From an optimization exercise on the open Yosys and OpenROAD flow, aimed at small area; shortcuts taken in it are not production practice.
At most, simulation tests tie the RTL to the original design; equivalence was not proved.
Not every run is shown, and edits may drop behaviour that the tests do not exercise.
No functional check of the RTL was part of runs 5 to 8 and 15.
Power figures rest on the tool's default switching activity, not on a simulated workload.

Run 1, wiring by layer:
Bar = 50 um.
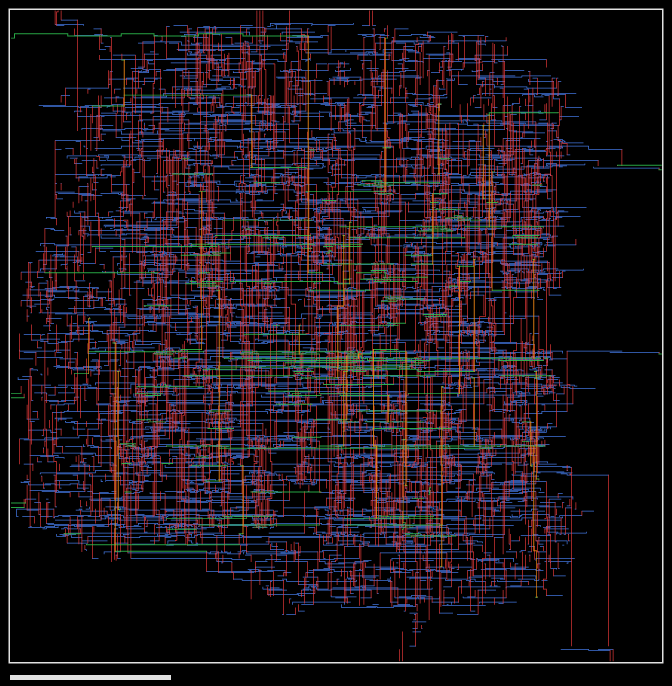
Run 1, full-chip view from the flow's report step:
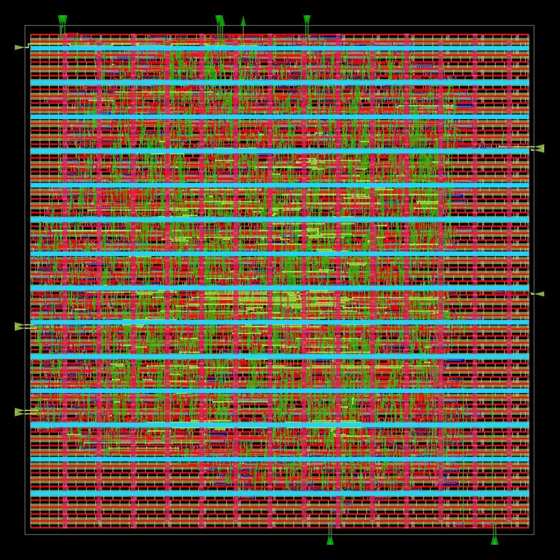
Run 1, wire density map:
20 x 20 tiles, from white (low) to dark blue (high), scaled to the fullest tile. Values are wire area over tile area, all layers added.
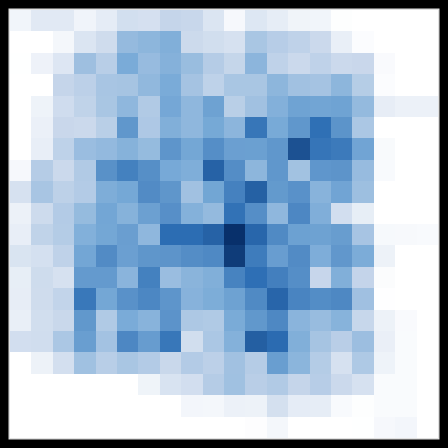
`flow/config.mk`:
```
export PLATFORM = sky130hd
export DESIGN_NAME = MSDFDotProductModule
export DESIGN_NICKNAME = MSDFDotProductModule
export VERILOG_FILES = /design/flow/design.v
export SDC_FILE = /design/flow/constraint.sdc
export NUM_CORES = 4
export LEC_CHECK = 0
export CAP_MARGIN = 20
export CORE_MARGIN = 2
export CORE_UTILIZATION = 40
export SLEW_MARGIN = 20
```
`flow/constraint.sdc`:
```
create_clock -name core_clock -period 8.0 [get_ports {clk}]
set_input_delay 1.6000 -clock core_clock [delete_from_list [all_inputs] [get_ports {clk}]]
set_output_delay 1.6000 -clock core_clock [all_outputs]
set_load 0.01 [all_outputs]
```
`flow/design.v`:
```
module SDOnlineConversionModule2(input clk, input reset,
    input [1:0] io_a,
    input  io_start,
    output[13:0] io_o
);
  wire[13:0] T637;
  wire[11:0] nextQ;
  wire[11:0] T0;
  wire[11:0] T1;
  wire[11:0] T2;
  wire[11:0] T3;
  wire[11:0] T4;
  wire[5:0] T5;
  wire[2:0] T6;
  wire[1:0] T7;
  wire T8;
  wire T9;
  wire T10;
  wire[11:0] inQM;
  reg [11:0] qm;
  wire[11:0] T638;
  wire[11:0] nextQM;
  wire[11:0] T11;
  wire[11:0] T12;
  wire[11:0] T13;
  wire[11:0] T14;
  wire[11:0] T15;
  wire[5:0] T16;
  wire[2:0] T17;
  wire[1:0] T18;
  wire T19;
  wire T20;
  wire T21;
  wire T22;
  wire T23;
  wire[11:0] T24;
  wire[11:0] mask;
  reg [11:0] nextMask;
  wire[11:0] T639;
  wire[12:0] T640;
  wire[12:0] T25;
  wire T26;
  wire T27;
  wire T28;
  wire[11:0] T29;
  wire T30;
  wire T31;
  wire[11:0] T32;
  wire T33;
  wire T34;
  wire[11:0] T35;
  wire T36;
  wire T37;
  wire[11:0] T38;
  wire T39;
  wire T40;
  wire[11:0] T41;
  wire T42;
  wire T43;
  wire[11:0] T44;
  wire T45;
  wire T46;
  wire[11:0] T47;
  wire T48;
  wire T49;
  wire[11:0] T50;
  wire T51;
  wire T52;
  wire[11:0] T53;
  wire T54;
  wire T55;
  wire[11:0] T56;
  wire T57;
  wire[11:0] T58;
  wire T59;
  wire T60;
  wire T61;
  wire T62;
  wire T63;
  wire T64;
  wire T65;
  wire T66;
  wire T67;
  wire T68;
  wire[2:0] T69;
  wire[1:0] T70;
  wire T71;
  wire T72;
  wire T73;
  wire T74;
  wire T75;
  wire T76;
  wire T77;
  wire T78;
  wire T79;
  wire T80;
  wire T81;
  wire T82;
  wire T83;
  wire T84;
  wire T85;
  wire[5:0] T86;
  wire[2:0] T87;
  wire[1:0] T88;
  wire T89;
  wire T90;
  wire T91;
  wire T92;
  wire T93;
  wire T94;
  wire T95;
  wire T96;
  wire T97;
  wire T98;
  wire T99;
  wire T100;
  wire T101;
  wire T102;
  wire T103;
  wire[2:0] T104;
  wire[1:0] T105;
  wire T106;
  wire T107;
  wire T108;
  wire T109;
  wire T110;
  wire T111;
  wire T112;
  wire T113;
  wire T114;
  wire T115;
  wire T116;
  wire T117;
  wire T118;
  wire[11:0] T119;
  wire[11:0] T120;
  wire[11:0] T121;
  wire[5:0] T122;
  wire[2:0] T123;
  wire[1:0] T124;
  wire T125;
  wire T126;
  wire T127;
  wire T128;
  wire T129;
  wire[11:0] T130;
  wire T131;
  wire T132;
  wire T133;
  wire[11:0] T134;
  wire T135;
  wire T136;
  wire[11:0] T137;
  wire T138;
  wire T139;
  wire[11:0] T140;
  wire T141;
  wire T142;
  wire[11:0] T143;
  wire T144;
  wire T145;
  wire[11:0] T146;
  wire T147;
  wire T148;
  wire[11:0] T149;
  wire T150;
  wire T151;
  wire[11:0] T152;
  wire T153;
  wire T154;
  wire[11:0] T155;
  wire T156;
  wire T157;
  wire[11:0] T158;
  wire T159;
  wire T160;
  wire[11:0] T161;
  wire T162;
  wire[11:0] T163;
  wire T164;
  wire T165;
  wire T166;
  wire T167;
  wire T168;
  wire T169;
  wire T170;
  wire T171;
  wire T172;
  wire T173;
  wire[2:0] T174;
  wire[1:0] T175;
  wire T176;
  wire T177;
  wire T178;
  wire T179;
  wire T180;
  wire T181;
  wire T182;
  wire T183;
  wire T184;
  wire T185;
  wire T186;
  wire T187;
  wire T188;
  wire T189;
  wire T190;
  wire[5:0] T191;
  wire[2:0] T192;
  wire[1:0] T193;
  wire T194;
  wire T195;
  wire T196;
  wire T197;
  wire T198;
  wire T199;
  wire T200;
  wire T201;
  wire T202;
  wire T203;
  wire T204;
  wire T205;
  wire T206;
  wire T207;
  wire T208;
  wire[2:0] T209;
  wire[1:0] T210;
  wire T211;
  wire T212;
  wire T213;
  wire T214;
  wire T215;
  wire T216;
  wire T217;
  wire T218;
  wire T219;
  wire T220;
  wire T221;
  wire T222;
  wire T223;
  wire[11:0] T224;
  wire[11:0] T225;
  wire[11:0] T226;
  wire[5:0] T227;
  wire[2:0] T228;
  wire[1:0] T229;
  wire T230;
  wire T231;
  wire T232;
  wire[11:0] inQ;
  reg [11:0] q;
  wire[11:0] T641;
  wire T233;
  wire T234;
  wire[11:0] T235;
  wire T236;
  wire T237;
  wire T238;
  wire[11:0] T239;
  wire T240;
  wire T241;
  wire[11:0] T242;
  wire T243;
  wire T244;
  wire[11:0] T245;
  wire T246;
  wire T247;
  wire[11:0] T248;
  wire T249;
  wire T250;
  wire[11:0] T251;
  wire T252;
  wire T253;
  wire[11:0] T254;
  wire T255;
  wire T256;
  wire[11:0] T257;
  wire T258;
  wire T259;
  wire[11:0] T260;
  wire T261;
  wire T262;
  wire[11:0] T263;
  wire T264;
  wire T265;
  wire[11:0] T266;
  wire T267;
  wire[11:0] T268;
  wire T269;
  wire T270;
  wire T271;
  wire T272;
  wire T273;
  wire T274;
  wire T275;
  wire T276;
  wire T277;
  wire T278;
  wire[2:0] T279;
  wire[1:0] T280;
  wire T281;
  wire T282;
  wire T283;
  wire T284;
  wire T285;
  wire T286;
  wire T287;
  wire T288;
  wire T289;
  wire T290;
  wire T291;
  wire T292;
  wire T293;
  wire T294;
  wire T295;
  wire[5:0] T296;
  wire[2:0] T297;
  wire[1:0] T298;
  wire T299;
  wire T300;
  wire T301;
  wire T302;
  wire T303;
  wire T304;
  wire T305;
  wire T306;
  wire T307;
  wire T308;
  wire T309;
  wire T310;
  wire T311;
  wire T312;
  wire T313;
  wire[2:0] T314;
  wire[1:0] T315;
  wire T316;
  wire T317;
  wire T318;
  wire T319;
  wire T320;
  wire T321;
  wire T322;
  wire T323;
  wire T324;
  wire T325;
  wire T326;
  wire T327;
  wire T328;
  wire T329;
  wire T330;
  wire[11:0] T331;
  wire T332;
  wire T333;
  wire T334;
  wire[11:0] T335;
  wire T336;
  wire T337;
  wire[11:0] T338;
  wire T339;
  wire T340;
  wire[11:0] T341;
  wire T342;
  wire T343;
  wire[11:0] T344;
  wire T345;
  wire T346;
  wire[11:0] T347;
  wire T348;
  wire T349;
  wire[11:0] T350;
  wire T351;
  wire T352;
  wire[11:0] T353;
  wire T354;
  wire T355;
  wire[11:0] T356;
  wire T357;
  wire T358;
  wire[11:0] T359;
  wire T360;
  wire T361;
  wire[11:0] T362;
  wire T363;
  wire[11:0] T364;
  wire T365;
  wire T366;
  wire T367;
  wire T368;
  wire T369;
  wire T370;
  wire T371;
  wire T372;
  wire T373;
  wire T374;
  wire[2:0] T375;
  wire[1:0] T376;
  wire T377;
  wire T378;
  wire T379;
  wire T380;
  wire T381;
  wire T382;
  wire T383;
  wire T384;
  wire T385;
  wire T386;
  wire T387;
  wire T388;
  wire T389;
  wire T390;
  wire T391;
  wire[5:0] T392;
  wire[2:0] T393;
  wire[1:0] T394;
  wire T395;
  wire T396;
  wire T397;
  wire T398;
  wire T399;
  wire T400;
  wire T401;
  wire T402;
  wire T403;
  wire T404;
  wire T405;
  wire T406;
  wire T407;
  wire T408;
  wire T409;
  wire[2:0] T410;
  wire[1:0] T411;
  wire T412;
  wire T413;
  wire T414;
  wire T415;
  wire T416;
  wire T417;
  wire T418;
  wire T419;
  wire T420;
  wire T421;
  wire T422;
  wire T423;
  wire T424;
  wire negOne;
  wire[11:0] T425;
  wire[11:0] T426;
  wire[11:0] T427;
  wire[5:0] T428;
  wire[2:0] T429;
  wire[1:0] T430;
  wire T431;
  wire T432;
  wire T433;
  wire T434;
  wire T435;
  wire[11:0] T436;
  wire T437;
  wire T438;
  wire T439;
  wire[11:0] T440;
  wire T441;
  wire T442;
  wire[11:0] T443;
  wire T444;
  wire T445;
  wire[11:0] T446;
  wire T447;
  wire T448;
  wire[11:0] T449;
  wire T450;
  wire T451;
  wire[11:0] T452;
  wire T453;
  wire T454;
  wire[11:0] T455;
  wire T456;
  wire T457;
  wire[11:0] T458;
  wire T459;
  wire T460;
  wire[11:0] T461;
  wire T462;
  wire T463;
  wire[11:0] T464;
  wire T465;
  wire T466;
  wire[11:0] T467;
  wire T468;
  wire[11:0] T469;
  wire T470;
  wire T471;
  wire T472;
  wire T473;
  wire T474;
  wire T475;
  wire T476;
  wire T477;
  wire T478;
  wire T479;
  wire[2:0] T480;
  wire[1:0] T481;
  wire T482;
  wire T483;
  wire T484;
  wire T485;
  wire T486;
  wire T487;
  wire T488;
  wire T489;
  wire T490;
  wire T491;
  wire T492;
  wire T493;
  wire T494;
  wire T495;
  wire T496;
  wire[5:0] T497;
  wire[2:0] T498;
  wire[1:0] T499;
  wire T500;
  wire T501;
  wire T502;
  wire T503;
  wire T504;
  wire T505;
  wire T506;
  wire T507;
  wire T508;
  wire T509;
  wire T510;
  wire T511;
  wire T512;
  wire T513;
  wire T514;
  wire[2:0] T515;
  wire[1:0] T516;
  wire T517;
  wire T518;
  wire T519;
  wire T520;
  wire T521;
  wire T522;
  wire T523;
  wire T524;
  wire T525;
  wire T526;
  wire T527;
  wire T528;
  wire T529;
  wire zero;
  wire T530;
  wire T531;
  wire[11:0] T532;
  wire[11:0] T533;
  wire[11:0] T534;
  wire[5:0] T535;
  wire[2:0] T536;
  wire[1:0] T537;
  wire T538;
  wire T539;
  wire T540;
  wire T541;
  wire T542;
  wire[11:0] T543;
  wire T544;
  wire T545;
  wire T546;
  wire[11:0] T547;
  wire T548;
  wire T549;
  wire[11:0] T550;
  wire T551;
  wire T552;
  wire[11:0] T553;
  wire T554;
  wire T555;
  wire[11:0] T556;
  wire T557;
  wire T558;
  wire[11:0] T559;
  wire T560;
  wire T561;
  wire[11:0] T562;
  wire T563;
  wire T564;
  wire[11:0] T565;
  wire T566;
  wire T567;
  wire[11:0] T568;
  wire T569;
  wire T570;
  wire[11:0] T571;
  wire T572;
  wire T573;
  wire[11:0] T574;
  wire T575;
  wire[11:0] T576;
  wire T577;
  wire T578;
  wire T579;
  wire T580;
  wire T581;
  wire T582;
  wire T583;
  wire T584;
  wire T585;
  wire T586;
  wire[2:0] T587;
  wire[1:0] T588;
  wire T589;
  wire T590;
  wire T591;
  wire T592;
  wire T593;
  wire T594;
  wire T595;
  wire T596;
  wire T597;
  wire T598;
  wire T599;
  wire T600;
  wire T601;
  wire T602;
  wire T603;
  wire[5:0] T604;
  wire[2:0] T605;
  wire[1:0] T606;
  wire T607;
  wire T608;
  wire T609;
  wire T610;
  wire T611;
  wire T612;
  wire T613;
  wire T614;
  wire T615;
  wire T616;
  wire T617;
  wire T618;
  wire T619;
  wire T620;
  wire T621;
  wire[2:0] T622;
  wire[1:0] T623;
  wire T624;
  wire T625;
  wire T626;
  wire T627;
  wire T628;
  wire T629;
  wire T630;
  wire T631;
  wire T632;
  wire T633;
  wire T634;
  wire T635;
  wire T636;
  wire one;
  assign io_o = T637;
  assign T637 = {2'h0, nextQ};
  assign nextQ = one ? T532 : T0;
  assign T0 = zero ? T425 : T1;
  assign T1 = negOne ? T2 : 12'h0;
  assign T2 = T3;
  assign T3 = T4;
  assign T4 = {T392, T5};
  assign T5 = {T375, T6};
  assign T6 = {T370, T7};
  assign T7 = {T365, T8};
  assign T8 = T9;
  assign T9 = T329 ? 1'h1 : T10;
  assign T10 = inQM[1'h0:1'h0];
  assign inQM = io_start ? 12'h0 : qm;
  assign T638 = reset ? 12'h0 : nextQM;
  assign nextQM = one ? T224 : T11;
  assign T11 = zero ? T119 : T12;
  assign T12 = negOne ? T13 : 12'h0;
  assign T13 = T14;
  assign T14 = T15;
  assign T15 = {T86, T16};
  assign T16 = {T69, T17};
  assign T17 = {T64, T18};
  assign T18 = {T59, T19};
  assign T19 = T20;
  assign T20 = T22 ? 1'h0 : T21;
  assign T21 = inQM[1'h0:1'h0];
  assign T22 = T26 & T23;
  assign T23 = ^ T24;
  assign T24 = mask & 12'h800;
  assign mask = io_start ? 12'h1 : nextMask;
  assign T639 = T640[4'hb:1'h0];
  assign T640 = reset ? 13'h1 : T25;
  assign T25 = mask << 1'h1;
  assign T26 = T27 ^ 1'h1;
  assign T27 = T30 | T28;
  assign T28 = ^ T29;
  assign T29 = mask & 12'h400;
  assign T30 = T33 | T31;
  assign T31 = ^ T32;
  assign T32 = mask & 12'h200;
  assign T33 = T36 | T34;
  assign T34 = ^ T35;
  assign T35 = mask & 12'h100;
  assign T36 = T39 | T37;
  assign T37 = ^ T38;
  assign T38 = mask & 12'h80;
  assign T39 = T42 | T40;
  assign T40 = ^ T41;
  assign T41 = mask & 12'h40;
  assign T42 = T45 | T43;
  assign T43 = ^ T44;
  assign T44 = mask & 12'h20;
  assign T45 = T48 | T46;
  assign T46 = ^ T47;
  assign T47 = mask & 12'h10;
  assign T48 = T51 | T49;
  assign T49 = ^ T50;
  assign T50 = mask & 12'h8;
  assign T51 = T54 | T52;
  assign T52 = ^ T53;
  assign T53 = mask & 12'h4;
  assign T54 = T57 | T55;
  assign T55 = ^ T56;
  assign T56 = mask & 12'h2;
  assign T57 = ^ T58;
  assign T58 = mask & 12'h1;
  assign T59 = T60;
  assign T60 = T62 ? 1'h0 : T61;
  assign T61 = inQM[1'h1:1'h1];
  assign T62 = T63 & T28;
  assign T63 = T30 ^ 1'h1;
  assign T64 = T65;
  assign T65 = T67 ? 1'h0 : T66;
  assign T66 = inQM[2'h2:2'h2];
  assign T67 = T68 & T31;
  assign T68 = T33 ^ 1'h1;
  assign T69 = {T81, T70};
  assign T70 = {T76, T71};
  assign T71 = T72;
  assign T72 = T74 ? 1'h0 : T73;
  assign T73 = inQM[2'h3:2'h3];
  assign T74 = T75 & T34;
  assign T75 = T36 ^ 1'h1;
  assign T76 = T77;
  assign T77 = T79 ? 1'h0 : T78;
  assign T78 = inQM[3'h4:3'h4];
  assign T79 = T80 & T37;
  assign T80 = T39 ^ 1'h1;
  assign T81 = T82;
  assign T82 = T84 ? 1'h0 : T83;
  assign T83 = inQM[3'h5:3'h5];
  assign T84 = T85 & T40;
  assign T85 = T42 ^ 1'h1;
  assign T86 = {T104, T87};
  assign T87 = {T99, T88};
  assign T88 = {T94, T89};
  assign T89 = T90;
  assign T90 = T92 ? 1'h0 : T91;
  assign T91 = inQM[3'h6:3'h6];
  assign T92 = T93 & T43;
  assign T93 = T45 ^ 1'h1;
  assign T94 = T95;
  assign T95 = T97 ? 1'h0 : T96;
  assign T96 = inQM[3'h7:3'h7];
  assign T97 = T98 & T46;
  assign T98 = T48 ^ 1'h1;
  assign T99 = T100;
  assign T100 = T102 ? 1'h0 : T101;
  assign T101 = inQM[4'h8:4'h8];
  assign T102 = T103 & T49;
  assign T103 = T51 ^ 1'h1;
  assign T104 = {T116, T105};
  assign T105 = {T111, T106};
  assign T106 = T107;
  assign T107 = T109 ? 1'h0 : T108;
  assign T108 = inQM[4'h9:4'h9];
  assign T109 = T110 & T52;
  assign T110 = T54 ^ 1'h1;
  assign T111 = T112;
  assign T112 = T114 ? 1'h0 : T113;
  assign T113 = inQM[4'ha:4'ha];
  assign T114 = T115 & T55;
  assign T115 = T57 ^ 1'h1;
  assign T116 = T117;
  assign T117 = T57 ? 1'h0 : T118;
  assign T118 = inQM[4'hb:4'hb];
  assign T119 = T120;
  assign T120 = T121;
  assign T121 = {T191, T122};
  assign T122 = {T174, T123};
  assign T123 = {T169, T124};
  assign T124 = {T164, T125};
  assign T125 = T126;
  assign T126 = T128 ? 1'h1 : T127;
  assign T127 = inQM[1'h0:1'h0];
  assign T128 = T131 & T129;
  assign T129 = ^ T130;
  assign T130 = mask & 12'h800;
  assign T131 = T132 ^ 1'h1;
  assign T132 = T135 | T133;
  assign T133 = ^ T134;
  assign T134 = mask & 12'h400;
  assign T135 = T138 | T136;
  assign T136 = ^ T137;
  assign T137 = mask & 12'h200;
  assign T138 = T141 | T139;
  assign T139 = ^ T140;
  assign T140 = mask & 12'h100;
  assign T141 = T144 | T142;
  assign T142 = ^ T143;
  assign T143 = mask & 12'h80;
  assign T144 = T147 | T145;
  assign T145 = ^ T146;
  assign T146 = mask & 12'h40;
  assign T147 = T150 | T148;
  assign T148 = ^ T149;
  assign T149 = mask & 12'h20;
  assign T150 = T153 | T151;
  assign T151 = ^ T152;
  assign T152 = mask & 12'h10;
  assign T153 = T156 | T154;
  assign T154 = ^ T155;
  assign T155 = mask & 12'h8;
  assign T156 = T159 | T157;
  assign T157 = ^ T158;
  assign T158 = mask & 12'h4;
  assign T159 = T162 | T160;
  assign T160 = ^ T161;
  assign T161 = mask & 12'h2;
  assign T162 = ^ T163;
  assign T163 = mask & 12'h1;
  assign T164 = T165;
  assign T165 = T167 ? 1'h1 : T166;
  assign T166 = inQM[1'h1:1'h1];
  assign T167 = T168 & T133;
  assign T168 = T135 ^ 1'h1;
  assign T169 = T170;
  assign T170 = T172 ? 1'h1 : T171;
  assign T171 = inQM[2'h2:2'h2];
  assign T172 = T173 & T136;
  assign T173 = T138 ^ 1'h1;
  assign T174 = {T186, T175};
  assign T175 = {T181, T176};
  assign T176 = T177;
  assign T177 = T179 ? 1'h1 : T178;
  assign T178 = inQM[2'h3:2'h3];
  assign T179 = T180 & T139;
  assign T180 = T141 ^ 1'h1;
  assign T181 = T182;
  assign T182 = T184 ? 1'h1 : T183;
  assign T183 = inQM[3'h4:3'h4];
  assign T184 = T185 & T142;
  assign T185 = T144 ^ 1'h1;
  assign T186 = T187;
  assign T187 = T189 ? 1'h1 : T188;
  assign T188 = inQM[3'h5:3'h5];
  assign T189 = T190 & T145;
  assign T190 = T147 ^ 1'h1;
  assign T191 = {T209, T192};
  assign T192 = {T204, T193};
  assign T193 = {T199, T194};
  assign T194 = T195;
  assign T195 = T197 ? 1'h1 : T196;
  assign T196 = inQM[3'h6:3'h6];
  assign T197 = T198 & T148;
  assign T198 = T150 ^ 1'h1;
  assign T199 = T200;
  assign T200 = T202 ? 1'h1 : T201;
  assign T201 = inQM[3'h7:3'h7];
  assign T202 = T203 & T151;
  assign T203 = T153 ^ 1'h1;
  assign T204 = T205;
  assign T205 = T207 ? 1'h1 : T206;
  assign T206 = inQM[4'h8:4'h8];
  assign T207 = T208 & T154;
  assign T208 = T156 ^ 1'h1;
  assign T209 = {T221, T210};
  assign T210 = {T216, T211};
  assign T211 = T212;
  assign T212 = T214 ? 1'h1 : T213;
  assign T213 = inQM[4'h9:4'h9];
  assign T214 = T215 & T157;
  assign T215 = T159 ^ 1'h1;
  assign T216 = T217;
  assign T217 = T219 ? 1'h1 : T218;
  assign T218 = inQM[4'ha:4'ha];
  assign T219 = T220 & T160;
  assign T220 = T162 ^ 1'h1;
  assign T221 = T222;
  assign T222 = T162 ? 1'h1 : T223;
  assign T223 = inQM[4'hb:4'hb];
  assign T224 = T225;
  assign T225 = T226;
  assign T226 = {T296, T227};
  assign T227 = {T279, T228};
  assign T228 = {T274, T229};
  assign T229 = {T269, T230};
  assign T230 = T231;
  assign T231 = T233 ? 1'h0 : T232;
  assign T232 = inQ[1'h0:1'h0];
  assign inQ = io_start ? 12'h0 : q;
  assign T641 = reset ? 12'h0 : nextQ;
  assign T233 = T236 & T234;
  assign T234 = ^ T235;
  assign T235 = mask & 12'h800;
  assign T236 = T237 ^ 1'h1;
  assign T237 = T240 | T238;
  assign T238 = ^ T239;
  assign T239 = mask & 12'h400;
  assign T240 = T243 | T241;
  assign T241 = ^ T242;
  assign T242 = mask & 12'h200;
  assign T243 = T246 | T244;
  assign T244 = ^ T245;
  assign T245 = mask & 12'h100;
  assign T246 = T249 | T247;
  assign T247 = ^ T248;
  assign T248 = mask & 12'h80;
  assign T249 = T252 | T250;
  assign T250 = ^ T251;
  assign T251 = mask & 12'h40;
  assign T252 = T255 | T253;
  assign T253 = ^ T254;
  assign T254 = mask & 12'h20;
  assign T255 = T258 | T256;
  assign T256 = ^ T257;
  assign T257 = mask & 12'h10;
  assign T258 = T261 | T259;
  assign T259 = ^ T260;
  assign T260 = mask & 12'h8;
  assign T261 = T264 | T262;
  assign T262 = ^ T263;
  assign T263 = mask & 12'h4;
  assign T264 = T267 | T265;
  assign T265 = ^ T266;
  assign T266 = mask & 12'h2;
  assign T267 = ^ T268;
  assign T268 = mask & 12'h1;
  assign T269 = T270;
  assign T270 = T272 ? 1'h0 : T271;
  assign T271 = inQ[1'h1:1'h1];
  assign T272 = T273 & T238;
  assign T273 = T240 ^ 1'h1;
  assign T274 = T275;
  assign T275 = T277 ? 1'h0 : T276;
  assign T276 = inQ[2'h2:2'h2];
  assign T277 = T278 & T241;
  assign T278 = T243 ^ 1'h1;
  assign T279 = {T291, T280};
  assign T280 = {T286, T281};
  assign T281 = T282;
  assign T282 = T284 ? 1'h0 : T283;
  assign T283 = inQ[2'h3:2'h3];
  assign T284 = T285 & T244;
  assign T285 = T246 ^ 1'h1;
  assign T286 = T287;
  assign T287 = T289 ? 1'h0 : T288;
  assign T288 = inQ[3'h4:3'h4];
  assign T289 = T290 & T247;
  assign T290 = T249 ^ 1'h1;
  assign T291 = T292;
  assign T292 = T294 ? 1'h0 : T293;
  assign T293 = inQ[3'h5:3'h5];
  assign T294 = T295 & T250;
  assign T295 = T252 ^ 1'h1;
  assign T296 = {T314, T297};
  assign T297 = {T309, T298};
  assign T298 = {T304, T299};
  assign T299 = T300;
  assign T300 = T302 ? 1'h0 : T301;
  assign T301 = inQ[3'h6:3'h6];
  assign T302 = T303 & T253;
  assign T303 = T255 ^ 1'h1;
  assign T304 = T305;
  assign T305 = T307 ? 1'h0 : T306;
  assign T306 = inQ[3'h7:3'h7];
  assign T307 = T308 & T256;
  assign T308 = T258 ^ 1'h1;
  assign T309 = T310;
  assign T310 = T312 ? 1'h0 : T311;
  assign T311 = inQ[4'h8:4'h8];
  assign T312 = T313 & T259;
  assign T313 = T261 ^ 1'h1;
  assign T314 = {T326, T315};
  assign T315 = {T321, T316};
  assign T316 = T317;
  assign T317 = T319 ? 1'h0 : T318;
  assign T318 = inQ[4'h9:4'h9];
  assign T319 = T320 & T262;
  assign T320 = T264 ^ 1'h1;
  assign T321 = T322;
  assign T322 = T324 ? 1'h0 : T323;
  assign T323 = inQ[4'ha:4'ha];
  assign T324 = T325 & T265;
  assign T325 = T267 ^ 1'h1;
  assign T326 = T327;
  assign T327 = T267 ? 1'h0 : T328;
  assign T328 = inQ[4'hb:4'hb];
  assign T329 = T332 & T330;
  assign T330 = ^ T331;
  assign T331 = mask & 12'h800;
  assign T332 = T333 ^ 1'h1;
  assign T333 = T336 | T334;
  assign T334 = ^ T335;
  assign T335 = mask & 12'h400;
  assign T336 = T339 | T337;
  assign T337 = ^ T338;
  assign T338 = mask & 12'h200;
  assign T339 = T342 | T340;
  assign T340 = ^ T341;
  assign T341 = mask & 12'h100;
  assign T342 = T345 | T343;
  assign T343 = ^ T344;
  assign T344 = mask & 12'h80;
  assign T345 = T348 | T346;
  assign T346 = ^ T347;
  assign T347 = mask & 12'h40;
  assign T348 = T351 | T349;
  assign T349 = ^ T350;
  assign T350 = mask & 12'h20;
  assign T351 = T354 | T352;
  assign T352 = ^ T353;
  assign T353 = mask & 12'h10;
  assign T354 = T357 | T355;
  assign T355 = ^ T356;
  assign T356 = mask & 12'h8;
  assign T357 = T360 | T358;
  assign T358 = ^ T359;
  assign T359 = mask & 12'h4;
  assign T360 = T363 | T361;
  assign T361 = ^ T362;
  assign T362 = mask & 12'h2;
  assign T363 = ^ T364;
  assign T364 = mask & 12'h1;
  assign T365 = T366;
  assign T366 = T368 ? 1'h1 : T367;
  assign T367 = inQM[1'h1:1'h1];
  assign T368 = T369 & T334;
  assign T369 = T336 ^ 1'h1;
  assign T370 = T371;
  assign T371 = T373 ? 1'h1 : T372;
  assign T372 = inQM[2'h2:2'h2];
  assign T373 = T374 & T337;
  assign T374 = T339 ^ 1'h1;
  assign T375 = {T387, T376};
  assign T376 = {T382, T377};
  assign T377 = T378;
  assign T378 = T380 ? 1'h1 : T379;
  assign T379 = inQM[2'h3:2'h3];
  assign T380 = T381 & T340;
  assign T381 = T342 ^ 1'h1;
  assign T382 = T383;
  assign T383 = T385 ? 1'h1 : T384;
  assign T384 = inQM[3'h4:3'h4];
  assign T385 = T386 & T343;
  assign T386 = T345 ^ 1'h1;
  assign T387 = T388;
  assign T388 = T390 ? 1'h1 : T389;
  assign T389 = inQM[3'h5:3'h5];
  assign T390 = T391 & T346;
  assign T391 = T348 ^ 1'h1;
  assign T392 = {T410, T393};
  assign T393 = {T405, T394};
  assign T394 = {T400, T395};
  assign T395 = T396;
  assign T396 = T398 ? 1'h1 : T397;
  assign T397 = inQM[3'h6:3'h6];
  assign T398 = T399 & T349;
  assign T399 = T351 ^ 1'h1;
  assign T400 = T401;
  assign T401 = T403 ? 1'h1 : T402;
  assign T402 = inQM[3'h7:3'h7];
  assign T403 = T404 & T352;
  assign T404 = T354 ^ 1'h1;
  assign T405 = T406;
  assign T406 = T408 ? 1'h1 : T407;
  assign T407 = inQM[4'h8:4'h8];
  assign T408 = T409 & T355;
  assign T409 = T357 ^ 1'h1;
  assign T410 = {T422, T411};
  assign T411 = {T417, T412};
  assign T412 = T413;
  assign T413 = T415 ? 1'h1 : T414;
  assign T414 = inQM[4'h9:4'h9];
  assign T415 = T416 & T358;
  assign T416 = T360 ^ 1'h1;
  assign T417 = T418;
  assign T418 = T420 ? 1'h1 : T419;
  assign T419 = inQM[4'ha:4'ha];
  assign T420 = T421 & T361;
  assign T421 = T363 ^ 1'h1;
  assign T422 = T423;
  assign T423 = T363 ? 1'h1 : T424;
  assign T424 = inQM[4'hb:4'hb];
  assign negOne = io_a == 2'h1;
  assign T425 = T426;
  assign T426 = T427;
  assign T427 = {T497, T428};
  assign T428 = {T480, T429};
  assign T429 = {T475, T430};
  assign T430 = {T470, T431};
  assign T431 = T432;
  assign T432 = T434 ? 1'h0 : T433;
  assign T433 = inQ[1'h0:1'h0];
  assign T434 = T437 & T435;
  assign T435 = ^ T436;
  assign T436 = mask & 12'h800;
  assign T437 = T438 ^ 1'h1;
  assign T438 = T441 | T439;
  assign T439 = ^ T440;
  assign T440 = mask & 12'h400;
  assign T441 = T444 | T442;
  assign T442 = ^ T443;
  assign T443 = mask & 12'h200;
  assign T444 = T447 | T445;
  assign T445 = ^ T446;
  assign T446 = mask & 12'h100;
  assign T447 = T450 | T448;
  assign T448 = ^ T449;
  assign T449 = mask & 12'h80;
  assign T450 = T453 | T451;
  assign T451 = ^ T452;
  assign T452 = mask & 12'h40;
  assign T453 = T456 | T454;
  assign T454 = ^ T455;
  assign T455 = mask & 12'h20;
  assign T456 = T459 | T457;
  assign T457 = ^ T458;
  assign T458 = mask & 12'h10;
  assign T459 = T462 | T460;
  assign T460 = ^ T461;
  assign T461 = mask & 12'h8;
  assign T462 = T465 | T463;
  assign T463 = ^ T464;
  assign T464 = mask & 12'h4;
  assign T465 = T468 | T466;
  assign T466 = ^ T467;
  assign T467 = mask & 12'h2;
  assign T468 = ^ T469;
  assign T469 = mask & 12'h1;
  assign T470 = T471;
  assign T471 = T473 ? 1'h0 : T472;
  assign T472 = inQ[1'h1:1'h1];
  assign T473 = T474 & T439;
  assign T474 = T441 ^ 1'h1;
  assign T475 = T476;
  assign T476 = T478 ? 1'h0 : T477;
  assign T477 = inQ[2'h2:2'h2];
  assign T478 = T479 & T442;
  assign T479 = T444 ^ 1'h1;
  assign T480 = {T492, T481};
  assign T481 = {T487, T482};
  assign T482 = T483;
  assign T483 = T485 ? 1'h0 : T484;
  assign T484 = inQ[2'h3:2'h3];
  assign T485 = T486 & T445;
  assign T486 = T447 ^ 1'h1;
  assign T487 = T488;
  assign T488 = T490 ? 1'h0 : T489;
  assign T489 = inQ[3'h4:3'h4];
  assign T490 = T491 & T448;
  assign T491 = T450 ^ 1'h1;
  assign T492 = T493;
  assign T493 = T495 ? 1'h0 : T494;
  assign T494 = inQ[3'h5:3'h5];
  assign T495 = T496 & T451;
  assign T496 = T453 ^ 1'h1;
  assign T497 = {T515, T498};
  assign T498 = {T510, T499};
  assign T499 = {T505, T500};
  assign T500 = T501;
  assign T501 = T503 ? 1'h0 : T502;
  assign T502 = inQ[3'h6:3'h6];
  assign T503 = T504 & T454;
  assign T504 = T456 ^ 1'h1;
  assign T505 = T506;
  assign T506 = T508 ? 1'h0 : T507;
  assign T507 = inQ[3'h7:3'h7];
  assign T508 = T509 & T457;
  assign T509 = T459 ^ 1'h1;
  assign T510 = T511;
  assign T511 = T513 ? 1'h0 : T512;
  assign T512 = inQ[4'h8:4'h8];
  assign T513 = T514 & T460;
  assign T514 = T462 ^ 1'h1;
  assign T515 = {T527, T516};
  assign T516 = {T522, T517};
  assign T517 = T518;
  assign T518 = T520 ? 1'h0 : T519;
  assign T519 = inQ[4'h9:4'h9];
  assign T520 = T521 & T463;
  assign T521 = T465 ^ 1'h1;
  assign T522 = T523;
  assign T523 = T525 ? 1'h0 : T524;
  assign T524 = inQ[4'ha:4'ha];
  assign T525 = T526 & T466;
  assign T526 = T468 ^ 1'h1;
  assign T527 = T528;
  assign T528 = T468 ? 1'h0 : T529;
  assign T529 = inQ[4'hb:4'hb];
  assign zero = T531 & T530;
  assign T530 = one ^ 1'h1;
  assign T531 = negOne ^ 1'h1;
  assign T532 = T533;
  assign T533 = T534;
  assign T534 = {T604, T535};
  assign T535 = {T587, T536};
  assign T536 = {T582, T537};
  assign T537 = {T577, T538};
  assign T538 = T539;
  assign T539 = T541 ? 1'h1 : T540;
  assign T540 = inQ[1'h0:1'h0];
  assign T541 = T544 & T542;
  assign T542 = ^ T543;
  assign T543 = mask & 12'h800;
  assign T544 = T545 ^ 1'h1;
  assign T545 = T548 | T546;
  assign T546 = ^ T547;
  assign T547 = mask & 12'h400;
  assign T548 = T551 | T549;
  assign T549 = ^ T550;
  assign T550 = mask & 12'h200;
  assign T551 = T554 | T552;
  assign T552 = ^ T553;
  assign T553 = mask & 12'h100;
  assign T554 = T557 | T555;
  assign T555 = ^ T556;
  assign T556 = mask & 12'h80;
  assign T557 = T560 | T558;
  assign T558 = ^ T559;
  assign T559 = mask & 12'h40;
  assign T560 = T563 | T561;
  assign T561 = ^ T562;
  assign T562 = mask & 12'h20;
  assign T563 = T566 | T564;
  assign T564 = ^ T565;
  assign T565 = mask & 12'h10;
  assign T566 = T569 | T567;
  assign T567 = ^ T568;
  assign T568 = mask & 12'h8;
  assign T569 = T572 | T570;
  assign T570 = ^ T571;
  assign T571 = mask & 12'h4;
  assign T572 = T575 | T573;
  assign T573 = ^ T574;
  assign T574 = mask & 12'h2;
  assign T575 = ^ T576;
  assign T576 = mask & 12'h1;
  assign T577 = T578;
  assign T578 = T580 ? 1'h1 : T579;
  assign T579 = inQ[1'h1:1'h1];
  assign T580 = T581 & T546;
  assign T581 = T548 ^ 1'h1;
  assign T582 = T583;
  assign T583 = T585 ? 1'h1 : T584;
  assign T584 = inQ[2'h2:2'h2];
  assign T585 = T586 & T549;
  assign T586 = T551 ^ 1'h1;
  assign T587 = {T599, T588};
  assign T588 = {T594, T589};
  assign T589 = T590;
  assign T590 = T592 ? 1'h1 : T591;
  assign T591 = inQ[2'h3:2'h3];
  assign T592 = T593 & T552;
  assign T593 = T554 ^ 1'h1;
  assign T594 = T595;
  assign T595 = T597 ? 1'h1 : T596;
  assign T596 = inQ[3'h4:3'h4];
  assign T597 = T598 & T555;
  assign T598 = T557 ^ 1'h1;
  assign T599 = T600;
  assign T600 = T602 ? 1'h1 : T601;
  assign T601 = inQ[3'h5:3'h5];
  assign T602 = T603 & T558;
  assign T603 = T560 ^ 1'h1;
  assign T604 = {T622, T605};
  assign T605 = {T617, T606};
  assign T606 = {T612, T607};
  assign T607 = T608;
  assign T608 = T610 ? 1'h1 : T609;
  assign T609 = inQ[3'h6:3'h6];
  assign T610 = T611 & T561;
  assign T611 = T563 ^ 1'h1;
  assign T612 = T613;
  assign T613 = T615 ? 1'h1 : T614;
  assign T614 = inQ[3'h7:3'h7];
  assign T615 = T616 & T564;
  assign T616 = T566 ^ 1'h1;
  assign T617 = T618;
  assign T618 = T620 ? 1'h1 : T619;
  assign T619 = inQ[4'h8:4'h8];
  assign T620 = T621 & T567;
  assign T621 = T569 ^ 1'h1;
  assign T622 = {T634, T623};
  assign T623 = {T629, T624};
  assign T624 = T625;
  assign T625 = T627 ? 1'h1 : T626;
  assign T626 = inQ[4'h9:4'h9];
  assign T627 = T628 & T570;
  assign T628 = T572 ^ 1'h1;
  assign T629 = T630;
  assign T630 = T632 ? 1'h1 : T631;
  assign T631 = inQ[4'ha:4'ha];
  assign T632 = T633 & T573;
  assign T633 = T575 ^ 1'h1;
  assign T634 = T635;
  assign T635 = T575 ? 1'h1 : T636;
  assign T636 = inQ[4'hb:4'hb];
  assign one = io_a == 2'h2;
  always @(posedge clk) begin
    if(reset) begin
      qm <= 12'h0;
    end else if(one) begin
      qm <= T224;
    end else if(zero) begin
      qm <= T119;
    end else if(negOne) begin
      qm <= T13;
    end else begin
      qm <= 12'h0;
    end
    nextMask <= T639;
    if(reset) begin
      q <= 12'h0;
    end else if(one) begin
      q <= T532;
    end else if(zero) begin
      q <= T425;
    end else if(negOne) begin
      q <= T2;
    end else begin
      q <= 12'h0;
    end
  end
endmodule
module FullAdderModule(
    input  io_a,
    input  io_b,
    input  io_cin,
    output io_o,
    output io_cout
);
  wire T0;
  wire T1;
  wire T2;
  wire T3;
  wire T4;
  wire T5;
  wire T6;
  assign io_cout = T0;
  assign T0 = T2 | T1;
  assign T1 = io_b & io_cin;
  assign T2 = T4 | T3;
  assign T3 = io_a & io_cin;
  assign T4 = io_a & io_b;
  assign io_o = T5;
  assign T5 = T6 ^ io_cin;
  assign T6 = io_a ^ io_b;
endmodule
module fourToTwoAdderModule(
    input [13:0] io_a,
    input [13:0] io_b,
    input [13:0] io_c,
    input [13:0] io_d,
    input  io_cin1,
    input  io_cin2,
    output[13:0] io_o,
    output[13:0] io_cout
);
  wire cT_13;
  wire T0;
  wire T1;
  wire T2;
  wire T3;
  wire cT_12;
  wire T4;
  wire T5;
  wire T6;
  wire T7;
  wire cT_11;
  wire T8;
  wire T9;
  wire T10;
  wire T11;
  wire cT_10;
  wire T12;
  wire T13;
  wire T14;
  wire T15;
  wire cT_9;
  wire T16;
  wire T17;
  wire T18;
  wire T19;
  wire cT_8;
  wire T20;
  wire T21;
  wire T22;
  wire T23;
  wire cT_7;
  wire T24;
  wire T25;
  wire T26;
  wire T27;
  wire cT_6;
  wire T28;
  wire T29;
  wire T30;
  wire T31;
  wire cT_5;
  wire T32;
  wire T33;
  wire T34;
  wire T35;
  wire cT_4;
  wire T36;
  wire T37;
  wire T38;
  wire T39;
  wire cT_3;
  wire T40;
  wire T41;
  wire T42;
  wire T43;
  wire cT_2;
  wire T44;
  wire T45;
  wire T46;
  wire T47;
  wire cT_1;
  wire T48;
  wire T49;
  wire T50;
  wire T51;
  wire cT_0;
  wire T52;
  wire T53;
  wire T54;
  wire T55;
  wire[13:0] T56;
  wire[13:0] T57;
  wire[13:0] T58;
  wire[6:0] T59;
  wire[3:0] T60;
  wire[1:0] T61;
  wire vcF_0;
  wire vc_0;
  wire vcF_1;
  wire vc_1;
  wire[1:0] T62;
  wire vcF_2;
  wire vc_2;
  wire vcF_3;
  wire vc_3;
  wire[2:0] T63;
  wire[1:0] T64;
  wire vcF_4;
  wire vc_4;
  wire vcF_5;
  wire vc_5;
  wire vcF_6;
  wire vc_6;
  wire[6:0] T65;
  wire[3:0] T66;
  wire[1:0] T67;
  wire vcF_7;
  wire vc_7;
  wire vcF_8;
  wire vc_8;
  wire[1:0] T68;
  wire vcF_9;
  wire vc_9;
  wire vcF_10;
  wire vc_10;
  wire[2:0] T69;
  wire[1:0] T70;
  wire vcF_11;
  wire vc_11;
  wire vcF_12;
  wire vc_12;
  wire vcF_13;
  wire vc_13;
  wire[13:0] T71;
  wire[13:0] T72;
  wire[13:0] T73;
  wire[6:0] T74;
  wire[3:0] T75;
  wire[1:0] T76;
  wire vs_0;
  wire vs_1;
  wire[1:0] T77;
  wire vs_2;
  wire vs_3;
  wire[2:0] T78;
  wire[1:0] T79;
  wire vs_4;
  wire vs_5;
  wire vs_6;
  wire[6:0] T80;
  wire[3:0] T81;
  wire[1:0] T82;
  wire vs_7;
  wire vs_8;
  wire[1:0] T83;
  wire vs_9;
  wire vs_10;
  wire[2:0] T84;
  wire[1:0] T85;
  wire vs_11;
  wire vs_12;
  wire vs_13;
  wire FullAdderModule_io_o;
  wire FullAdderModule_io_cout;
  wire FullAdderModule_1_io_o;
  wire FullAdderModule_1_io_cout;
  wire FullAdderModule_2_io_o;
  wire FullAdderModule_2_io_cout;
  wire FullAdderModule_3_io_o;
  wire FullAdderModule_3_io_cout;
  wire FullAdderModule_4_io_o;
  wire FullAdderModule_4_io_cout;
  wire FullAdderModule_5_io_o;
  wire FullAdderModule_5_io_cout;
  wire FullAdderModule_6_io_o;
  wire FullAdderModule_6_io_cout;
  wire FullAdderModule_7_io_o;
  wire FullAdderModule_7_io_cout;
  wire FullAdderModule_8_io_o;
  wire FullAdderModule_8_io_cout;
  wire FullAdderModule_9_io_o;
  wire FullAdderModule_9_io_cout;
  wire FullAdderModule_10_io_o;
  wire FullAdderModule_10_io_cout;
  wire FullAdderModule_11_io_o;
  wire FullAdderModule_11_io_cout;
  wire FullAdderModule_12_io_o;
  wire FullAdderModule_12_io_cout;
  wire FullAdderModule_13_io_o;
  wire FullAdderModule_13_io_cout;
  wire FullAdderModule_14_io_o;
  wire FullAdderModule_14_io_cout;
  wire FullAdderModule_15_io_o;
  wire FullAdderModule_15_io_cout;
  wire FullAdderModule_16_io_o;
  wire FullAdderModule_16_io_cout;
  wire FullAdderModule_17_io_o;
  wire FullAdderModule_17_io_cout;
  wire FullAdderModule_18_io_o;
  wire FullAdderModule_18_io_cout;
  wire FullAdderModule_19_io_o;
  wire FullAdderModule_19_io_cout;
  wire FullAdderModule_20_io_o;
  wire FullAdderModule_20_io_cout;
  wire FullAdderModule_21_io_o;
  wire FullAdderModule_21_io_cout;
  wire FullAdderModule_22_io_o;
  wire FullAdderModule_22_io_cout;
  wire FullAdderModule_23_io_o;
  wire FullAdderModule_23_io_cout;
  wire FullAdderModule_24_io_o;
  wire FullAdderModule_24_io_cout;
  wire FullAdderModule_25_io_o;
  wire FullAdderModule_25_io_cout;
  wire FullAdderModule_26_io_o;
  wire FullAdderModule_27_io_o;
  assign cT_13 = FullAdderModule_24_io_cout;
  assign T0 = io_d[4'hd:4'hd];
  assign T1 = io_c[4'hd:4'hd];
  assign T2 = io_b[4'hd:4'hd];
  assign T3 = io_a[4'hd:4'hd];
  assign cT_12 = FullAdderModule_22_io_cout;
  assign T4 = io_d[4'hc:4'hc];
  assign T5 = io_c[4'hc:4'hc];
  assign T6 = io_b[4'hc:4'hc];
  assign T7 = io_a[4'hc:4'hc];
  assign cT_11 = FullAdderModule_20_io_cout;
  assign T8 = io_d[4'hb:4'hb];
  assign T9 = io_c[4'hb:4'hb];
  assign T10 = io_b[4'hb:4'hb];
  assign T11 = io_a[4'hb:4'hb];
  assign cT_10 = FullAdderModule_18_io_cout;
  assign T12 = io_d[4'ha:4'ha];
  assign T13 = io_c[4'ha:4'ha];
  assign T14 = io_b[4'ha:4'ha];
  assign T15 = io_a[4'ha:4'ha];
  assign cT_9 = FullAdderModule_16_io_cout;
  assign T16 = io_d[4'h9:4'h9];
  assign T17 = io_c[4'h9:4'h9];
  assign T18 = io_b[4'h9:4'h9];
  assign T19 = io_a[4'h9:4'h9];
  assign cT_8 = FullAdderModule_14_io_cout;
  assign T20 = io_d[4'h8:4'h8];
  assign T21 = io_c[4'h8:4'h8];
  assign T22 = io_b[4'h8:4'h8];
  assign T23 = io_a[4'h8:4'h8];
  assign cT_7 = FullAdderModule_12_io_cout;
  assign T24 = io_d[3'h7:3'h7];
  assign T25 = io_c[3'h7:3'h7];
  assign T26 = io_b[3'h7:3'h7];
  assign T27 = io_a[3'h7:3'h7];
  assign cT_6 = FullAdderModule_10_io_cout;
  assign T28 = io_d[3'h6:3'h6];
  assign T29 = io_c[3'h6:3'h6];
  assign T30 = io_b[3'h6:3'h6];
  assign T31 = io_a[3'h6:3'h6];
  assign cT_5 = FullAdderModule_8_io_cout;
  assign T32 = io_d[3'h5:3'h5];
  assign T33 = io_c[3'h5:3'h5];
  assign T34 = io_b[3'h5:3'h5];
  assign T35 = io_a[3'h5:3'h5];
  assign cT_4 = FullAdderModule_6_io_cout;
  assign T36 = io_d[3'h4:3'h4];
  assign T37 = io_c[3'h4:3'h4];
  assign T38 = io_b[3'h4:3'h4];
  assign T39 = io_a[3'h4:3'h4];
  assign cT_3 = FullAdderModule_4_io_cout;
  assign T40 = io_d[2'h3:2'h3];
  assign T41 = io_c[2'h3:2'h3];
  assign T42 = io_b[2'h3:2'h3];
  assign T43 = io_a[2'h3:2'h3];
  assign cT_2 = FullAdderModule_2_io_cout;
  assign T44 = io_d[2'h2:2'h2];
  assign T45 = io_c[2'h2:2'h2];
  assign T46 = io_b[2'h2:2'h2];
  assign T47 = io_a[2'h2:2'h2];
  assign cT_1 = FullAdderModule_io_cout;
  assign T48 = io_d[1'h1:1'h1];
  assign T49 = io_c[1'h1:1'h1];
  assign T50 = io_b[1'h1:1'h1];
  assign T51 = io_a[1'h1:1'h1];
  assign cT_0 = io_cin2;
  assign T52 = io_d[1'h0:1'h0];
  assign T53 = io_c[1'h0:1'h0];
  assign T54 = io_b[1'h0:1'h0];
  assign T55 = io_a[1'h0:1'h0];
  assign io_cout = T56;
  assign T56 = T57;
  assign T57 = T58;
  assign T58 = {T65, T59};
  assign T59 = {T63, T60};
  assign T60 = {T62, T61};
  assign T61 = {vcF_1, vcF_0};
  assign vcF_0 = vc_0;
  assign vc_0 = io_cin1;
  assign vcF_1 = vc_1;
  assign vc_1 = FullAdderModule_1_io_cout;
  assign T62 = {vcF_3, vcF_2};
  assign vcF_2 = vc_2;
  assign vc_2 = FullAdderModule_3_io_cout;
  assign vcF_3 = vc_3;
  assign vc_3 = FullAdderModule_5_io_cout;
  assign T63 = {vcF_6, T64};
  assign T64 = {vcF_5, vcF_4};
  assign vcF_4 = vc_4;
  assign vc_4 = FullAdderModule_7_io_cout;
  assign vcF_5 = vc_5;
  assign vc_5 = FullAdderModule_9_io_cout;
  assign vcF_6 = vc_6;
  assign vc_6 = FullAdderModule_11_io_cout;
  assign T65 = {T69, T66};
  assign T66 = {T68, T67};
  assign T67 = {vcF_8, vcF_7};
  assign vcF_7 = vc_7;
  assign vc_7 = FullAdderModule_13_io_cout;
  assign vcF_8 = vc_8;
  assign vc_8 = FullAdderModule_15_io_cout;
  assign T68 = {vcF_10, vcF_9};
  assign vcF_9 = vc_9;
  assign vc_9 = FullAdderModule_17_io_cout;
  assign vcF_10 = vc_10;
  assign vc_10 = FullAdderModule_19_io_cout;
  assign T69 = {vcF_13, T70};
  assign T70 = {vcF_12, vcF_11};
  assign vcF_11 = vc_11;
  assign vc_11 = FullAdderModule_21_io_cout;
  assign vcF_12 = vc_12;
  assign vc_12 = FullAdderModule_23_io_cout;
  assign vcF_13 = vc_13;
  assign vc_13 = FullAdderModule_25_io_cout;
  assign io_o = T71;
  assign T71 = T72;
  assign T72 = T73;
  assign T73 = {T80, T74};
  assign T74 = {T78, T75};
  assign T75 = {T77, T76};
  assign T76 = {vs_1, vs_0};
  assign vs_0 = FullAdderModule_1_io_o;
  assign vs_1 = FullAdderModule_3_io_o;
  assign T77 = {vs_3, vs_2};
  assign vs_2 = FullAdderModule_5_io_o;
  assign vs_3 = FullAdderModule_7_io_o;
  assign T78 = {vs_6, T79};
  assign T79 = {vs_5, vs_4};
  assign vs_4 = FullAdderModule_9_io_o;
  assign vs_5 = FullAdderModule_11_io_o;
  assign vs_6 = FullAdderModule_13_io_o;
  assign T80 = {T84, T81};
  assign T81 = {T83, T82};
  assign T82 = {vs_8, vs_7};
  assign vs_7 = FullAdderModule_15_io_o;
  assign vs_8 = FullAdderModule_17_io_o;
  assign T83 = {vs_10, vs_9};
  assign vs_9 = FullAdderModule_19_io_o;
  assign vs_10 = FullAdderModule_21_io_o;
  assign T84 = {vs_13, T85};
  assign T85 = {vs_12, vs_11};
  assign vs_11 = FullAdderModule_23_io_o;
  assign vs_12 = FullAdderModule_25_io_o;
  assign vs_13 = FullAdderModule_27_io_o;
  FullAdderModule FullAdderModule(
       .io_a( T55 ),
       .io_b( T54 ),
       .io_cin( T53 ),
       .io_o( FullAdderModule_io_o ),
       .io_cout( FullAdderModule_io_cout )
  );
  FullAdderModule FullAdderModule_1(
       .io_a( FullAdderModule_io_o ),
       .io_b( T52 ),
       .io_cin( cT_0 ),
       .io_o( FullAdderModule_1_io_o ),
       .io_cout( FullAdderModule_1_io_cout )
  );
  FullAdderModule FullAdderModule_2(
       .io_a( T51 ),
       .io_b( T50 ),
       .io_cin( T49 ),
       .io_o( FullAdderModule_2_io_o ),
       .io_cout( FullAdderModule_2_io_cout )
  );
  FullAdderModule FullAdderModule_3(
       .io_a( FullAdderModule_2_io_o ),
       .io_b( T48 ),
       .io_cin( cT_1 ),
       .io_o( FullAdderModule_3_io_o ),
       .io_cout( FullAdderModule_3_io_cout )
  );
  FullAdderModule FullAdderModule_4(
       .io_a( T47 ),
       .io_b( T46 ),
       .io_cin( T45 ),
       .io_o( FullAdderModule_4_io_o ),
       .io_cout( FullAdderModule_4_io_cout )
  );
  FullAdderModule FullAdderModule_5(
       .io_a( FullAdderModule_4_io_o ),
       .io_b( T44 ),
       .io_cin( cT_2 ),
       .io_o( FullAdderModule_5_io_o ),
       .io_cout( FullAdderModule_5_io_cout )
  );
  FullAdderModule FullAdderModule_6(
       .io_a( T43 ),
       .io_b( T42 ),
       .io_cin( T41 ),
       .io_o( FullAdderModule_6_io_o ),
       .io_cout( FullAdderModule_6_io_cout )
  );
  FullAdderModule FullAdderModule_7(
       .io_a( FullAdderModule_6_io_o ),
       .io_b( T40 ),
       .io_cin( cT_3 ),
       .io_o( FullAdderModule_7_io_o ),
       .io_cout( FullAdderModule_7_io_cout )
  );
  FullAdderModule FullAdderModule_8(
       .io_a( T39 ),
       .io_b( T38 ),
       .io_cin( T37 ),
       .io_o( FullAdderModule_8_io_o ),
       .io_cout( FullAdderModule_8_io_cout )
  );
  FullAdderModule FullAdderModule_9(
       .io_a( FullAdderModule_8_io_o ),
       .io_b( T36 ),
       .io_cin( cT_4 ),
       .io_o( FullAdderModule_9_io_o ),
       .io_cout( FullAdderModule_9_io_cout )
  );
  FullAdderModule FullAdderModule_10(
       .io_a( T35 ),
       .io_b( T34 ),
       .io_cin( T33 ),
       .io_o( FullAdderModule_10_io_o ),
       .io_cout( FullAdderModule_10_io_cout )
  );
  FullAdderModule FullAdderModule_11(
       .io_a( FullAdderModule_10_io_o ),
       .io_b( T32 ),
       .io_cin( cT_5 ),
       .io_o( FullAdderModule_11_io_o ),
       .io_cout( FullAdderModule_11_io_cout )
  );
  FullAdderModule FullAdderModule_12(
       .io_a( T31 ),
       .io_b( T30 ),
       .io_cin( T29 ),
       .io_o( FullAdderModule_12_io_o ),
       .io_cout( FullAdderModule_12_io_cout )
  );
  FullAdderModule FullAdderModule_13(
       .io_a( FullAdderModule_12_io_o ),
       .io_b( T28 ),
       .io_cin( cT_6 ),
       .io_o( FullAdderModule_13_io_o ),
       .io_cout( FullAdderModule_13_io_cout )
  );
  FullAdderModule FullAdderModule_14(
       .io_a( T27 ),
       .io_b( T26 ),
       .io_cin( T25 ),
       .io_o( FullAdderModule_14_io_o ),
       .io_cout( FullAdderModule_14_io_cout )
  );
  FullAdderModule FullAdderModule_15(
       .io_a( FullAdderModule_14_io_o ),
       .io_b( T24 ),
       .io_cin( cT_7 ),
       .io_o( FullAdderModule_15_io_o ),
       .io_cout( FullAdderModule_15_io_cout )
  );
  FullAdderModule FullAdderModule_16(
       .io_a( T23 ),
       .io_b( T22 ),
       .io_cin( T21 ),
       .io_o( FullAdderModule_16_io_o ),
       .io_cout( FullAdderModule_16_io_cout )
  );
  FullAdderModule FullAdderModule_17(
       .io_a( FullAdderModule_16_io_o ),
       .io_b( T20 ),
       .io_cin( cT_8 ),
       .io_o( FullAdderModule_17_io_o ),
       .io_cout( FullAdderModule_17_io_cout )
  );
  FullAdderModule FullAdderModule_18(
       .io_a( T19 ),
       .io_b( T18 ),
       .io_cin( T17 ),
       .io_o( FullAdderModule_18_io_o ),
       .io_cout( FullAdderModule_18_io_cout )
  );
  FullAdderModule FullAdderModule_19(
       .io_a( FullAdderModule_18_io_o ),
       .io_b( T16 ),
       .io_cin( cT_9 ),
       .io_o( FullAdderModule_19_io_o ),
       .io_cout( FullAdderModule_19_io_cout )
  );
  FullAdderModule FullAdderModule_20(
       .io_a( T15 ),
       .io_b( T14 ),
       .io_cin( T13 ),
       .io_o( FullAdderModule_20_io_o ),
       .io_cout( FullAdderModule_20_io_cout )
  );
  FullAdderModule FullAdderModule_21(
       .io_a( FullAdderModule_20_io_o ),
       .io_b( T12 ),
       .io_cin( cT_10 ),
       .io_o( FullAdderModule_21_io_o ),
       .io_cout( FullAdderModule_21_io_cout )
  );
  FullAdderModule FullAdderModule_22(
       .io_a( T11 ),
       .io_b( T10 ),
       .io_cin( T9 ),
       .io_o( FullAdderModule_22_io_o ),
       .io_cout( FullAdderModule_22_io_cout )
  );
  FullAdderModule FullAdderModule_23(
       .io_a( FullAdderModule_22_io_o ),
       .io_b( T8 ),
       .io_cin( cT_11 ),
       .io_o( FullAdderModule_23_io_o ),
       .io_cout( FullAdderModule_23_io_cout )
  );
  FullAdderModule FullAdderModule_24(
       .io_a( T7 ),
       .io_b( T6 ),
       .io_cin( T5 ),
       .io_o( FullAdderModule_24_io_o ),
       .io_cout( FullAdderModule_24_io_cout )
  );
  FullAdderModule FullAdderModule_25(
       .io_a( FullAdderModule_24_io_o ),
       .io_b( T4 ),
       .io_cin( cT_12 ),
       .io_o( FullAdderModule_25_io_o ),
       .io_cout( FullAdderModule_25_io_cout )
  );
  FullAdderModule FullAdderModule_26(
       .io_a( T3 ),
       .io_b( T2 ),
       .io_cin( T1 ),
       .io_o( FullAdderModule_26_io_o )
  );
  FullAdderModule FullAdderModule_27(
       .io_a( FullAdderModule_26_io_o ),
       .io_b( T0 ),
       .io_cin( cT_13 ),
       .io_o( FullAdderModule_27_io_o )
  );
endmodule
module MulSEL(
    input [2:0] io_a,
    output[1:0] io_o
);
  wire[1:0] T0;
  wire[1:0] T1;
  wire T2;
  wire[1:0] T3;
  wire T4;
  wire T5;
  wire T6;
  wire T7;
  wire T8;
  wire[1:0] T9;
  wire T10;
  wire T11;
  wire T12;
  wire T13;
  assign io_o = T0;
  assign T0 = T8 ? 2'h2 : T1;
  assign T1 = T2 ? 2'h1 : 2'h0;
  assign T2 = T3 == 2'h2;
  assign T3 = {T7, T4};
  assign T4 = T6 & T5;
  assign T5 = io_a[1'h0:1'h0];
  assign T6 = io_a[1'h1:1'h1];
  assign T7 = io_a[2'h2:2'h2];
  assign T8 = T9 == 2'h1;
  assign T9 = {T13, T10};
  assign T10 = T12 | T11;
  assign T11 = io_a[1'h0:1'h0];
  assign T12 = io_a[1'h1:1'h1];
  assign T13 = io_a[2'h2:2'h2];
endmodule
module MSDFDotProductModule(input clk, input reset,
    input [1:0] io_a_3,
    input [1:0] io_a_2,
    input [1:0] io_a_1,
    input [1:0] io_a_0,
    input [1:0] io_b_3,
    input [1:0] io_b_2,
    input [1:0] io_b_1,
    input [1:0] io_b_0,
    input  io_start,
    output[1:0] io_c
);
  wire T0;
  wire T1;
  reg  R2;
  wire T235;
  wire T3;
  wire[1:0] T4;
  wire[1:0] T5;
  wire[1:0] T6;
  wire T7;
  wire T8;
  wire T9;
  wire T10;
  reg  R11;
  reg  R12;
  reg  R13;
  reg  R14;
  wire T15;
  reg  R16;
  wire T236;
  reg  R17;
  wire T237;
  wire T18;
  wire T19;
  wire T20;
  wire T21;
  wire T22;
  wire[1:0] T23;
  wire[1:0] T24;
  wire[1:0] T25;
  wire T26;
  wire T27;
  wire T28;
  wire T29;
  reg  R30;
  wire T31;
  reg  R32;
  wire T238;
  wire T33;
  wire T34;
  wire T35;
  wire T36;
  reg  R37;
  wire T239;
  wire T38;
  reg  R39;
  wire T240;
  wire T40;
  wire T41;
  wire T42;
  wire T43;
  wire T44;
  wire T45;
  wire T46;
  wire T47;
  wire T48;
  reg  R49;
  wire T241;
  wire T50;
  reg  R51;
  wire T242;
  wire T52;
  wire T53;
  wire T54;
  wire T55;
  wire T56;
  wire T57;
  wire T58;
  wire[2:0] T59;
  wire[3:0] T60;
  wire[3:0] T61;
  wire[3:0] T62;
  wire T63;
  wire T64;
  wire[13:0] T65;
  reg [13:0] R66;
  wire[13:0] T243;
  wire[13:0] T244;
  wire[10:0] T67;
  wire[9:0] T68;
  wire T69;
  wire[13:0] T70;
  wire[13:0] T71;
  wire[13:0] T72;
  wire[13:0] T73;
  wire[13:0] T245;
  wire[10:0] T74;
  wire T75;
  wire[13:0] T76;
  wire T77;
  wire[13:0] T78;
  wire[13:0] T79;
  wire[13:0] T80;
  wire[13:0] T81;
  reg [13:0] R82;
  wire[13:0] T246;
  wire[13:0] T247;
  wire[10:0] T83;
  wire T84;
  wire[13:0] T85;
  wire T86;
  wire[13:0] T87;
  reg [13:0] R88;
  wire[13:0] T248;
  wire[14:0] T249;
  wire[14:0] T89;
  wire[13:0] T90;
  wire[13:0] T91;
  wire[11:0] T92;
  wire[9:0] T93;
  wire[1:0] T94;
  wire[1:0] T95;
  wire T96;
  wire T97;
  wire T98;
  wire T99;
  wire[2:0] T100;
  wire[3:0] T101;
  wire[3:0] T102;
  wire[3:0] T103;
  wire T104;
  wire T105;
  wire[13:0] T106;
  reg [13:0] R107;
  wire[13:0] T250;
  wire[13:0] T251;
  wire[10:0] T108;
  wire[9:0] T109;
  wire T110;
  wire[13:0] T111;
  wire[13:0] T112;
  wire[13:0] T113;
  wire[13:0] T114;
  wire[13:0] T252;
  wire[10:0] T115;
  wire T116;
  wire[13:0] T117;
  wire T118;
  wire[13:0] T119;
  wire[13:0] T120;
  wire[13:0] T121;
  wire[13:0] T122;
  reg [13:0] R123;
  wire[13:0] T253;
  wire[13:0] T254;
  wire[10:0] T124;
  wire T125;
  wire[13:0] T126;
  wire T127;
  wire[13:0] T128;
  reg [13:0] R129;
  wire[13:0] T255;
  wire[14:0] T256;
  wire[14:0] T130;
  wire[13:0] T131;
  wire[13:0] T132;
  wire[11:0] T133;
  wire[9:0] T134;
  wire[1:0] T135;
  wire[1:0] T136;
  wire T137;
  wire T138;
  wire T139;
  wire T140;
  wire[2:0] T141;
  wire[3:0] T142;
  wire[3:0] T143;
  wire[3:0] T144;
  wire T145;
  wire T146;
  wire[13:0] T147;
  reg [13:0] R148;
  wire[13:0] T257;
  wire[13:0] T258;
  wire[10:0] T149;
  wire[9:0] T150;
  wire T151;
  wire[13:0] T152;
  wire[13:0] T153;
  wire[13:0] T154;
  wire[13:0] T155;
  wire[13:0] T259;
  wire[10:0] T156;
  wire T157;
  wire[13:0] T158;
  wire T159;
  wire[13:0] T160;
  wire[13:0] T161;
  wire[13:0] T162;
  wire[13:0] T163;
  reg [13:0] R164;
  wire[13:0] T260;
  wire[13:0] T261;
  wire[10:0] T165;
  wire T166;
  wire[13:0] T167;
  wire T168;
  wire[13:0] T169;
  reg [13:0] R170;
  wire[13:0] T262;
  wire[14:0] T263;
  wire[14:0] T171;
  wire[13:0] T172;
  wire[13:0] T173;
  wire[11:0] T174;
  wire[9:0] T175;
  wire[1:0] T176;
  wire[1:0] T177;
  wire T178;
  wire T179;
  wire T180;
  wire T181;
  wire[2:0] T182;
  wire[3:0] T183;
  wire[3:0] T184;
  wire[3:0] T185;
  wire T186;
  wire T187;
  wire[13:0] T188;
  reg [13:0] R189;
  wire[13:0] T264;
  wire[13:0] T265;
  wire[10:0] T190;
  wire[9:0] T191;
  wire T192;
  wire[13:0] T193;
  wire[13:0] T194;
  wire[13:0] T195;
  wire[13:0] T196;
  wire[13:0] T266;
  wire[10:0] T197;
  wire T198;
  wire[13:0] T199;
  wire T200;
  wire[13:0] T201;
  wire[13:0] T202;
  wire[13:0] T203;
  wire[13:0] T204;
  reg [13:0] R205;
  wire[13:0] T267;
  wire[13:0] T268;
  wire[10:0] T206;
  wire T207;
  wire[13:0] T208;
  wire T209;
  wire[13:0] T210;
  reg [13:0] R211;
  wire[13:0] T269;
  wire[14:0] T270;
  wire[14:0] T212;
  wire[13:0] T213;
  wire[13:0] T214;
  wire[11:0] T215;
  wire[9:0] T216;
  wire[1:0] T217;
  wire[1:0] T218;
  wire T219;
  wire T220;
  wire T221;
  wire T222;
  wire[1:0] T223;
  wire[1:0] T224;
  wire[1:0] T225;
  wire T226;
  wire T227;
  wire T228;
  wire T229;
  reg  R230;
  reg  R231;
  reg  R232;
  wire T233;
  reg  R234;
  wire T271;
  wire[13:0] SDOnlineConversionModule2_io_o;
  wire[13:0] SDOnlineConversionModule2_1_io_o;
  wire[1:0] MulSEL_io_o;
  wire[13:0] SDOnlineConversionModule2_2_io_o;
  wire[13:0] SDOnlineConversionModule2_3_io_o;
  wire[1:0] MulSEL_1_io_o;
  wire[13:0] SDOnlineConversionModule2_4_io_o;
  wire[13:0] SDOnlineConversionModule2_5_io_o;
  wire[1:0] MulSEL_2_io_o;
  wire[13:0] SDOnlineConversionModule2_6_io_o;
  wire[13:0] SDOnlineConversionModule2_7_io_o;
  wire[1:0] MulSEL_3_io_o;
  wire FullAdderModule_io_o;
  wire FullAdderModule_io_cout;
  wire FullAdderModule_1_io_o;
  wire FullAdderModule_1_io_cout;
  wire FullAdderModule_2_io_o;
  wire FullAdderModule_2_io_cout;
  wire FullAdderModule_3_io_o;
  wire FullAdderModule_3_io_cout;
  wire FullAdderModule_4_io_o;
  wire FullAdderModule_4_io_cout;
  wire FullAdderModule_5_io_o;
  wire FullAdderModule_5_io_cout;
  wire[13:0] fourToTwoAdderModule_io_o;
  wire[13:0] fourToTwoAdderModule_io_cout;
  wire[13:0] fourToTwoAdderModule_1_io_o;
  wire[13:0] fourToTwoAdderModule_1_io_cout;
  wire[13:0] fourToTwoAdderModule_2_io_o;
  wire[13:0] fourToTwoAdderModule_2_io_cout;
  wire[13:0] fourToTwoAdderModule_3_io_o;
  wire[13:0] fourToTwoAdderModule_3_io_cout;
  assign T0 = FullAdderModule_4_io_cout;
  assign T1 = ~ R2;
  assign T235 = reset ? 1'h0 : T3;
  assign T3 = T4[1'h0:1'h0];
  assign T4 = T5;
  assign T5 = T6;
  assign T6 = {T15, T7};
  assign T7 = T8;
  assign T8 = R11 ? 1'h0 : T9;
  assign T9 = T10;
  assign T10 = ~ FullAdderModule_3_io_cout;
  assign T15 = R16;
  assign T236 = reset ? 1'h0 : FullAdderModule_3_io_o;
  assign T237 = reset ? 1'h0 : FullAdderModule_4_io_o;
  assign T18 = T19;
  assign T19 = T4[1'h1:1'h1];
  assign T20 = ~ T21;
  assign T21 = T22;
  assign T22 = T23[1'h0:1'h0];
  assign T23 = T24;
  assign T24 = T25;
  assign T25 = {T31, T26};
  assign T26 = T27;
  assign T27 = R30 ? 1'h0 : T28;
  assign T28 = T29;
  assign T29 = ~ FullAdderModule_1_io_cout;
  assign T31 = R32;
  assign T238 = reset ? 1'h0 : FullAdderModule_1_io_o;
  assign T33 = T34;
  assign T34 = T23[1'h1:1'h1];
  assign T35 = FullAdderModule_2_io_cout;
  assign T36 = ~ R37;
  assign T239 = reset ? 1'h0 : T38;
  assign T38 = MulSEL_3_io_o[1'h0:1'h0];
  assign T240 = reset ? 1'h0 : FullAdderModule_2_io_o;
  assign T40 = T41;
  assign T41 = MulSEL_3_io_o[1'h1:1'h1];
  assign T42 = ~ T43;
  assign T43 = T44;
  assign T44 = MulSEL_2_io_o[1'h0:1'h0];
  assign T45 = T46;
  assign T46 = MulSEL_2_io_o[1'h1:1'h1];
  assign T47 = FullAdderModule_io_cout;
  assign T48 = ~ R49;
  assign T241 = reset ? 1'h0 : T50;
  assign T50 = MulSEL_1_io_o[1'h0:1'h0];
  assign T242 = reset ? 1'h0 : FullAdderModule_io_o;
  assign T52 = T53;
  assign T53 = MulSEL_1_io_o[1'h1:1'h1];
  assign T54 = ~ T55;
  assign T55 = T56;
  assign T56 = MulSEL_io_o[1'h0:1'h0];
  assign T57 = T58;
  assign T58 = MulSEL_io_o[1'h1:1'h1];
  assign T59 = T60[2'h3:1'h1];
  assign T60 = T62 + T61;
  assign T61 = fourToTwoAdderModule_3_io_cout[4'hd:4'ha];
  assign T62 = fourToTwoAdderModule_3_io_o[4'hd:4'ha];
  assign T63 = io_b_3 == 2'h1;
  assign T64 = io_a_3 == 2'h1;
  assign T65 = T69 ? 14'h0 : R66;
  assign T243 = reset ? 14'h0 : T244;
  assign T244 = {3'h0, T67};
  assign T67 = T68 << 1'h1;
  assign T68 = fourToTwoAdderModule_3_io_cout[4'h9:1'h0];
  assign T69 = io_start;
  assign T70 = T71;
  assign T71 = T77 ? T76 : T72;
  assign T72 = T75 ? T73 : 14'h0;
  assign T73 = T245;
  assign T245 = {3'h0, T74};
  assign T74 = SDOnlineConversionModule2_7_io_o >> 2'h3;
  assign T75 = io_a_3 == 2'h2;
  assign T76 = ~ T73;
  assign T77 = io_a_3 == 2'h1;
  assign T78 = T79;
  assign T79 = io_start ? 14'h0 : T80;
  assign T80 = T86 ? T85 : T81;
  assign T81 = T84 ? R82 : 14'h0;
  assign T246 = reset ? 14'h0 : T247;
  assign T247 = {3'h0, T83};
  assign T83 = SDOnlineConversionModule2_6_io_o >> 2'h3;
  assign T84 = io_b_3 == 2'h2;
  assign T85 = ~ R82;
  assign T86 = io_b_3 == 2'h1;
  assign T87 = T69 ? 14'h0 : R88;
  assign T248 = T249[4'hd:1'h0];
  assign T249 = reset ? 15'h0 : T89;
  assign T89 = T90 << 1'h1;
  assign T90 = T91;
  assign T91 = {T95, T92};
  assign T92 = {T94, T93};
  assign T93 = fourToTwoAdderModule_3_io_o[4'h9:1'h0];
  assign T94 = T60[1'h1:1'h0];
  assign T95 = {1'h1, T96};
  assign T96 = T98 ^ T97;
  assign T97 = T60[2'h2:2'h2];
  assign T98 = T99 == 1'h0;
  assign T99 = MulSEL_3_io_o == 2'h0;
  assign T100 = T101[2'h3:1'h1];
  assign T101 = T103 + T102;
  assign T102 = fourToTwoAdderModule_2_io_cout[4'hd:4'ha];
  assign T103 = fourToTwoAdderModule_2_io_o[4'hd:4'ha];
  assign T104 = io_b_2 == 2'h1;
  assign T105 = io_a_2 == 2'h1;
  assign T106 = T110 ? 14'h0 : R107;
  assign T250 = reset ? 14'h0 : T251;
  assign T251 = {3'h0, T108};
  assign T108 = T109 << 1'h1;
  assign T109 = fourToTwoAdderModule_2_io_cout[4'h9:1'h0];
  assign T110 = io_start;
  assign T111 = T112;
  assign T112 = T118 ? T117 : T113;
  assign T113 = T116 ? T114 : 14'h0;
  assign T114 = T252;
  assign T252 = {3'h0, T115};
  assign T115 = SDOnlineConversionModule2_5_io_o >> 2'h3;
  assign T116 = io_a_2 == 2'h2;
  assign T117 = ~ T114;
  assign T118 = io_a_2 == 2'h1;
  assign T119 = T120;
  assign T120 = io_start ? 14'h0 : T121;
  assign T121 = T127 ? T126 : T122;
  assign T122 = T125 ? R123 : 14'h0;
  assign T253 = reset ? 14'h0 : T254;
  assign T254 = {3'h0, T124};
  assign T124 = SDOnlineConversionModule2_4_io_o >> 2'h3;
  assign T125 = io_b_2 == 2'h2;
  assign T126 = ~ R123;
  assign T127 = io_b_2 == 2'h1;
  assign T128 = T110 ? 14'h0 : R129;
  assign T255 = T256[4'hd:1'h0];
  assign T256 = reset ? 15'h0 : T130;
  assign T130 = T131 << 1'h1;
  assign T131 = T132;
  assign T132 = {T136, T133};
  assign T133 = {T135, T134};
  assign T134 = fourToTwoAdderModule_2_io_o[4'h9:1'h0];
  assign T135 = T101[1'h1:1'h0];
  assign T136 = {1'h1, T137};
  assign T137 = T139 ^ T138;
  assign T138 = T101[2'h2:2'h2];
  assign T139 = T140 == 1'h0;
  assign T140 = MulSEL_2_io_o == 2'h0;
  assign T141 = T142[2'h3:1'h1];
  assign T142 = T144 + T143;
  assign T143 = fourToTwoAdderModule_1_io_cout[4'hd:4'ha];
  assign T144 = fourToTwoAdderModule_1_io_o[4'hd:4'ha];
  assign T145 = io_b_1 == 2'h1;
  assign T146 = io_a_1 == 2'h1;
  assign T147 = T151 ? 14'h0 : R148;
  assign T257 = reset ? 14'h0 : T258;
  assign T258 = {3'h0, T149};
  assign T149 = T150 << 1'h1;
  assign T150 = fourToTwoAdderModule_1_io_cout[4'h9:1'h0];
  assign T151 = io_start;
  assign T152 = T153;
  assign T153 = T159 ? T158 : T154;
  assign T154 = T157 ? T155 : 14'h0;
  assign T155 = T259;
  assign T259 = {3'h0, T156};
  assign T156 = SDOnlineConversionModule2_3_io_o >> 2'h3;
  assign T157 = io_a_1 == 2'h2;
  assign T158 = ~ T155;
  assign T159 = io_a_1 == 2'h1;
  assign T160 = T161;
  assign T161 = io_start ? 14'h0 : T162;
  assign T162 = T168 ? T167 : T163;
  assign T163 = T166 ? R164 : 14'h0;
  assign T260 = reset ? 14'h0 : T261;
  assign T261 = {3'h0, T165};
  assign T165 = SDOnlineConversionModule2_2_io_o >> 2'h3;
  assign T166 = io_b_1 == 2'h2;
  assign T167 = ~ R164;
  assign T168 = io_b_1 == 2'h1;
  assign T169 = T151 ? 14'h0 : R170;
  assign T262 = T263[4'hd:1'h0];
  assign T263 = reset ? 15'h0 : T171;
  assign T171 = T172 << 1'h1;
  assign T172 = T173;
  assign T173 = {T177, T174};
  assign T174 = {T176, T175};
  assign T175 = fourToTwoAdderModule_1_io_o[4'h9:1'h0];
  assign T176 = T142[1'h1:1'h0];
  assign T177 = {1'h1, T178};
  assign T178 = T180 ^ T179;
  assign T179 = T142[2'h2:2'h2];
  assign T180 = T181 == 1'h0;
  assign T181 = MulSEL_1_io_o == 2'h0;
  assign T182 = T183[2'h3:1'h1];
  assign T183 = T185 + T184;
  assign T184 = fourToTwoAdderModule_io_cout[4'hd:4'ha];
  assign T185 = fourToTwoAdderModule_io_o[4'hd:4'ha];
  assign T186 = io_b_0 == 2'h1;
  assign T187 = io_a_0 == 2'h1;
  assign T188 = T192 ? 14'h0 : R189;
  assign T264 = reset ? 14'h0 : T265;
  assign T265 = {3'h0, T190};
  assign T190 = T191 << 1'h1;
  assign T191 = fourToTwoAdderModule_io_cout[4'h9:1'h0];
  assign T192 = io_start;
  assign T193 = T194;
  assign T194 = T200 ? T199 : T195;
  assign T195 = T198 ? T196 : 14'h0;
  assign T196 = T266;
  assign T266 = {3'h0, T197};
  assign T197 = SDOnlineConversionModule2_1_io_o >> 2'h3;
  assign T198 = io_a_0 == 2'h2;
  assign T199 = ~ T196;
  assign T200 = io_a_0 == 2'h1;
  assign T201 = T202;
  assign T202 = io_start ? 14'h0 : T203;
  assign T203 = T209 ? T208 : T204;
  assign T204 = T207 ? R205 : 14'h0;
  assign T267 = reset ? 14'h0 : T268;
  assign T268 = {3'h0, T206};
  assign T206 = SDOnlineConversionModule2_io_o >> 2'h3;
  assign T207 = io_b_0 == 2'h2;
  assign T208 = ~ R205;
  assign T209 = io_b_0 == 2'h1;
  assign T210 = T192 ? 14'h0 : R211;
  assign T269 = T270[4'hd:1'h0];
  assign T270 = reset ? 15'h0 : T212;
  assign T212 = T213 << 1'h1;
  assign T213 = T214;
  assign T214 = {T218, T215};
  assign T215 = {T217, T216};
  assign T216 = fourToTwoAdderModule_io_o[4'h9:1'h0];
  assign T217 = T183[1'h1:1'h0];
  assign T218 = {1'h1, T219};
  assign T219 = T221 ^ T220;
  assign T220 = T183[2'h2:2'h2];
  assign T221 = T222 == 1'h0;
  assign T222 = MulSEL_io_o == 2'h0;
  assign io_c = T223;
  assign T223 = T224;
  assign T224 = T225;
  assign T225 = {T233, T226};
  assign T226 = T227;
  assign T227 = R230 ? 1'h0 : T228;
  assign T228 = T229;
  assign T229 = ~ FullAdderModule_5_io_cout;
  assign T233 = R234;
  assign T271 = reset ? 1'h0 : FullAdderModule_5_io_o;
  SDOnlineConversionModule2 SDOnlineConversionModule2(.clk(clk), .reset(reset),
       .io_a( io_a_0 ),
       .io_start( io_start ),
       .io_o( SDOnlineConversionModule2_io_o )
  );
  SDOnlineConversionModule2 SDOnlineConversionModule2_1(.clk(clk), .reset(reset),
       .io_a( io_b_0 ),
       .io_start( io_start ),
       .io_o( SDOnlineConversionModule2_1_io_o )
  );
  fourToTwoAdderModule fourToTwoAdderModule(
       .io_a( T210 ),
       .io_b( T201 ),
       .io_c( T193 ),
       .io_d( T188 ),
       .io_cin1( T187 ),
       .io_cin2( T186 ),
       .io_o( fourToTwoAdderModule_io_o ),
       .io_cout( fourToTwoAdderModule_io_cout )
  );
  MulSEL MulSEL(
       .io_a( T182 ),
       .io_o( MulSEL_io_o )
  );
  SDOnlineConversionModule2 SDOnlineConversionModule2_2(.clk(clk), .reset(reset),
       .io_a( io_a_1 ),
       .io_start( io_start ),
       .io_o( SDOnlineConversionModule2_2_io_o )
  );
  SDOnlineConversionModule2 SDOnlineConversionModule2_3(.clk(clk), .reset(reset),
       .io_a( io_b_1 ),
       .io_start( io_start ),
       .io_o( SDOnlineConversionModule2_3_io_o )
  );
  fourToTwoAdderModule fourToTwoAdderModule_1(
       .io_a( T169 ),
       .io_b( T160 ),
       .io_c( T152 ),
       .io_d( T147 ),
       .io_cin1( T146 ),
       .io_cin2( T145 ),
       .io_o( fourToTwoAdderModule_1_io_o ),
       .io_cout( fourToTwoAdderModule_1_io_cout )
  );
  MulSEL MulSEL_1(
       .io_a( T141 ),
       .io_o( MulSEL_1_io_o )
  );
  SDOnlineConversionModule2 SDOnlineConversionModule2_4(.clk(clk), .reset(reset),
       .io_a( io_a_2 ),
       .io_start( io_start ),
       .io_o( SDOnlineConversionModule2_4_io_o )
  );
  SDOnlineConversionModule2 SDOnlineConversionModule2_5(.clk(clk), .reset(reset),
       .io_a( io_b_2 ),
       .io_start( io_start ),
       .io_o( SDOnlineConversionModule2_5_io_o )
  );
  fourToTwoAdderModule fourToTwoAdderModule_2(
       .io_a( T128 ),
       .io_b( T119 ),
       .io_c( T111 ),
       .io_d( T106 ),
       .io_cin1( T105 ),
       .io_cin2( T104 ),
       .io_o( fourToTwoAdderModule_2_io_o ),
       .io_cout( fourToTwoAdderModule_2_io_cout )
  );
  MulSEL MulSEL_2(
       .io_a( T100 ),
       .io_o( MulSEL_2_io_o )
  );
  SDOnlineConversionModule2 SDOnlineConversionModule2_6(.clk(clk), .reset(reset),
       .io_a( io_a_3 ),
       .io_start( io_start ),
       .io_o( SDOnlineConversionModule2_6_io_o )
  );
  SDOnlineConversionModule2 SDOnlineConversionModule2_7(.clk(clk), .reset(reset),
       .io_a( io_b_3 ),
       .io_start( io_start ),
       .io_o( SDOnlineConversionModule2_7_io_o )
  );
  fourToTwoAdderModule fourToTwoAdderModule_3(
       .io_a( T87 ),
       .io_b( T78 ),
       .io_c( T70 ),
       .io_d( T65 ),
       .io_cin1( T64 ),
       .io_cin2( T63 ),
       .io_o( fourToTwoAdderModule_3_io_o ),
       .io_cout( fourToTwoAdderModule_3_io_cout )
  );
  MulSEL MulSEL_3(
       .io_a( T59 ),
       .io_o( MulSEL_3_io_o )
  );
  FullAdderModule FullAdderModule(
       .io_a( T57 ),
       .io_b( T54 ),
       .io_cin( T52 ),
       .io_o( FullAdderModule_io_o ),
       .io_cout( FullAdderModule_io_cout )
  );
  FullAdderModule FullAdderModule_1(
       .io_a( R51 ),
       .io_b( T48 ),
       .io_cin( T47 ),
       .io_o( FullAdderModule_1_io_o ),
       .io_cout( FullAdderModule_1_io_cout )
  );
  FullAdderModule FullAdderModule_2(
       .io_a( T45 ),
       .io_b( T42 ),
       .io_cin( T40 ),
       .io_o( FullAdderModule_2_io_o ),
       .io_cout( FullAdderModule_2_io_cout )
  );
  FullAdderModule FullAdderModule_3(
       .io_a( R39 ),
       .io_b( T36 ),
       .io_cin( T35 ),
       .io_o( FullAdderModule_3_io_o ),
       .io_cout( FullAdderModule_3_io_cout )
  );
  FullAdderModule FullAdderModule_4(
       .io_a( T33 ),
       .io_b( T20 ),
       .io_cin( T18 ),
       .io_o( FullAdderModule_4_io_o ),
       .io_cout( FullAdderModule_4_io_cout )
  );
  FullAdderModule FullAdderModule_5(
       .io_a( R17 ),
       .io_b( T1 ),
       .io_cin( T0 ),
       .io_o( FullAdderModule_5_io_o ),
       .io_cout( FullAdderModule_5_io_cout )
  );
  always @(posedge clk) begin
    if(reset) begin
      R2 <= 1'h0;
    end else begin
      R2 <= T3;
    end
    R11 <= R12;
    R12 <= R13;
    R13 <= R14;
    R14 <= io_start;
    if(reset) begin
      R16 <= 1'h0;
    end else begin
      R16 <= FullAdderModule_3_io_o;
    end
    if(reset) begin
      R17 <= 1'h0;
    end else begin
      R17 <= FullAdderModule_4_io_o;
    end
    R30 <= R12;
    if(reset) begin
      R32 <= 1'h0;
    end else begin
      R32 <= FullAdderModule_1_io_o;
    end
    if(reset) begin
      R37 <= 1'h0;
    end else begin
      R37 <= T38;
    end
    if(reset) begin
      R39 <= 1'h0;
    end else begin
      R39 <= FullAdderModule_2_io_o;
    end
    if(reset) begin
      R49 <= 1'h0;
    end else begin
      R49 <= T50;
    end
    if(reset) begin
      R51 <= 1'h0;
    end else begin
      R51 <= FullAdderModule_io_o;
    end
    if(reset) begin
      R66 <= 14'h0;
    end else begin
      R66 <= T244;
    end
    if(reset) begin
      R82 <= 14'h0;
    end else begin
      R82 <= T247;
    end
    R88 <= T248;
    if(reset) begin
      R107 <= 14'h0;
    end else begin
      R107 <= T251;
    end
    if(reset) begin
      R123 <= 14'h0;
    end else begin
      R123 <= T254;
    end
    R129 <= T255;
    if(reset) begin
      R148 <= 14'h0;
    end else begin
      R148 <= T258;
    end
    if(reset) begin
      R164 <= 14'h0;
    end else begin
      R164 <= T261;
    end
    R170 <= T262;
    if(reset) begin
      R189 <= 14'h0;
    end else begin
      R189 <= T265;
    end
    if(reset) begin
      R205 <= 14'h0;
    end else begin
      R205 <= T268;
    end
    R211 <= T269;
    R230 <= R231;
    R231 <= R232;
    R232 <= R12;
    if(reset) begin
      R234 <= 1'h0;
    end else begin
      R234 <= FullAdderModule_5_io_o;
    end
  end
endmodule
```
`flow/run.sh`:
```
#!/bin/bash
# synth_recipe.tcl (not shown) runs the flow's synth.tcl, then flattens the netlist and writes it again
# the make line also repeats each setting of config.mk as NAME=value (left out here)
make -C /OpenROAD-flow-scripts/flow DESIGN_CONFIG=/design/flow/config.mk WORK_HOME=/design/flow/orfs CLKGATE_MAP_FILE= SYNTH_SCRIPT=/design/flow/synth_recipe.tcl finish
```
==> out/qor.txt, run 1 <==
Critical-path top delay cell - fa_1
Crit Path Class - input pin to primary output
Number of fill cells - 3806
Post-synth top area share - 0.331
Worst slack, placed - -0.541 ns
RR Startpoint - SDOnlineConversionModule2.nextMask[0]
Die Ht - 202 um
Iter 0 DRT Violations - 1094
Count leader, synth - dfxtp_1
Clock tree buffer depth - 3
Worst hold start - R13
Fmax - 0.129 GHz
Placed cell area - 16500 um2
Clock slew at reported path FFs - 0.06 ns
RSZ-0062 raised after global routing - false
Vias after detailed routing - 12900
Post-synthesis sequential area ratio - 0.331
Hold crit path type - flop to flop
Synth top cells by count - dfxtp_1, nor2_1, nor2b_1
Max-cap violations - 0
P_leak - 7.19 nW
Largest net degree at the start of global routing - 108
Crit path buffers/inverters - 9
Worst Setup EP - io_c[0]
VDD IR max - 0.166 mV
Final WS setup - 0.233 ns
Antenna-violating nets left - 0
Initial antenna violation count - 0
N_diodes - 0
Share of layout cells above drive strength 1 - 0.105
Clock Sinks - 260
Synth cell types - 66
Starting Density - 0.406
Post-CTS setup buffer count - 1
Final net count - 1980
CP delay by family, top - adder cells
Worst Skew - 0.0208 ns
Seq cells post-synth - 260
Worst Reg2Reg Path Length in Cells - 17
Clk latency of the worst-skew pair - 0.58 ns
Worst slew margin - 0.300
Post-synth EDFFs - 0
CTS Buf Count - 30
Congestion Overflow GR - 0
Critical Path Start - io_b_1[1]
Hold Buf Count CTS - 0
CTS tree - built
H-tree Lvls - 1
Post-synthesis average cell area - 8.46 um2
Worst R2R End - R2
Hold Path End - R12
Post-synthesis cell count - 1856
Vias/cell - 5.47
Port Buf Inserts - 20
Hold Path Stages - 0
Final min period - 7.77 ns
Async set-or-reset flop fraction in the synthesized netlist - 0
Worst EP required - 6.40 ns
Per-cell routed wire length - 17.6 um
Endpoints failing hold - 0
Top cells by area, synth - dfxtp_1, fa_1, nor2b_1
Ys flop type - dfxtp_1
Vias in the first global route - 12600
Crit share post-route - 0.971
FF+latch area - 5200 um2
Worst Path Arrival - 6.17 ns
CORE AREA - 38700 um2
Cell Rows - 72
Ys Warns - 2
Multi-input gate area - 9560 um2
# DRC - 0
CP endpoint kind - primary output
Die area - 40900 um2
CTS resizes - 11
Critical path depth - 24
Status - complete, no violations
Worst slew pin tran - 1.05 ns
Setup Viol. Count Final - 0
HPWL Detailed - 26900 um
Post-Syn Area - 15700 um2
DR pass1 iterations - 8
Die W - 202 um
Register-to-register setup slack - 3.21 ns
First-pass GRT wire length - 69300 um
Crit path max fanout - 3
CP cell instances - dlygate4sd2_1, inv_1, ha_2, buf_4, nor2b_1, buf_4, fa_1, inv_1, fa_1, inv_1, ha_1, inv_1, fa_2, xor2_2, nand2_2, a31oi_2, a2bb2oi_2, fa_1, nand2b_1, fa_1, inv_1, fa_1, nor2b_1, dlygate4sd2_1
Final Slew Violations - 0
Max stage delay on crit path - 0.54 ns
Power Dens Cells - 199 nW/um2
Routability cong. - 0.811
Crit start category - input pin
Yosys top cell by area - dfxtp_1
Syn nets - 2015
Syn-to-layout area delta - 12.0%
Clk root buf - clkbuf_16
Sum of negative setup slack - 0 ns
Notes on 'wiring by layer' above:
Key: M3 = green [wire length 2330 um]; M4 = orange [wire length 1070 um]; M1 = blue [wire length 19700 um]; M2 = red [wire length 18400 um]

Notes on 'full-chip view from the flow's report step' above:
# IOs: 21
Layout Cells excl Fill: 2362
Finished Cell Area: 17600 um2
Final Util: 0.454

Notes on 'wire density map' above:
20% of the tiles are nearly empty. The emptiest ninth of the die: lower right. The fullest tile reaches 0.54. The densest ninth of the die: center. 25% of the tiles are over half the peak.
GR Util All Layers: 0.207
total wire length: 41600 um

==> run 1: state kept, by name, summed over array words and instances, names as in the netlist, 10 cells and up <==
| name | count |
|---|---|
| R129 | 13 |
| R211 | 13 |
| R189 | 10 |
| R107 | 10 |
| R66 | 10 |
| R88 | 13 |
| R170 | 13 |
| R148 | 10 |
==> run 1: cells by family (layout without fill, tap and decap cells) <==
kind of cell	Yosys count	count (layout)	share of synthesized area
muxes	73	73	0.0494
AOI/OAI and AO/OA	440	440	0.174
adders and majority gates	141	141	0.158
xor gates and xnor gates	24	24	0.0169
buffers and inverters	263	251	0.0647
and+or+nand+nor	655	655	0.205
DFF	260	260	0.331
==> run 1: cell type report <==
cell class                 count  area share
timing repair buffer          95      0.0442
sequential                   260       0.296
multi-input combinational   1333       0.543
clock buffer                  42      0.0504
inverter                     101      0.0217
clock inverter                13     0.00825
tap                          518      0.0368
==> run 1: placed cells by master, fill, tap and decap left out, drive strengths merged, types with 36 or more instances in the layout <==
cell type,instances
a31oi,77
ha,44
nor2b,193
a21oi,161
nand3,37
nor2,200
fa,96
mux2i,37
o21ai,64
inv,101
buf,76
mux2,36
dfxtp,260
clkbuf,43
nand2,137
==> run 1: power breakdown <==
part	leakage [nW]	total (mW)	internal (mW)	switching, mW
Clock	0.511	1.44	0.864	0.578
Combinational	4.56	0.651	0.271	0.381
Sequential	2.12	1.41	1.37	0.0342
==> run 1: worst reg2reg max path, delay by kind of cell, from the launching register on <==
| kind | cells | cell delay, ns |
|---|---|---|
| XOR/XNOR | 1 | 0.49 |
| multiplexers | 1 | 0.37 |
| buffers and inverters | 4 | 0.54 |
| AO/OA/AOI/OAI | 3 | 0.76 |
| AND/OR/NAND/NOR | 3 | 0.40 |
| adder cells (fa/ha/maj) | 5 | 1.55 |
| flip-flops | 1 | 0.55 |
==> run 1: layer usage <==
| layer | GRT usage | share of wire |
|---|---|---|
| met5 | 0 | 0 |
| met4 | 0.0576 | 0.026 |
| met3 | 0.0318 | 0.056 |
| met2 | 0.326 | 0.44 |
| met1 | 0.296 | 0.47 |
==> run 1: metrics by stage <==
step	util	power, mW	instances	hold slack (ns)
2_1_floorplan	-	1.89	1856	0.310
3_3_place_gp	0.426	2.07	2306	0.313
3_5_place_dp	0.426	2.07	2306	0.314
4_1_cts	0.454	3.53	2362	0.328
5_1_grt	0.454	3.68	2362	0.329
6_report	0.454	3.50	2362	0.326
Run 1, M3 wires:
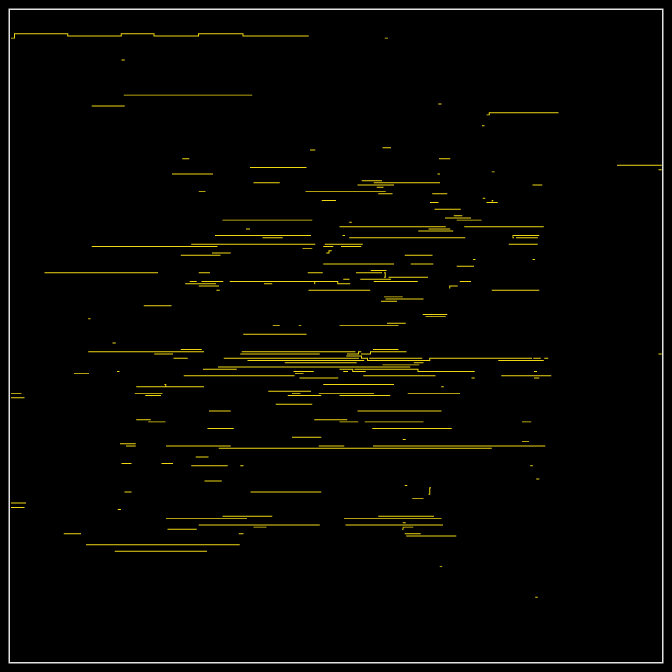

--- run 2 (changed files replaced; the others as in run 1) ---
==> flow/design.v <==
module msdf_conv(
    input        start,
    input  [1:0] d,
    input  [3:0] j,        
    input  [8:0] hi,       
    input        lz,       
    output [8:0] hi_eff,   
    output [8:0] hi_nxt,   
    output       lz_nxt
);
  wire pos = (d == 2'b10);
  wire neg = (d == 2'b01);
  wire nz  = pos | neg;
  assign hi_eff = start ? 9'd0 : hi;
  wire lz_eff = start | lz;
  wire [9:0] z;            
  assign z[0] = lz_eff;
  genvar n;
  generate
    for (n = 0; n < 9; n = n + 1) begin : g
      assign z[n+1] = z[n] & ~hi_eff[n];
      wire eq = (j == 4'd8 - n);
      wire gt = (j >  4'd8 - n);
      assign hi_nxt[n] = (hi_eff[n] ^ (neg & gt & z[n])) | (nz & eq);
    end
  endgenerate
  assign lz_nxt = lz_eff & ~(nz & (j >= 4'd9) & (j <= 4'd11));
endmodule
module msdf_fa(input a, input b, input c, output s, output co);
  assign s = a ^ b ^ c;
  assign co = (a & b) | (a & c) | (b & c);
endmodule
module msdf_mul(
    input         start,
    input  [1:0]  x,       
    input  [1:0]  y,       
    input  [8:0]  av,      
    input  [8:0]  bv,      
    input  [13:1] s,       
    input  [10:1] c,       
    output [13:1] s_nxt,
    output [10:1] c_nxt,
    output [1:0]  p        
);
  wire xpos = (x == 2'b10), xneg = (x == 2'b01);
  wire ypos = (y == 2'b10), yneg = (y == 2'b01);
  wire [13:0] ia = start ? 14'd0 : {s, 1'b0};
  wire [13:0] id = start ? 14'd0 : {3'd0, c, 1'b0};
  wire [13:0] ib = start ? 14'd0 : yneg ? ~{5'd0, av} : ypos ? {5'd0, av} : 14'd0;
  wire [13:0] ic = xneg ? ~{5'd0, bv} : xpos ? {5'd0, bv} : 14'd0;
  wire [13:0] s1, t1, o, t2;
  wire [13:0] t1s = {t1[12:0], yneg};
  genvar n;
  generate
    for (n = 0; n < 14; n = n + 1) begin : fa
      msdf_fa f1(.a(ia[n]), .b(ib[n]), .c(ic[n]), .s(s1[n]), .co(t1[n]));
      msdf_fa f2(.a(s1[n]), .b(id[n]), .c(t1s[n]), .s(o[n]), .co(t2[n]));
    end
  endgenerate
  wire [13:0] co = {t2[12:0], xneg};
  wire [3:0] e = o[13:10] + co[13:10];
  wire sp = ~e[3] & (e[2] | e[1]);
  wire sn =  e[3] & ~(e[2] & e[1]);
  assign p = {sp, sn};
  assign s_nxt = {e[2] ^ (sp | sn), e[1:0], o[9:0]};
  assign c_nxt = co[9:0];
endmodule
module MSDFDotProductModule(input clk, input reset,
    input [1:0] io_a_3,
    input [1:0] io_a_2,
    input [1:0] io_a_1,
    input [1:0] io_a_0,
    input [1:0] io_b_3,
    input [1:0] io_b_2,
    input [1:0] io_b_1,
    input [1:0] io_b_0,
    input  io_start,
    output[1:0] io_c
);
  reg  [3:0] cnt;
  wire [3:0] j = io_start ? 4'd0 : cnt;
  always @(posedge clk) cnt <= j + {3'd0, j != 4'd15};
  wire [1:0] xa [0:3];
  wire [1:0] yb [0:3];
  assign xa[0] = io_a_0; assign xa[1] = io_a_1; assign xa[2] = io_a_2; assign xa[3] = io_a_3;
  assign yb[0] = io_b_0; assign yb[1] = io_b_1; assign yb[2] = io_b_2; assign yb[3] = io_b_3;
  wire [1:0] m [0:3];
  genvar i;
  generate
    for (i = 0; i < 4; i = i + 1) begin : pr
      reg  [8:0]  qa, qb;
      reg         la, lb;
      reg  [13:1] rs;
      reg  [10:1] rc;
      wire [8:0]  qa_eff, qa_nxt, qb_eff, qb_nxt;
      wire        la_nxt, lb_nxt;
      wire [13:1] rs_nxt;
      wire [10:1] rc_nxt;
      msdf_conv ca(.start(io_start), .d(xa[i]), .j(j), .hi(qa), .lz(la),
                   .hi_eff(qa_eff), .hi_nxt(qa_nxt), .lz_nxt(la_nxt));
      msdf_conv cb(.start(io_start), .d(yb[i]), .j(j), .hi(qb), .lz(lb),
                   .hi_eff(qb_eff), .hi_nxt(qb_nxt), .lz_nxt(lb_nxt));
      msdf_mul mu(.start(io_start), .x(xa[i]), .y(yb[i]), .av(qa_eff), .bv(qb_nxt),
                  .s(rs), .c(rc), .s_nxt(rs_nxt), .c_nxt(rc_nxt), .p(m[i]));
      always @(posedge clk) begin
        qa <= qa_nxt; la <= la_nxt;
        qb <= qb_nxt; lb <= lb_nxt;
        rs <= rs_nxt; rc <= rc_nxt;
      end
    end
  endgenerate
  wire f4 = (j == 4'd4);    
  wire f6 = (j == 4'd6);    
  reg r51, r49, r32, r39, r37, r16, r17, r2, r234;
  wire fo0 = m[0][1] ^ ~m[0][0] ^ m[1][1];
  wire fc0 = (m[0][1] & ~m[0][0]) | (m[0][1] & m[1][1]) | (~m[0][0] & m[1][1]);
  wire fo1 = r51 ^ ~r49 ^ fc0;
  wire fc1 = (r51 & ~r49) | (r51 & fc0) | (~r49 & fc0);
  wire fo2 = m[2][1] ^ ~m[2][0] ^ m[3][1];
  wire fc2 = (m[2][1] & ~m[2][0]) | (m[2][1] & m[3][1]) | (~m[2][0] & m[3][1]);
  wire fo3 = r39 ^ ~r37 ^ fc2;
  wire fc3 = (r39 & ~r37) | (r39 & fc2) | (~r37 & fc2);
  wire z01n = ~f4 & ~fc1;
  wire z23n = ~f4 & ~fc3;
  wire fo4 = r32 ^ ~z01n ^ r16;
  wire fc4 = (r32 & ~z01n) | (r32 & r16) | (~z01n & r16);
  wire fo5 = r17 ^ ~r2 ^ fc4;
  wire fc5 = (r17 & ~r2) | (r17 & fc4) | (~r2 & fc4);
  always @(posedge clk) begin
    r51 <= fo0; r49 <= m[1][0];
    r39 <= fo2; r37 <= m[3][0];
    if (reset) begin
      r32 <= 1'b0; r16 <= 1'b0; r17 <= 1'b0; r2 <= 1'b0; r234 <= 1'b0;
    end else begin
      r32 <= fo1; r16 <= fo3; r17 <= fo4; r2 <= z23n; r234 <= fo5;
    end
  end
  assign io_c = {r234, ~f6 & ~fc5};
endmodule
==> flow/config.mk <==
export PLATFORM = sky130hd
export DESIGN_NAME = MSDFDotProductModule
export DESIGN_NICKNAME = MSDFDotProductModule
export VERILOG_FILES = /design/flow/design.v
export SDC_FILE = /design/flow/constraint.sdc
export NUM_CORES = 4
export LEC_CHECK = 0
export CAP_MARGIN = 20
export CORE_MARGIN = 2
export CORE_UTILIZATION = 40
export CTS_BUF_LIST = sky130_fd_sc_hd__clkbuf_4 sky130_fd_sc_hd__clkbuf_8
export CTS_CLUSTER_SIZE = 30
export SLEW_MARGIN = 20
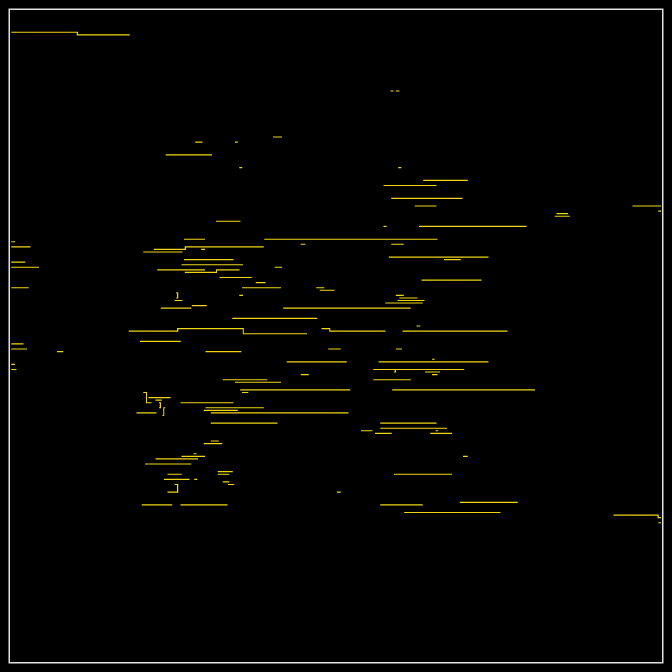
Run 2: M3 wires
The layer holds 3.9% of the routed length. The wires run mostly horizontal.
met3 GRT Util: 0.0217
vias after detailed routing: 8584
total wire length: 28400 um

==> out/qor.txt, run 2 <==
Antenna-violating nets left - 0
DR pass1 iterations - 5
Crit path max fanout - 3
Top flop regs - pr.rs: 52 flops, pr.rc: 40 flops
Status - complete, no violations
Die Ht - 174 um
Commonest cells after routing, fill and taps aside - dfxtp_1, inv_1, buf_4
Multi-input gate area - 7220 um2
CP endpoint kind - primary output
Placed Cells - 1585
Max-cap violations - 0
Post-synthesis average cell area - 9.64 um2
Share of layout cells above drive strength 1 - 0.181
Worst Skew - 0.0159 ns
Seq cells post-synth - 185
Die W - 174 um
Ys flop type - dfxtp_1
Most flops, register - pr.rs
HPWL Detailed - 19800 um
Endpoints failing hold - 0
Per-cell routed wire length - 17.2 um
Iter 0 DRT Violations - 728
CTS tree - built
Commonest non-fill, non-tap cell in the layout - dfxtp_1
VDD IR max - 0.181 mV
Starting Density - 0.404
Synth cell types - 73
Initial antenna violation count - 0
Clock slew at reported path FFs - 0.09 ns
FF+latch area - 3700 um2
Layout Cells excl Fill - 1651
Ys Warns - 1
Post-synthesis sequential area ratio - 0.322
Routability cong. - 0.840
Final min period - 7.78 ns
CORE AREA - 28500 um2
Placed cell area - 12300 um2
Final net count - 1415
Top cells by area, synth - dfxtp_1, fa_1, ha_1
Clock Sinks - 185
Die area - 30100 um2
GR Util All Layers - 0.196
Worst slack, placed - -1.04 ns
Post-synth top area share - 0.322
# DRC - 0
Worst Path Arrival - 6.18 ns
Crit Path Class - input pin to primary output
Clk latency of the worst-skew pair - 0.48 ns
Port Buf Inserts - 20
Vias in the first global route - 8916
First-pass GRT wire length - 47300 um
P_leak - 5.65 nW
Setup Viol. Count Final - 0
Largest net degree at the start of global routing - 55
Syn nets - 1354
Worst slew margin - 0.311
Largest register FFs - 52
Fin Hold WS - 0.511 ns
Vias/cell - 5.20
Sum of negative setup slack - 0 ns
Async set-or-reset flop fraction in the synthesized netlist - 0
Worst EP required - 6.40 ns
Syn-to-layout area delta - 14.5%
Finished Cell Area - 13200 um2
Yosys top cell by area - dfxtp_1
Hold Buf Count CTS - 0
Crit start category - input pin
Synth top cells by count - dfxtp_1, inv_1, fa_1, nand2_1, nor2b_1
Post-synthesis cell count - 1193
# IOs - 21
Clock tree buffer depth - 2
Cell Rows - 62
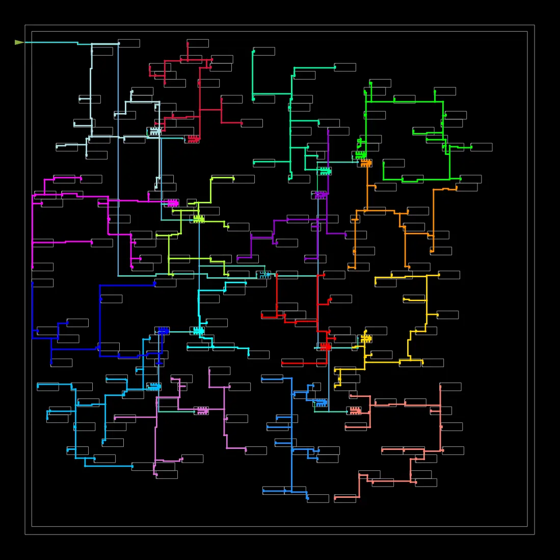
Run 2: CTS result over the die
CTS Buf Count: 17
H-tree Lvls: 4
clk root buf: clkbuf_8

## run 2: cell count changes in the layout (fill, tap and decap cells not counted), sizes merged, moves of 27 or more
cell,change
o22ai,+27
o21ai,-37
nor2,-144
a21oi,-124
a31oi,-72
nand2,-41
nor2b,-107
dfxtp,-75
## run 2: cell families after synthesis
logic type / count (synthesis) / synth area share
xor gates and xnor gates: 66 / 0.0551
DFF: 185 / 0.322
muxes: 73 / 0.0676
and+or+nand+nor: 353 / 0.163
adders and majority gates: 146 / 0.221
AOI/OAI and AO/OA: 176 / 0.104
buffers and inverters: 194 / 0.0672
## run 2: worst max-delay path, stage by stage
cell and delay (ns):
clkbuf_2 0.09, inv_2 0.06, ha_4 0.13, nor2b_4 0.15, o2111ai_2 0.11, o211a_1 0.24, a311oi_2 0.32, mux2_4 0.34
fa_2 0.33, inv_2 0.06, fa_2 0.19, inv_2 0.05, ha_4 0.15, buf_4 0.12, a21o_1 0.17, a21oi_2 0.12
xnor3_2 0.31, nor2_2 0.14, a21oi_2 0.05, fa_2 0.34, nand2b_4 0.14, fa_2 0.35, fa_2 0.35, nor2b_1 0.11
buf_2 0.14
## run 2: path summary, 6_finish.rpt
check        startpoint  endpoint  slack, ns  depth (start not counted)
max reg2reg    pr[0].lb       r51       0.96                         44
min reg2reg    pr[1].la  pr[1].la       0.51                          1
min            pr[1].la  pr[1].la       0.51                          1
max           io_b_0[1]   io_c[0]       0.22                         25
## run 2: timing repair
item                                   CTS  global route
pin swaps                               19            24
gates resized for setup                 45            20
setup endpoints to repair                1             3
buffers inserted                        32             4
endpoints found under the hold margin    0             0
## run 2: routing by layer
layer,routed length [um],global-route usage
met3,1110,0.0217
met1,13200,0.275
met2,13500,0.319
met4,568,0.0607
met5,0,0
## run 2: final cells by class
cell class	count	area share
flip-flops and latches	185	0.281
clock buffers	21	0.0215
clock inverters	11	0.00865
multi-input cells	814	0.549
repair buffers	118	0.0700
well taps	384	0.0365
inverters	118	0.0336
## run 2: power by group
| part | switching [mW] | internal, mW | leakage [nW] |
|---|---|---|---|
| sequential | 0.0851 | 1.12 | 1.53 |
| combinational | 0.647 | 0.627 | 3.92 |
| clock | 0.374 | 0.280 | 0.198 |
| total | 1.11 | 2.03 | 5.65 |
Run 2, M1 wires:
Bar = 50 um.
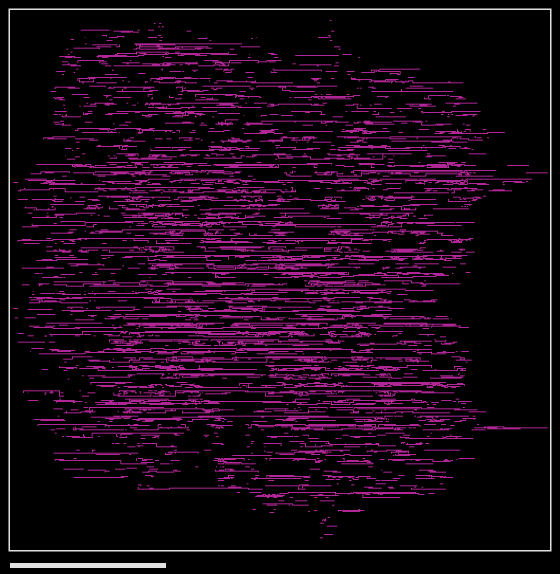

==> run 3, diff against run 2 <==
--- a/flow/config.mk
+++ b/flow/config.mk
@@ -10,4 +10,3 @@
 export CORE_UTILIZATION = 40
-export CTS_BUF_LIST = sky130_fd_sc_hd__clkbuf_4 sky130_fd_sc_hd__clkbuf_8
-export CTS_CLUSTER_SIZE = 30
+export GPL_TIMING_DRIVEN = 0
 export SLEW_MARGIN = 20
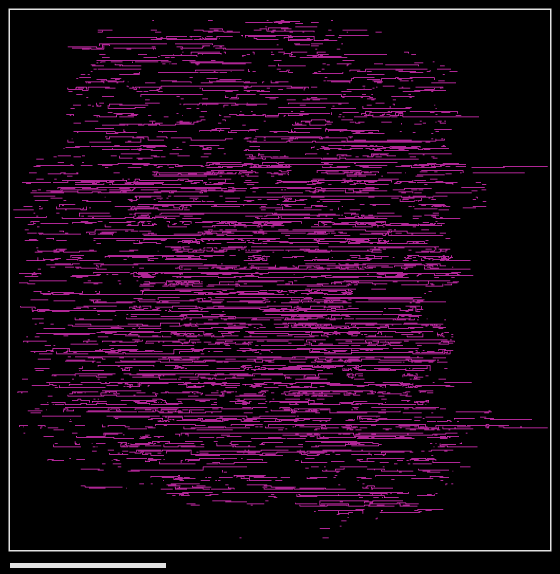
Run 3: M1 wires
Bar = 50 um.
The layer holds 45% of the routed length. The wires run mostly horizontal.
total wire length: 31100 um
met1 Use GR: 0.286

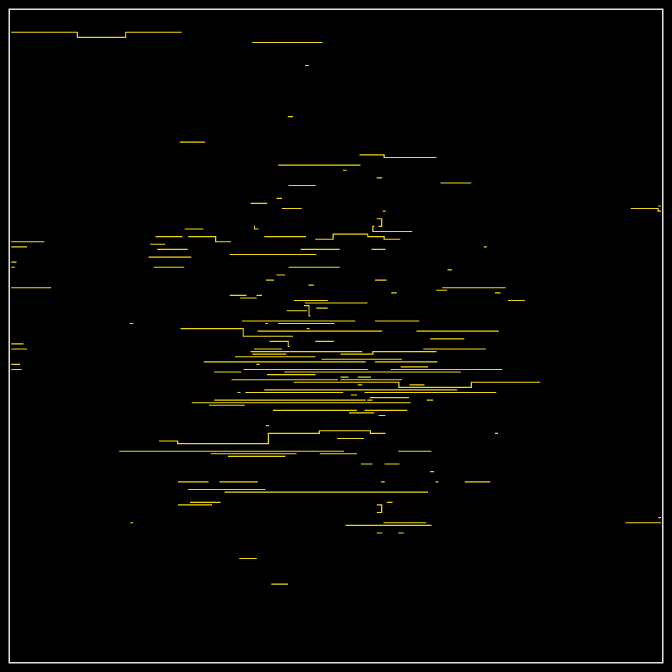
Run 3: M3 wires
met3 GRT Util: 0.0390
vias after detailed routing: 8638

==> out/qor.txt, run 3 <==
Clock slew at reported path FFs - 0.07 ns
Crit path top cell by count - fa_2
Routability cong. - 0.881
CORE AREA - 28500 um2
Share of layout cells above drive strength 1 - 0.150
Worst Path Arrival - 6.31 ns
Top flop regs - pr.rs: 52 flops, pr.rc: 40 flops
Endpoints failing hold - 0
Critical-path top delay cell - fa_2
H-tree Lvls - 4
Congestion Overflow GR - 0
Cell Rows - 62
Syn nets - 1354
RSZ-0062 raised after global routing - true
Die W - 174 um
Setup Viol. Count Final - 0
Clock tree buffer depth - 2
Count leader, synth - dfxtp_1
Worst Skew - 0.0100 ns
Crit start category - input pin
N_diodes - 0
GR Util All Layers - 0.215
CP endpoint kind - primary output
Antenna-violating nets left - 0
Post-synth EDFFs - 0
Vias in the first global route - 8900
VDD IR max - 0.155 mV
Worst slew margin - 0.272
Clk latency of the worst-skew pair - 0.44 ns
Iter 0 DRT Violations - 577
Yosys top cell by area - dfxtp_1
CTS Buf Count - 17
Post-Syn Area - 11500 um2
Final net count - 1405
Hold Path Stages - 1
Fmax - 0.126 GHz
Max stage delay on crit path - 0.58 ns
HPWL Detailed - 22300 um
Status - complete, no violations
Syn-to-layout area delta - 14.8%
# IOs - 21
Worst slew pin tran - 1.09 ns
Top cells by area, synth - dfxtp_1, fa_1, ha_1
Async set-or-reset flop fraction in the synthesized netlist - 0
Layout Cells excl Fill - 1638
Worst R2R End - r234
Largest net degree at the start of global routing - 20
Hold Path End - pr[1].la
Most flops, register - pr.rs
CP cell instances - buf_6, clkinv_1, clkbuf_2, buf_2, clkbuf_2, nand2_1, fa_2, inv_1, ha_2, inv_2, fa_2, inv_2, o21ai_4, a21oi_4, fa_2, nand2b_4, fa_2, fa_2, nor2b_1, buf_2
Synth cell types - 73
Final Slew Violations - 0
Sum of negative setup slack - 0 ns
# DRC - 0
Initial antenna violation count - 0
Ys flop type - dfxtp_1
Post-synth top area share - 0.322
Hold crit path type - flop to flop
Seq cells post-synth - 185
First-pass GRT wire length - 49900 um
Clk root buf - clkbuf_16
Die area - 30100 um2
Largest register FFs - 52
Starting Density - 0.404
Number of fill cells - 2749
Ys Warns - 1
Post-synthesis average cell area - 9.64 um2
Clock Sinks - 185
Worst EP required - 6.40 ns
Crit Path Class - input pin to primary output
Register-to-register setup slack - 2.42 ns
Commonest non-fill, non-tap cell in the layout - dfxtp_1
Crit share post-route - 0.989
Post-synthesis sequential area ratio - 0.322
Final min period - 7.91 ns
Power Dens Cells - 240 nW/um2
Per-cell routed wire length - 19.0 um
Post-synthesis cell count - 1193
Die Ht - 174 um
Port Buf Inserts - 19
Max-cap violations - 0
Placed Cells - 1596
P_leak - 5.56 nW
CTS tree - built
DR pass1 iterations - 6
Critical Path Start - io_start
Synth top cells by count - dfxtp_1, inv_1, fa_1, nand2_1, nor2b_1
RR Startpoint - cnt[2]
Commonest cells after routing, fill and taps aside - dfxtp_1, inv_1, nand2_1
Crit path max fanout - 10
Worst Reg2Reg Path Length in Cells - 21
Vias/cell - 5.27
Worst hold start - pr[1].la
[run 3: per-stage QoR]
stage / worst slack, ns / hold WS (ns) / area, um2 / utilization / power [mW]
global placement: -2.19 / 0.476 / 12200 / 0.428 / 2.20
floorplan: 0.0231 / 0.461 / 11500 / - / 1.93
finish: 0.0911 / 0.498 / 13200 / 0.463 / 3.17
CTS: -0.00434 / 0.498 / 13100 / 0.461 / 3.15
global route: -0.0653 / 0.531 / 13200 / 0.463 / 3.39
detailed placement: -2.11 / 0.482 / 12200 / 0.428 / 2.22
[run 3: worst max-delay path by stage]
stage               to
6_report       io_c[0]
3_5_place_dp   io_c[0]
5_1_grt        io_c[0]
3_3_place_gp   io_c[0]
4_1_cts        io_c[0]
2_1_floorplan  io_c[0]
[run 3: report_power, final]
| part | total [mW] | internal (mW) | switching [mW] |
|---|---|---|---|
| logic | 1.14 | 0.512 | 0.626 |
| clock network | 0.823 | 0.442 | 0.380 |
| registers | 1.21 | 1.12 | 0.0843 |
[run 3: cell families (layout without fill, tap and decap cells)]
kind of cell | after synthesis | in the layout | share of synthesized area
buf+inv | 194 | 255 | 0.0672
fa+ha+maj | 146 | 146 | 0.221
simple gates | 353 | 353 | 0.163
flops | 185 | 185 | 0.322
compound gates | 176 | 176 | 0.104
xor+xnor | 66 | 66 | 0.0551
mux | 73 | 73 | 0.0676
[run 3: area by class of cell]
type | instances | area (um2) | share of cell area
buffer | 70 | 400 | 0.0303
clock buffer | 19 | 453 | 0.0343
clock inverter | 10 | 97.6 | 0.00740
inverter | 118 | 445 | 0.0338
multi-input combinational | 814 | 7300 | 0.553
sequential | 185 | 3700 | 0.281
tap | 384 | 480 | 0.0364
timing repair buffer | 38 | 318 | 0.0241
[run 3: worst max-delay path, delay by kind of cell]
kind	cells	cell delay (ns)
buf+inv	9	1.82
simple gates	3	0.44
fa+ha+maj	6	2.18
compound gates	2	0.24
[run 3: timing repair]
action | in CTS | in global routing
setup endpoints to repair | 1 | 1
hold endpoints to repair | 0 | 0
pin swaps | 24 | 18
resized for setup | 113 | 18
hold buffers | 0 | 0
buffers inserted | 12 | 7
cloned | 0 | 0
[run 3: per-layer routing]
metal	up-vias	share of wire	track usage
met2	243	0.47	0.347
met1	4233	0.45	0.286
li1	4104	-	-
met5	-	0	0
met3	58	0.054	0.0390
met4	0	0.030	0.0833
Run 3, CTS result over the die:
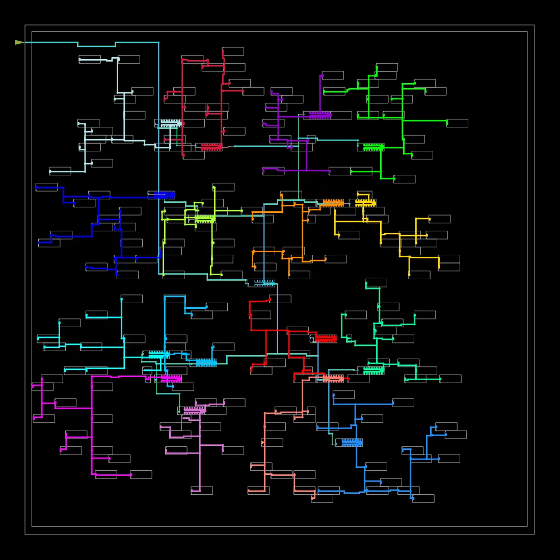

==> run 4, diff against run 3 <==
--- a/flow/config.mk
+++ b/flow/config.mk
@@ -10,3 +10,2 @@
 export CORE_UTILIZATION = 40
-export GPL_TIMING_DRIVEN = 0
 export SLEW_MARGIN = 20
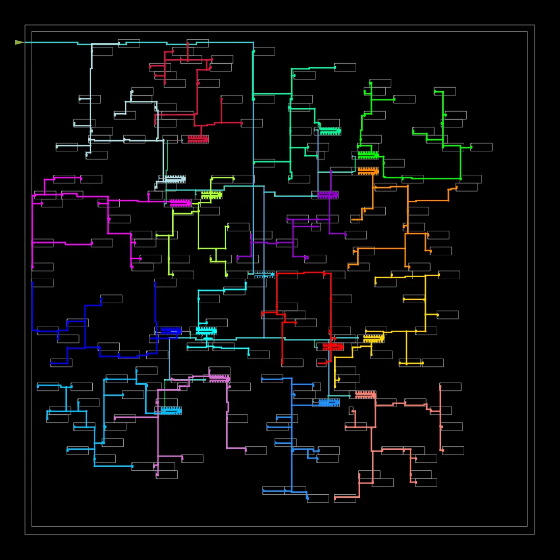
Run 4: CTS result over the die
Clock Sinks: 185
clk root buf: clkbuf_16
seq_cells: 185

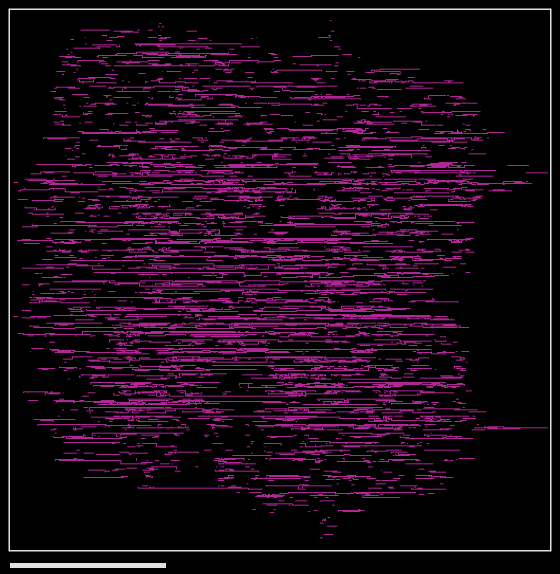
Run 4: M1 wires
Bar = 50 um.
The layer holds 46% of the routed length. The wires run mostly horizontal.
total wire length: 28500 um
vias after detailed routing: 8615

==> out/qor.txt, run 4 <==
Status - complete, no violations
Multi-input gate area - 7190 um2
FF+latch area - 3700 um2
Post-synth top area share - 0.322
Met3 wire len - 1250 um
Layout Cells excl Fill - 1648
GRT busiest layer - met2
Post-synth EDFFs - 0
Power Dens Cells - 250 nW/um2
Met2 Wirelength - 13500 um
Yosys top cell by area - dfxtp_1
Setup Viol. Count Final - 0
Cell Rows - 62
Worst Skew - 0.0103 ns
VDD IR max - 0.192 mV
Syn nets - 1354
RSZ-0062 raised after global routing - false
Die Ht - 174 um
Ys flop type - dfxtp_1
Port Buf Inserts - 20
Post-Syn Area - 11500 um2
Async set-or-reset flop fraction in the synthesized netlist - 0
# DRC - 0
Final Slew Violations - 0
Endpoints failing hold - 0
Worst slew pin tran - 1.17 ns
Worst Path Arrival - 6.16 ns
Ys Warns - 1
Post-synthesis average cell area - 9.64 um2
Placed Cells - 1585
Post-synthesis cell count - 1193
Largest net degree at the start of global routing - 55
HPWL Detailed - 19800 um
Crit start category - input pin
GR Util All Layers - 0.197
H-tree Lvls - 4
Most flops, register - pr.rs
Worst slew margin - 0.215
Die W - 174 um
Worst slack, placed - -1.04 ns
CTS tree - built
Synth top cells by count - dfxtp_1, inv_1, fa_1, nand2_1, nor2b_1
# IOs - 21
Die area - 30100 um2
Fmax - 0.129 GHz
Post-synthesis sequential area ratio - 0.322
Commonest non-fill, non-tap cell in the layout - dfxtp_1
Count leader, synth - dfxtp_1
Final min period - 7.76 ns
Vias in the first global route - 8879
Worst EP required - 6.40 ns
Met2 Track Usage GR - 0.317
Max layer used - met4
Wl on met1 - 13100 um
CORE AREA - 28500 um2
Final net count - 1412
Commonest cells after routing, fill and taps aside - dfxtp_1, inv_1, nand2_1
Seq cells post-synth - 185
Share of layout cells above drive strength 1 - 0.176
Antenna-violating nets left - 0
Final WS setup - 0.241 ns
Crit Path Class - input pin to primary output
Initial antenna violation count - 0
Starting Density - 0.404
Top cells by area, synth - dfxtp_1, fa_1, ha_1
Top flop regs - pr.rs: 52 flops, pr.rc: 40 flops
Met3 GRT Util - 0.0298
Iter 0 DRT Violations - 688
N_diodes - 0
DR pass1 iterations - 6
Largest register FFs - 52
P_leak - 5.72 nW
Max-cap violations - 0
Crit path max fanout - 5
Clk latency of the worst-skew pair - 0.43 ns
Hold crit path type - flop to flop
CP endpoint kind - primary output
Routability cong. - 0.840
Syn-to-layout area delta - 15.7%
Per-cell routed wire length - 17.3 um
Crit share post-route - 0.970
Congestion Overflow GR - 0
Synth cell types - 73
Met1 Use GR - 0.272
Clock tree buffer depth - 2
Number of fill cells - 2692
Vias/cell - 5.23
First-pass GRT wire length - 47200 um
CTS Buf Count - 17
Clock slew at reported path FFs - 0.06 ns
run 4: cell counts after synthesis:
No cell type changed its count.
run 4: critical path, cell delays in order:
cell and delay [ns]:
clkdlybuf4s50_1 0.47, inv_1 0.04, ha_1 0.18, buf_4 0.17, fa_1 0.44, fa_1 0.60
ha_4 0.15, inv_2 0.04, fa_2 0.36, xor2_2 0.24, inv_2 0.06, buf_4 0.13
o21ai_2 0.13, a21oi_2 0.08, fa_2 0.34, nand2b_4 0.14, fa_2 0.37, fa_2 0.35
nor2b_1 0.11, buf_2 0.14
run 4: kinds of logic (layout without fill, tap and decap cells):
logic type / after synthesis / count (layout) / share of synthesized area
adders and majority gates: 146 / 146 / 0.221
and+or+nand+nor: 353 / 353 / 0.163
buffers and inverters: 194 / 265 / 0.0672
xor gates and xnor gates: 66 / 66 / 0.0551
muxes: 73 / 73 / 0.0676
DFF: 185 / 185 / 0.322
AOI/OAI and AO/OA: 176 / 176 / 0.104
run 4: final timing paths:
| check | from | cells past startpoint | to | slack [ns] |
|---|---|---|---|---|
| max | io_a_0[1] | 20 | io_c[0] | 0.24 |
| min | pr[1].la | 1 | pr[1].la | 0.51 |
| max reg2reg | pr[0].lb | 43 | r51 | 1.06 |
| min reg2reg | pr[1].la | 1 | pr[1].la | 0.51 |
run 4: stage by stage:
step | hold WS, ns | util | instance area [um2] | TNS, ns | total power [mW]
detailed placement | 0.494 | 0.433 | 12300 | -1.04 | 2.25
global route | 0.532 | 0.467 | 13300 | 0 | 3.56
CTS | 0.506 | 0.466 | 13300 | -0.124 | 3.30
global placement | 0.482 | 0.433 | 12300 | -1.02 | 2.23
floorplan | 0.461 | - | 11500 | 0 | 1.93
finish | 0.514 | 0.467 | 13300 | 0 | 3.33
run 4: area by class of cell:
class	instances	share of cell area
Clock buffer	21	0.0354
Clock inverter	11	0.00856
Inverter	118	0.0333
Multi-Input combinational cell	814	0.541
Sequential cell	185	0.278
Tap cell	384	0.0361
Timing Repair Buffer	115	0.0675
run 4: what timing repair did:
action | in CTS | in global routing
hold buffers | 0 | 0
gates resized for setup | 39 | 20
pin swaps | 16 | 20
buffers inserted | 32 | 2
endpoints found under the setup margin | 1 | 3
run 4: power by group:
group / total, mW / internal [mW] / switching (mW)
Combinational: 1.27 / 0.617 / 0.649
Sequential: 1.21 / 1.12 / 0.0852
Clock: 0.855 / 0.460 / 0.395
Run 4, M3 wires:
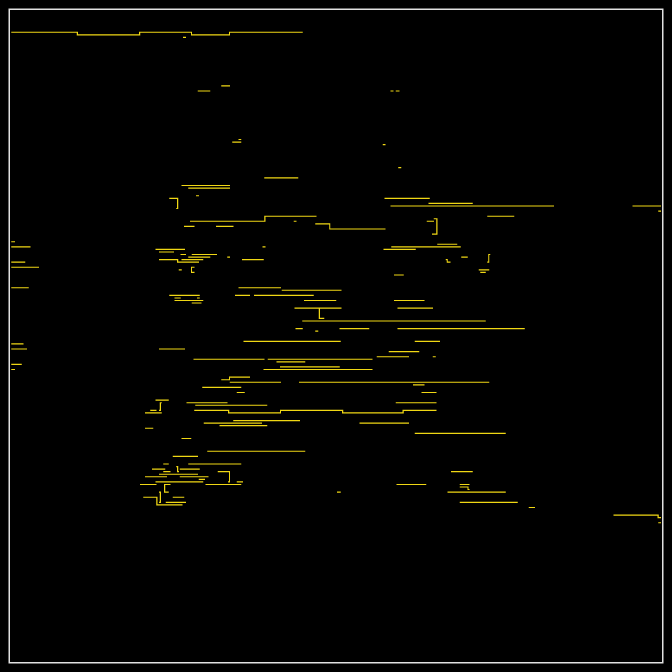

==> run 5, diff against run 4 <==
--- a/flow/design.v
+++ b/flow/design.v
@@ -48,3 +48,4 @@
   wire [13:0] id = start ? 14'd0 : {3'd0, c, 1'b0};
-  wire [13:0] ib = start ? 14'd0 : yneg ? ~{5'd0, av} : ypos ? {5'd0, av} : 14'd0;
+  wire ybneg = yneg & ~start;    
+  wire [13:0] ib = ybneg ? ~{5'd0, av} : ypos ? {5'd0, av} : 14'd0;
   wire [13:0] ic = xneg ? ~{5'd0, bv} : xpos ? {5'd0, bv} : 14'd0;
@@ -116,4 +117,5 @@
   wire fc0 = (m[0][1] & ~m[0][0]) | (m[0][1] & m[1][1]) | (~m[0][0] & m[1][1]);
+  wire g1 = r51 & ~r49, p1 = r51 | ~r49;
+  wire fc1 = g1 | (p1 & fc0);
   wire fo1 = r51 ^ ~r49 ^ fc0;
-  wire fc1 = (r51 & ~r49) | (r51 & fc0) | (~r49 & fc0);
   wire fo2 = m[2][1] ^ ~m[2][0] ^ m[3][1];
@@ -122,8 +124,9 @@
   wire fc3 = (r39 & ~r37) | (r39 & fc2) | (~r37 & fc2);
-  wire z01n = ~f4 & ~fc1;
+  wire z01 = f4 | fc1;      
   wire z23n = ~f4 & ~fc3;
-  wire fo4 = r32 ^ ~z01n ^ r16;
-  wire fc4 = (r32 & ~z01n) | (r32 & r16) | (~z01n & r16);
-  wire fo5 = r17 ^ ~r2 ^ fc4;
-  wire fc5 = (r17 & ~r2) | (r17 & fc4) | (~r2 & fc4);
+  wire g4 = r32 & r16, p4 = r32 | r16;
+  wire fo4 = r32 ^ z01 ^ r16;
+  wire g5 = r17 & ~r2, p5 = r17 | ~r2;
+  wire fc5 = g5 | (p5 & g4) | (p5 & p4 & f4) | (p5 & p4 & g1) | (p5 & p4 & p1 & fc0);
+  wire fo5 = r17 ^ ~r2 ^ (g4 | (p4 & z01));
   always @(posedge clk) begin
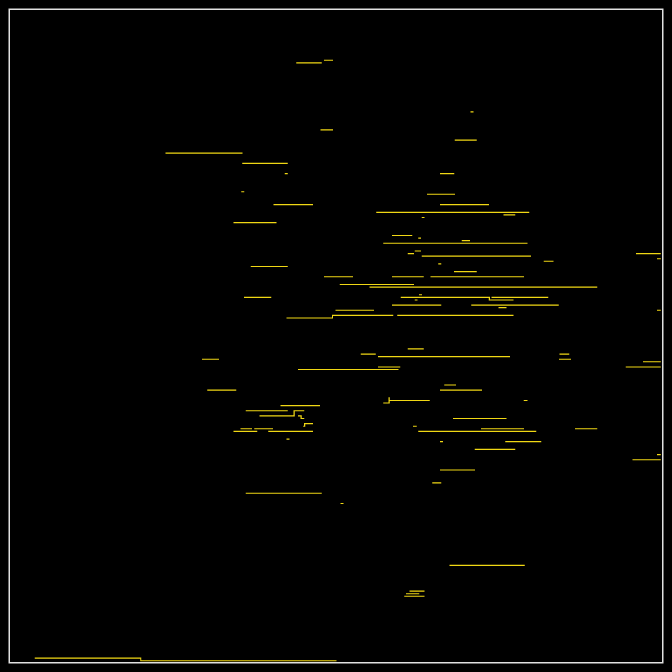
Run 5: M3 wires
The layer holds 3.7% of the routed length. The layer carries 943 um of wire.
vias after detailed routing: 7970
met3 GRT Util: 0.0245

==> out/qor.txt, run 5 <==
Top flop regs - pr.rs: 52 flops, pr.rc: 40 flops
P_leak - 5.11 nW
Synth cell types - 67
VDD IR max - 0.156 mV
Clock tree buffer depth - 2
Post-synth EDFFs - 0
RR Startpoint - cnt[2]
Simple-gate share of the synthesized area - 0.173
Synth Area in Compound Gates - 0.0986
Cell Rows - 61
Crit share post-route - 0.972
Clock slew at reported path FFs - 0.07 ns
Final net count - 1300
Status - complete, no violations
Antenna-violating nets left - 0
Crit start category - input pin
Number of fill cells - 2667
Max-cap violations - 0
Multi-input gate area - 7140 um2
DR pass1 iterations - 5
CP delay by family, top - adder cells
Syn nets - 1295
Setup Viol. Count Final - 0
Worst slew pin tran - 1.07 ns
Post-synth top area share - 0.328
Endpoints failing hold - 0
Worst EP required - 6.40 ns
Top cells by area, synth - dfxtp_1, fa_1, nor2b_1
Die Ht - 172 um
Power Dens Cells - 248 nW/um2
Worst Reg2Reg Path Length in Cells - 23
Post-synthesis cell count - 1131
Synth top cells by count - dfxtp_1, nor2b_1, fa_1
CP cell instances - clkdlybuf4s50_1, ha_2, nand4bb_1, or3_4, nor4_4, xnor2_2, mux2i_1, a311o_1, fa_2, inv_2, fa_1, inv_1, ha_1, fa_2, xor2_2, o211ai_1, o211ai_1, a2111oi_2, buf_2
Post-Syn Area - 11300 um2
Clk latency of the worst-skew pair - 0.44 ns
Multiplexer share of the synthesized area - 0.0696
Syn-to-layout area delta - 11.4%
Count leader, synth - dfxtp_1
Fin Hold WS - 0.479 ns
Register-to-register setup slack - 2.50 ns
Worst Skew - 0.0102 ns
N_diodes - 0
Ys flop type - dfxtp_1
Largest net degree at the start of global routing - 74
Commonest cells after routing, fill and taps aside - dfxtp_1, nor2b_1, fa_1
Vias in the first global route - 7712
Clock Sinks - 185
Ys Warns - 1
Worst slew margin - 0.287
Synth Area in Adders - 0.225
Crit Path Class - input pin to primary output
Total wire length - 25200 um
Routability cong. - 0.799
CP endpoint kind - primary output
Final min period - 7.78 ns
Port Buf Inserts - 20
Crit path max fanout - 4
FF+latch area - 3700 um2
CORE AREA - 27800 um2
GR Util All Layers - 0.181
Hold Path Stages - 1
Clk root buf - clkbuf_16
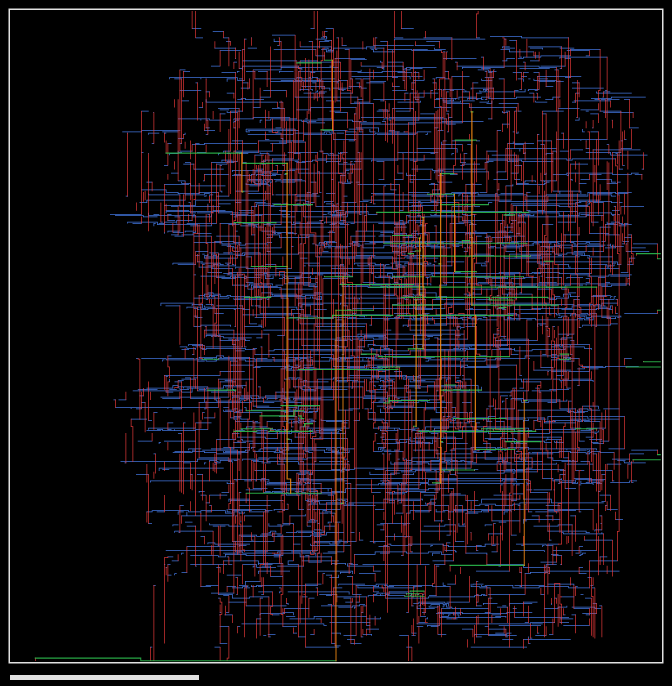
Run 5: wiring by layer
Bar = 50 um.
Key: M4 = orange [wire length 584 um]; M3 = green [wire length 943 um]; M1 = blue [wire length 11700 um]; M2 = red [wire length 12000 um]

-- run 5: cell types whose count changed after synthesis, moves of 5 or more --
cell      previous run  this run
o31ai_1              7         2
nor4_1               7        20
or2_2                6         1
nor2_1              55        81
xnor2_1             35        51
o211ai_1             8        13
nand2_1             96        55
nor2b_1             86       105
o22ai_1             32        45
inv_1              117        51
buf_1               15         7
-- run 5: stage by stage --
| stage | instances | worst slack (ns) | total power [mW] | TNS, ns |
|---|---|---|---|---|
| floorplan | 1131 | 0.720 | 1.97 | 0 |
| detailed placement | 1494 | -0.456 | 2.25 | -0.456 |
| global placement | 1494 | -0.389 | 2.23 | -0.389 |
| finish | 1527 | 0.220 | 3.12 | 0 |
| CTS | 1526 | 0.0206 | 3.14 | 0 |
| global route | 1527 | 0.00729 | 3.34 | 0 |
-- run 5: metal layers --
layer	vias up	track usage	share of wire
met1	3908	0.245	0.46
met3	38	0.0245	0.037
li1	3872	-	-
met4	0	0.0555	0.023
met5	-	0	0
met2	152	0.302	0.48
-- run 5: where the power goes --
group          total, mW  switching, mW  leakage [nW]  internal (mW)
clock              0.881          0.400         0.292          0.481
sequential          1.22         0.0973          1.53           1.12
combinational       1.01          0.529          3.29          0.485
-- run 5: final cells by class --
class                      instances  area share
timing repair buffer              56      0.0371
multi-input combinational        825       0.568
tap                              378      0.0376
sequential                       185       0.294
clock buffer                      19      0.0352
inverter                          51      0.0152
clock inverter                    13      0.0127
-- run 5: cells by family after synthesis --
kind of cell | count (synthesis)
multiplexers | 73
adder cells (fa/ha/maj) | 146
buffers and inverters | 121
flip-flops | 185
AND/OR/NAND/NOR | 359
AO/OA/AOI/OAI | 170
XOR/XNOR | 77
-- run 5: worst max-delay path by stage --
stage	startpoint	to	slack, ns	cells past startpoint
2_1_floorplan	io_b_1[1]	io_c[0]	0.72	19
4_1_cts	io_b_1[0]	io_c[0]	0.02	19
3_5_place_dp	io_b_1[0]	io_c[0]	-0.46	20
5_1_grt	io_b_1[0]	io_c[0]	0.007	19
3_3_place_gp	io_b_1[0]	io_c[0]	-0.39	20
6_report	io_b_1[0]	io_c[0]	0.22	19
-- run 5: timing repair --
action / in CTS / in global routing
gates resized for setup: 2 / 14
pin swaps: 3 / 5
buffers inserted: 0 / 1
hold buffers: 0 / 0
cloned: 0 / 0
setup endpoints to repair: 1 / 1
Run 5, CTS result over the die:
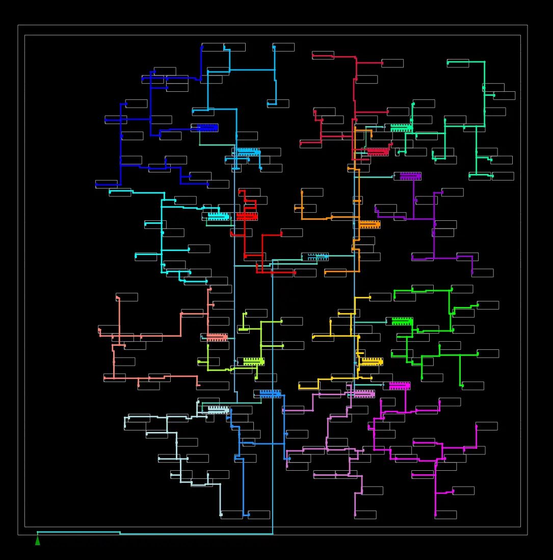

==> run 6, diff against run 5 <==
--- a/flow/config.mk
+++ b/flow/config.mk
@@ -10,2 +10,4 @@
 export CORE_UTILIZATION = 40
+export CTS_BUF_LIST = sky130_fd_sc_hd__clkbuf_4 sky130_fd_sc_hd__clkbuf_8
+export CTS_CLUSTER_SIZE = 30
 export SLEW_MARGIN = 20
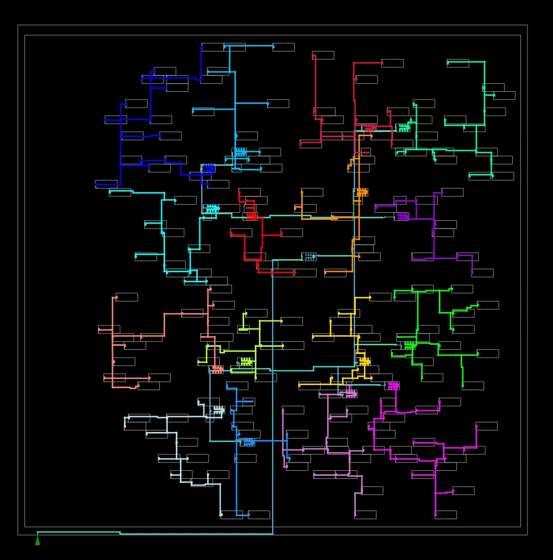
Run 6: CTS result over the die
clk root buf: clkbuf_8

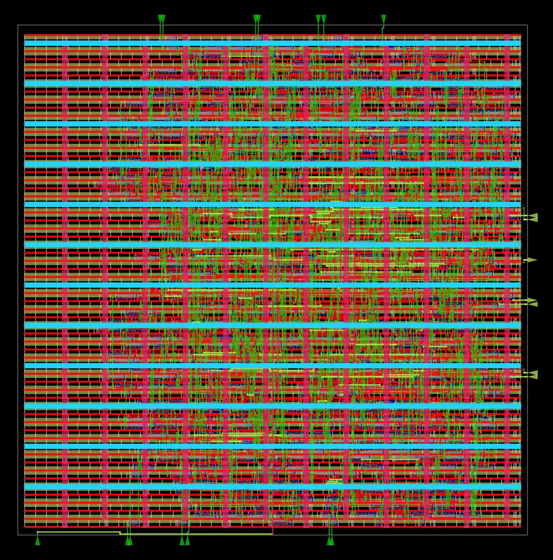
Run 6: full-chip view from the flow's report step
Die W: 172 um
Layout Cells excl Fill: 1527
Final Util: 0.446

==> out/qor.txt, run 6 <==
Antenna-violating nets left - 0
VDD IR max - 0.106 mV
Ys flop type - dfxtp_1
H-tree Lvls - 4
Top flop regs - pr.rs: 52 flops, pr.rc: 40 flops
Share of layout cells above drive strength 1 - 0.123
N_diodes - 0
Final WS setup - 0.228 ns
Starting Density - 0.407
Number of fill cells - 2683
Setup Viol. Count Final - 0
CTS Buf Count - 17
Syn-to-layout area delta - 9.78%
FF+latch area - 3700 um2
Clock Sinks - 185
RSZ-0062 raised after global routing - false
Die area - 29600 um2
Vias after detailed routing - 7913
CTS tree - built
Worst slew pin tran - 1.08 ns
Post-synth top area share - 0.328
Crit Path Class - input pin to primary output
Endpoints failing hold - 0
Fmax - 0.129 GHz
Crit start category - input pin
CP endpoint kind - primary output
Status - complete, no violations
Clock tree buffer depth - 2
Commonest cells after routing, fill and taps aside - dfxtp_1, nor2b_1, fa_1
Cell Rows - 61
Most flops, register - pr.rs
Max stage delay on crit path - 0.53 ns
Seq cells post-synth - 185
Sum of negative setup slack - 0 ns
Worst Skew - 0.0166 ns
Syn nets - 1295
Per-cell routed wire length - 16.5 um
Largest net degree at the start of global routing - 74
Crit path top cell by count - o211ai_1
Vias/cell - 5.18
DR pass1 iterations - 4
Synth top cells by count - dfxtp_1, nor2b_1, fa_1
Yosys top cell by area - dfxtp_1
P_leak - 5.03 nW
Hold crit path type - flop to flop
Count leader, synth - dfxtp_1
Worst slack, placed - -0.456 ns
Max-cap violations - 0
Final min period - 7.77 ns
Clock slew at reported path FFs - 0.09 ns
Fin Hold WS - 0.481 ns
Ys Warns - 1
# IOs - 21
GR Util All Layers - 0.181
Final net count - 1300
Commonest non-fill, non-tap cell in the layout - dfxtp_1
Worst EP required - 6.40 ns
Crit share post-route - 0.972
Critical-path top delay cell - clkdlybuf4s50_1
Largest register FFs - 52
Iter 0 DRT Violations - 632
Multi-input gate area - 7150 um2
Post-Syn Area - 11300 um2
Initial antenna violation count - 0
Async set-or-reset flop fraction in the synthesized netlist - 0
First-pass GRT wire length - 41200 um
Worst slew margin - 0.277
Post-synthesis cell count - 1131
Port Buf Inserts - 20
# DRC - 0
HPWL Detailed - 17800 um
CORE AREA - 27800 um2
Clk latency of the worst-skew pair - 0.48 ns
Post-synthesis average cell area - 9.99 um2
Congestion Overflow GR - 0
Crit path max fanout - 3
Top cells by area, synth - dfxtp_1, fa_1, nor2b_1
Power Dens Cells - 235 nW/um2
CP cell instances - clkdlybuf4s50_1, ha_4, nand4bb_1, or3_4, nor4_4, xnor2_2, mux2i_1, a311o_1, fa_2, inv_2, fa_1, inv_1, ha_1, a21o_1, a21oi_2, xnor3_2, o211ai_1, o211ai_1, a2111oi_2, buf_2
Total wire length - 25200 um
Hold Buf Count CTS - 0
Worst Path Arrival - 6.17 ns
Post-synth EDFFs - 0
-- run 6: power breakdown --
| part | leakage [nW] | switching [mW] | internal, mW | total (mW) |
|---|---|---|---|---|
| Clock | 0.208 | 0.375 | 0.301 | 0.676 |
| Combinational | 3.29 | 0.527 | 0.485 | 1.01 |
| Sequential | 1.53 | 0.0975 | 1.12 | 1.22 |
| Total | 5.03 | 1.00 | 1.91 | 2.91 |
-- run 6: logic make-up (layout without fill, tap and decap cells) --
family	after synthesis	count (layout)	synth area share
compound gates	170	170	0.0986
xor+xnor	77	77	0.0621
fa+ha+maj	146	146	0.225
buf+inv	121	139	0.0446
flops	185	185	0.328
mux	73	73	0.0696
simple gates	359	359	0.173
-- run 6: critical path, delay by kind of cell --
family	cells	cell delay, ns
compound gates	6	1.42
xor+xnor	2	0.47
fa+ha+maj	4	0.94
buf+inv	4	0.84
mux	1	0.09
simple gates	3	0.78
-- run 6: final cells by class --
type / instances / share of cell area
clock buffer: 19 / 0.0206
inverter: 51 / 0.0154
tap: 378 / 0.0381
timing repair buffer: 56 / 0.0376
clock inverter: 13 / 0.0129
sequential: 185 / 0.299
multi-input combinational: 825 / 0.577
-- run 6: stage by stage --
step | power [mW] | cells | cell area (um2) | utilization
finish | 2.91 | 1527 | 12400 | 0.446
CTS | 2.93 | 1526 | 12300 | 0.444
global route | 3.13 | 1527 | 12400 | 0.446
global placement | 2.23 | 1494 | 11900 | 0.429
detailed placement | 2.25 | 1494 | 11900 | 0.429
floorplan | 1.97 | 1131 | 11300 | -
-- run 6: final timing paths --
| check | depth (start not counted) | from | end | slack (ns) |
|---|---|---|---|---|
| min | 1 | pr[3].qb[8] | pr[3].qb[8] | 0.48 |
| max | 20 | io_b_1[0] | io_c[0] | 0.23 |
| max reg2reg | 23 | cnt[2] | r234 | 2.53 |
| min reg2reg | 1 | pr[3].qb[8] | pr[3].qb[8] | 0.48 |
-- run 6: what timing repair did --
action,4_1_cts,5_1_grt
gates resized for setup,2,15
hold endpoints to repair,0,0
pin swaps,3,7
buffers inserted,0,1
endpoints found under the setup margin,1,1
-- run 6: per-layer routing --
layer  share of wire  wire length [um]  up-vias  GRT usage
met5               0                 0        -          0
met4           0.014               357        0     0.0471
met3           0.043              1070       25     0.0295
met2            0.48             12200      149      0.301
met1            0.46             11600     3866      0.244
li1                -                 -     3873          -
Run 6, wire density map:
34 x 34 tiles, from white (low) to dark blue (high), scaled to the fullest tile. Values are wire area over tile area, all layers added.
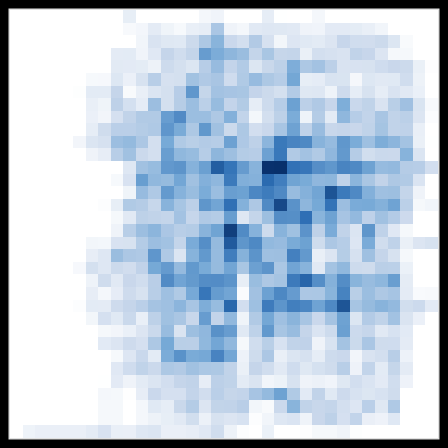

==> run 7, diff against run 6 <==
--- a/flow/design.v
+++ b/flow/design.v
@@ -16,3 +16,3 @@
   wire [9:0] z;            
-  assign z[0] = lz_eff;
+  assign z[0] = lz;
   genvar n;
@@ -20,6 +20,6 @@
     for (n = 0; n < 9; n = n + 1) begin : g
-      assign z[n+1] = z[n] & ~hi_eff[n];
+      assign z[n+1] = z[n] & ~hi[n];
       wire eq = (j == 4'd8 - n);
       wire gt = (j >  4'd8 - n);
-      assign hi_nxt[n] = (hi_eff[n] ^ (neg & gt & z[n])) | (nz & eq);
+      assign hi_nxt[n] = eq ? nz : (hi_eff[n] ^ (neg & gt & z[n]));
     end
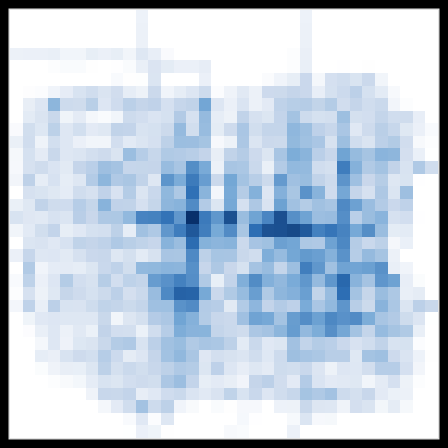
Run 7: wire density map
34 x 34 tiles, from white (low) to dark blue (high), scaled to the fullest tile. Values are wire area over tile area, all layers added.
The densest ninth of the die: center. 26% of the tiles are nearly empty. The emptiest ninth of the die: upper left. The fullest tile reaches 0.66.
total wire length: 24900 um
vias after detailed routing: 7519
per-cell routed wire length: 16.7 um

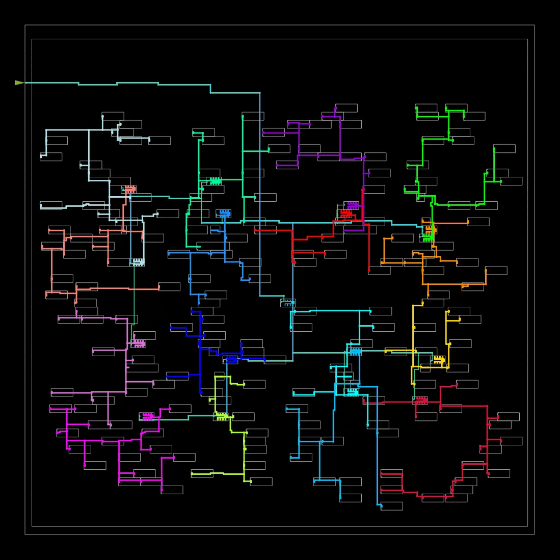
Run 7: CTS result over the die

==> out/qor.txt, run 7 <==
Status - complete, no violations
Max stage delay on crit path - 0.48 ns
Final WS setup - 0.165 ns
Ys Warns - 1
# DRC - 0
Critical path depth - 21
Endpoints failing hold - 0
Clock tree buffer depth - 2
Max-cap violations - 0
Worst slew pin tran - 1.08 ns
P_leak - 5.16 nW
Final Slew Violations - 0
Vias in the first global route - 7774
Largest net degree at the start of global routing - 61
GR Util All Layers - 0.184
Worst slack, placed - -0.592 ns
Async set-or-reset flop fraction in the synthesized netlist - 0
Cell Rows - 60
Clk latency of the worst-skew pair - 0.49 ns
Die area - 29100 um2
Ys flop type - dfxtp_1
Final min period - 7.83 ns
Seq cells post-synth - 185
Die Ht - 171 um
Crit path buffers/inverters - 5
Setup Viol. Count Final - 0
Post-synth EDFFs - 0
Worst EP required - 6.40 ns
Worst Path Arrival - 6.23 ns
H-tree Lvls - 4
HPWL Detailed - 17900 um
CTS tree - built
Top cells by area, synth - dfxtp_1, fa_1, nor2b_1
Antenna-violating nets left - 0
Hold crit path type - flop to flop
Post-synthesis average cell area - 10.2 um2
Fmax - 0.128 GHz
Synth cell types - 56
Most flops, register - pr.rs
Clk root buf - clkbuf_8
Initial antenna violation count - 0
Commonest non-fill, non-tap cell in the layout - dfxtp_1
Congestion Overflow GR - 0
Commonest cells after routing, fill and taps aside - dfxtp_1, nor2b_1, fa_1
Hold Path Stages - 1
Power Total - 2.98 mW
Placed cell area - 11900 um2
Crit Path Class - input pin to primary output
CP delay by family, top - buffers and inverters
CP cell instances - clkdlybuf4s50_1, ha_2, nand4bb_1, or3_4, nor3_4, xor2_1, mux2i_1, mux2_2, fa_1, inv_1, fa_1, inv_1, ha_2, a21o_1, a21oi_1, xnor3_2, a21o_1, o211ai_1, a2111oi_2, buf_4, clkdlybuf4s15_2
Crit path max fanout - 4
Count leader, synth - dfxtp_1
Crit share post-route - 0.979
CP endpoint kind - primary output
Die W - 171 um
Power Dens Cells - 240 nW/um2
Worst Skew - 0.0200 ns
Syn nets - 1250
VDD IR max - 0.183 mV
Routability cong. - 0.816
Clock slew at reported path FFs - 0.09 ns
DR pass1 iterations - 5
CORE AREA - 27100 um2
Iter 0 DRT Violations - 352
Post-synth top area share - 0.333
Synth top cells by count - dfxtp_1, nor2b_1, fa_1
N_diodes - 0
Share of layout cells above drive strength 1 - 0.125
Vias/cell - 5.03
# IOs - 21
Top flop regs - pr.rs: 52 flops, pr.rc: 40 flops
Clock Sinks - 185
Post-synthesis cell count - 1086
Yosys top cell by area - dfxtp_1
Post-Syn Area - 11100 um2
Worst Reg2Reg Path Length in Cells - 22
Starting Density - 0.410
CTS Buf Count - 17
Crit start category - input pin
Final net count - 1275
Largest register FFs - 52
First-pass GRT wire length - 41200 um
Syn-to-layout area delta - 11.7%
Critical-path top delay cell - clkdlybuf4s50_1
Finished Cell Area - 12400 um2
Port Buf Inserts - 20
Worst slew margin - 0.276
Post-synthesis sequential area ratio - 0.333
run 7: what timing repair did:
action                     CTS  global route
pin swaps                    4            12
hold buffers                 0             0
setup endpoints to repair    1             1
buffers inserted             2             1
gates resized for setup     10            21
run 7: logic make-up after synthesis:
logic type	after synthesis	synth area share
adder cells (fa/ha/maj)	148	0.230
XOR/XNOR	87	0.0711
flip-flops	185	0.333
buffers and inverters	111	0.0388
AO/OA/AOI/OAI	98	0.0576
multiplexers	100	0.0942
AND/OR/NAND/NOR	357	0.175
run 7: power breakdown:
part           total (mW)  switching, mW  internal (mW)
logic                1.07          0.541          0.532
registers            1.23         0.0930           1.13
clock network       0.675          0.361          0.315
total                2.98          0.994           1.98
run 7: worst paths after layout:
check             slack [ns]  endpoint         from
setup / recovery        0.17   io_c[0]    io_b_0[0]
setup reg to reg        2.61      r234  pr[1].qb[1]
hold reg to reg         0.50  pr[2].lb     pr[2].lb
hold / removal          0.50  pr[2].lb     pr[2].lb
run 7: layout make-up:
type / count / area (um2)
Fill cell: 2547 / 14700
Multi-Input combinational cell: 790 / 7090
Sequential cell: 185 / 3700
Timing Repair Buffer: 62 / 532
Tap cell: 372 / 465
Clock buffer: 18 / 241
Inverter: 55 / 206
Clock inverter: 12 / 164
run 7: per-layer routing:
metal / track usage / part of all wire / up-vias
met5: 0 / 0 / -
li1: - / - / 3651
met2: 0.299 / 0.48 / 134
met3: 0.0400 / 0.045 / 34
met4: 0.0587 / 0.020 / 0
met1: 0.243 / 0.46 / 3700
run 7: metrics by stage:
step | setup TNS, ns | utilization | hold WS (ns) | cells
floorplan | 0 | - | 0.469 | 1086
global placement | -0.456 | 0.437 | 0.483 | 1461
detailed placement | -0.592 | 0.438 | 0.484 | 1461
CTS | 0 | 0.454 | 0.506 | 1493
global route | -0.00147 | 0.458 | 0.520 | 1494
finish | 0 | 0.458 | 0.502 | 1494
Run 7, M3 wires:
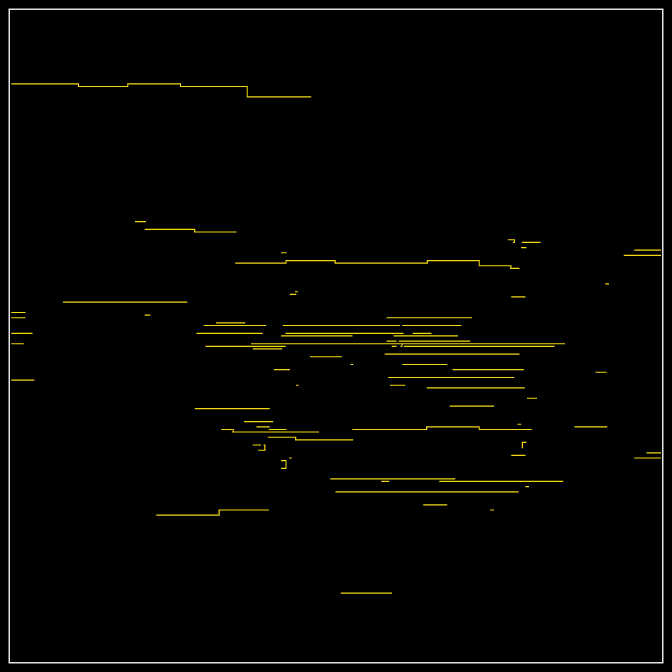

==> run 8, diff against run 7 <==
--- a/flow/config.mk
+++ b/flow/config.mk
@@ -12,2 +12,3 @@
 export CTS_CLUSTER_SIZE = 30
+export GPL_TIMING_DRIVEN = 0
 export SLEW_MARGIN = 20
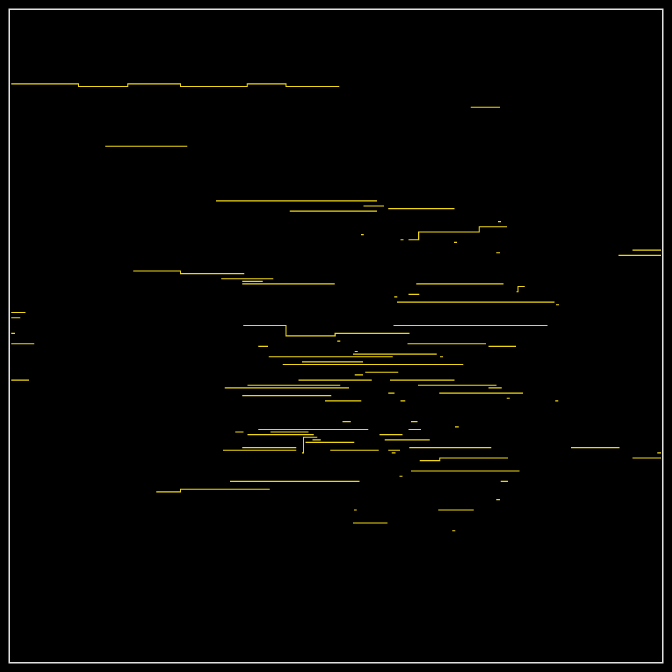
Run 8: M3 wires
The longest straight run is 46.9 um. 60 nets have wire on it. The layer holds 4.3% of the routed length. The wires run mostly horizontal. The layer carries 1150 um of wire.
met3 GRT Util: 0.0257
total wire length: 27100 um
vias after detailed routing: 7612

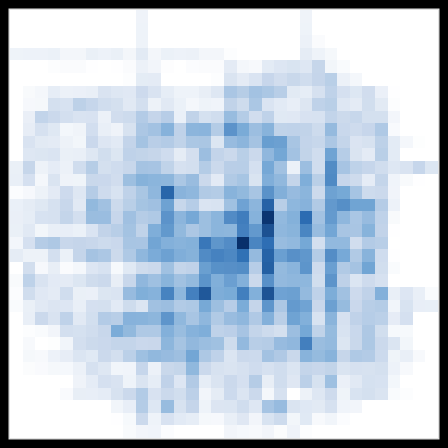
Run 8: wire density map
34 x 34 tiles, from white (low) to dark blue (high), scaled to the fullest tile. Values are wire area over tile area, all layers added.
The densest ninth of the die: center. 6.9% of the tiles are over half the peak. The mean over all tiles is 0.15. The fullest tile reaches 0.74.

==> out/qor.txt, run 8 <==
CORE AREA - 27100 um2
Final Util - 0.456
Power Dens Cells - 237 nW/um2
Clk latency of the worst-skew pair - 0.48 ns
Setup Viol. Count Final - 0
CP endpoint kind - primary output
Post-synth top area share - 0.333
Clock Sinks - 185
Die area - 29100 um2
Final WS setup - 0.241 ns
Iter 0 DRT Violations - 381
Per-cell routed wire length - 17.9 um
Seq cells post-synth - 185
Register-to-register setup slack - 2.28 ns
First-pass GRT wire length - 43700 um
Top cells by area, synth - dfxtp_1, fa_1, nor2b_1
Vias in the first global route - 7876
Int Power - 1.90 mW
Vias/cell - 5.03
Clock share of power - 0.224
RR Startpoint - cnt[3]
Post-synthesis sequential area ratio - 0.333
Hold Path End - pr[2].lb
HPWL Detailed - 19800 um
Gate power share - 0.360
Sequential share of power - 0.416
Worst EP required - 6.40 ns
Post-synth EDFFs - 0
Crit start category - input pin
Cell Rows - 60
GRT busiest layer - met2
Ys Warns - 1
Hold crit path type - flop to flop
Worst slew margin - 0.335
Share of layout cells above drive strength 1 - 0.104
# DRC - 0
Initial antenna violation count - 0
DR pass1 iterations - 5
Final min period - 7.76 ns
Syn nets - 1250
Status - complete, no violations
CP cell instances - buf_2, clkbuf_1, clkbuf_2, buf_1, buf_2, nor2_1, fa_1, inv_1, fa_1, inv_1, ha_1, inv_1, fa_2, xor2_4, nor2_1, o211ai_1, o211ai_1, a2111oi_2, buf_2
Max-cap violations - 0
Routability cong. - 0.867
Crit path max fanout - 10
Commonest cells after routing, fill and taps aside - dfxtp_1, nor2b_1, fa_1
Switch share - 0.353
Port Buf Inserts - 19
Die W - 171 um
Worst Path Arrival - 6.16 ns
Max stage delay on crit path - 0.46 ns
Worst Skew - 0.0197 ns
Hold Path Stages - 1
Commonest non-fill, non-tap cell in the layout - dfxtp_1
CTS Buf Count - 17
Met1 Use GR - 0.286
Synth cell types - 56
Yosys top cell by area - dfxtp_1
Top flop regs - pr.rs: 52 flops, pr.rc: 40 flops
Async set-or-reset flop fraction in the synthesized netlist - 0
Most flops, register - pr.rs
Clock slew at reported path FFs - 0.10 ns
Clk root buf - clkbuf_8
Crit share post-route - 0.970
Count leader, synth - dfxtp_1
Starting Density - 0.410
Final Slew Violations - 0
Fmax - 0.129 GHz
Endpoints failing hold - 0
Post-synthesis cell count - 1086
Critical Path Start - io_start
Post-synthesis average cell area - 10.2 um2
Crit Path Class - input pin to primary output
Largest net degree at the start of global routing - 19
Worst slew pin tran - 0.991 ns
Critical-path top delay cell - clkbuf_1
Final net count - 1292
Clock tree buffer depth - 2
Synth top cells by count - dfxtp_1, nor2b_1, fa_1
GR Util All Layers - 0.200
CTS tree - built
Met2 Track Usage GR - 0.309
H-tree Lvls - 4
N_diodes - 0
# IOs - 21
Worst slack, placed - -1.24 ns
P_leak - 5.09 nW
Worst R2R End - r234
VDD IR max - 0.188 mV
Syn-to-layout area delta - 11.2%
P_sw - 1.03 mW
Ys flop type - dfxtp_1
Worst Reg2Reg Path Length in Cells - 22
Post-Syn Area - 11100 um2
Worst hold start - pr[2].lb
Largest register FFs - 52
Antenna-violating nets left - 0
Die Ht - 171 um
Congestion Overflow GR - 0
## run 8: per-layer routing
metal | part of all wire | routed length, um
met5 | 0 | 0
met4 | 0.025 | 668
met2 | 0.46 | 12400
met1 | 0.48 | 12900
met3 | 0.043 | 1150
## run 8: power by group through the flow
stage	registers [mW]	clock network, mW	logic (mW)
2_1_floorplan	1.21	0	0.760
3_3_place_gp	1.24	0	0.991
3_5_place_dp	1.24	0	1.01
4_1_cts	1.22	0.671	1.05
5_1_grt	1.24	0.709	1.20
6_report	1.22	0.657	1.05
## run 8: what timing repair did
action / in CTS / in global routing
setup endpoints to repair: 1 / 1
hold buffers: 0 / 0
pin swaps: 5 / 11
buffers inserted: 2 / 1
gates resized for setup: 28 / 14
## run 8: cell type report
| type | count | area (um2) |
|---|---|---|
| inverter | 55 | 206 |
| multi-input combinational | 790 | 7130 |
| fill | 2575 | 14700 |
| sequential | 185 | 3700 |
| buffer | 56 | 234 |
| timing repair buffer | 23 | 220 |
| clock buffer | 18 | 248 |
| tap | 372 | 465 |
| clock inverter | 14 | 151 |
## run 8: how the worst max path moves through the flow
stage          endpoint  slack (ns)  cells past startpoint
2_1_floorplan   io_c[0]        0.42                     18
3_3_place_gp    io_c[0]       -1.25                     18
3_5_place_dp    io_c[0]       -1.24                     21
4_1_cts         io_c[0]       0.002                     20
5_1_grt         io_c[0]       -0.01                     20
6_report        io_c[0]        0.24                     19
## run 8: cell families after synthesis
group,Yosys count,synth area share
fa+ha+maj,148,0.230
simple gates,357,0.175
mux,100,0.0942
flops,185,0.333
buf+inv,111,0.0388
compound gates,98,0.0576
xor+xnor,87,0.0711
## run 8: worst max-delay path: cells and delay by family
family          cells  cell delay, ns
compound gates      3            0.75
simple gates        2            0.20
fa+ha+maj           4            1.03
buf+inv             9            2.33
xor+xnor            1            0.21
## run 8: through the flow
| stage | cell area [um2] | cells | hold WS [ns] | total power, mW | TNS (ns) |
|---|---|---|---|---|---|
| after floorplan | 11100 | 1086 | 0.469 | 1.97 | 0 |
| after global placement | 11800 | 1477 | 0.486 | 2.23 | -1.25 |
| after detailed placement | 11800 | 1478 | 0.494 | 2.24 | -1.24 |
| after CTS | 12300 | 1512 | 0.521 | 2.94 | 0 |
| after global routing | 12400 | 1513 | 0.531 | 3.16 | -0.0141 |
| final | 12400 | 1513 | 0.523 | 2.93 | 0 |
Run 8, full-chip view from the flow's report step:
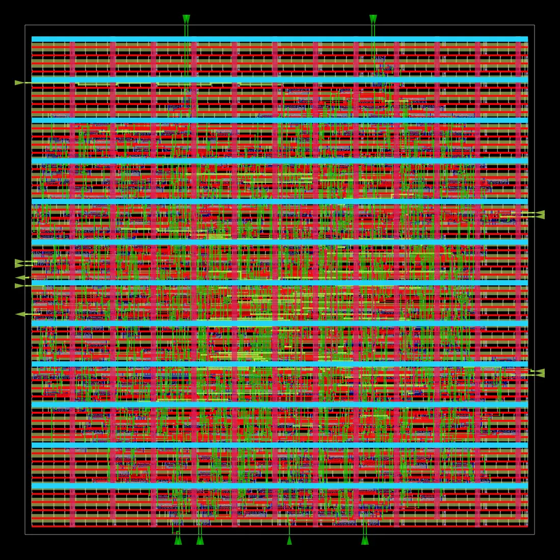

==> run 9, diff against run 8 <==
--- a/flow/design.v
+++ b/flow/design.v
@@ -1,8 +1,10 @@
 module msdf_conv(
+    input  [1:0] d,
+    input  [8:0] eq,       
+    input  [8:0] keep,     
+    input  [8:0] gt,       
+    input        lo,       
     input        start,
-    input  [1:0] d,
-    input  [3:0] j,        
     input  [8:0] hi,       
     input        lz,       
-    output [8:0] hi_eff,   
     output [8:0] hi_nxt,   
@@ -13,5 +15,3 @@
   wire nz  = pos | neg;
-  assign hi_eff = start ? 9'd0 : hi;
-  wire lz_eff = start | lz;
-  wire [9:0] z;            
+  wire [9:0] z;
   assign z[0] = lz;
@@ -21,8 +21,6 @@
       assign z[n+1] = z[n] & ~hi[n];
-      wire eq = (j == 4'd8 - n);
-      wire gt = (j >  4'd8 - n);
-      assign hi_nxt[n] = eq ? nz : (hi_eff[n] ^ (neg & gt & z[n]));
+      assign hi_nxt[n] = (eq[n] & nz) | (keep[n] & (hi[n] ^ (neg & gt[n] & z[n])));
     end
   endgenerate
-  assign lz_nxt = lz_eff & ~(nz & (j >= 4'd9) & (j <= 4'd11));
+  assign lz_nxt = (start | lz) & ~(nz & lo);
 endmodule
@@ -38,5 +36,5 @@
     input  [8:0]  bv,      
-    input  [13:1] s,       
+    input  [12:1] s,       
     input  [10:1] c,       
-    output [13:1] s_nxt,
+    output [12:1] s_nxt,
     output [10:1] c_nxt,
@@ -46,6 +44,13 @@
   wire ypos = (y == 2'b10), yneg = (y == 2'b01);
-  wire [13:0] ia = start ? 14'd0 : {s, 1'b0};
+  wire ybpos = ypos & ~start, ybneg = yneg & ~start;
+  wire [13:0] ia = start ? 14'd0 : {s[12], s, 1'b0};
   wire [13:0] id = start ? 14'd0 : {3'd0, c, 1'b0};
-  wire ybneg = yneg & ~start;    
-  wire [13:0] ib = ybneg ? ~{5'd0, av} : ypos ? {5'd0, av} : 14'd0;
+  wire [13:0] ib;
+  genvar n;
+  generate
+    for (n = 0; n < 9; n = n + 1) begin : bsel
+      assign ib[n] = av[n] ? ybpos : ybneg;
+    end
+  endgenerate
+  assign ib[13:9] = {5{ybneg}};
   wire [13:0] ic = xneg ? ~{5'd0, bv} : xpos ? {5'd0, bv} : 14'd0;
@@ -53,3 +58,2 @@
   wire [13:0] t1s = {t1[12:0], yneg};
-  genvar n;
   generate
@@ -65,3 +69,3 @@
   assign p = {sp, sn};
-  assign s_nxt = {e[2] ^ (sp | sn), e[1:0], o[9:0]};
+  assign s_nxt = {e[1:0], o[9:0]};
   assign c_nxt = co[9:0];
@@ -83,2 +87,12 @@
   always @(posedge clk) cnt <= j + {3'd0, j != 4'd15};
+  wire [8:0] eq, gt, keep;
+  genvar n;
+  generate
+    for (n = 0; n < 9; n = n + 1) begin : dec
+      assign eq[n]   = (j == 4'd8 - n);
+      assign gt[n]   = (j >  4'd8 - n);
+      assign keep[n] = ~eq[n] & ~io_start;
+    end
+  endgenerate
+  wire lo = (j >= 4'd9);
   wire [1:0] xa [0:3];
@@ -93,13 +107,13 @@
       reg         la, lb;
-      reg  [13:1] rs;
+      reg  [12:1] rs;
       reg  [10:1] rc;
-      wire [8:0]  qa_eff, qa_nxt, qb_eff, qb_nxt;
+      wire [8:0]  qa_nxt, qb_nxt;
       wire        la_nxt, lb_nxt;
-      wire [13:1] rs_nxt;
+      wire [12:1] rs_nxt;
       wire [10:1] rc_nxt;
-      msdf_conv ca(.start(io_start), .d(xa[i]), .j(j), .hi(qa), .lz(la),
-                   .hi_eff(qa_eff), .hi_nxt(qa_nxt), .lz_nxt(la_nxt));
-      msdf_conv cb(.start(io_start), .d(yb[i]), .j(j), .hi(qb), .lz(lb),
-                   .hi_eff(qb_eff), .hi_nxt(qb_nxt), .lz_nxt(lb_nxt));
-      msdf_mul mu(.start(io_start), .x(xa[i]), .y(yb[i]), .av(qa_eff), .bv(qb_nxt),
+      msdf_conv ca(.d(xa[i]), .eq(eq), .keep(keep), .gt(gt), .lo(lo), .start(io_start),
+                   .hi(qa), .lz(la), .hi_nxt(qa_nxt), .lz_nxt(la_nxt));
+      msdf_conv cb(.d(yb[i]), .eq(eq), .keep(keep), .gt(gt), .lo(lo), .start(io_start),
+                   .hi(qb), .lz(lb), .hi_nxt(qb_nxt), .lz_nxt(lb_nxt));
+      msdf_mul mu(.start(io_start), .x(xa[i]), .y(yb[i]), .av(qa), .bv(qb_nxt),
                   .s(rs), .c(rc), .s_nxt(rs_nxt), .c_nxt(rc_nxt), .p(m[i]));
--- a/flow/config.mk
+++ b/flow/config.mk
@@ -12,3 +12,2 @@
 export CTS_CLUSTER_SIZE = 30
-export GPL_TIMING_DRIVEN = 0
 export SLEW_MARGIN = 20
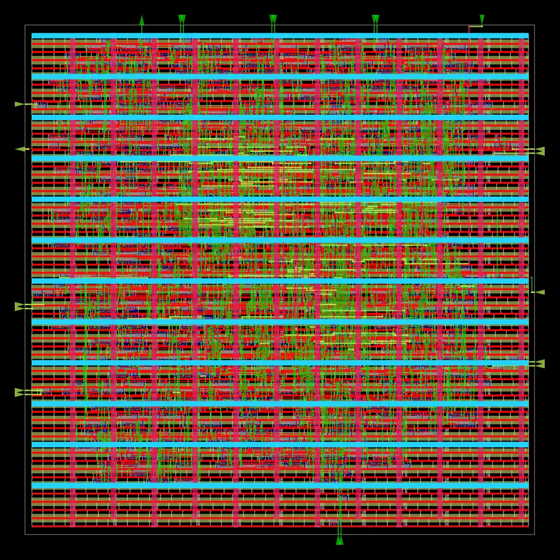
Run 9: full-chip view from the flow's report step
die area: 28700 um2
Cell Rows: 60

==> out/qor.txt, run 9 <==
Placed cell area - 11500 um2
Die Ht - 169 um
Synth cell types - 74
Seq cells post-synth - 181
CORE AREA - 27000 um2
CP endpoint kind - primary output
Post-Syn Area - 11000 um2
HPWL Detailed - 18500 um
# IOs - 21
XOR/XNOR Fraction of Synth Area - 0.0616
Count leader, synth - dfxtp_1
Vias/cell - 5.38
P_leak - 4.80 nW
DR pass1 iterations - 5
GR Util All Layers - 0.187
Simple-gate share of the synthesized area - 0.172
Ys Warns - 1
Async set-or-reset flop fraction in the synthesized netlist - 0
Largest net degree at the start of global routing - 86
Syn-to-layout area delta - 8.64%
Setup Viol. Count Final - 0
Top flop regs - pr.rs: 48 flops, pr.rc: 40 flops
# DRC - 0
CTS Buf Count - 17
Layout Cells excl Fill - 1439
Clock slew at reported path FFs - 0.10 ns
Crit Path Class - input pin to primary output
Commonest cells after routing, fill and taps aside - dfxtp_1, nor2b_1, fa_1
Crit path buffers/inverters - 6
Per-cell routed wire length - 17.8 um
Clk root buf - clkbuf_8
Status - complete, no violations
Clock Sinks - 181
Crit share post-route - 0.952
Critical-path top delay cell - or4bb_4
Hold crit path type - flop to flop
Final net count - 1249
Sum of negative setup slack - 0 ns
Share of layout cells above drive strength 1 - 0.0911
Clock tree buffer depth - 2
Synth Area in Adders - 0.231
Synth top cells by count - dfxtp_1, nor2b_1, fa_1
RSZ-0062 raised after global routing - false
Crit start category - input pin
Fmax - 0.131 GHz
Largest register FFs - 48
CP cell instances - clkdlybuf4s50_1, inv_1, ha_1, or4bb_4, nor4_4, xnor2_1, mux2i_1, mux2_2, fa_1, inv_1, fa_1, inv_1, ha_1, inv_1, fa_1, and2_1, o2bb2ai_1, a31oi_1, clkdlybuf4s50_1
Post-synth EDFFs - 0
Crit path max fanout - 4
Worst slew margin - 0.305
Most flops, register - pr.rs
Post-synth top area share - 0.331
CTS tree - built
Final min period - 7.61 ns
Worst Skew - 0.0156 ns
Final Util - 0.442
Commonest non-fill, non-tap cell in the layout - dfxtp_1
CP delay by family, top - adder cells
Starting Density - 0.406
Yosys top cell by area - dfxtp_1
Synth Area in Compound Gates - 0.0923
Power Dens Cells - 235 nW/um2
Critical path depth - 19
Port Buf Inserts - 20
Post-synthesis average cell area - 10.1 um2
Initial antenna violation count - 0
Worst EP required - 6.40 ns
Crit path top cell by count - inv_1
Fin Hold WS - 0.489 ns
Syn nets - 1248
Ys flop type - dfxtp_1
H-tree Lvls - 4
Antenna-violating nets left - 0
Post-synthesis sequential area ratio - 0.331
Vias in the first global route - 7792
Max stage delay on crit path - 0.52 ns
Post-synthesis cell count - 1084
Iter 0 DRT Violations - 436
Multiplexer share of the synthesized area - 0.0712
Finished Cell Area - 11900 um2
Placed Cells - 1405
Worst Path Arrival - 6.01 ns
First-pass GRT wire length - 41900 um
Final Slew Violations - 0
VDD IR max - 0.111 mV
Clk latency of the worst-skew pair - 0.48 ns
Congestion Overflow GR - 0
Routability cong. - 0.849
Max-cap violations - 0
Worst Reg2Reg Path Length in Cells - 22
Hold Path Stages - 1
Hold Buf Count CTS - 0
Worst slew pin tran - 1.04 ns
N_diodes - 0
Endpoints failing hold - 0
Die W - 169 um
Top cells by area, synth - dfxtp_1, fa_1, ha_1
Main combinational cell family by area after synthesis - adder cells
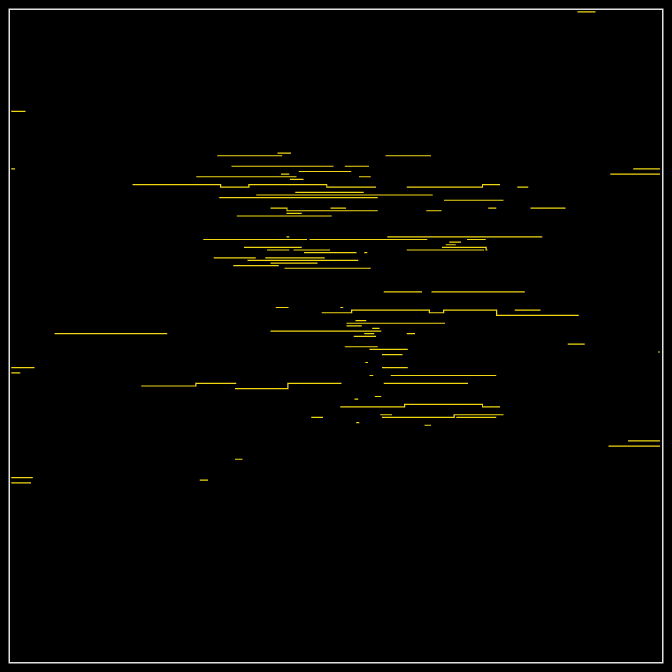
Run 9: M3 wires
vias after detailed routing: 7747
total wire length: 25600 um
met3 GRT Util: 0.0324

[run 9: cell types whose count changed in the layout (fill, tap and decap cells not counted), moves of 11 or more]
cell      before  now
buf_1         11    0
nand2_1       64   45
nor2b_1      123   97
buf_4          5   23
o22ai_1       23   38
clkbuf_1      30    0
mux2i_1       64   52
nor3_1        12   28
[run 9: where the power goes]
group          leakage [nW]  total, mW  switching, mW  internal (mW)
Combinational          3.12      0.987          0.529          0.459
Clock                 0.193      0.628          0.375          0.253
Sequential             1.49       1.19         0.0923           1.09
Total                  4.80       2.80          0.996           1.81
[run 9: worst paths after layout]
kind	start	to	slack (ns)
max reg2reg	cnt[1]	r234	2.47
max	io_b_0[1]	io_c[0]	0.39
min reg2reg	pr[3].la	pr[3].la	0.49
min	pr[3].la	pr[3].la	0.49
[run 9: logic make-up after synthesis]
| family | count (synthesis) |
|---|---|
| DFF | 181 |
| muxes | 75 |
| xor gates and xnor gates | 77 |
| adders and majority gates | 145 |
| and+or+nand+nor | 348 |
| AOI/OAI and AO/OA | 143 |
| buffers and inverters | 115 |
[run 9: final cells by class]
class                   instances  area (um2)
clock buffers                  20         275
multi-input cells             788        6890
flip-flops and latches        181        3620
repair buffers                 42         363
fillers                      2528       15100
inverters                      55         206
clock inverters                12         110
well taps                     341         427
[run 9: per-stage QoR]
step | total power [mW] | worst slack, ns
CTS | 2.83 | 0.270
floorplan | 1.92 | 1.24
global route | 3.02 | 0.0252
finish | 2.80 | 0.386
detailed placement | 2.19 | 0.310
global placement | 2.18 | 0.319
[run 9: timing repair]
| item | CTS | global route |
|---|---|---|
| setup buffers | 0 | 2 |
| resized for setup | 0 | 3 |
| endpoints found under the setup margin | 0 | 1 |
[run 9: per-layer routing]
metal | GRT usage | routed length [um]
met1 | 0.269 | 12400
met2 | 0.294 | 11800
met3 | 0.0324 | 1190
met4 | 0.0450 | 338
met5 | 0 | 0
Run 9, wire density map:
34 x 34 tiles, from white (low) to dark blue (high), scaled to the fullest tile. Values are wire area over tile area, all layers added.
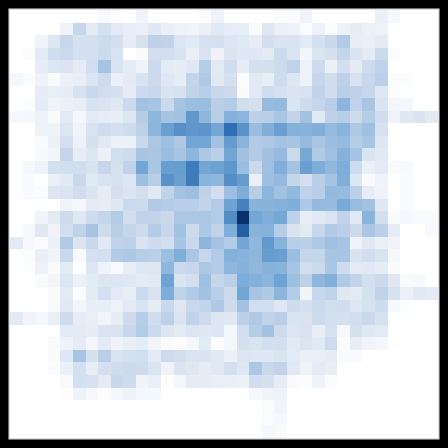

==> run 10, diff against run 9 <==
--- a/flow/config.mk
+++ b/flow/config.mk
@@ -12,2 +12,3 @@
 export CTS_CLUSTER_SIZE = 30
+export GPL_TIMING_DRIVEN = 0
 export SLEW_MARGIN = 20
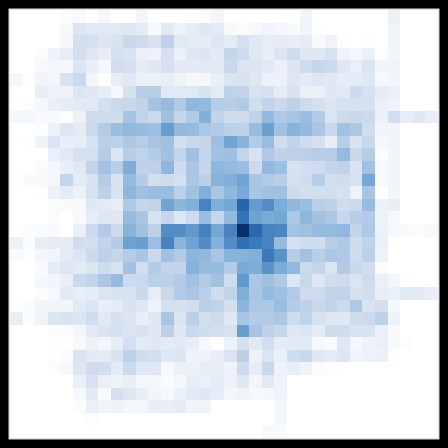
Run 10: wire density map
34 x 34 tiles, from white (low) to dark blue (high), scaled to the fullest tile. Values are wire area over tile area, all layers added.
The emptiest ninth of the die: lower right. The densest ninth of the die: center. The mean over all tiles is 0.16. 27% of the tiles are nearly empty. 3.3% of the tiles are over half the peak.

==> out/qor.txt, run 10 <==
Commonest cells after routing, fill and taps aside - dfxtp_1, nor2b_1, fa_1
Yosys top cell by area - dfxtp_1
Final Slew Violations - 0
Max stage delay on crit path - 0.56 ns
Share of layout cells above drive strength 1 - 0.0949
# DRC - 0
Met1 Use GR - 0.296
Critical-path top delay cell - or4bb_4
Routability cong. - 0.908
Worst slew margin - 0.380
N_diodes - 0
DR pass1 iterations - 5
Int Power - 1.85 mW
Async set-or-reset flop fraction in the synthesized netlist - 0
Commonest non-fill, non-tap cell in the layout - dfxtp_1
Worst Skew - 0.0190 ns
Setup Viol. Count Final - 0
Clock tree buffer depth - 2
Die W - 169 um
Clk root buf - clkbuf_8
Vias after detailed routing - 7991
Worst slew pin tran - 0.927 ns
Largest register FFs - 48
Gate power share - 0.360
Met3 GRT Util - 0.0375
Post-synthesis sequential area ratio - 0.331
Worst Path Arrival - 6.17 ns
Total wire length - 28300 um
Crit Path Class - input pin to primary output
Antenna-violating nets left - 0
Port Buf Inserts - 20
CORE AREA - 27000 um2
Top cells by area, synth - dfxtp_1, fa_1, ha_1
Worst Reg2Reg Path Length in Cells - 20
Post-Syn Area - 11000 um2
Congestion Overflow GR - 0
Ys flop type - dfxtp_1
H-tree Lvls - 4
Top flop regs - pr.rs: 48 flops, pr.rc: 40 flops
Worst EP required - 6.40 ns
Clock slew at reported path FFs - 0.09 ns
Hold Path End - pr[3].la
Die area - 28700 um2
Number of fill cells - 2551
Ys Warns - 1
Crit share post-route - 0.971
Most flops, register - pr.rs
P_leak - 4.87 nW
P_sw - 0.999 mW
Final Util - 0.449
Crit path buffers/inverters - 5
Hold Buf Count CTS - 0
CTS Buf Count - 17
Count leader, synth - dfxtp_1
Vias in the first global route - 8078
Syn nets - 1248
Clk latency of the worst-skew pair - 0.48 ns
Die Ht - 169 um
CP delay by family, top - adder cells
Final net count - 1290
Worst R2R End - r234
Iter 0 DRT Violations - 728
Switch share - 0.351
Hold Path Stages - 1
Hold crit path type - flop to flop
CTS tree - built
Post-synthesis average cell area - 10.1 um2
Met2 Track Usage GR - 0.324
HPWL Detailed - 20600 um
GR Util All Layers - 0.209
Multi-input gate area - 6950 um2
Crit path max fanout - 7
Starting Density - 0.406
Cell Rows - 60
First-pass GRT wire length - 45800 um
Fmax - 0.129 GHz
Initial antenna violation count - 0
Synth top cells by count - dfxtp_1, nor2b_1, fa_1
Register-to-register setup slack - 2.63 ns
Max-cap violations - 0
Clock share of power - 0.227
Fin Hold WS - 0.497 ns
CP endpoint kind - primary output
Vias/cell - 5.40
Syn-to-layout area delta - 10.5%
Worst hold start - pr[3].la
Post-synth EDFFs - 0
GRT busiest layer - met2
# IOs - 21
CP cell instances - clkdlybuf4s50_1, ha_1, or4bb_4, nor4_4, xnor2_1, mux2i_1, mux2_2, fa_1, inv_1, fa_1, inv_1, ha_1, inv_1, fa_1, xor2_1, and2_1, o2bb2ai_1, a31oi_1, clkdlybuf4s50_1
VDD IR max - 0.112 mV
Power Dens Cells - 235 nW/um2
Endpoints failing hold - 0
Sequential share of power - 0.413
Largest net degree at the start of global routing - 17
Seq cells post-synth - 181
Status - complete, no violations
FF+latch area - 3620 um2
RSZ-0062 raised after global routing - false
Final min period - 7.77 ns
Per-cell routed wire length - 19.2 um
Crit start category - input pin
RR Startpoint - cnt[0]
Post-synth top area share - 0.331
Post-synthesis cell count - 1084
Synth cell types - 74
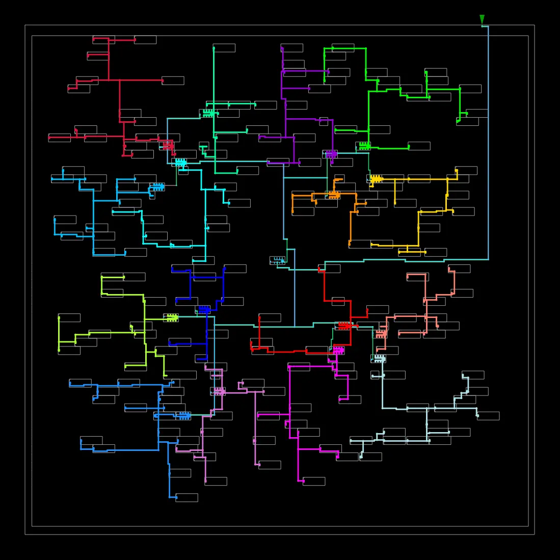
Run 10: CTS result over the die
seq_cells: 181
Clock Sinks: 181

## run 10: logic make-up (layout without fill, tap and decap cells)
group           Yosys count  after routing  synth area share
buf+inv                 115            169            0.0409
compound gates          143            143            0.0923
simple gates            348            348             0.172
xor+xnor                 77             77            0.0616
mux                      75             75            0.0712
flops                   181            181             0.331
fa+ha+maj               145            145             0.231
## run 10: per-stage QoR
step / setup WS [ns] / TNS, ns / power (mW) / instances / area [um2]
6_report: 0.230 / 0 / 2.85 / 1479 / 12100
3_3_place_gp: -0.975 / -1.10 / 2.20 / 1445 / 11600
3_5_place_dp: -0.934 / -1.00 / 2.22 / 1445 / 11600
4_1_cts: 0.0153 / 0 / 2.87 / 1476 / 12000
5_1_grt: 0.00308 / 0 / 3.07 / 1479 / 12100
2_1_floorplan: 1.24 / 0 / 1.92 / 1084 / 11000
## run 10: worst max-delay path by stage
stage | slack [ns] | startpoint | cells past startpoint | to
3_5_place_dp | -0.93 | io_start | 16 | io_c[0]
4_1_cts | 0.02 | io_start | 15 | io_c[0]
2_1_floorplan | 1.24 | io_start | 13 | io_c[0]
6_report | 0.23 | io_b_0[0] | 19 | io_c[0]
3_3_place_gp | -0.97 | io_start | 15 | io_c[0]
5_1_grt | 0.003 | io_b_0[0] | 19 | io_c[0]
## run 10: power by group through the flow
stage	clock, mW	sequential, mW	combinational, mW
final	0.646	1.18	1.02
after global routing	0.699	1.20	1.17
after CTS	0.661	1.18	1.04
after detailed placement	0	1.19	1.02
after global placement	0	1.19	1.00
after floorplan	0	1.17	0.746
## run 10: area by class of cell
class,count,area share
multi-input cells,788,0.575
flip-flops and latches,181,0.299
well taps,341,0.0353
plain buffers,59,0.0215
clock buffers,19,0.0206
repair buffers,24,0.0192
inverters,55,0.0174
clock inverters,12,0.0121
## run 10: what timing repair did
item / 4_1_cts / 5_1_grt
buffers inserted: 0 / 4
endpoints found under the setup margin: 1 / 1
gates resized for setup: 15 / 12
## run 10: metal layers
metal / vias up / routed length, um / part of all wire
met3: 48 / 1720 / 0.061
met4: 0 / 780 / 0.028
met5: - / 0 / 0
li1: 3804 / - / -
met2: 238 / 12700 / 0.45
met1: 3901 / 13200 / 0.46
Run 10, full-chip view from the flow's report step:
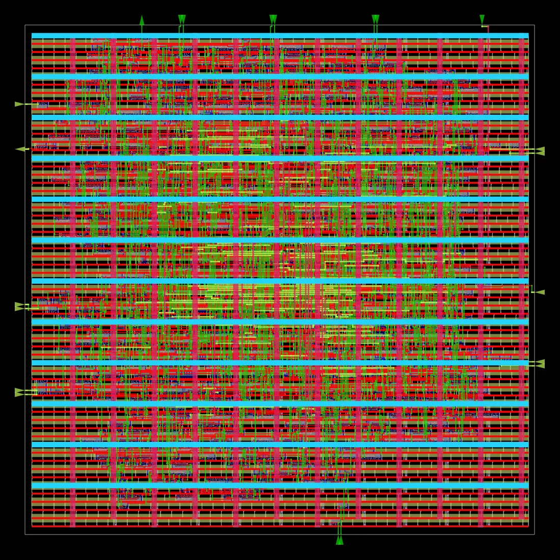

==> run 11, diff against run 10 <==
==> flow/flow/run.sh (new file) <==
#!/bin/bash
# The standard layout (standard.sh, unchanged synthesis and steps),
# except that buffer_ports builds the input and output port buffers from
# sky130_fd_sc_hd__buf_1 cells instead of the delay cells it picks by default;
# later repair steps may still resize them.  The output of make (all ORFS
# steps) goes to make_finish.log; each step's own log stays in orfs/logs/.
set -euo pipefail
cd "$(dirname "${BASH_SOURCE[0]}")/.."
export BUFFER_PORTS_ARGS="-buffer_cell sky130_fd_sc_hd__buf_1"
bash standard.sh finish > make_finish.log 2>&1
==> flow/standard.sh (new file) <==
#!/bin/bash
# synth_recipe.tcl (not shown) runs the flow's synth.tcl, then flattens the netlist and writes it again
# the make line also repeats each setting of config.mk as NAME=value (left out here)
make -C /OpenROAD-flow-scripts/flow DESIGN_CONFIG=/design/flow/config.mk WORK_HOME=/design/flow/orfs CLKGATE_MAP_FILE= SYNTH_SCRIPT=/design/flow/synth_recipe.tcl "${@:-finish}"
--- a/flow/config.mk
+++ b/flow/config.mk
@@ -12,3 +12,2 @@
 export CTS_CLUSTER_SIZE = 30
-export GPL_TIMING_DRIVEN = 0
 export SLEW_MARGIN = 20
removed: flow/run.sh
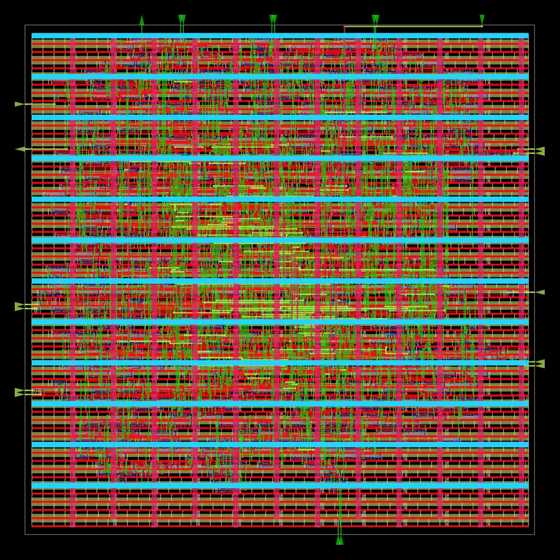
Run 11: full-chip view from the flow's report step
Die Ht: 169 um
Final Util: 0.435

==> out/qor.txt, run 11 <==
Status - complete, no violations
Vias after detailed routing - 7730
Placed cell area - 11400 um2
Clk latency of the worst-skew pair - 0.49 ns
Vias in the first global route - 7544
Final net count - 1244
RR Startpoint - cnt[1]
VDD IR max - 0.0918 mV
Iter 0 DRT Violations - 628
Placed Cells - 1402
Crit Path Class - input pin to primary output
CP endpoint kind - primary output
Worst Reg2Reg Path Length in Cells - 18
Layout Cells excl Fill - 1434
Cell Rows - 60
Die area - 28700 um2
Commonest cells after routing, fill and taps aside - dfxtp_1, nor2b_1, fa_1
Largest register FFs - 48
P_leak - 4.72 nW
CTS Buf Count - 17
H-tree Lvls - 4
Worst R2R End - r16
Vias/cell - 5.39
Antenna-violating nets left - 0
HPWL Detailed - 18300 um
GR Util All Layers - 0.190
Starting Density - 0.406
Commonest non-fill, non-tap cell in the layout - dfxtp_1
Per-cell routed wire length - 18.0 um
Clock Sinks - 181
Crit path top cell by count - inv_1
Post-Syn Area - 11000 um2
Register-to-register setup slack - 2.38 ns
Post-synthesis average cell area - 10.1 um2
CORE AREA - 27000 um2
CTS tree - built
Ys flop type - dfxtp_1
# IOs - 21
Largest net degree at the start of global routing - 44
Post-synthesis sequential area ratio - 0.331
Worst slew margin - 0.301
Routability cong. - 0.854
Most flops, register - pr.rs
Post-synth top area share - 0.331
Setup Viol. Count Final - 0
Crit path buffers/inverters - 7
Finished Cell Area - 11700 um2
Yosys top cell by area - dfxtp_1
Seq cells post-synth - 181
Port Buf Inserts - 20
CP cell instances - buf_1, inv_1, ha_1, buf_4, or4bb_1, nor4_2, xnor2_1, mux2i_1, mux2_2, fa_1, inv_1, fa_1, inv_1, ha_1, inv_1, fa_1, and2_1, o2bb2ai_1, a31oi_1, buf_1
Max-cap violations - 0
N_diodes - 0
Worst slew pin tran - 1.05 ns
Post-synthesis cell count - 1084
Hold Path End - pr[3].la
Max stage delay on crit path - 0.57 ns
First-pass GRT wire length - 42400 um
Clock slew at reported path FFs - 0.10 ns
CTS resizes - 0
Fmax - 0.140 GHz
Top flop regs - pr.rs: 48 flops, pr.rc: 40 flops
Final min period - 7.16 ns
Hold crit path type - flop to flop
Post-synth EDFFs - 0
Worst hold start - pr[3].la
RSZ-0062 raised after global routing - false
Async set-or-reset flop fraction in the synthesized netlist - 0
Worst EP required - 6.40 ns
Syn-to-layout area delta - 7.15%
Synth top cells by count - dfxtp_1, nor2b_1, fa_1
Clk root buf - clkbuf_8
Critical-path top delay cell - or4bb_1
Share of layout cells above drive strength 1 - 0.0860
Syn nets - 1248
Worst Path Arrival - 5.56 ns
Die W - 169 um
DR pass1 iterations - 6
Hold Buf Count CTS - 0
Power Dens Cells - 238 nW/um2
Crit path max fanout - 13
Clock tree buffer depth - 2
Worst slack, placed - 0.857 ns
Crit start category - input pin
Crit share post-route - 0.896
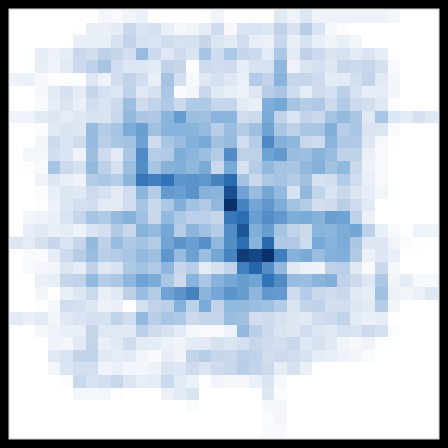
Run 11: wire density map
34 x 34 tiles, from white (low) to dark blue (high), scaled to the fullest tile. Values are wire area over tile area, all layers added.
The emptiest ninth of the die: lower right. The fullest tile reaches 0.76. 28% of the tiles are nearly empty.

==> run 11: routing by layer <==
layer	vias up	GRT usage	wire (um)
met5	-	0	0
met4	0	0.0483	405
met3	29	0.0343	1320
met2	192	0.287	11500
met1	3801	0.282	12600
li1	3708	-	-
==> run 11: how the worst max path moves through the flow <==
stage                          from      end  slack [ns]  cells past startpoint
after floorplan            io_start  io_c[0]        1.24                     13
after global placement    io_b_0[1]  io_c[0]        0.93                     20
after detailed placement  io_b_0[1]  io_c[0]        0.86                     20
after CTS                 io_b_0[1]  io_c[0]        0.82                     20
after global routing      io_b_0[1]  io_c[0]        0.47                     20
final                     io_b_0[1]  io_c[0]        0.84                     20
==> run 11: worst register-to-register path, stage by stage, from the launching register on <==
cell      delay, ns
dfxtp_1        0.84
or3_1          0.54
nor2_1         0.16
nor2_2         0.22
buf_4          0.25
mux2i_1        0.30
mux2_2         0.40
fa_1           0.41
inv_1          0.10
fa_1           0.18
inv_1          0.04
ha_1           0.24
fa_1           0.44
xor2_1         0.17
or2_2          0.14
nand2_1        0.08
a211oi_1       0.28
fa_1           0.56
nor2b_1        0.18
==> run 11: through the flow <==
| stage | power, mW | util |
|---|---|---|
| floorplan | 1.92 | - |
| global placement | 2.17 | 0.421 |
| detailed placement | 2.19 | 0.421 |
| CTS | 2.82 | 0.435 |
| global route | 3.00 | 0.435 |
| finish | 2.79 | 0.435 |
==> run 11: logic make-up (layout without fill, tap and decap cells) <==
logic type | Yosys count | count (layout) | share of synthesized area
XOR/XNOR | 77 | 77 | 0.0616
AO/OA/AOI/OAI | 143 | 143 | 0.0923
AND/OR/NAND/NOR | 348 | 348 | 0.172
adder cells (fa/ha/maj) | 145 | 145 | 0.231
buffers and inverters | 115 | 124 | 0.0409
multiplexers | 75 | 75 | 0.0712
flip-flops | 181 | 181 | 0.331
==> run 11: final cells by class <==
| type | instances | area, um2 |
|---|---|---|
| sequential | 181 | 3620 |
| inverter | 55 | 206 |
| fill | 2569 | 15200 |
| multi-input combinational | 788 | 6890 |
| clock inverter | 12 | 124 |
| tap | 341 | 427 |
| timing repair buffer | 37 | 206 |
| clock buffer | 20 | 256 |
==> run 11: power breakdown <==
part	switching [mW]	internal (mW)	total (mW)
combinational	0.534	0.440	0.974
clock	0.367	0.262	0.629
sequential	0.0934	1.09	1.19
Run 11, M1 wires:
Bar = 50 um.
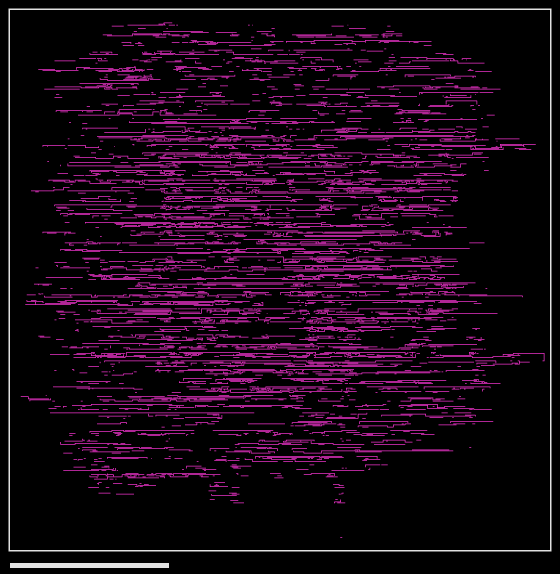

==> run 12, diff against run 11 <==
--- a/flow/config.mk
+++ b/flow/config.mk
@@ -12,2 +12,3 @@
 export CTS_CLUSTER_SIZE = 30
+export GPL_TIMING_DRIVEN = 0
 export SLEW_MARGIN = 20
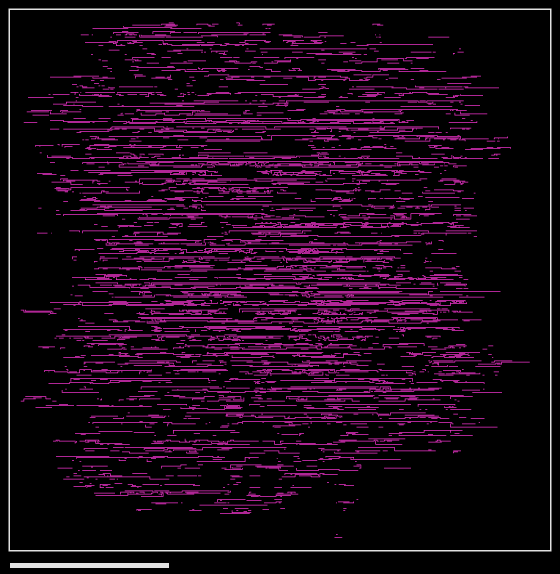
Run 12: M1 wires
Bar = 50 um.
met1 Use GR: 0.293
vias after detailed routing: 8022
total wire length: 28500 um

==> out/qor.txt, run 12 <==
Syn nets - 1248
Die W - 169 um
Initial antenna violation count - 0
Ys flop type - dfxtp_1
Max-cap violations - 0
Cell Rows - 60
Async set-or-reset flop fraction in the synthesized netlist - 0
Count leader, synth - dfxtp_1
Final net count - 1285
Top cells by area, synth - dfxtp_1, fa_1, ha_1
Hold Buf Count CTS - 0
Worst slack, placed - -0.190 ns
DR pass1 iterations - 5
Clock Sinks - 181
CORE AREA - 27000 um2
Seq cells post-synth - 181
Share of layout cells above drive strength 1 - 0.0820
RSZ-0062 raised after global routing - false
Top flop regs - pr.rs: 48 flops, pr.rc: 40 flops
Clk latency of the worst-skew pair - 0.49 ns
CTS tree - built
Worst slew pin tran - 0.925 ns
CP endpoint kind - primary output
Clk root buf - clkbuf_8
Syn-to-layout area delta - 8.44%
Crit start category - input pin
Power Total - 2.83 mW
N_diodes - 0
Sum of negative setup slack - 0 ns
Final Util - 0.441
Commonest non-fill, non-tap cell in the layout - dfxtp_1
# IOs - 21
H-tree Lvls - 4
Post-synth top area share - 0.331
VDD IR max - 0.108 mV
FF+latch area - 3620 um2
Port Buf Inserts - 20
Hold crit path type - flop to flop
Worst Skew - 0.0192 ns
Commonest cells after routing, fill and taps aside - dfxtp_1, nor2b_1, fa_1
HPWL Detailed - 20900 um
Setup Viol. Count Final - 0
Antenna-violating nets left - 0
CTS Buf Count - 17
Ys Warns - 1
Crit path max fanout - 12
Largest net degree at the start of global routing - 20
Fmax - 0.133 GHz
Post-synth EDFFs - 0
Congestion Overflow GR - 0
Largest register FFs - 48
Power Dens Cells - 238 nW/um2
Synth top cells by count - dfxtp_1, nor2b_1, fa_1
Crit share post-route - 0.941
Number of fill cells - 2606
Post-Syn Area - 11000 um2
Vias/cell - 5.44
P_leak - 4.77 nW
Post-synthesis average cell area - 10.1 um2
Die area - 28700 um2
Final WS setup - 0.475 ns
Clock slew at reported path FFs - 0.10 ns
Starting Density - 0.406
Yosys top cell by area - dfxtp_1
Worst slew margin - 0.383
Endpoints failing hold - 0
Worst Path Arrival - 5.93 ns
Vias in the first global route - 7992
# DRC - 0
GR Util All Layers - 0.209
First-pass GRT wire length - 45500 um
Routability cong. - 0.896
Die Ht - 169 um
Post-synthesis sequential area ratio - 0.331
Iter 0 DRT Violations - 711
Final Slew Violations - 0
Crit Path Class - input pin to primary output
Synth cell types - 74
Most flops, register - pr.rs
Post-synthesis cell count - 1084
Post-CTS setup buffer count - 0
Per-cell routed wire length - 19.3 um
Clock tree buffer depth - 2
Final min period - 7.53 ns
Status - complete, no violations
Worst EP required - 6.40 ns
Multi-input gate area - 6900 um2
Fin Hold WS - 0.499 ns
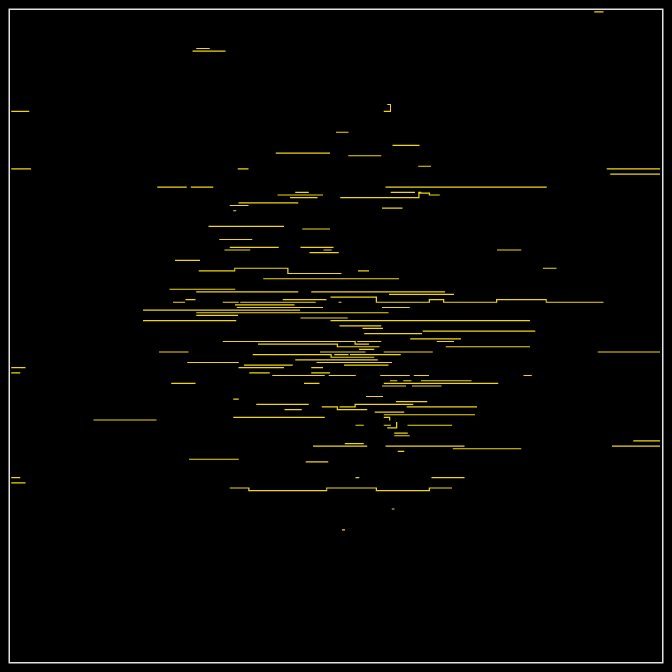
Run 12: M3 wires
The wires run mostly horizontal. The layer carries 1660 um of wire. The longest straight run is 51.5 um.

run 12: cell counts after synthesis:
Identical to the previous run, type by type.
run 12: stage by stage:
| step | cells | instance area (um2) |
|---|---|---|
| after floorplan | 1084 | 11000 |
| after global placement | 1445 | 11500 |
| after detailed placement | 1445 | 11500 |
| after CTS | 1476 | 11900 |
| after global routing | 1475 | 11900 |
| final | 1475 | 11900 |
run 12: area by class of cell:
| type | instances | area share |
|---|---|---|
| multi-input cells | 788 | 0.581 |
| plain buffers | 58 | 0.0203 |
| well taps | 341 | 0.0359 |
| repair buffers | 20 | 0.00632 |
| clock buffers | 18 | 0.0203 |
| inverters | 55 | 0.0174 |
| flip-flops and latches | 181 | 0.305 |
| clock inverters | 14 | 0.0134 |
run 12: logic make-up (layout without fill, tap and decap cells):
logic type / after synthesis / in the layout / share of synthesized area
AND/OR/NAND/NOR: 348 / 348 / 0.172
multiplexers: 75 / 75 / 0.0712
XOR/XNOR: 77 / 77 / 0.0616
AO/OA/AOI/OAI: 143 / 143 / 0.0923
flip-flops: 181 / 181 / 0.331
adder cells (fa/ha/maj): 145 / 145 / 0.231
buffers and inverters: 115 / 165 / 0.0409
run 12: path summary, 6_finish.rpt:
check / startpoint / endpoint / slack, ns / cells after the start
min reg2reg: pr[3].la / pr[3].la / 0.50 / 1
max: io_a_1[1] / io_c[0] / 0.47 / 17
max reg2reg: cnt[0] / r234 / 2.63 / 20
min: pr[3].la / pr[3].la / 0.50 / 1
run 12: worst max-delay path, cell delays in order:
cell and delay, ns:
buf_1 0.10, inv_1 0.06, ha_1 0.60, clkinv_1 0.55, nand2_1 0.53, mux2i_1 0.20, fa_1 0.44, inv_1 0.09
fa_1 0.16, inv_1 0.04, ha_1 0.22, fa_1 0.43, xor2_1 0.16, or2_2 0.28, o2bb2ai_1 0.14, a31oi_1 0.14
buf_1 0.17
run 12: what timing repair did:
action,CTS,global route
gates cloned,0,0
gates resized for setup,2,6
setup endpoints to repair,1,1
run 12: routing by layer:
metal	GRT usage	part of all wire
met1	0.293	0.46
met2	0.332	0.46
met3	0.0368	0.058
met4	0.0569	0.018
met5	0	0
run 12: power by group:
group | leakage, nW | total, mW | internal, mW | switching (mW)
Clock | 0.199 | 0.648 | 0.265 | 0.383
Combinational | 3.08 | 1.00 | 0.443 | 0.558
Sequential | 1.49 | 1.18 | 1.09 | 0.0835
Total | 4.77 | 2.83 | 1.80 | 1.02
Run 12, wiring by layer:
Bar = 50 um.
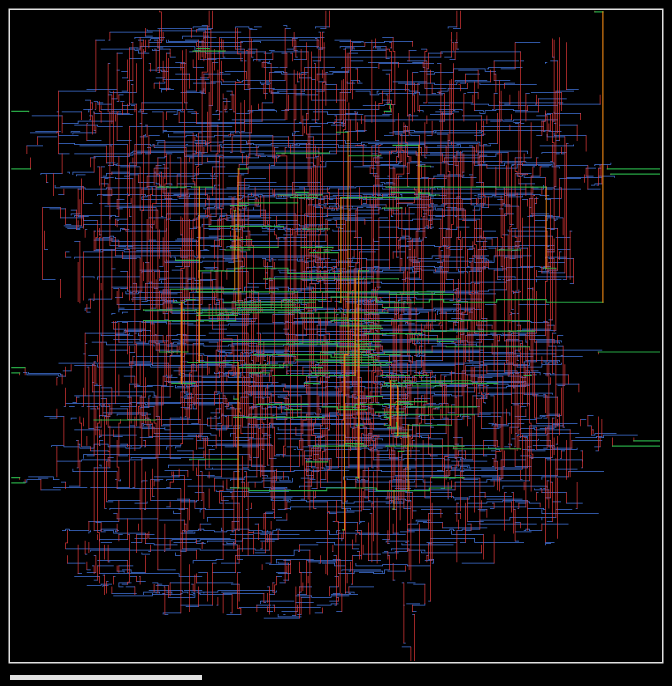

==> run 13, diff against run 12 <==
--- a/flow/flow/run.sh
+++ b/flow/flow/run.sh
@@ -9,2 +9,3 @@
 export BUFFER_PORTS_ARGS="-buffer_cell sky130_fd_sc_hd__buf_1"
+export CTS_ARGS="-sink_clustering_enable -repair_clock_nets -sink_clustering_size 30 -buf_list {sky130_fd_sc_hd__clkbuf_4 sky130_fd_sc_hd__clkbuf_8} -dont_use_dummy_load"
 bash standard.sh finish > make_finish.log 2>&1
--- a/flow/config.mk
+++ b/flow/config.mk
@@ -12,3 +12,2 @@
 export CTS_CLUSTER_SIZE = 30
-export GPL_TIMING_DRIVEN = 0
 export SLEW_MARGIN = 20
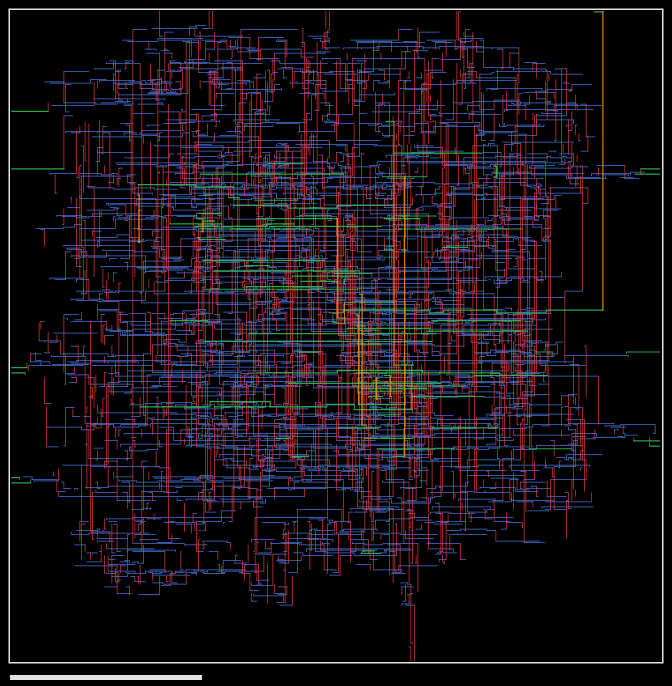
Run 13: wiring by layer
Bar = 50 um.
Key: M4 = orange [wire length 339 um]; M1 = blue [wire length 12600 um]; M3 = green [wire length 1340 um]; M2 = red [wire length 11400 um]
vias after detailed routing: 7600
GR Util All Layers: 0.189
per-cell routed wire length: 18.2 um
total wire length: 25800 um

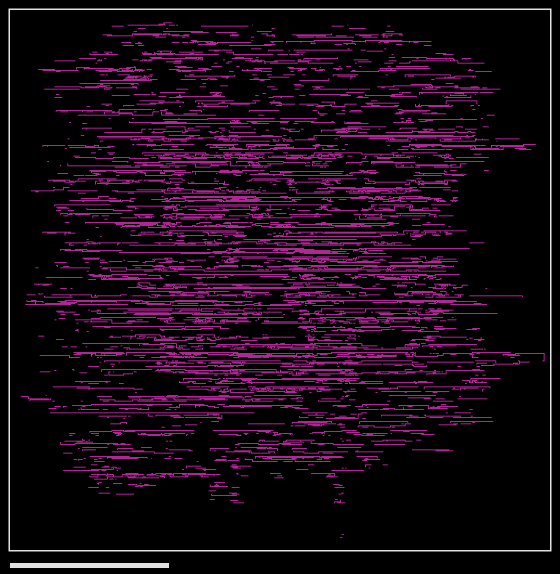
Run 13: M1 wires
Bar = 50 um.
The layer holds 49% of the routed length. 1139 nets have wire on it.

==> out/qor.txt, run 13 <==
Status - complete, no violations
CTS resizes - 0
Clk latency of the worst-skew pair - 0.48 ns
Initial antenna violation count - 0
Crit Path Class - input pin to primary output
Largest net degree at the start of global routing - 44
Post-synth EDFFs - 0
Clk root buf - clkbuf_8
Crit path top cell by count - inv_1
Vias in the first global route - 7492
Vias/cell - 5.36
Worst R2R End - r234
Post-Syn Area - 11000 um2
CTS tree - built
Post-CTS setup buffer count - 0
Ys Warns - 1
Endpoints failing hold - 0
Iter 0 DRT Violations - 635
First-pass GRT wire length - 42200 um
Placed cell area - 11400 um2
# DRC - 0
Async set-or-reset flop fraction in the synthesized netlist - 0
Hold Buf Count CTS - 0
Worst Path Arrival - 5.57 ns
Register-to-register setup slack - 2.39 ns
DR pass1 iterations - 5
Commonest cells after routing, fill and taps aside - dfxtp_1, nor2b_1, fa_1
P_leak - 4.66 nW
Antenna-violating nets left - 0
Finished Cell Area - 11600 um2
Max-cap violations - 0
Die W - 169 um
Port Buf Inserts - 20
Starting Density - 0.406
Seq cells post-synth - 181
N_diodes - 0
Crit start category - input pin
Max stage delay on crit path - 0.57 ns
Ys flop type - dfxtp_1
Syn nets - 1248
Final Slew Violations - 0
# IOs - 21
Commonest non-fill, non-tap cell in the layout - dfxtp_1
Die area - 28700 um2
Most flops, register - pr.rs
Count leader, synth - dfxtp_1
Fmax - 0.139 GHz
Yosys top cell by area - dfxtp_1
Final WS setup - 0.827 ns
Die Ht - 169 um
Clock Sinks - 181
Crit path max fanout - 13
CP endpoint kind - primary output
HPWL Detailed - 18300 um
Hold crit path type - flop to flop
Worst slew pin tran - 1.02 ns
Share of layout cells above drive strength 1 - 0.0733
VDD IR max - 0.0918 mV
CTS Buf Count - 17
Setup Viol. Count Final - 0
Post-synthesis average cell area - 10.1 um2
Crit share post-route - 0.897
Worst slack, placed - 0.857 ns
Post-synthesis sequential area ratio - 0.331
Final net count - 1244
Largest register FFs - 48
Clock slew at reported path FFs - 0.08 ns
Final min period - 7.17 ns
CORE AREA - 27000 um2
Worst EP required - 6.40 ns
Critical-path top delay cell - or4bb_1
CP cell instances - buf_1, inv_1, ha_1, buf_4, or4bb_1, nor4_2, xnor2_1, mux2i_1, mux2_2, fa_1, inv_1, fa_1, inv_1, ha_1, inv_1, fa_1, and2_1, o2bb2ai_1, a31oi_1, buf_1
Worst Setup EP - io_c[0]
RSZ-0062 raised after global routing - false
Worst Reg2Reg Path Length in Cells - 21
Critical Path Start - io_b_0[1]
Layout Cells excl Fill - 1419
Placed Cells - 1402
Congestion Overflow GR - 0
Clock tree buffer depth - 2
Post-synth top area share - 0.331
Synth cell types - 74
Synth top cells by count - dfxtp_1, nor2b_1, fa_1
Fin Hold WS - 0.487 ns
Worst slew margin - 0.318
Top flop regs - pr.rs: 48 flops, pr.rc: 40 flops
Sum of negative setup slack - 0 ns
Top cells by area, synth - dfxtp_1, fa_1, ha_1
Worst Skew - 0.0275 ns
## run 13: cell counts after synthesis
No cell type changed its count.
## run 13: how the worst min path moves through the flow
stage	depth (start not counted)	from	endpoint
floorplan	1	pr[3].la	pr[3].la
global placement	1	pr[3].la	pr[3].la
detailed placement	1	pr[3].la	pr[3].la
CTS	1	pr[3].la	pr[3].la
global route	1	pr[3].la	pr[3].la
finish	1	pr[3].la	pr[3].la
## run 13: layout make-up
| class | instances | area (um2) |
|---|---|---|
| multi-input combinational | 788 | 6890 |
| inverter | 55 | 206 |
| tap | 341 | 427 |
| fill | 2573 | 15400 |
| sequential | 181 | 3620 |
| clock buffer | 17 | 234 |
| timing repair buffer | 37 | 206 |
## run 13: metrics by stage
| stage | power (mW) | utilization |
|---|---|---|
| 2_1_floorplan | 1.92 | - |
| 3_3_place_gp | 2.17 | 0.421 |
| 3_5_place_dp | 2.19 | 0.421 |
| 4_1_cts | 2.68 | 0.430 |
| 5_1_grt | 2.86 | 0.430 |
| 6_report | 2.65 | 0.430 |
## run 13: per-layer routing
metal  global-route usage  routed length [um]
met1                0.280               12600
met5                    0                   0
met2                0.285               11400
met3               0.0385                1340
met4               0.0394                 339
## run 13: logic make-up after synthesis
logic type / synth area share
adders and majority gates: 0.231
xor gates and xnor gates: 0.0616
AOI/OAI and AO/OA: 0.0923
buffers and inverters: 0.0409
muxes: 0.0712
and+or+nand+nor: 0.172
DFF: 0.331
## run 13: where the power goes
part	internal, mW	switching [mW]
sequential	1.09	0.0935
combinational	0.439	0.533
clock	0.188	0.304
Run 13, M3 wires:
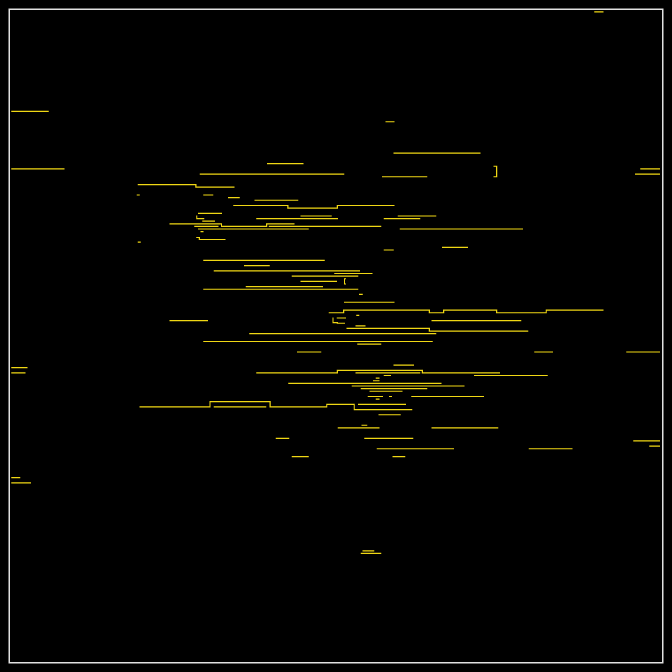

==> run 14, diff against run 13 <==
==> flow/flow/run.sh (replaced) <==
#!/bin/bash
# The standard layout (standard.sh: ORFS synthesis and all later steps),
# with three changes to how the layout is made:
#  - synthesis maps the logic with an area-oriented ABC script
#    (flow/abc_area.script) instead of ORFS's delay-oriented one; everything
#    else in synthesis (registers, their names and cells) is unchanged.  ORFS's
#    scripts are copied to ./orfs_scripts and only abc_speed.script is replaced.
#  - buffer_ports builds the port buffers from sky130_fd_sc_hd__buf_1 cells
#    instead of the delay cells it picks by default (repair may resize them).
#  - CTS does not add dummy loads.
# The output of make (all ORFS steps) goes to make_finish.log; each step's own
# log stays in orfs/logs/.
set -euo pipefail
cd "$(dirname "${BASH_SOURCE[0]}")/.."
rm -rf orfs_scripts
cp -r "$FLOW_HOME/scripts" orfs_scripts
cp flow/abc_area.script orfs_scripts/abc_speed.script
export SCRIPTS_DIR="$PWD/orfs_scripts"
export BUFFER_PORTS_ARGS="-buffer_cell sky130_fd_sc_hd__buf_1"
export CTS_ARGS="-sink_clustering_enable -repair_clock_nets -sink_clustering_size 30 -buf_list {sky130_fd_sc_hd__clkbuf_4 sky130_fd_sc_hd__clkbuf_8} -dont_use_dummy_load"
bash standard.sh finish > make_finish.log 2>&1
==> flow/flow/abc_area.script (new file) <==
&get -n
&st
&dch
&nf -R 1000 -p
&st
&syn2
&dch
&nf -R 1000 -p
&st
&syn2
&dch
&nf -R 1000 -p
&put
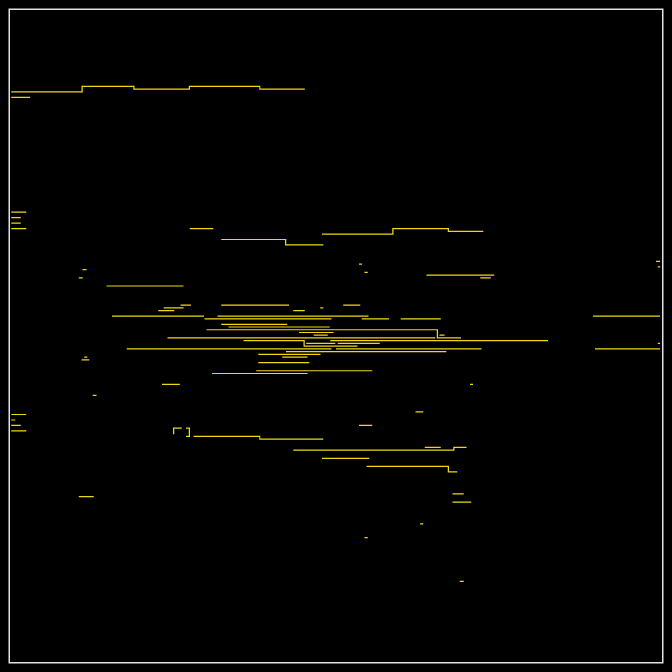
Run 14: M3 wires
51 nets have wire on it. The layer holds 4.7% of the routed length.
vias after detailed routing: 6847
met3 GRT Util: 0.0411
total wire length: 21900 um

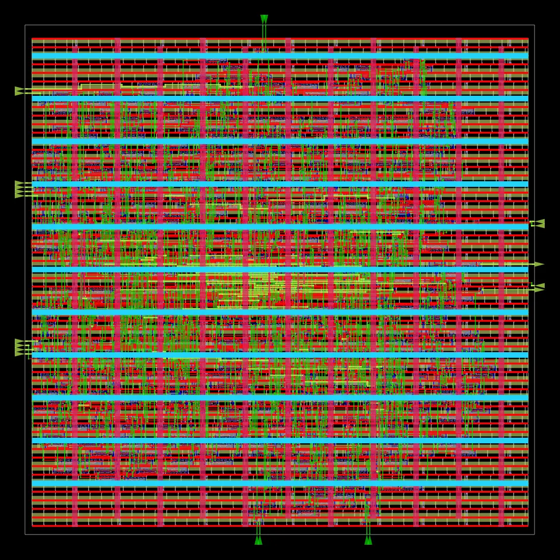
Run 14: full-chip view from the flow's report step
Layout Cells excl Fill: 1335
die area: 26300 um2
Die Ht: 162 um
Final Util: 0.445

==> out/qor.txt, run 14 <==
Crit Path Class - input pin to primary output
Final min period - 7.62 ns
Vias/cell - 5.13
Syn nets - 1123
Worst slew pin tran - 0.889 ns
Worst EP required - 6.40 ns
Post-synthesis cell count - 959
Crit path max fanout - 5
Final Slew Violations - 0
Top cells by area, synth - dfxtp_1, fa_1, ha_1
P_leak - 4.33 nW
Register-to-register setup slack - 2.86 ns
Clock Sinks - 181
Worst slew margin - 0.405
Post-Syn Area - 10000 um2
Post-synth EDFFs - 0
GR Util All Layers - 0.178
Post-synthesis sequential area ratio - 0.362
Synth top cells by count - dfxtp_1, nor2b_1, fa_1
Async set-or-reset flop fraction in the synthesized netlist - 0
Placed cell area - 10600 um2
N_diodes - 0
Power Dens Cells - 241 nW/um2
Max-cap violations - 0
Crit share post-route - 0.953
Routability cong. - 0.829
Cell Rows - 57
Max stage delay on crit path - 0.47 ns
Yosys top cell by area - dfxtp_1
Worst Path Arrival - 6.02 ns
Largest net degree at the start of global routing - 50
Per-cell routed wire length - 16.4 um
Finished Cell Area - 10900 um2
Clk latency of the worst-skew pair - 0.45 ns
Hold crit path type - flop to flop
Post-synth top area share - 0.362
Clk root buf - clkbuf_8
Congestion Overflow GR - 0
Port Buf Inserts - 20
Status - complete, no violations
Worst R2R End - r234
Vias in the first global route - 7328
Synth cell types - 37
Starting Density - 0.409
Worst hold start - pr[2].lb
Ys Warns - 1
# DRC - 0
RR Startpoint - pr[1].lb
Syn-to-layout area delta - 8.83%
Seq cells post-synth - 181
CORE AREA - 24500 um2
Fmax - 0.131 GHz
Post-synthesis average cell area - 10.4 um2
CP endpoint kind - primary output
Commonest cells after routing, fill and taps aside - dfxtp_1, nor2b_1, fa_1
Top flop regs - pr.rs: 48 flops, pr.rc: 40 flops
Critical Path Start - io_b_1[1]
Endpoints failing hold - 0
HPWL Detailed - 16000 um
Hold Buf Count CTS - 0
CTS tree - built
Ys flop type - dfxtp_1
Placed Cells - 1315
Iter 0 DRT Violations - 404
Commonest non-fill, non-tap cell in the layout - dfxtp_1
Largest register FFs - 48
CTS Buf Count - 17
Most flops, register - pr.rs
Worst Reg2Reg Path Length in Cells - 24
Worst Skew - 0.0300 ns
Hold Path End - pr[2].lb
First-pass GRT wire length - 36600 um
VDD IR max - 0.0997 mV
# IOs - 21
Final net count - 1177
Critical-path top delay cell - fa_1
Setup Viol. Count Final - 0
DR pass1 iterations - 4
H-tree Lvls - 4
Hold Path Stages - 1
Clock tree buffer depth - 2
Initial antenna violation count - 0
Die W - 162 um
Count leader, synth - dfxtp_1
Clock slew at reported path FFs - 0.09 ns
Antenna-violating nets left - 0
Crit start category - input pin
Share of layout cells above drive strength 1 - 0.0455
[run 14: power breakdown]
| part | internal (mW) | switching [mW] | leakage, nW |
|---|---|---|---|
| logic | 0.439 | 0.515 | 2.72 |
| clock network | 0.188 | 0.288 | 0.122 |
| registers | 1.11 | 0.0830 | 1.49 |
[run 14: how the worst max path moves through the flow]
| stage | end | slack, ns | cells after the start |
|---|---|---|---|
| final | io_c[0] | 0.38 | 25 |
| after global routing | io_c[0] | -0.03 | 24 |
| after CTS | io_c[0] | 0.17 | 25 |
| after detailed placement | io_c[0] | 0.21 | 25 |
| after global placement | io_c[0] | 0.28 | 25 |
| after floorplan | io_c[0] | 0.80 | 23 |
[run 14: cells by family (layout without fill, tap and decap cells)]
| family | Yosys count | after routing | synth area share |
|---|---|---|---|
| muxes | 36 | 36 | 0.0405 |
| AOI/OAI and AO/OA | 169 | 169 | 0.104 |
| xor gates and xnor gates | 72 | 72 | 0.0630 |
| buffers and inverters | 48 | 100 | 0.0184 |
| adders and majority gates | 145 | 145 | 0.253 |
| and+or+nand+nor | 308 | 308 | 0.159 |
| DFF | 181 | 181 | 0.362 |
[run 14: layout make-up]
cell class / instances / area, um2
clock buffers: 17 / 234
fillers: 2368 / 13600
inverters: 47 / 176
multi-input cells: 730 / 6250
flip-flops and latches: 181 / 3620
well taps: 324 / 405
repair buffers: 36 / 199
[run 14: critical path: cells and delay by family]
kind                       cells  cell delay (ns)
adders and majority gates      5             1.47
and+or+nand+nor                8             1.06
AOI/OAI and AO/OA              4             0.78
buffers and inverters          5             0.41
muxes                          1             0.38
xor gates and xnor gates       2             0.33
[run 14: timing repair]
action                     4_1_cts  5_1_grt
buffers inserted                 0        3
setup endpoints to repair        0        1
gates resized for setup          0       14
[run 14: through the flow]
stage	power, mW	setup slack (ns)	TNS (ns)	hold WS [ns]
final	2.62	0.379	0	0.478
after global routing	2.85	-0.0257	-0.0257	0.491
after CTS	2.65	0.174	0	0.481
after detailed placement	2.16	0.208	0	0.461
after global placement	2.13	0.279	0	0.455
after floorplan	1.91	0.797	0	0.448
[run 14: per-layer routing]
metal | wire length (um) | vias up | global-route usage
met4 | 333 | 0 | 0.0499
met5 | 0 | - | 0
met2 | 10600 | 121 | 0.303
met1 | 9850 | 3318 | 0.227
met3 | 1030 | 27 | 0.0411
li1 | - | 3381 | -
Run 14, wiring by layer:
Bar = 50 um.
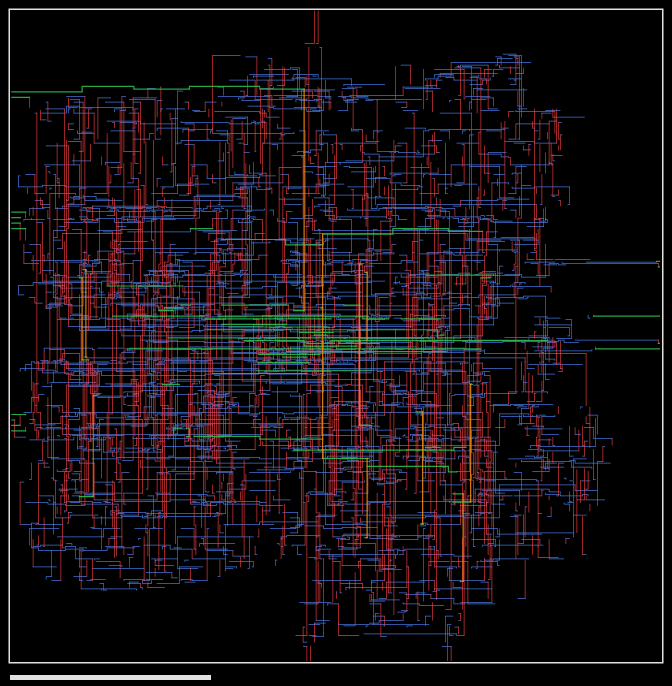

==> run 15, diff against run 14 <==
--- a/flow/design.v
+++ b/flow/design.v
@@ -21,3 +21,4 @@
       assign z[n+1] = z[n] & ~hi[n];
-      assign hi_nxt[n] = (eq[n] & nz) | (keep[n] & (hi[n] ^ (neg & gt[n] & z[n])));
+      wire tz = gt[n] & z[n];
+      assign hi_nxt[n] = (eq[n] & nz) | (keep[n] & (hi[n] ^ (neg & tz)));
     end
@@ -55,3 +56,9 @@
   assign ib[13:9] = {5{ybneg}};
-  wire [13:0] ic = xneg ? ~{5'd0, bv} : xpos ? {5'd0, bv} : 14'd0;
+  wire [13:0] ic;
+  generate
+    for (n = 0; n < 9; n = n + 1) begin : csel
+      assign ic[n] = bv[n] ? xpos : xneg;
+    end
+  endgenerate
+  assign ic[13:9] = {5{xneg}};
   wire [13:0] s1, t1, o, t2;
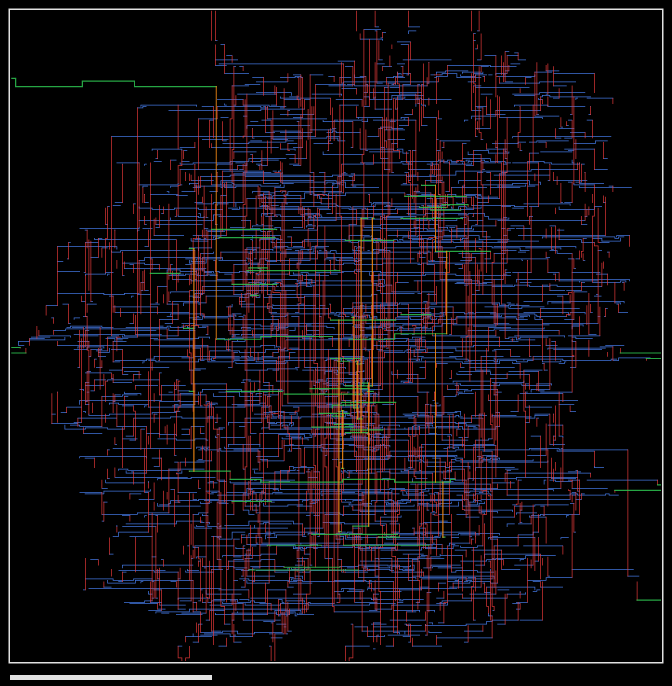
Run 15: wiring by layer
Bar = 50 um.
vias after detailed routing: 6672
total wire length: 21100 um
GR Util All Layers: 0.172
per-cell routed wire length: 15.9 um

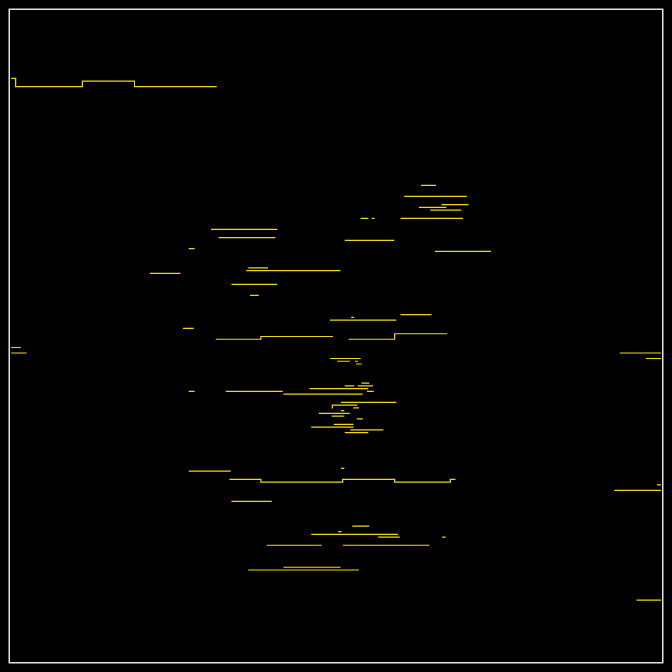
Run 15: M3 wires
met3 GRT Util: 0.0252

==> out/qor.txt, run 15 <==
Most flops, register - pr.rs
Routability cong. - 0.857
RR Startpoint - pr[3].qb[0]
Ys Warns - 1
Worst hold start - pr[0].la
CTS Buf Count - 17
Share of layout cells above drive strength 1 - 0.0580
Clock Sinks - 181
Crit share post-route - 0.967
Ys flop type - dfxtp_1
FF+latch area - 3620 um2
Max stage delay on crit path - 0.51 ns
Yosys top cell by area - dfxtp_1
# DRC - 0
Post-synthesis cell count - 944
P_leak - 4.28 nW
Die W - 161 um
Port Buf Inserts - 20
Initial antenna violation count - 0
Critical Path Start - io_b_1[1]
Status - complete, no violations
Final Slew Violations - 0
Clk latency of the worst-skew pair - 0.46 ns
Worst R2R End - r2
CP delay by family, top - adder cells
Synth top cells by count - dfxtp_1, nor2b_1, fa_1
Worst EP required - 6.40 ns
Worst slew pin tran - 0.865 ns
Post-Syn Area - 9910 um2
Largest register FFs - 48
Multi-input gate area - 6190 um2
VDD IR max - 0.0867 mV
Endpoints failing hold - 0
CORE AREA - 24300 um2
Congestion Overflow GR - 0
Vias/cell - 5.04
Crit path top cell by count - clkinv_1
Final net count - 1166
Syn nets - 1108
Cell Rows - 57
Worst Skew - 0.0244 ns
Hold Buf Count CTS - 0
Crit path buffers/inverters - 5
Commonest cells after routing, fill and taps aside - dfxtp_1, nor2b_1, fa_1
Syn-to-layout area delta - 9.71%
CP endpoint kind - primary output
Critical-path top delay cell - or4_4
Setup Viol. Count Final - 0
Finished Cell Area - 10900 um2
Crit start category - input pin
Largest net degree at the start of global routing - 101
Starting Density - 0.408
Hold Path End - pr[0].la
Hold crit path type - flop to flop
Top flop regs - pr.rs: 48 flops, pr.rc: 40 flops
Crit path max fanout - 4
Max-cap violations - 0
Power Dens Cells - 240 nW/um2
N_diodes - 0
H-tree Lvls - 4
Register-to-register setup slack - 2.65 ns
Iter 0 DRT Violations - 319
Async set-or-reset flop fraction in the synthesized netlist - 0
Seq cells post-synth - 181
Clock tree buffer depth - 2
Die Ht - 161 um
Power Total - 2.61 mW
Worst Path Arrival - 6.14 ns
Synth cell types - 32
HPWL Detailed - 15400 um
Count leader, synth - dfxtp_1
GRT busiest layer - met1
Final min period - 7.74 ns
Commonest non-fill, non-tap cell in the layout - dfxtp_1
Number of fill cells - 2316
Post-synthesis average cell area - 10.5 um2
Top cells by area, synth - dfxtp_1, fa_1, ha_1
Final WS setup - 0.263 ns
Placed cell area - 10500 um2
Antenna-violating nets left - 0
Fmax - 0.129 GHz
CTS tree - built
Post-synth EDFFs - 0
# IOs - 21
Hold Path Stages - 1
Clock slew at reported path FFs - 0.07 ns
Met2 Track Usage GR - 0.254
Crit Path Class - input pin to primary output
Worst Reg2Reg Path Length in Cells - 19
First-pass GRT wire length - 35200 um
Vias in the first global route - 6579
DR pass1 iterations - 5
Worst slack, placed - 0.0567 ns
Die area - 26100 um2
Post-synth top area share - 0.366
Worst slew margin - 0.417
Met1 Use GR - 0.259
Clk root buf - clkbuf_8
Post-synthesis sequential area ratio - 0.366
## run 15: cell families after synthesis
kind of cell | share of synthesized area
multiplexers | 0.0409
buffers and inverters | 0.0189
adder cells (fa/ha/maj) | 0.255
AND/OR/NAND/NOR | 0.152
AO/OA/AOI/OAI | 0.0921
flip-flops | 0.366
XOR/XNOR | 0.0751
## run 15: worst max path at each step
stage	endpoint	slack (ns)	cells past startpoint
after floorplan	io_c[0]	0.20	18
after global placement	io_c[0]	0.12	25
after detailed placement	io_c[0]	0.06	25
after CTS	io_c[0]	0.06	25
after global routing	io_c[0]	-0.02	24
final	io_c[0]	0.26	25
## run 15: layer usage
layer  vias to the layer above  wire [um]  part of all wire
met1                      3218      11000              0.52
met3                        29        646             0.031
li1                       3308          -                 -
met5                         -          0                 0
met4                         0        437             0.021
met2                       117       9040              0.43
## run 15: per-stage QoR
stage               utilization  hold slack (ns)  instances  TNS, ns
floorplan                     -            0.448        944        0
global placement          0.433            0.455       1303        0
detailed placement        0.433            0.462       1303        0
CTS                       0.442            0.480       1320        0
global route              0.447            0.491       1324  -0.0159
finish                    0.447            0.479       1324        0
## run 15: timing repair
action | in CTS | in global routing
setup endpoints to repair | 0 | 1
buffers inserted | 0 | 4
resized for setup | 0 | 26
## run 15: power breakdown
part | switching [mW] | internal [mW] | leakage, nW
clock network | 0.288 | 0.188 | 0.122
logic | 0.507 | 0.445 | 2.67
registers | 0.0790 | 1.10 | 1.49
## run 15: area by class of cell
class,instances,share of cell area
Clock buffer,17,0.0215
Inverter,48,0.0166
Multi-Input combinational cell,714,0.569
Sequential cell,181,0.333
Tap cell,324,0.0373
Timing Repair Buffer,40,0.0222
Run 15, full-chip view from the flow's report step:
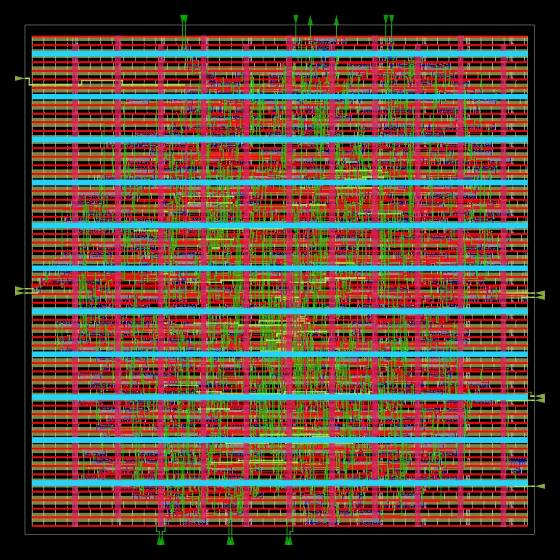

==> run 16, diff against run 15 <==
--- a/flow/design.v
+++ b/flow/design.v
@@ -21,4 +21,3 @@
       assign z[n+1] = z[n] & ~hi[n];
-      wire tz = gt[n] & z[n];
-      assign hi_nxt[n] = (eq[n] & nz) | (keep[n] & (hi[n] ^ (neg & tz)));
+      assign hi_nxt[n] = (eq[n] & nz) | (keep[n] & (hi[n] ^ (neg & gt[n] & z[n])));
     end
@@ -56,13 +55,7 @@
   assign ib[13:9] = {5{ybneg}};
-  wire [13:0] ic;
+  wire [13:0] ic = xneg ? ~{5'd0, bv} : xpos ? {5'd0, bv} : 14'd0;
+  wire [9:0] s1, t1, o, t2;
+  wire [9:0] t1s = {t1[8:0], yneg};
   generate
-    for (n = 0; n < 9; n = n + 1) begin : csel
-      assign ic[n] = bv[n] ? xpos : xneg;
-    end
-  endgenerate
-  assign ic[13:9] = {5{xneg}};
-  wire [13:0] s1, t1, o, t2;
-  wire [13:0] t1s = {t1[12:0], yneg};
-  generate
-    for (n = 0; n < 14; n = n + 1) begin : fa
+    for (n = 0; n < 10; n = n + 1) begin : fa
       msdf_fa f1(.a(ia[n]), .b(ib[n]), .c(ic[n]), .s(s1[n]), .co(t1[n]));
@@ -71,9 +64,17 @@
   endgenerate
-  wire [13:0] co = {t2[12:0], xneg};
-  wire [3:0] e = o[13:10] + co[13:10];
-  wire sp = ~e[3] & (e[2] | e[1]);
-  wire sn =  e[3] & ~(e[2] & e[1]);
+  wire [9:0] co = {t2[8:0], xneg};
+  wire sa, ca, sb, cb, e0, cc;
+  msdf_fa fe1(.a(id[10]), .b(t1[9]), .c(t2[9]), .s(sa), .co(ca));
+  msdf_fa fe2(.a(ia[10]), .b(sa), .c(~xneg), .s(sb), .co(cb));
+  assign e0 = sb ^ ~ybneg;
+  assign cc = sb & ~ybneg;
+  wire k2 = (cb & cc) | (cb & ia[11]) | (cb & ca) | (cc & ia[11]) | (cc & ca) | (ia[11] & ca);
+  wire k4 = cb & cc & ia[11] & ca;
+  wire k1 = cb ^ cc ^ ia[11] ^ ca;
+  wire sp = ia[12] ? k4 : k2;
+  wire sn = ia[12] & ~k2;
+  wire [1:0] e = {~k1, e0};
   assign p = {sp, sn};
   assign s_nxt = {e[1:0], o[9:0]};
-  assign c_nxt = co[9:0];
+  assign c_nxt = co;
 endmodule
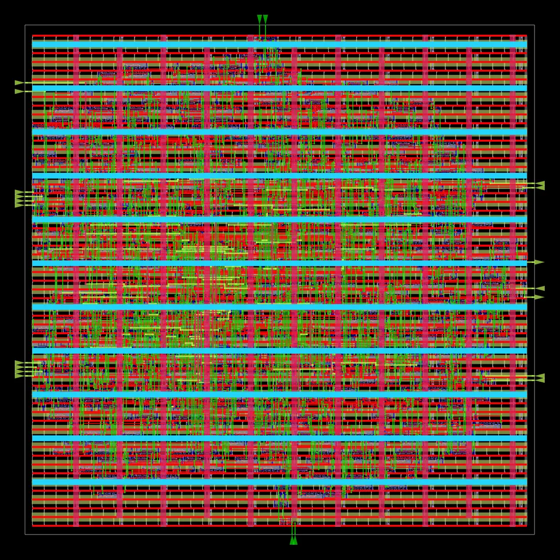
Run 16: full-chip view from the flow's report step
Final Util: 0.469
total wire length: 22300 um
die area: 25100 um2
Die Ht: 158 um
Die W: 158 um

==> out/qor.txt, run 16 <==
Main combinational cell family by area after synthesis - adder cells
Vias/cell - 5.06
CTS Buf Count - 17
Top flop regs - pr.rs: 48 flops, pr.rc: 40 flops
Ys flop type - dfxtp_1
Post-synth top area share - 0.380
Largest net degree at the start of global routing - 40
Syn-to-layout area delta - 15.2%
Synth Area in Adders - 0.228
Final WS setup - -0.653 ns
Crit path buffers/inverters - 7
Most flops, register - pr.rs
Per-cell routed wire length - 16.5 um
Post-synthesis average cell area - 10.2 um2
Crit start category - input pin
Commonest non-fill, non-tap cell in the layout - dfxtp_1
Final Slew Violations - 0
Endpoints failing hold - 0
CORE AREA - 23400 um2
XOR/XNOR Fraction of Synth Area - 0.0606
CP delay by family, top - adder cells
First-pass GRT wire length - 36700 um
N_diodes - 0
Congestion Overflow GR - 0
Top cells by area, synth - dfxtp_1, fa_1, nor2b_1
Antenna-violating nets left - 0
Post-Syn Area - 9530 um2
Critical-path top delay cell - or4_4
Met3 GRT Util - 0.0338
Post-synth EDFFs - 0
Routability cong. - 0.812
Worst Path Arrival - 7.05 ns
Largest register FFs - 48
Syn nets - 1072
Layout Cells excl Fill - 1355
Clock Sinks - 181
Placed cell area - 10300 um2
Fmax - 0.116 GHz
Cell Rows - 56
GR Util All Layers - 0.191
Met2 Track Usage GR - 0.334
Worst EP required - 6.40 ns
HPWL Detailed - 15900 um
Async set-or-reset flop fraction in the synthesized netlist - 0
CTS tree - built
Final min period - 8.65 ns
Setup Viol. Count Final - 1
Max stage delay on crit path - 0.54 ns
Vias in the first global route - 7057
Worst slew pin tran - 1.06 ns
Final net count - 1180
Multi-input gate area - 5870 um2
Initial antenna violation count - 0
Port Buf Inserts - 20
Status - failed layout checks
Clock tree buffer depth - 2
# DRC - 0
FF+latch area - 3620 um2
Sum of negative setup slack - -0.653 ns
Crit Path Class - input pin to primary output
Hold crit path type - flop to flop
Post-synthesis sequential area ratio - 0.380
Number of fill cells - 2237
Multiplexer share of the synthesized area - 0.0425
Iter 0 DRT Violations - 370
GRT busiest layer - met2
Placed Cells - 1304
RSZ-0062 raised after global routing - true
Seq cells post-synth - 181
Ys Warns - 1
Simple-gate share of the synthesized area - 0.165
Worst Skew - 0.0278 ns
Starting Density - 0.407
Synth top cells by count - dfxtp_1, nor2b_1, fa_1
Vias after detailed routing - 6852
Max-cap violations - 0
Layout Check Fails - setup timing
Worst slew margin - 0.293
VDD IR max - 0.114 mV
Clk root buf - clkbuf_8
Crit share post-route - 1.08
DR pass1 iterations - 7
Count leader, synth - dfxtp_1
Yosys top cell by area - dfxtp_1
Power Dens Cells - 240 nW/um2
Clk latency of the worst-skew pair - 0.47 ns
# IOs - 21
Clock slew at reported path FFs - 0.07 ns
Share of layout cells above drive strength 1 - 0.131
Finished Cell Area - 11000 um2
CP endpoint kind - primary output
Synth Area in Compound Gates - 0.0994
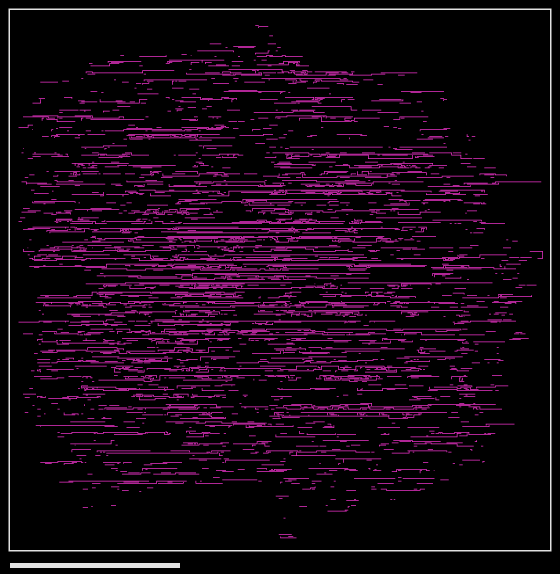
Run 16: M1 wires
Bar = 50 um.
The layer carries 10000 um of wire. 1058 nets have wire on it.

==> run 16: cell count changes in the layout (fill, tap and decap cells not counted), sizes merged, moves of 5 or more <==
cell,change
o221ai,+5
xnor2,-21
ha,-12
fa,-10
nor2b,-8
buf,+49
clkinv,+7
a21o,-6
nand3,+17
a31o,+6
==> run 16: area by class of cell <==
type                            count  area share
Tap cell                          319      0.0363
Inverter                           59      0.0208
Clock buffer                       17      0.0213
Sequential cell                   181       0.330
Timing Repair Buffer               90      0.0570
Multi-Input combinational cell    689       0.535
==> run 16: repair_timing <==
action	CTS	global route
buffers inserted	39	4
resized for setup	15	30
hold buffers	0	0
setup endpoints to repair	1	5
pin swaps	8	23
==> run 16: report_power, final <==
part           total [mW]  internal (mW)  switching (mW)
clock network       0.487          0.189           0.298
logic               0.959          0.468           0.492
registers            1.19           1.10          0.0874
==> run 16: path summary, 6_finish.rpt <==
kind	depth (start not counted)	slack [ns]	endpoint	from
max	31	-0.65	io_c[0]	io_b_1[1]
min	1	0.48	pr[2].la	pr[2].la
max reg2reg	41	1.15	pr[1].rs[8]	pr[1].lb
min reg2reg	1	0.48	pr[2].la	pr[2].la
==> run 16: metal layers <==
metal | vias to the layer above | part of all wire | wire length, um
met4 | 0 | 0.016 | 353
met1 | 3312 | 0.45 | 10000
met3 | 26 | 0.034 | 766
met2 | 137 | 0.50 | 11200
li1 | 3377 | - | -
met5 | - | 0 | 0
==> run 16: cells by family (layout without fill, tap and decap cells) <==
group                    Yosys count  in the layout
AND/OR/NAND/NOR                  311            311
flip-flops                       181            181
AO/OA/AOI/OAI                    153            153
adder cells (fa/ha/maj)          123            123
XOR/XNOR                          66             66
buffers and inverters             60            166
multiplexers                      36             36
==> run 16: worst register-to-register path: cells and delay by family, from the launching register on <==
family                     cells  cell delay [ns]
DFF                            1             0.35
xor gates and xnor gates       1             0.13
muxes                          1             0.34
and+or+nand+nor                5             1.02
adders and majority gates      2             0.98
buffers and inverters         31             3.81
AOI/OAI and AO/OA              1             0.11
Run 16, M3 wires:
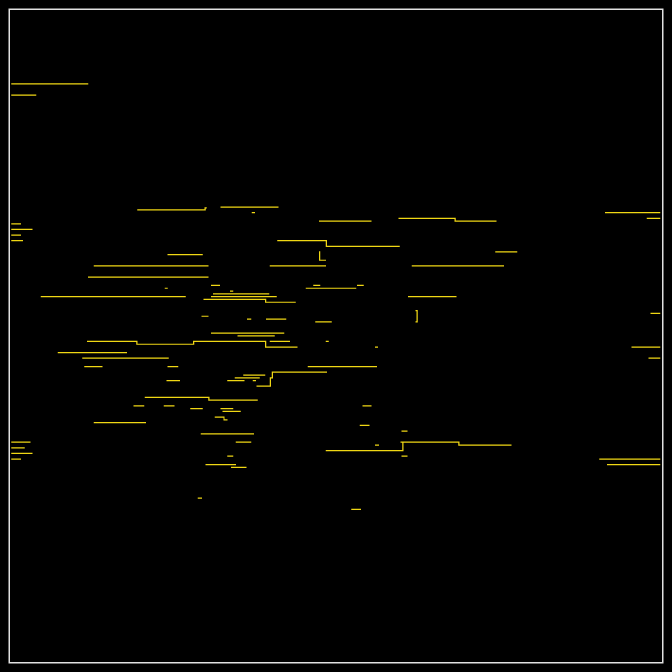

==> run 17, diff against run 16 <==
--- a/flow/design.v
+++ b/flow/design.v
@@ -65,13 +65,16 @@
   wire [9:0] co = {t2[8:0], xneg};
-  wire sa, ca, sb, cb, e0, cc;
-  msdf_fa fe1(.a(id[10]), .b(t1[9]), .c(t2[9]), .s(sa), .co(ca));
-  msdf_fa fe2(.a(ia[10]), .b(sa), .c(~xneg), .s(sb), .co(cb));
-  assign e0 = sb ^ ~ybneg;
-  assign cc = sb & ~ybneg;
-  wire k2 = (cb & cc) | (cb & ia[11]) | (cb & ca) | (cc & ia[11]) | (cc & ca) | (ia[11] & ca);
-  wire k4 = cb & cc & ia[11] & ca;
-  wire k1 = cb ^ cc ^ ia[11] ^ ca;
+  wire s0, c1, h0, h1, f0, f1;
+  msdf_fa fe1(.a(ia[10]), .b(id[10]), .c(~xneg), .s(s0), .co(c1));
+  assign h0 = s0 ^ ~ybneg;
+  assign h1 = s0 & ~ybneg;
+  msdf_fa fe2(.a(h0), .b(t1[9]), .c(t2[9]), .s(f0), .co(f1));
+  wire g1 = c1 | h1 | ia[11];                                    
+  wire g2 = (c1 & h1) | (c1 & ia[11]) | (h1 & ia[11]);           
+  wire g3 = c1 & h1 & ia[11];                                    
+  wire gp = c1 ^ h1 ^ ia[11];                                    
+  wire k2 = g2 | (f1 & g1);
+  wire k4 = f1 & g3;
   wire sp = ia[12] ? k4 : k2;
   wire sn = ia[12] & ~k2;
-  wire [1:0] e = {~k1, e0};
+  wire [1:0] e = {~(f1 ^ gp), f0};
   assign p = {sp, sn};
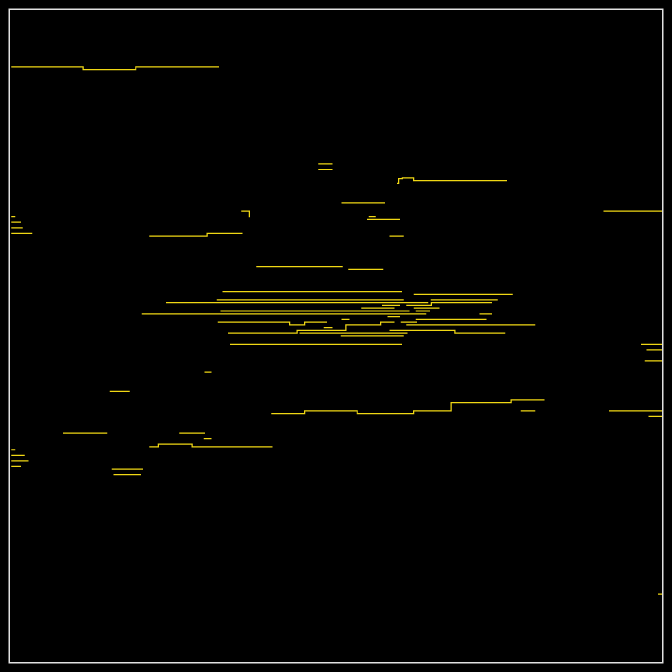
Run 17: M3 wires
The longest straight run is 69.5 um. The wires run mostly horizontal. The layer carries 967 um of wire. The layer holds 4.4% of the routed length.

==> out/qor.txt, run 17 <==
Status - complete, no violations
Congestion Overflow GR - 0
Placed Cells - 1316
Clock slew at reported path FFs - 0.09 ns
Starting Density - 0.403
Post-synthesis sequential area ratio - 0.373
Int Power - 1.66 mW
Power Dens Cells - 234 nW/um2
# IOs - 21
Crit path buffers/inverters - 5
Synth cell types - 40
CP delay by family, top - simple AND/OR/NAND/NOR gates
Vias/cell - 5.13
Clock share of power - 0.194
Final Slew Violations - 0
DR pass1 iterations - 5
Initial antenna violation count - 0
CORE AREA - 24100 um2
# DRC - 0
Fmax - 0.130 GHz
H-tree Lvls - 4
Ys flop type - dfxtp_1
Die area - 25500 um2
Antenna-violating nets left - 0
Synth top cells by count - dfxtp_1, nor2_1, fa_1
CP endpoint kind - primary output
Critical-path top delay cell - or4_4
Max-cap violations - 0
Final min period - 7.69 ns
First-pass GRT wire length - 35700 um
Crit path top cell by count - nand2_1
Sequential share of power - 0.475
Commonest non-fill, non-tap cell in the layout - dfxtp_1
Routability cong. - 0.803
Die W - 160 um
Vias in the first global route - 6832
N_diodes - 0
Worst Skew - 0.0278 ns
Ys Warns - 1
Top cells by area, synth - dfxtp_1, fa_1, ha_1
Largest net degree at the start of global routing - 74
Worst slew pin tran - 0.991 ns
Share of layout cells above drive strength 1 - 0.0524
Crit path max fanout - 3
Die Ht - 160 um
Yosys top cell by area - dfxtp_1
Crit Path Class - input pin to primary output
Post-synth EDFFs - 0
P_leak - 4.07 nW
Per-cell routed wire length - 16.3 um
Power Total - 2.49 mW
Max stage delay on crit path - 0.45 ns
Clock tree buffer depth - 2
Iter 0 DRT Violations - 430
Hold crit path type - flop to flop
Async set-or-reset flop fraction in the synthesized netlist - 0
Largest register FFs - 48
Vias after detailed routing - 6858
Crit share post-route - 0.962
Crit start category - input pin
P_sw - 0.827 mW
Top flop regs - pr.rs: 48 flops, pr.rc: 40 flops
Layout Cells excl Fill - 1336
HPWL Detailed - 15600 um
Post-Syn Area - 9710 um2
Endpoints failing hold - 0
Worst EP required - 6.40 ns
Total wire length - 21800 um
Switch share - 0.332
Setup Viol. Count Final - 0
GR Util All Layers - 0.177
Clock Sinks - 181
RSZ-0062 raised after global routing - false
Gate power share - 0.332
Clk latency of the worst-skew pair - 0.46 ns
Worst Path Arrival - 6.09 ns
Clk root buf - clkbuf_8
Commonest cells after routing, fill and taps aside - dfxtp_1, nor2_1, fa_1
Most flops, register - pr.rs
Post-synth top area share - 0.373
Syn-to-layout area delta - 9.59%
Syn nets - 1105
Count leader, synth - dfxtp_1
Post-synthesis cell count - 955
Port Buf Inserts - 20
CTS tree - built
Final Util - 0.441
Post-synthesis average cell area - 10.2 um2
Sum of negative setup slack - 0 ns
CTS Buf Count - 17
Worst slew margin - 0.339
Seq cells post-synth - 181
Final net count - 1164
VDD IR max - 0.106 mV
Cell Rows - 57
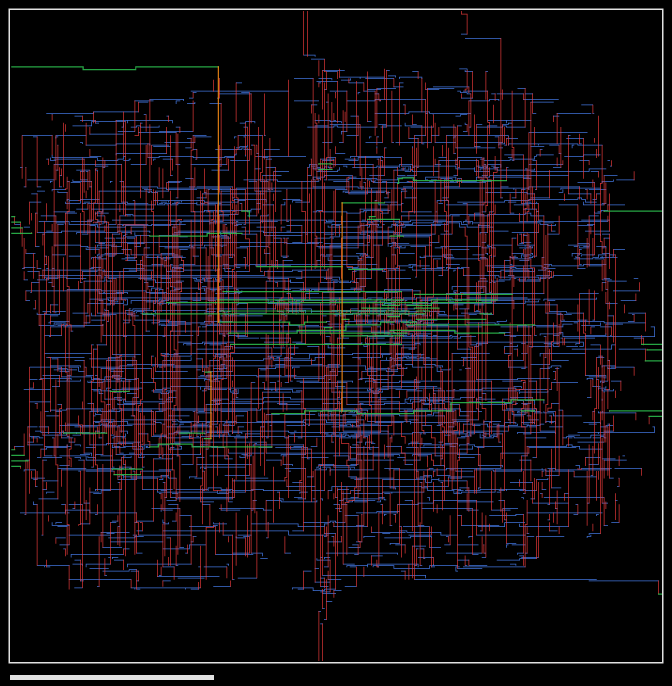
Run 17: wiring by layer
Bar = 50 um.
Key: M2 = red [wire length 10700 um]; M4 = orange [wire length 130 um]; M1 = blue [wire length 9990 um]; M3 = green [wire length 967 um]

## run 17: cell count changes after synthesis, sizes merged, moves of 6 or more
cell	delta
nand2b	+21
xor2	-6
nor2b	-7
o22ai	-7
nor2	+18
a21oi	+7
nand2	-6
o21a	-6
mux2	-9
## run 17: final timing paths
kind	start	slack [ns]	cells past startpoint	endpoint
setup / recovery	io_b_0[1]	0.31	25	io_c[0]
hold / removal	pr[3].rs[12]	0.48	2	r37
setup reg to reg	pr[0].qb[0]	2.71	23	r234
hold reg to reg	pr[3].rs[12]	0.48	2	r37
## run 17: metrics by stage
| stage | setup slack (ns) | area (um2) | hold WS, ns |
|---|---|---|---|
| after global placement | 0.00770 | 10300 | 0.454 |
| after detailed placement | -0.0829 | 10300 | 0.460 |
| after CTS | 0.0535 | 10600 | 0.478 |
| final | 0.306 | 10600 | 0.475 |
| after global routing | 0.00359 | 10600 | 0.494 |
| after floorplan | 0.352 | 9710 | 0.438 |
## run 17: kinds of logic (layout without fill, tap and decap cells)
family / count (synthesis) / count (layout) / share of synthesized area
AOI/OAI and AO/OA: 157 / 157 / 0.0989
adders and majority gates: 131 / 131 / 0.238
and+or+nand+nor: 335 / 335 / 0.177
muxes: 29 / 29 / 0.0334
DFF: 181 / 181 / 0.373
xor gates and xnor gates: 63 / 63 / 0.0568
buffers and inverters: 59 / 116 / 0.0232
## run 17: area by class of cell
cell class,instances,area (um2)
Clock buffer,17,234
Fill cell,2430,13500
Inverter,58,218
Multi-Input combinational cell,715,5910
Sequential cell,181,3620
Tap cell,324,405
Timing Repair Buffer,41,251
## run 17: layer usage
metal	up-vias	GRT usage	share of wire
met1	3383	0.232	0.46
li1	3358	-	-
met2	109	0.304	0.49
met3	8	0.0395	0.044
met5	-	0	0
met4	0	0.0324	0.0059
## run 17: timing repair
action                     4_1_cts  5_1_grt
setup endpoints to repair        1        1
hold buffers                     0        0
buffers inserted                 0        3
pin swaps                        0        7
gates resized for setup          3       15
## run 17: power groups by stage
stage	clock, mW	sequential (mW)	combinational, mW
finish	0.483	1.18	0.825
floorplan	0	1.18	0.618
CTS	0.500	1.18	0.824
detailed placement	0	1.20	0.817
global route	0.531	1.20	0.966
global placement	0	1.20	0.782
Run 17, M1 wires:
Bar = 50 um.
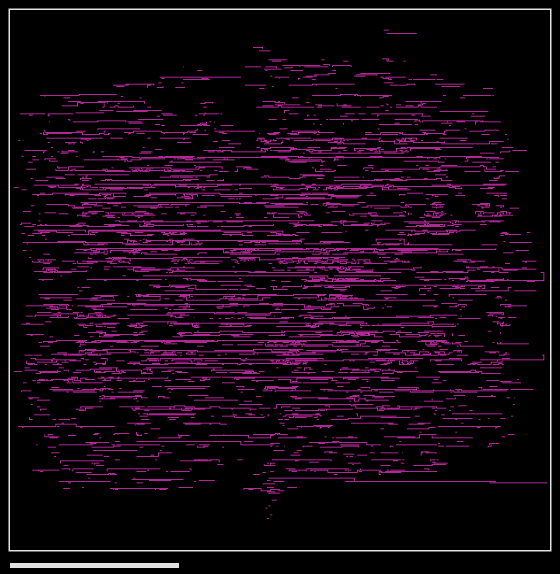

==> run 18, diff against run 17 <==
==> flow/flow/abc_area.script (replaced) <==
&get -n
&st
&dch
&nf -R 0 -p
&st
&syn2
&dch
&nf -R 0 -p
&st
&syn2
&dch
&nf -R 0 -p
&put
--- a/flow/config.mk
+++ b/flow/config.mk
@@ -12,2 +12,3 @@
 export CTS_CLUSTER_SIZE = 30
+export GPL_TIMING_DRIVEN = 0
 export SLEW_MARGIN = 20
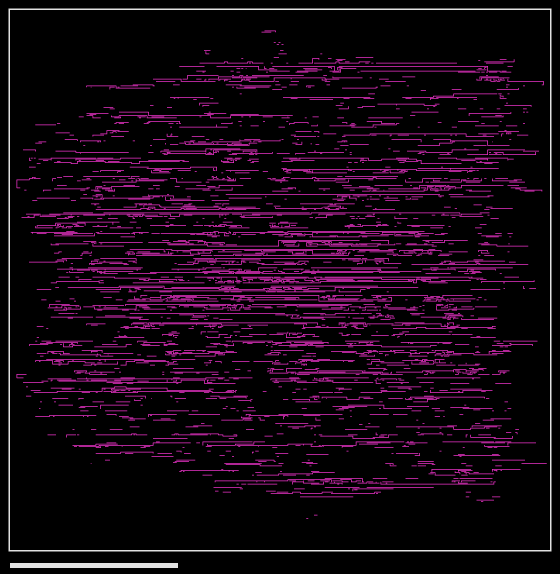
Run 18: M1 wires
Bar = 50 um.
The layer carries 10000 um of wire. The wires run mostly horizontal. 1025 nets have wire on it. The layer holds 48% of the routed length. The longest straight run is 63.5 um.
met1 Use GR: 0.229
total wire length: 21000 um
vias after detailed routing: 6681

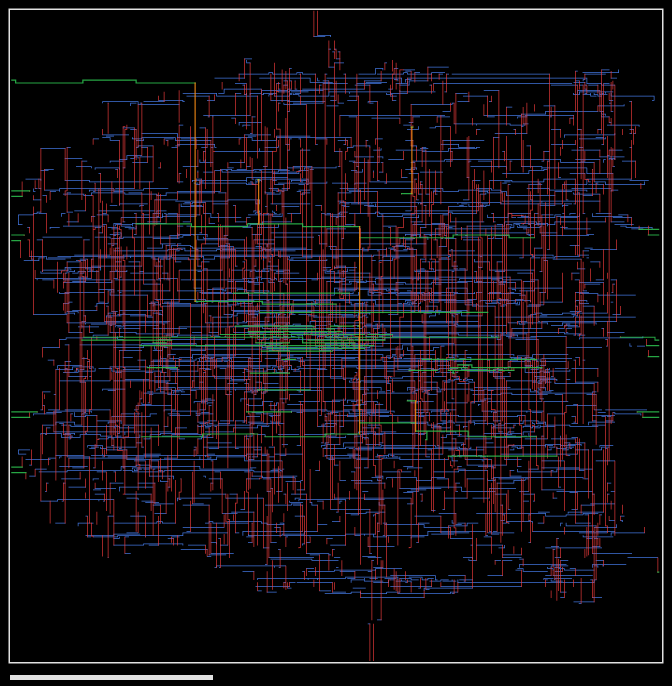
Run 18: wiring by layer
Bar = 50 um.
Key: M4 = orange [wire length 139 um]; M2 = red [wire length 9920 um]; M3 = green [wire length 945 um]; M1 = blue [wire length 10000 um]

==> out/qor.txt, run 18 <==
Status - complete, no violations
Clock Sinks - 181
Synth top cells by count - dfxtp_1, fa_1, nor2b_1
P_leak - 4.11 nW
VDD IR max - 0.0794 mV
Final Slew Violations - 0
Vias/cell - 5.07
HPWL Detailed - 15300 um
Die Ht - 160 um
Critical-path top delay cell - fa_1
Cell Rows - 57
Worst Skew - 0.0268 ns
CORE AREA - 24200 um2
Congestion Overflow GR - 0
Post-synthesis average cell area - 10.3 um2
Synth cell types - 49
Final net count - 1145
CP endpoint kind - primary output
Sum of negative setup slack - 0 ns
Clock tree buffer depth - 2
Syn nets - 1101
Syn-to-layout area delta - 8.80%
Final WS setup - 0.307 ns
Post-synth top area share - 0.370
Fin Hold WS - 0.458 ns
Post-Syn Area - 9790 um2
Clk root buf - clkbuf_8
Post-synth EDFFs - 0
Die area - 25700 um2
Async set-or-reset flop fraction in the synthesized netlist - 0
Number of fill cells - 2336
Starting Density - 0.405
Share of layout cells above drive strength 1 - 0.0332
Largest register FFs - 48
Seq cells post-synth - 181
Yosys top cell by area - dfxtp_1
Final min period - 7.69 ns
Endpoints failing hold - 0
Die W - 160 um
Worst slew pin tran - 0.998 ns
Clk latency of the worst-skew pair - 0.46 ns
Max-cap violations - 0
Count leader, synth - dfxtp_1
Vias in the first global route - 6553
Max stage delay on crit path - 0.48 ns
Ys flop type - dfxtp_1
Clock slew at reported path FFs - 0.09 ns
Routability cong. - 0.817
Post-synthesis sequential area ratio - 0.370
CTS Buf Count - 17
Worst EP required - 6.40 ns
Crit share post-route - 0.962
Placed cell area - 10300 um2
Worst slack, placed - -0.0808 ns
CTS tree - built
CP cell instances - buf_1, clkinv_1, ha_2, nand4bb_2, nor4_4, nor4b_4, xnor2_1, mux2i_1, mux2_1, fa_1, clkinv_1, fa_1, clkinv_1, fa_1, nand2_1, nand2_1, a2bb2oi_1, fa_1, nor2_1, a211oi_1, a211oi_1, nor3_1, buf_1
N_diodes - 0
Most flops, register - pr.rs
Crit path buffers/inverters - 5
H-tree Lvls - 4
First-pass GRT wire length - 34100 um
Largest net degree at the start of global routing - 38
Setup Viol. Count Final - 0
# IOs - 21
Initial antenna violation count - 0
Post-synthesis cell count - 951
Top flop regs - pr.rs: 48 flops, pr.rc: 40 flops
Fmax - 0.130 GHz
Placed Cells - 1298
CP delay by family, top - adder cells
Port Buf Inserts - 20
Commonest cells after routing, fill and taps aside - dfxtp_1, fa_1, nor2b_1
Worst Path Arrival - 6.09 ns
DR pass1 iterations - 4
Ys Warns - 1
Crit Path Class - input pin to primary output
Crit start category - input pin
Iter 0 DRT Violations - 327
Per-cell routed wire length - 16.0 um
Hold crit path type - flop to flop
# DRC - 0
Crit path max fanout - 4
Worst slew margin - 0.333
Power Dens Cells - 232 nW/um2
[run 18: per-stage QoR]
step | util | total power [mW]
after floorplan | - | 1.80
after global placement | 0.425 | 1.98
after detailed placement | 0.427 | 2.03
after CTS | 0.437 | 2.50
after global routing | 0.440 | 2.67
final | 0.440 | 2.47
[run 18: timing repair]
item | CTS | global route
buffers inserted | 0 | 2
setup endpoints to repair | 1 | 1
resized for setup | 2 | 10
pin swaps | 0 | 1
[run 18: logic make-up (layout without fill, tap and decap cells)]
family | count (synthesis) | count (layout) | synth area share
buffers and inverters | 61 | 103 | 0.0238
adders and majority gates | 131 | 131 | 0.236
xor gates and xnor gates | 66 | 66 | 0.0591
DFF | 181 | 181 | 0.370
AOI/OAI and AO/OA | 143 | 143 | 0.0919
and+or+nand+nor | 327 | 327 | 0.172
muxes | 42 | 42 | 0.0473
[run 18: final timing paths]
path                start       to  slack, ns  cells after the start
max             io_b_0[1]  io_c[0]       0.31                     23
min          pr[3].rs[12]      r37       0.46                      2
max reg2reg        cnt[3]     r234       2.66                     18
min reg2reg  pr[3].rs[12]      r37       0.46                      2
[run 18: metal layers]
metal  share of wire  up-vias  GRT usage  wire length, um
li1                -     3327          -                -
met1            0.48     3230      0.229            10000
met2            0.47      110      0.271             9920
met3           0.045       14     0.0439              944
met4          0.0066        0     0.0336              139
met5               0        -          0                0
[run 18: power breakdown]
part           total, mW  switching [mW]  leakage (nW)  internal, mW
logic              0.811           0.446          2.50         0.366
registers           1.18          0.0794          1.49          1.10
clock network      0.478           0.290         0.122         0.188
total               2.47           0.815          4.11          1.65
[run 18: tightest hold or removal path, delay by kind of cell (launching register included)]
family / cells / cell delay [ns]
flip-flops: 1 / 0.31
AND/OR/NAND/NOR: 2 / 0.12
[run 18: area by class of cell]
type	count	area, um2	share of cell area
tap	324	405	0.0381
clock buffer	17	234	0.0220
inverter	60	228	0.0214
timing repair buffer	25	139	0.0130
sequential	181	3620	0.340
multi-input combinational	709	6010	0.565
buffer	1	7.51	0.000705

## Gallery

Full-chip view from the flow's report step.
shot_01.png
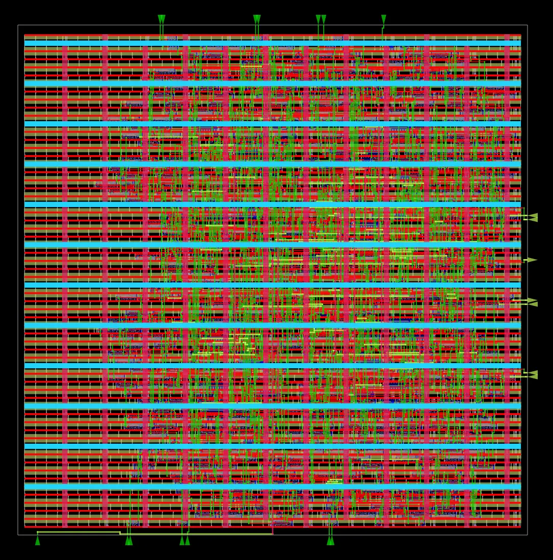
shot_02.png
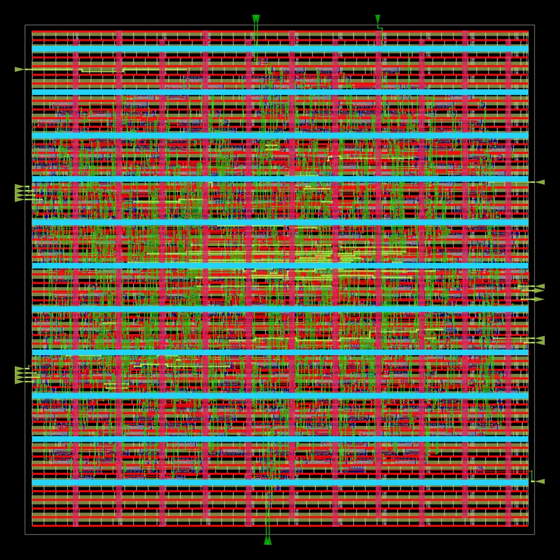
shot_03.png
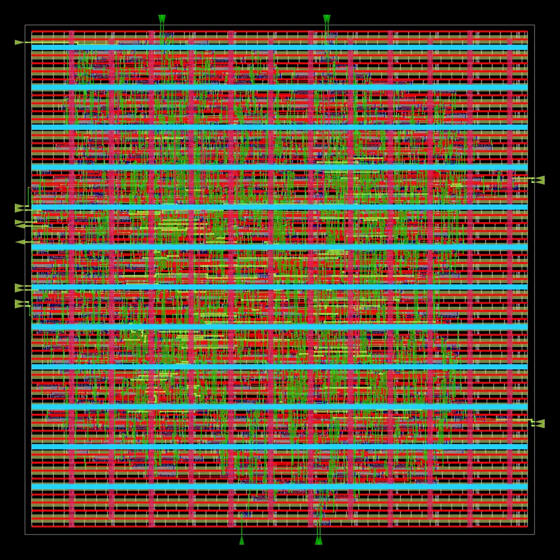
shot_04.png
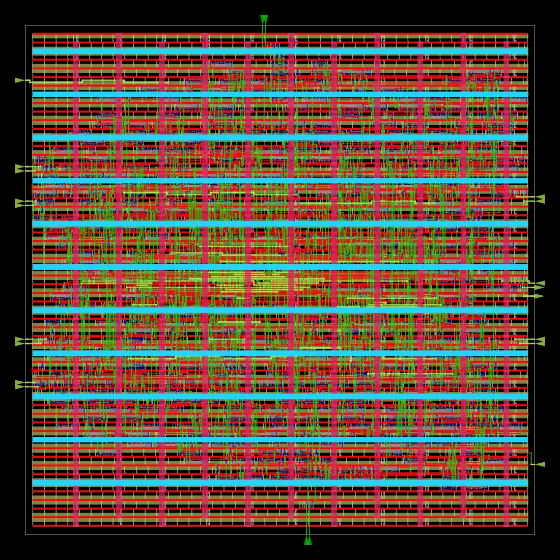
shot_05.png
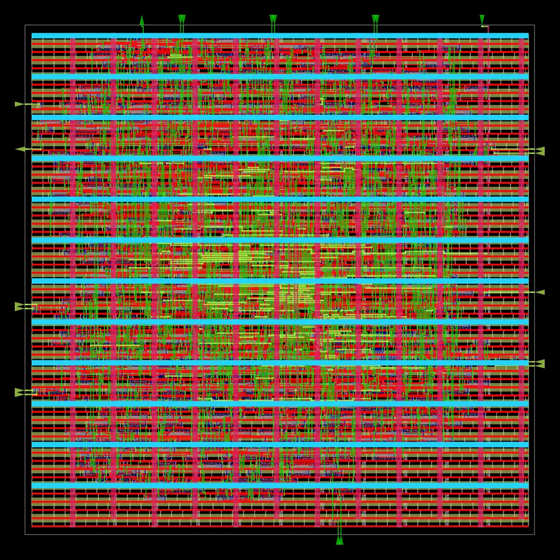
shot_06.png
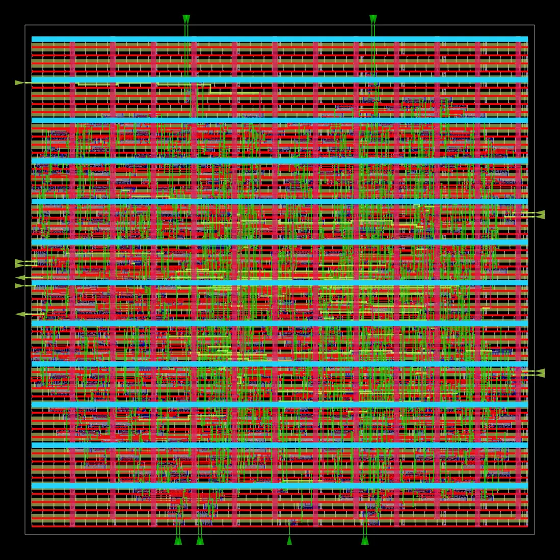
| from | picture |
|---|---|
| run 2 | shot_03.png |
| run 7 | shot_06.png |
| run 12 | shot_05.png |
| run 18 | shot_04.png |
| run 5 | shot_01.png |
| run 17 | shot_02.png |


==> gallery <==
Wire density map.
image #1
32 x 32 tiles, from white (low) to dark blue (high), scaled to the fullest tile. Values are wire area over tile area, all layers added.
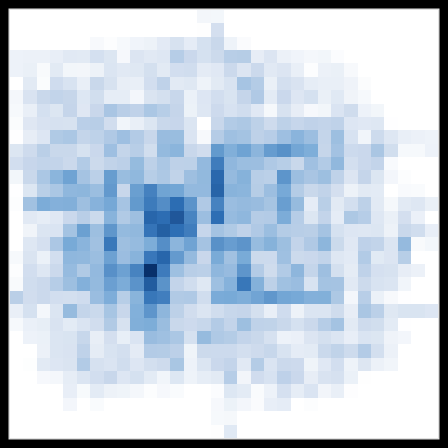
image #2
32 x 32 tiles, from white (low) to dark blue (high), scaled to the fullest tile. Values are wire area over tile area, all layers added.
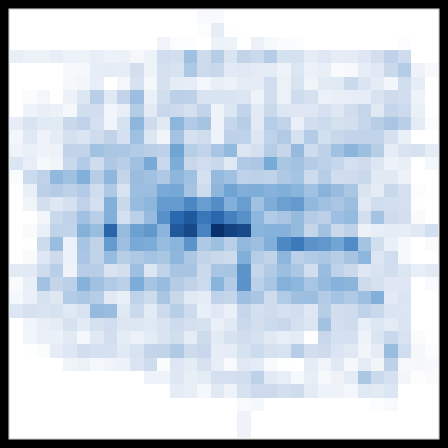
image #3
32 x 32 tiles, from white (low) to dark blue (high), scaled to the fullest tile. Values are wire area over tile area, all layers added.
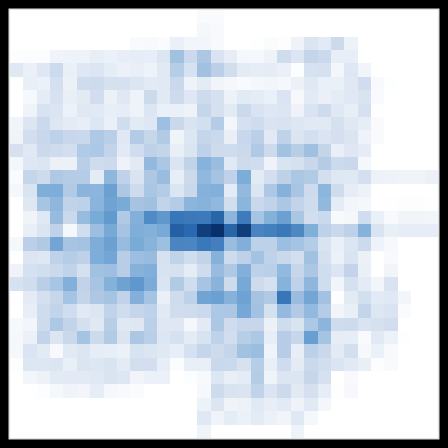
image #4
32 x 32 tiles, from white (low) to dark blue (high), scaled to the fullest tile. Values are wire area over tile area, all layers added.
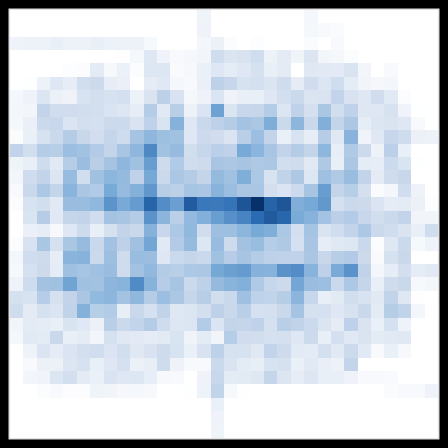
image #5
35 x 35 tiles, from white (low) to dark blue (high), scaled to the fullest tile. Values are wire area over tile area, all layers added.
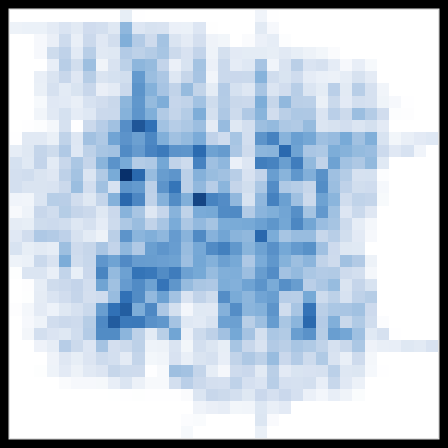
image #6
32 x 32 tiles, from white (low) to dark blue (high), scaled to the fullest tile. Values are wire area over tile area, all layers added.
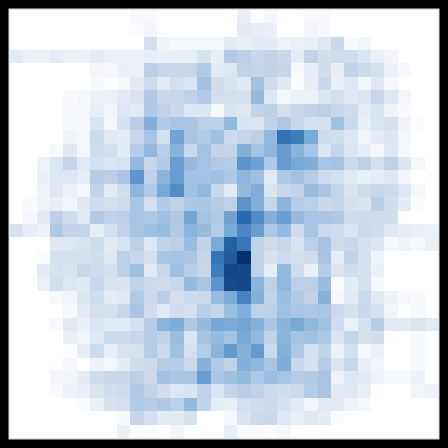
image #5: run 4
image #2: run 18
image #1: run 16
image #4: run 17
image #3: run 14
image #6: run 15

[re-timing with driven ports]
In the flow no input, the clock included, has a driving cell. The finished layouts below were timed again as built, in two steps. Step 1 sets driving cells, clkbuf_16 on the clock port and buf_2 on the other inputs (assumed; they add their load-dependent delay and slew). Step 2 also shifts input and output timing later by t, the mid clock arrival at the registers, as if the neighbouring blocks saw the same clock. a / b / c = no drivers / after step 1 / after step 2; a / b = the first two.
run | shift t [ns] | setup slack, ns | worst register clock-pin slew, ns | worst data-port slew with drivers (ns) | cell pins on the clock port's net
run 1 | 0.617 | 0.233 / 0.209 / 0.209 | 0.07 / 0.07 | 0.05 | 1
run 2 | 0.518 | 0.218 / 0.195 / -0.199 | 0.11 / 0.11 | 0.04 | 1
run 3 | 0.488 | 0.091 / 0.056 / 0.056 | 0.07 / 0.07 | 0.05 | 1
run 4 | 0.477 | 0.241 / 0.214 / -0.120 | 0.07 / 0.08 | 0.04 | 1
run 5 | 0.484 | 0.220 / 0.190 / 0.190 | 0.08 / 0.08 | 0.04 | 1
run 6 | 0.520 | 0.228 / 0.199 / 0.199 | 0.11 / 0.11 | 0.04 | 1
run 7 | 0.518 | 0.165 / 0.136 / 0.136 | 0.11 / 0.11 | 0.04 | 1
run 8 | 0.522 | 0.241 / 0.221 / 0.221 | 0.12 / 0.12 | 0.04 | 1
run 9 | 0.515 | 0.386 / 0.362 / 0.362 | 0.11 / 0.11 | 0.03 | 1
run 10 | 0.512 | 0.230 / 0.203 / 0.203 | 0.10 / 0.10 | 0.03 | 1
run 11 | 0.524 | 0.835 / 0.813 / 0.813 | 0.11 / 0.11 | 0.03 | 1
run 12 | 0.524 | 0.475 / 0.454 / 0.454 | 0.11 / 0.11 | 0.03 | 1
run 13 | 0.512 | 0.827 / 0.805 / 0.805 | 0.10 / 0.10 | 0.03 | 1
run 14 | 0.480 | 0.379 / 0.359 / 0.359 | 0.09 / 0.09 | 0.04 | 1
run 15 | 0.486 | 0.263 / 0.244 / 0.244 | 0.09 / 0.09 | 0.03 | 1
run 16 | 0.494 | -0.653 / -0.694 / -0.694 | 0.10 / 0.10 | 0.06 | 1
run 17 | 0.486 | 0.306 / 0.286 / 0.286 | 0.10 / 0.10 | 0.03 | 1
run 18 | 0.494 | 0.307 / 0.285 / 0.285 | 0.10 / 0.10 | 0.03 | 1
With both steps, setup timing fails in run 2 and run 4, where it was met with ideal ports. For run 2, which loses most, drivers alone change the setup slack by -0.023 ns; drivers and shift together by -0.417 ns.
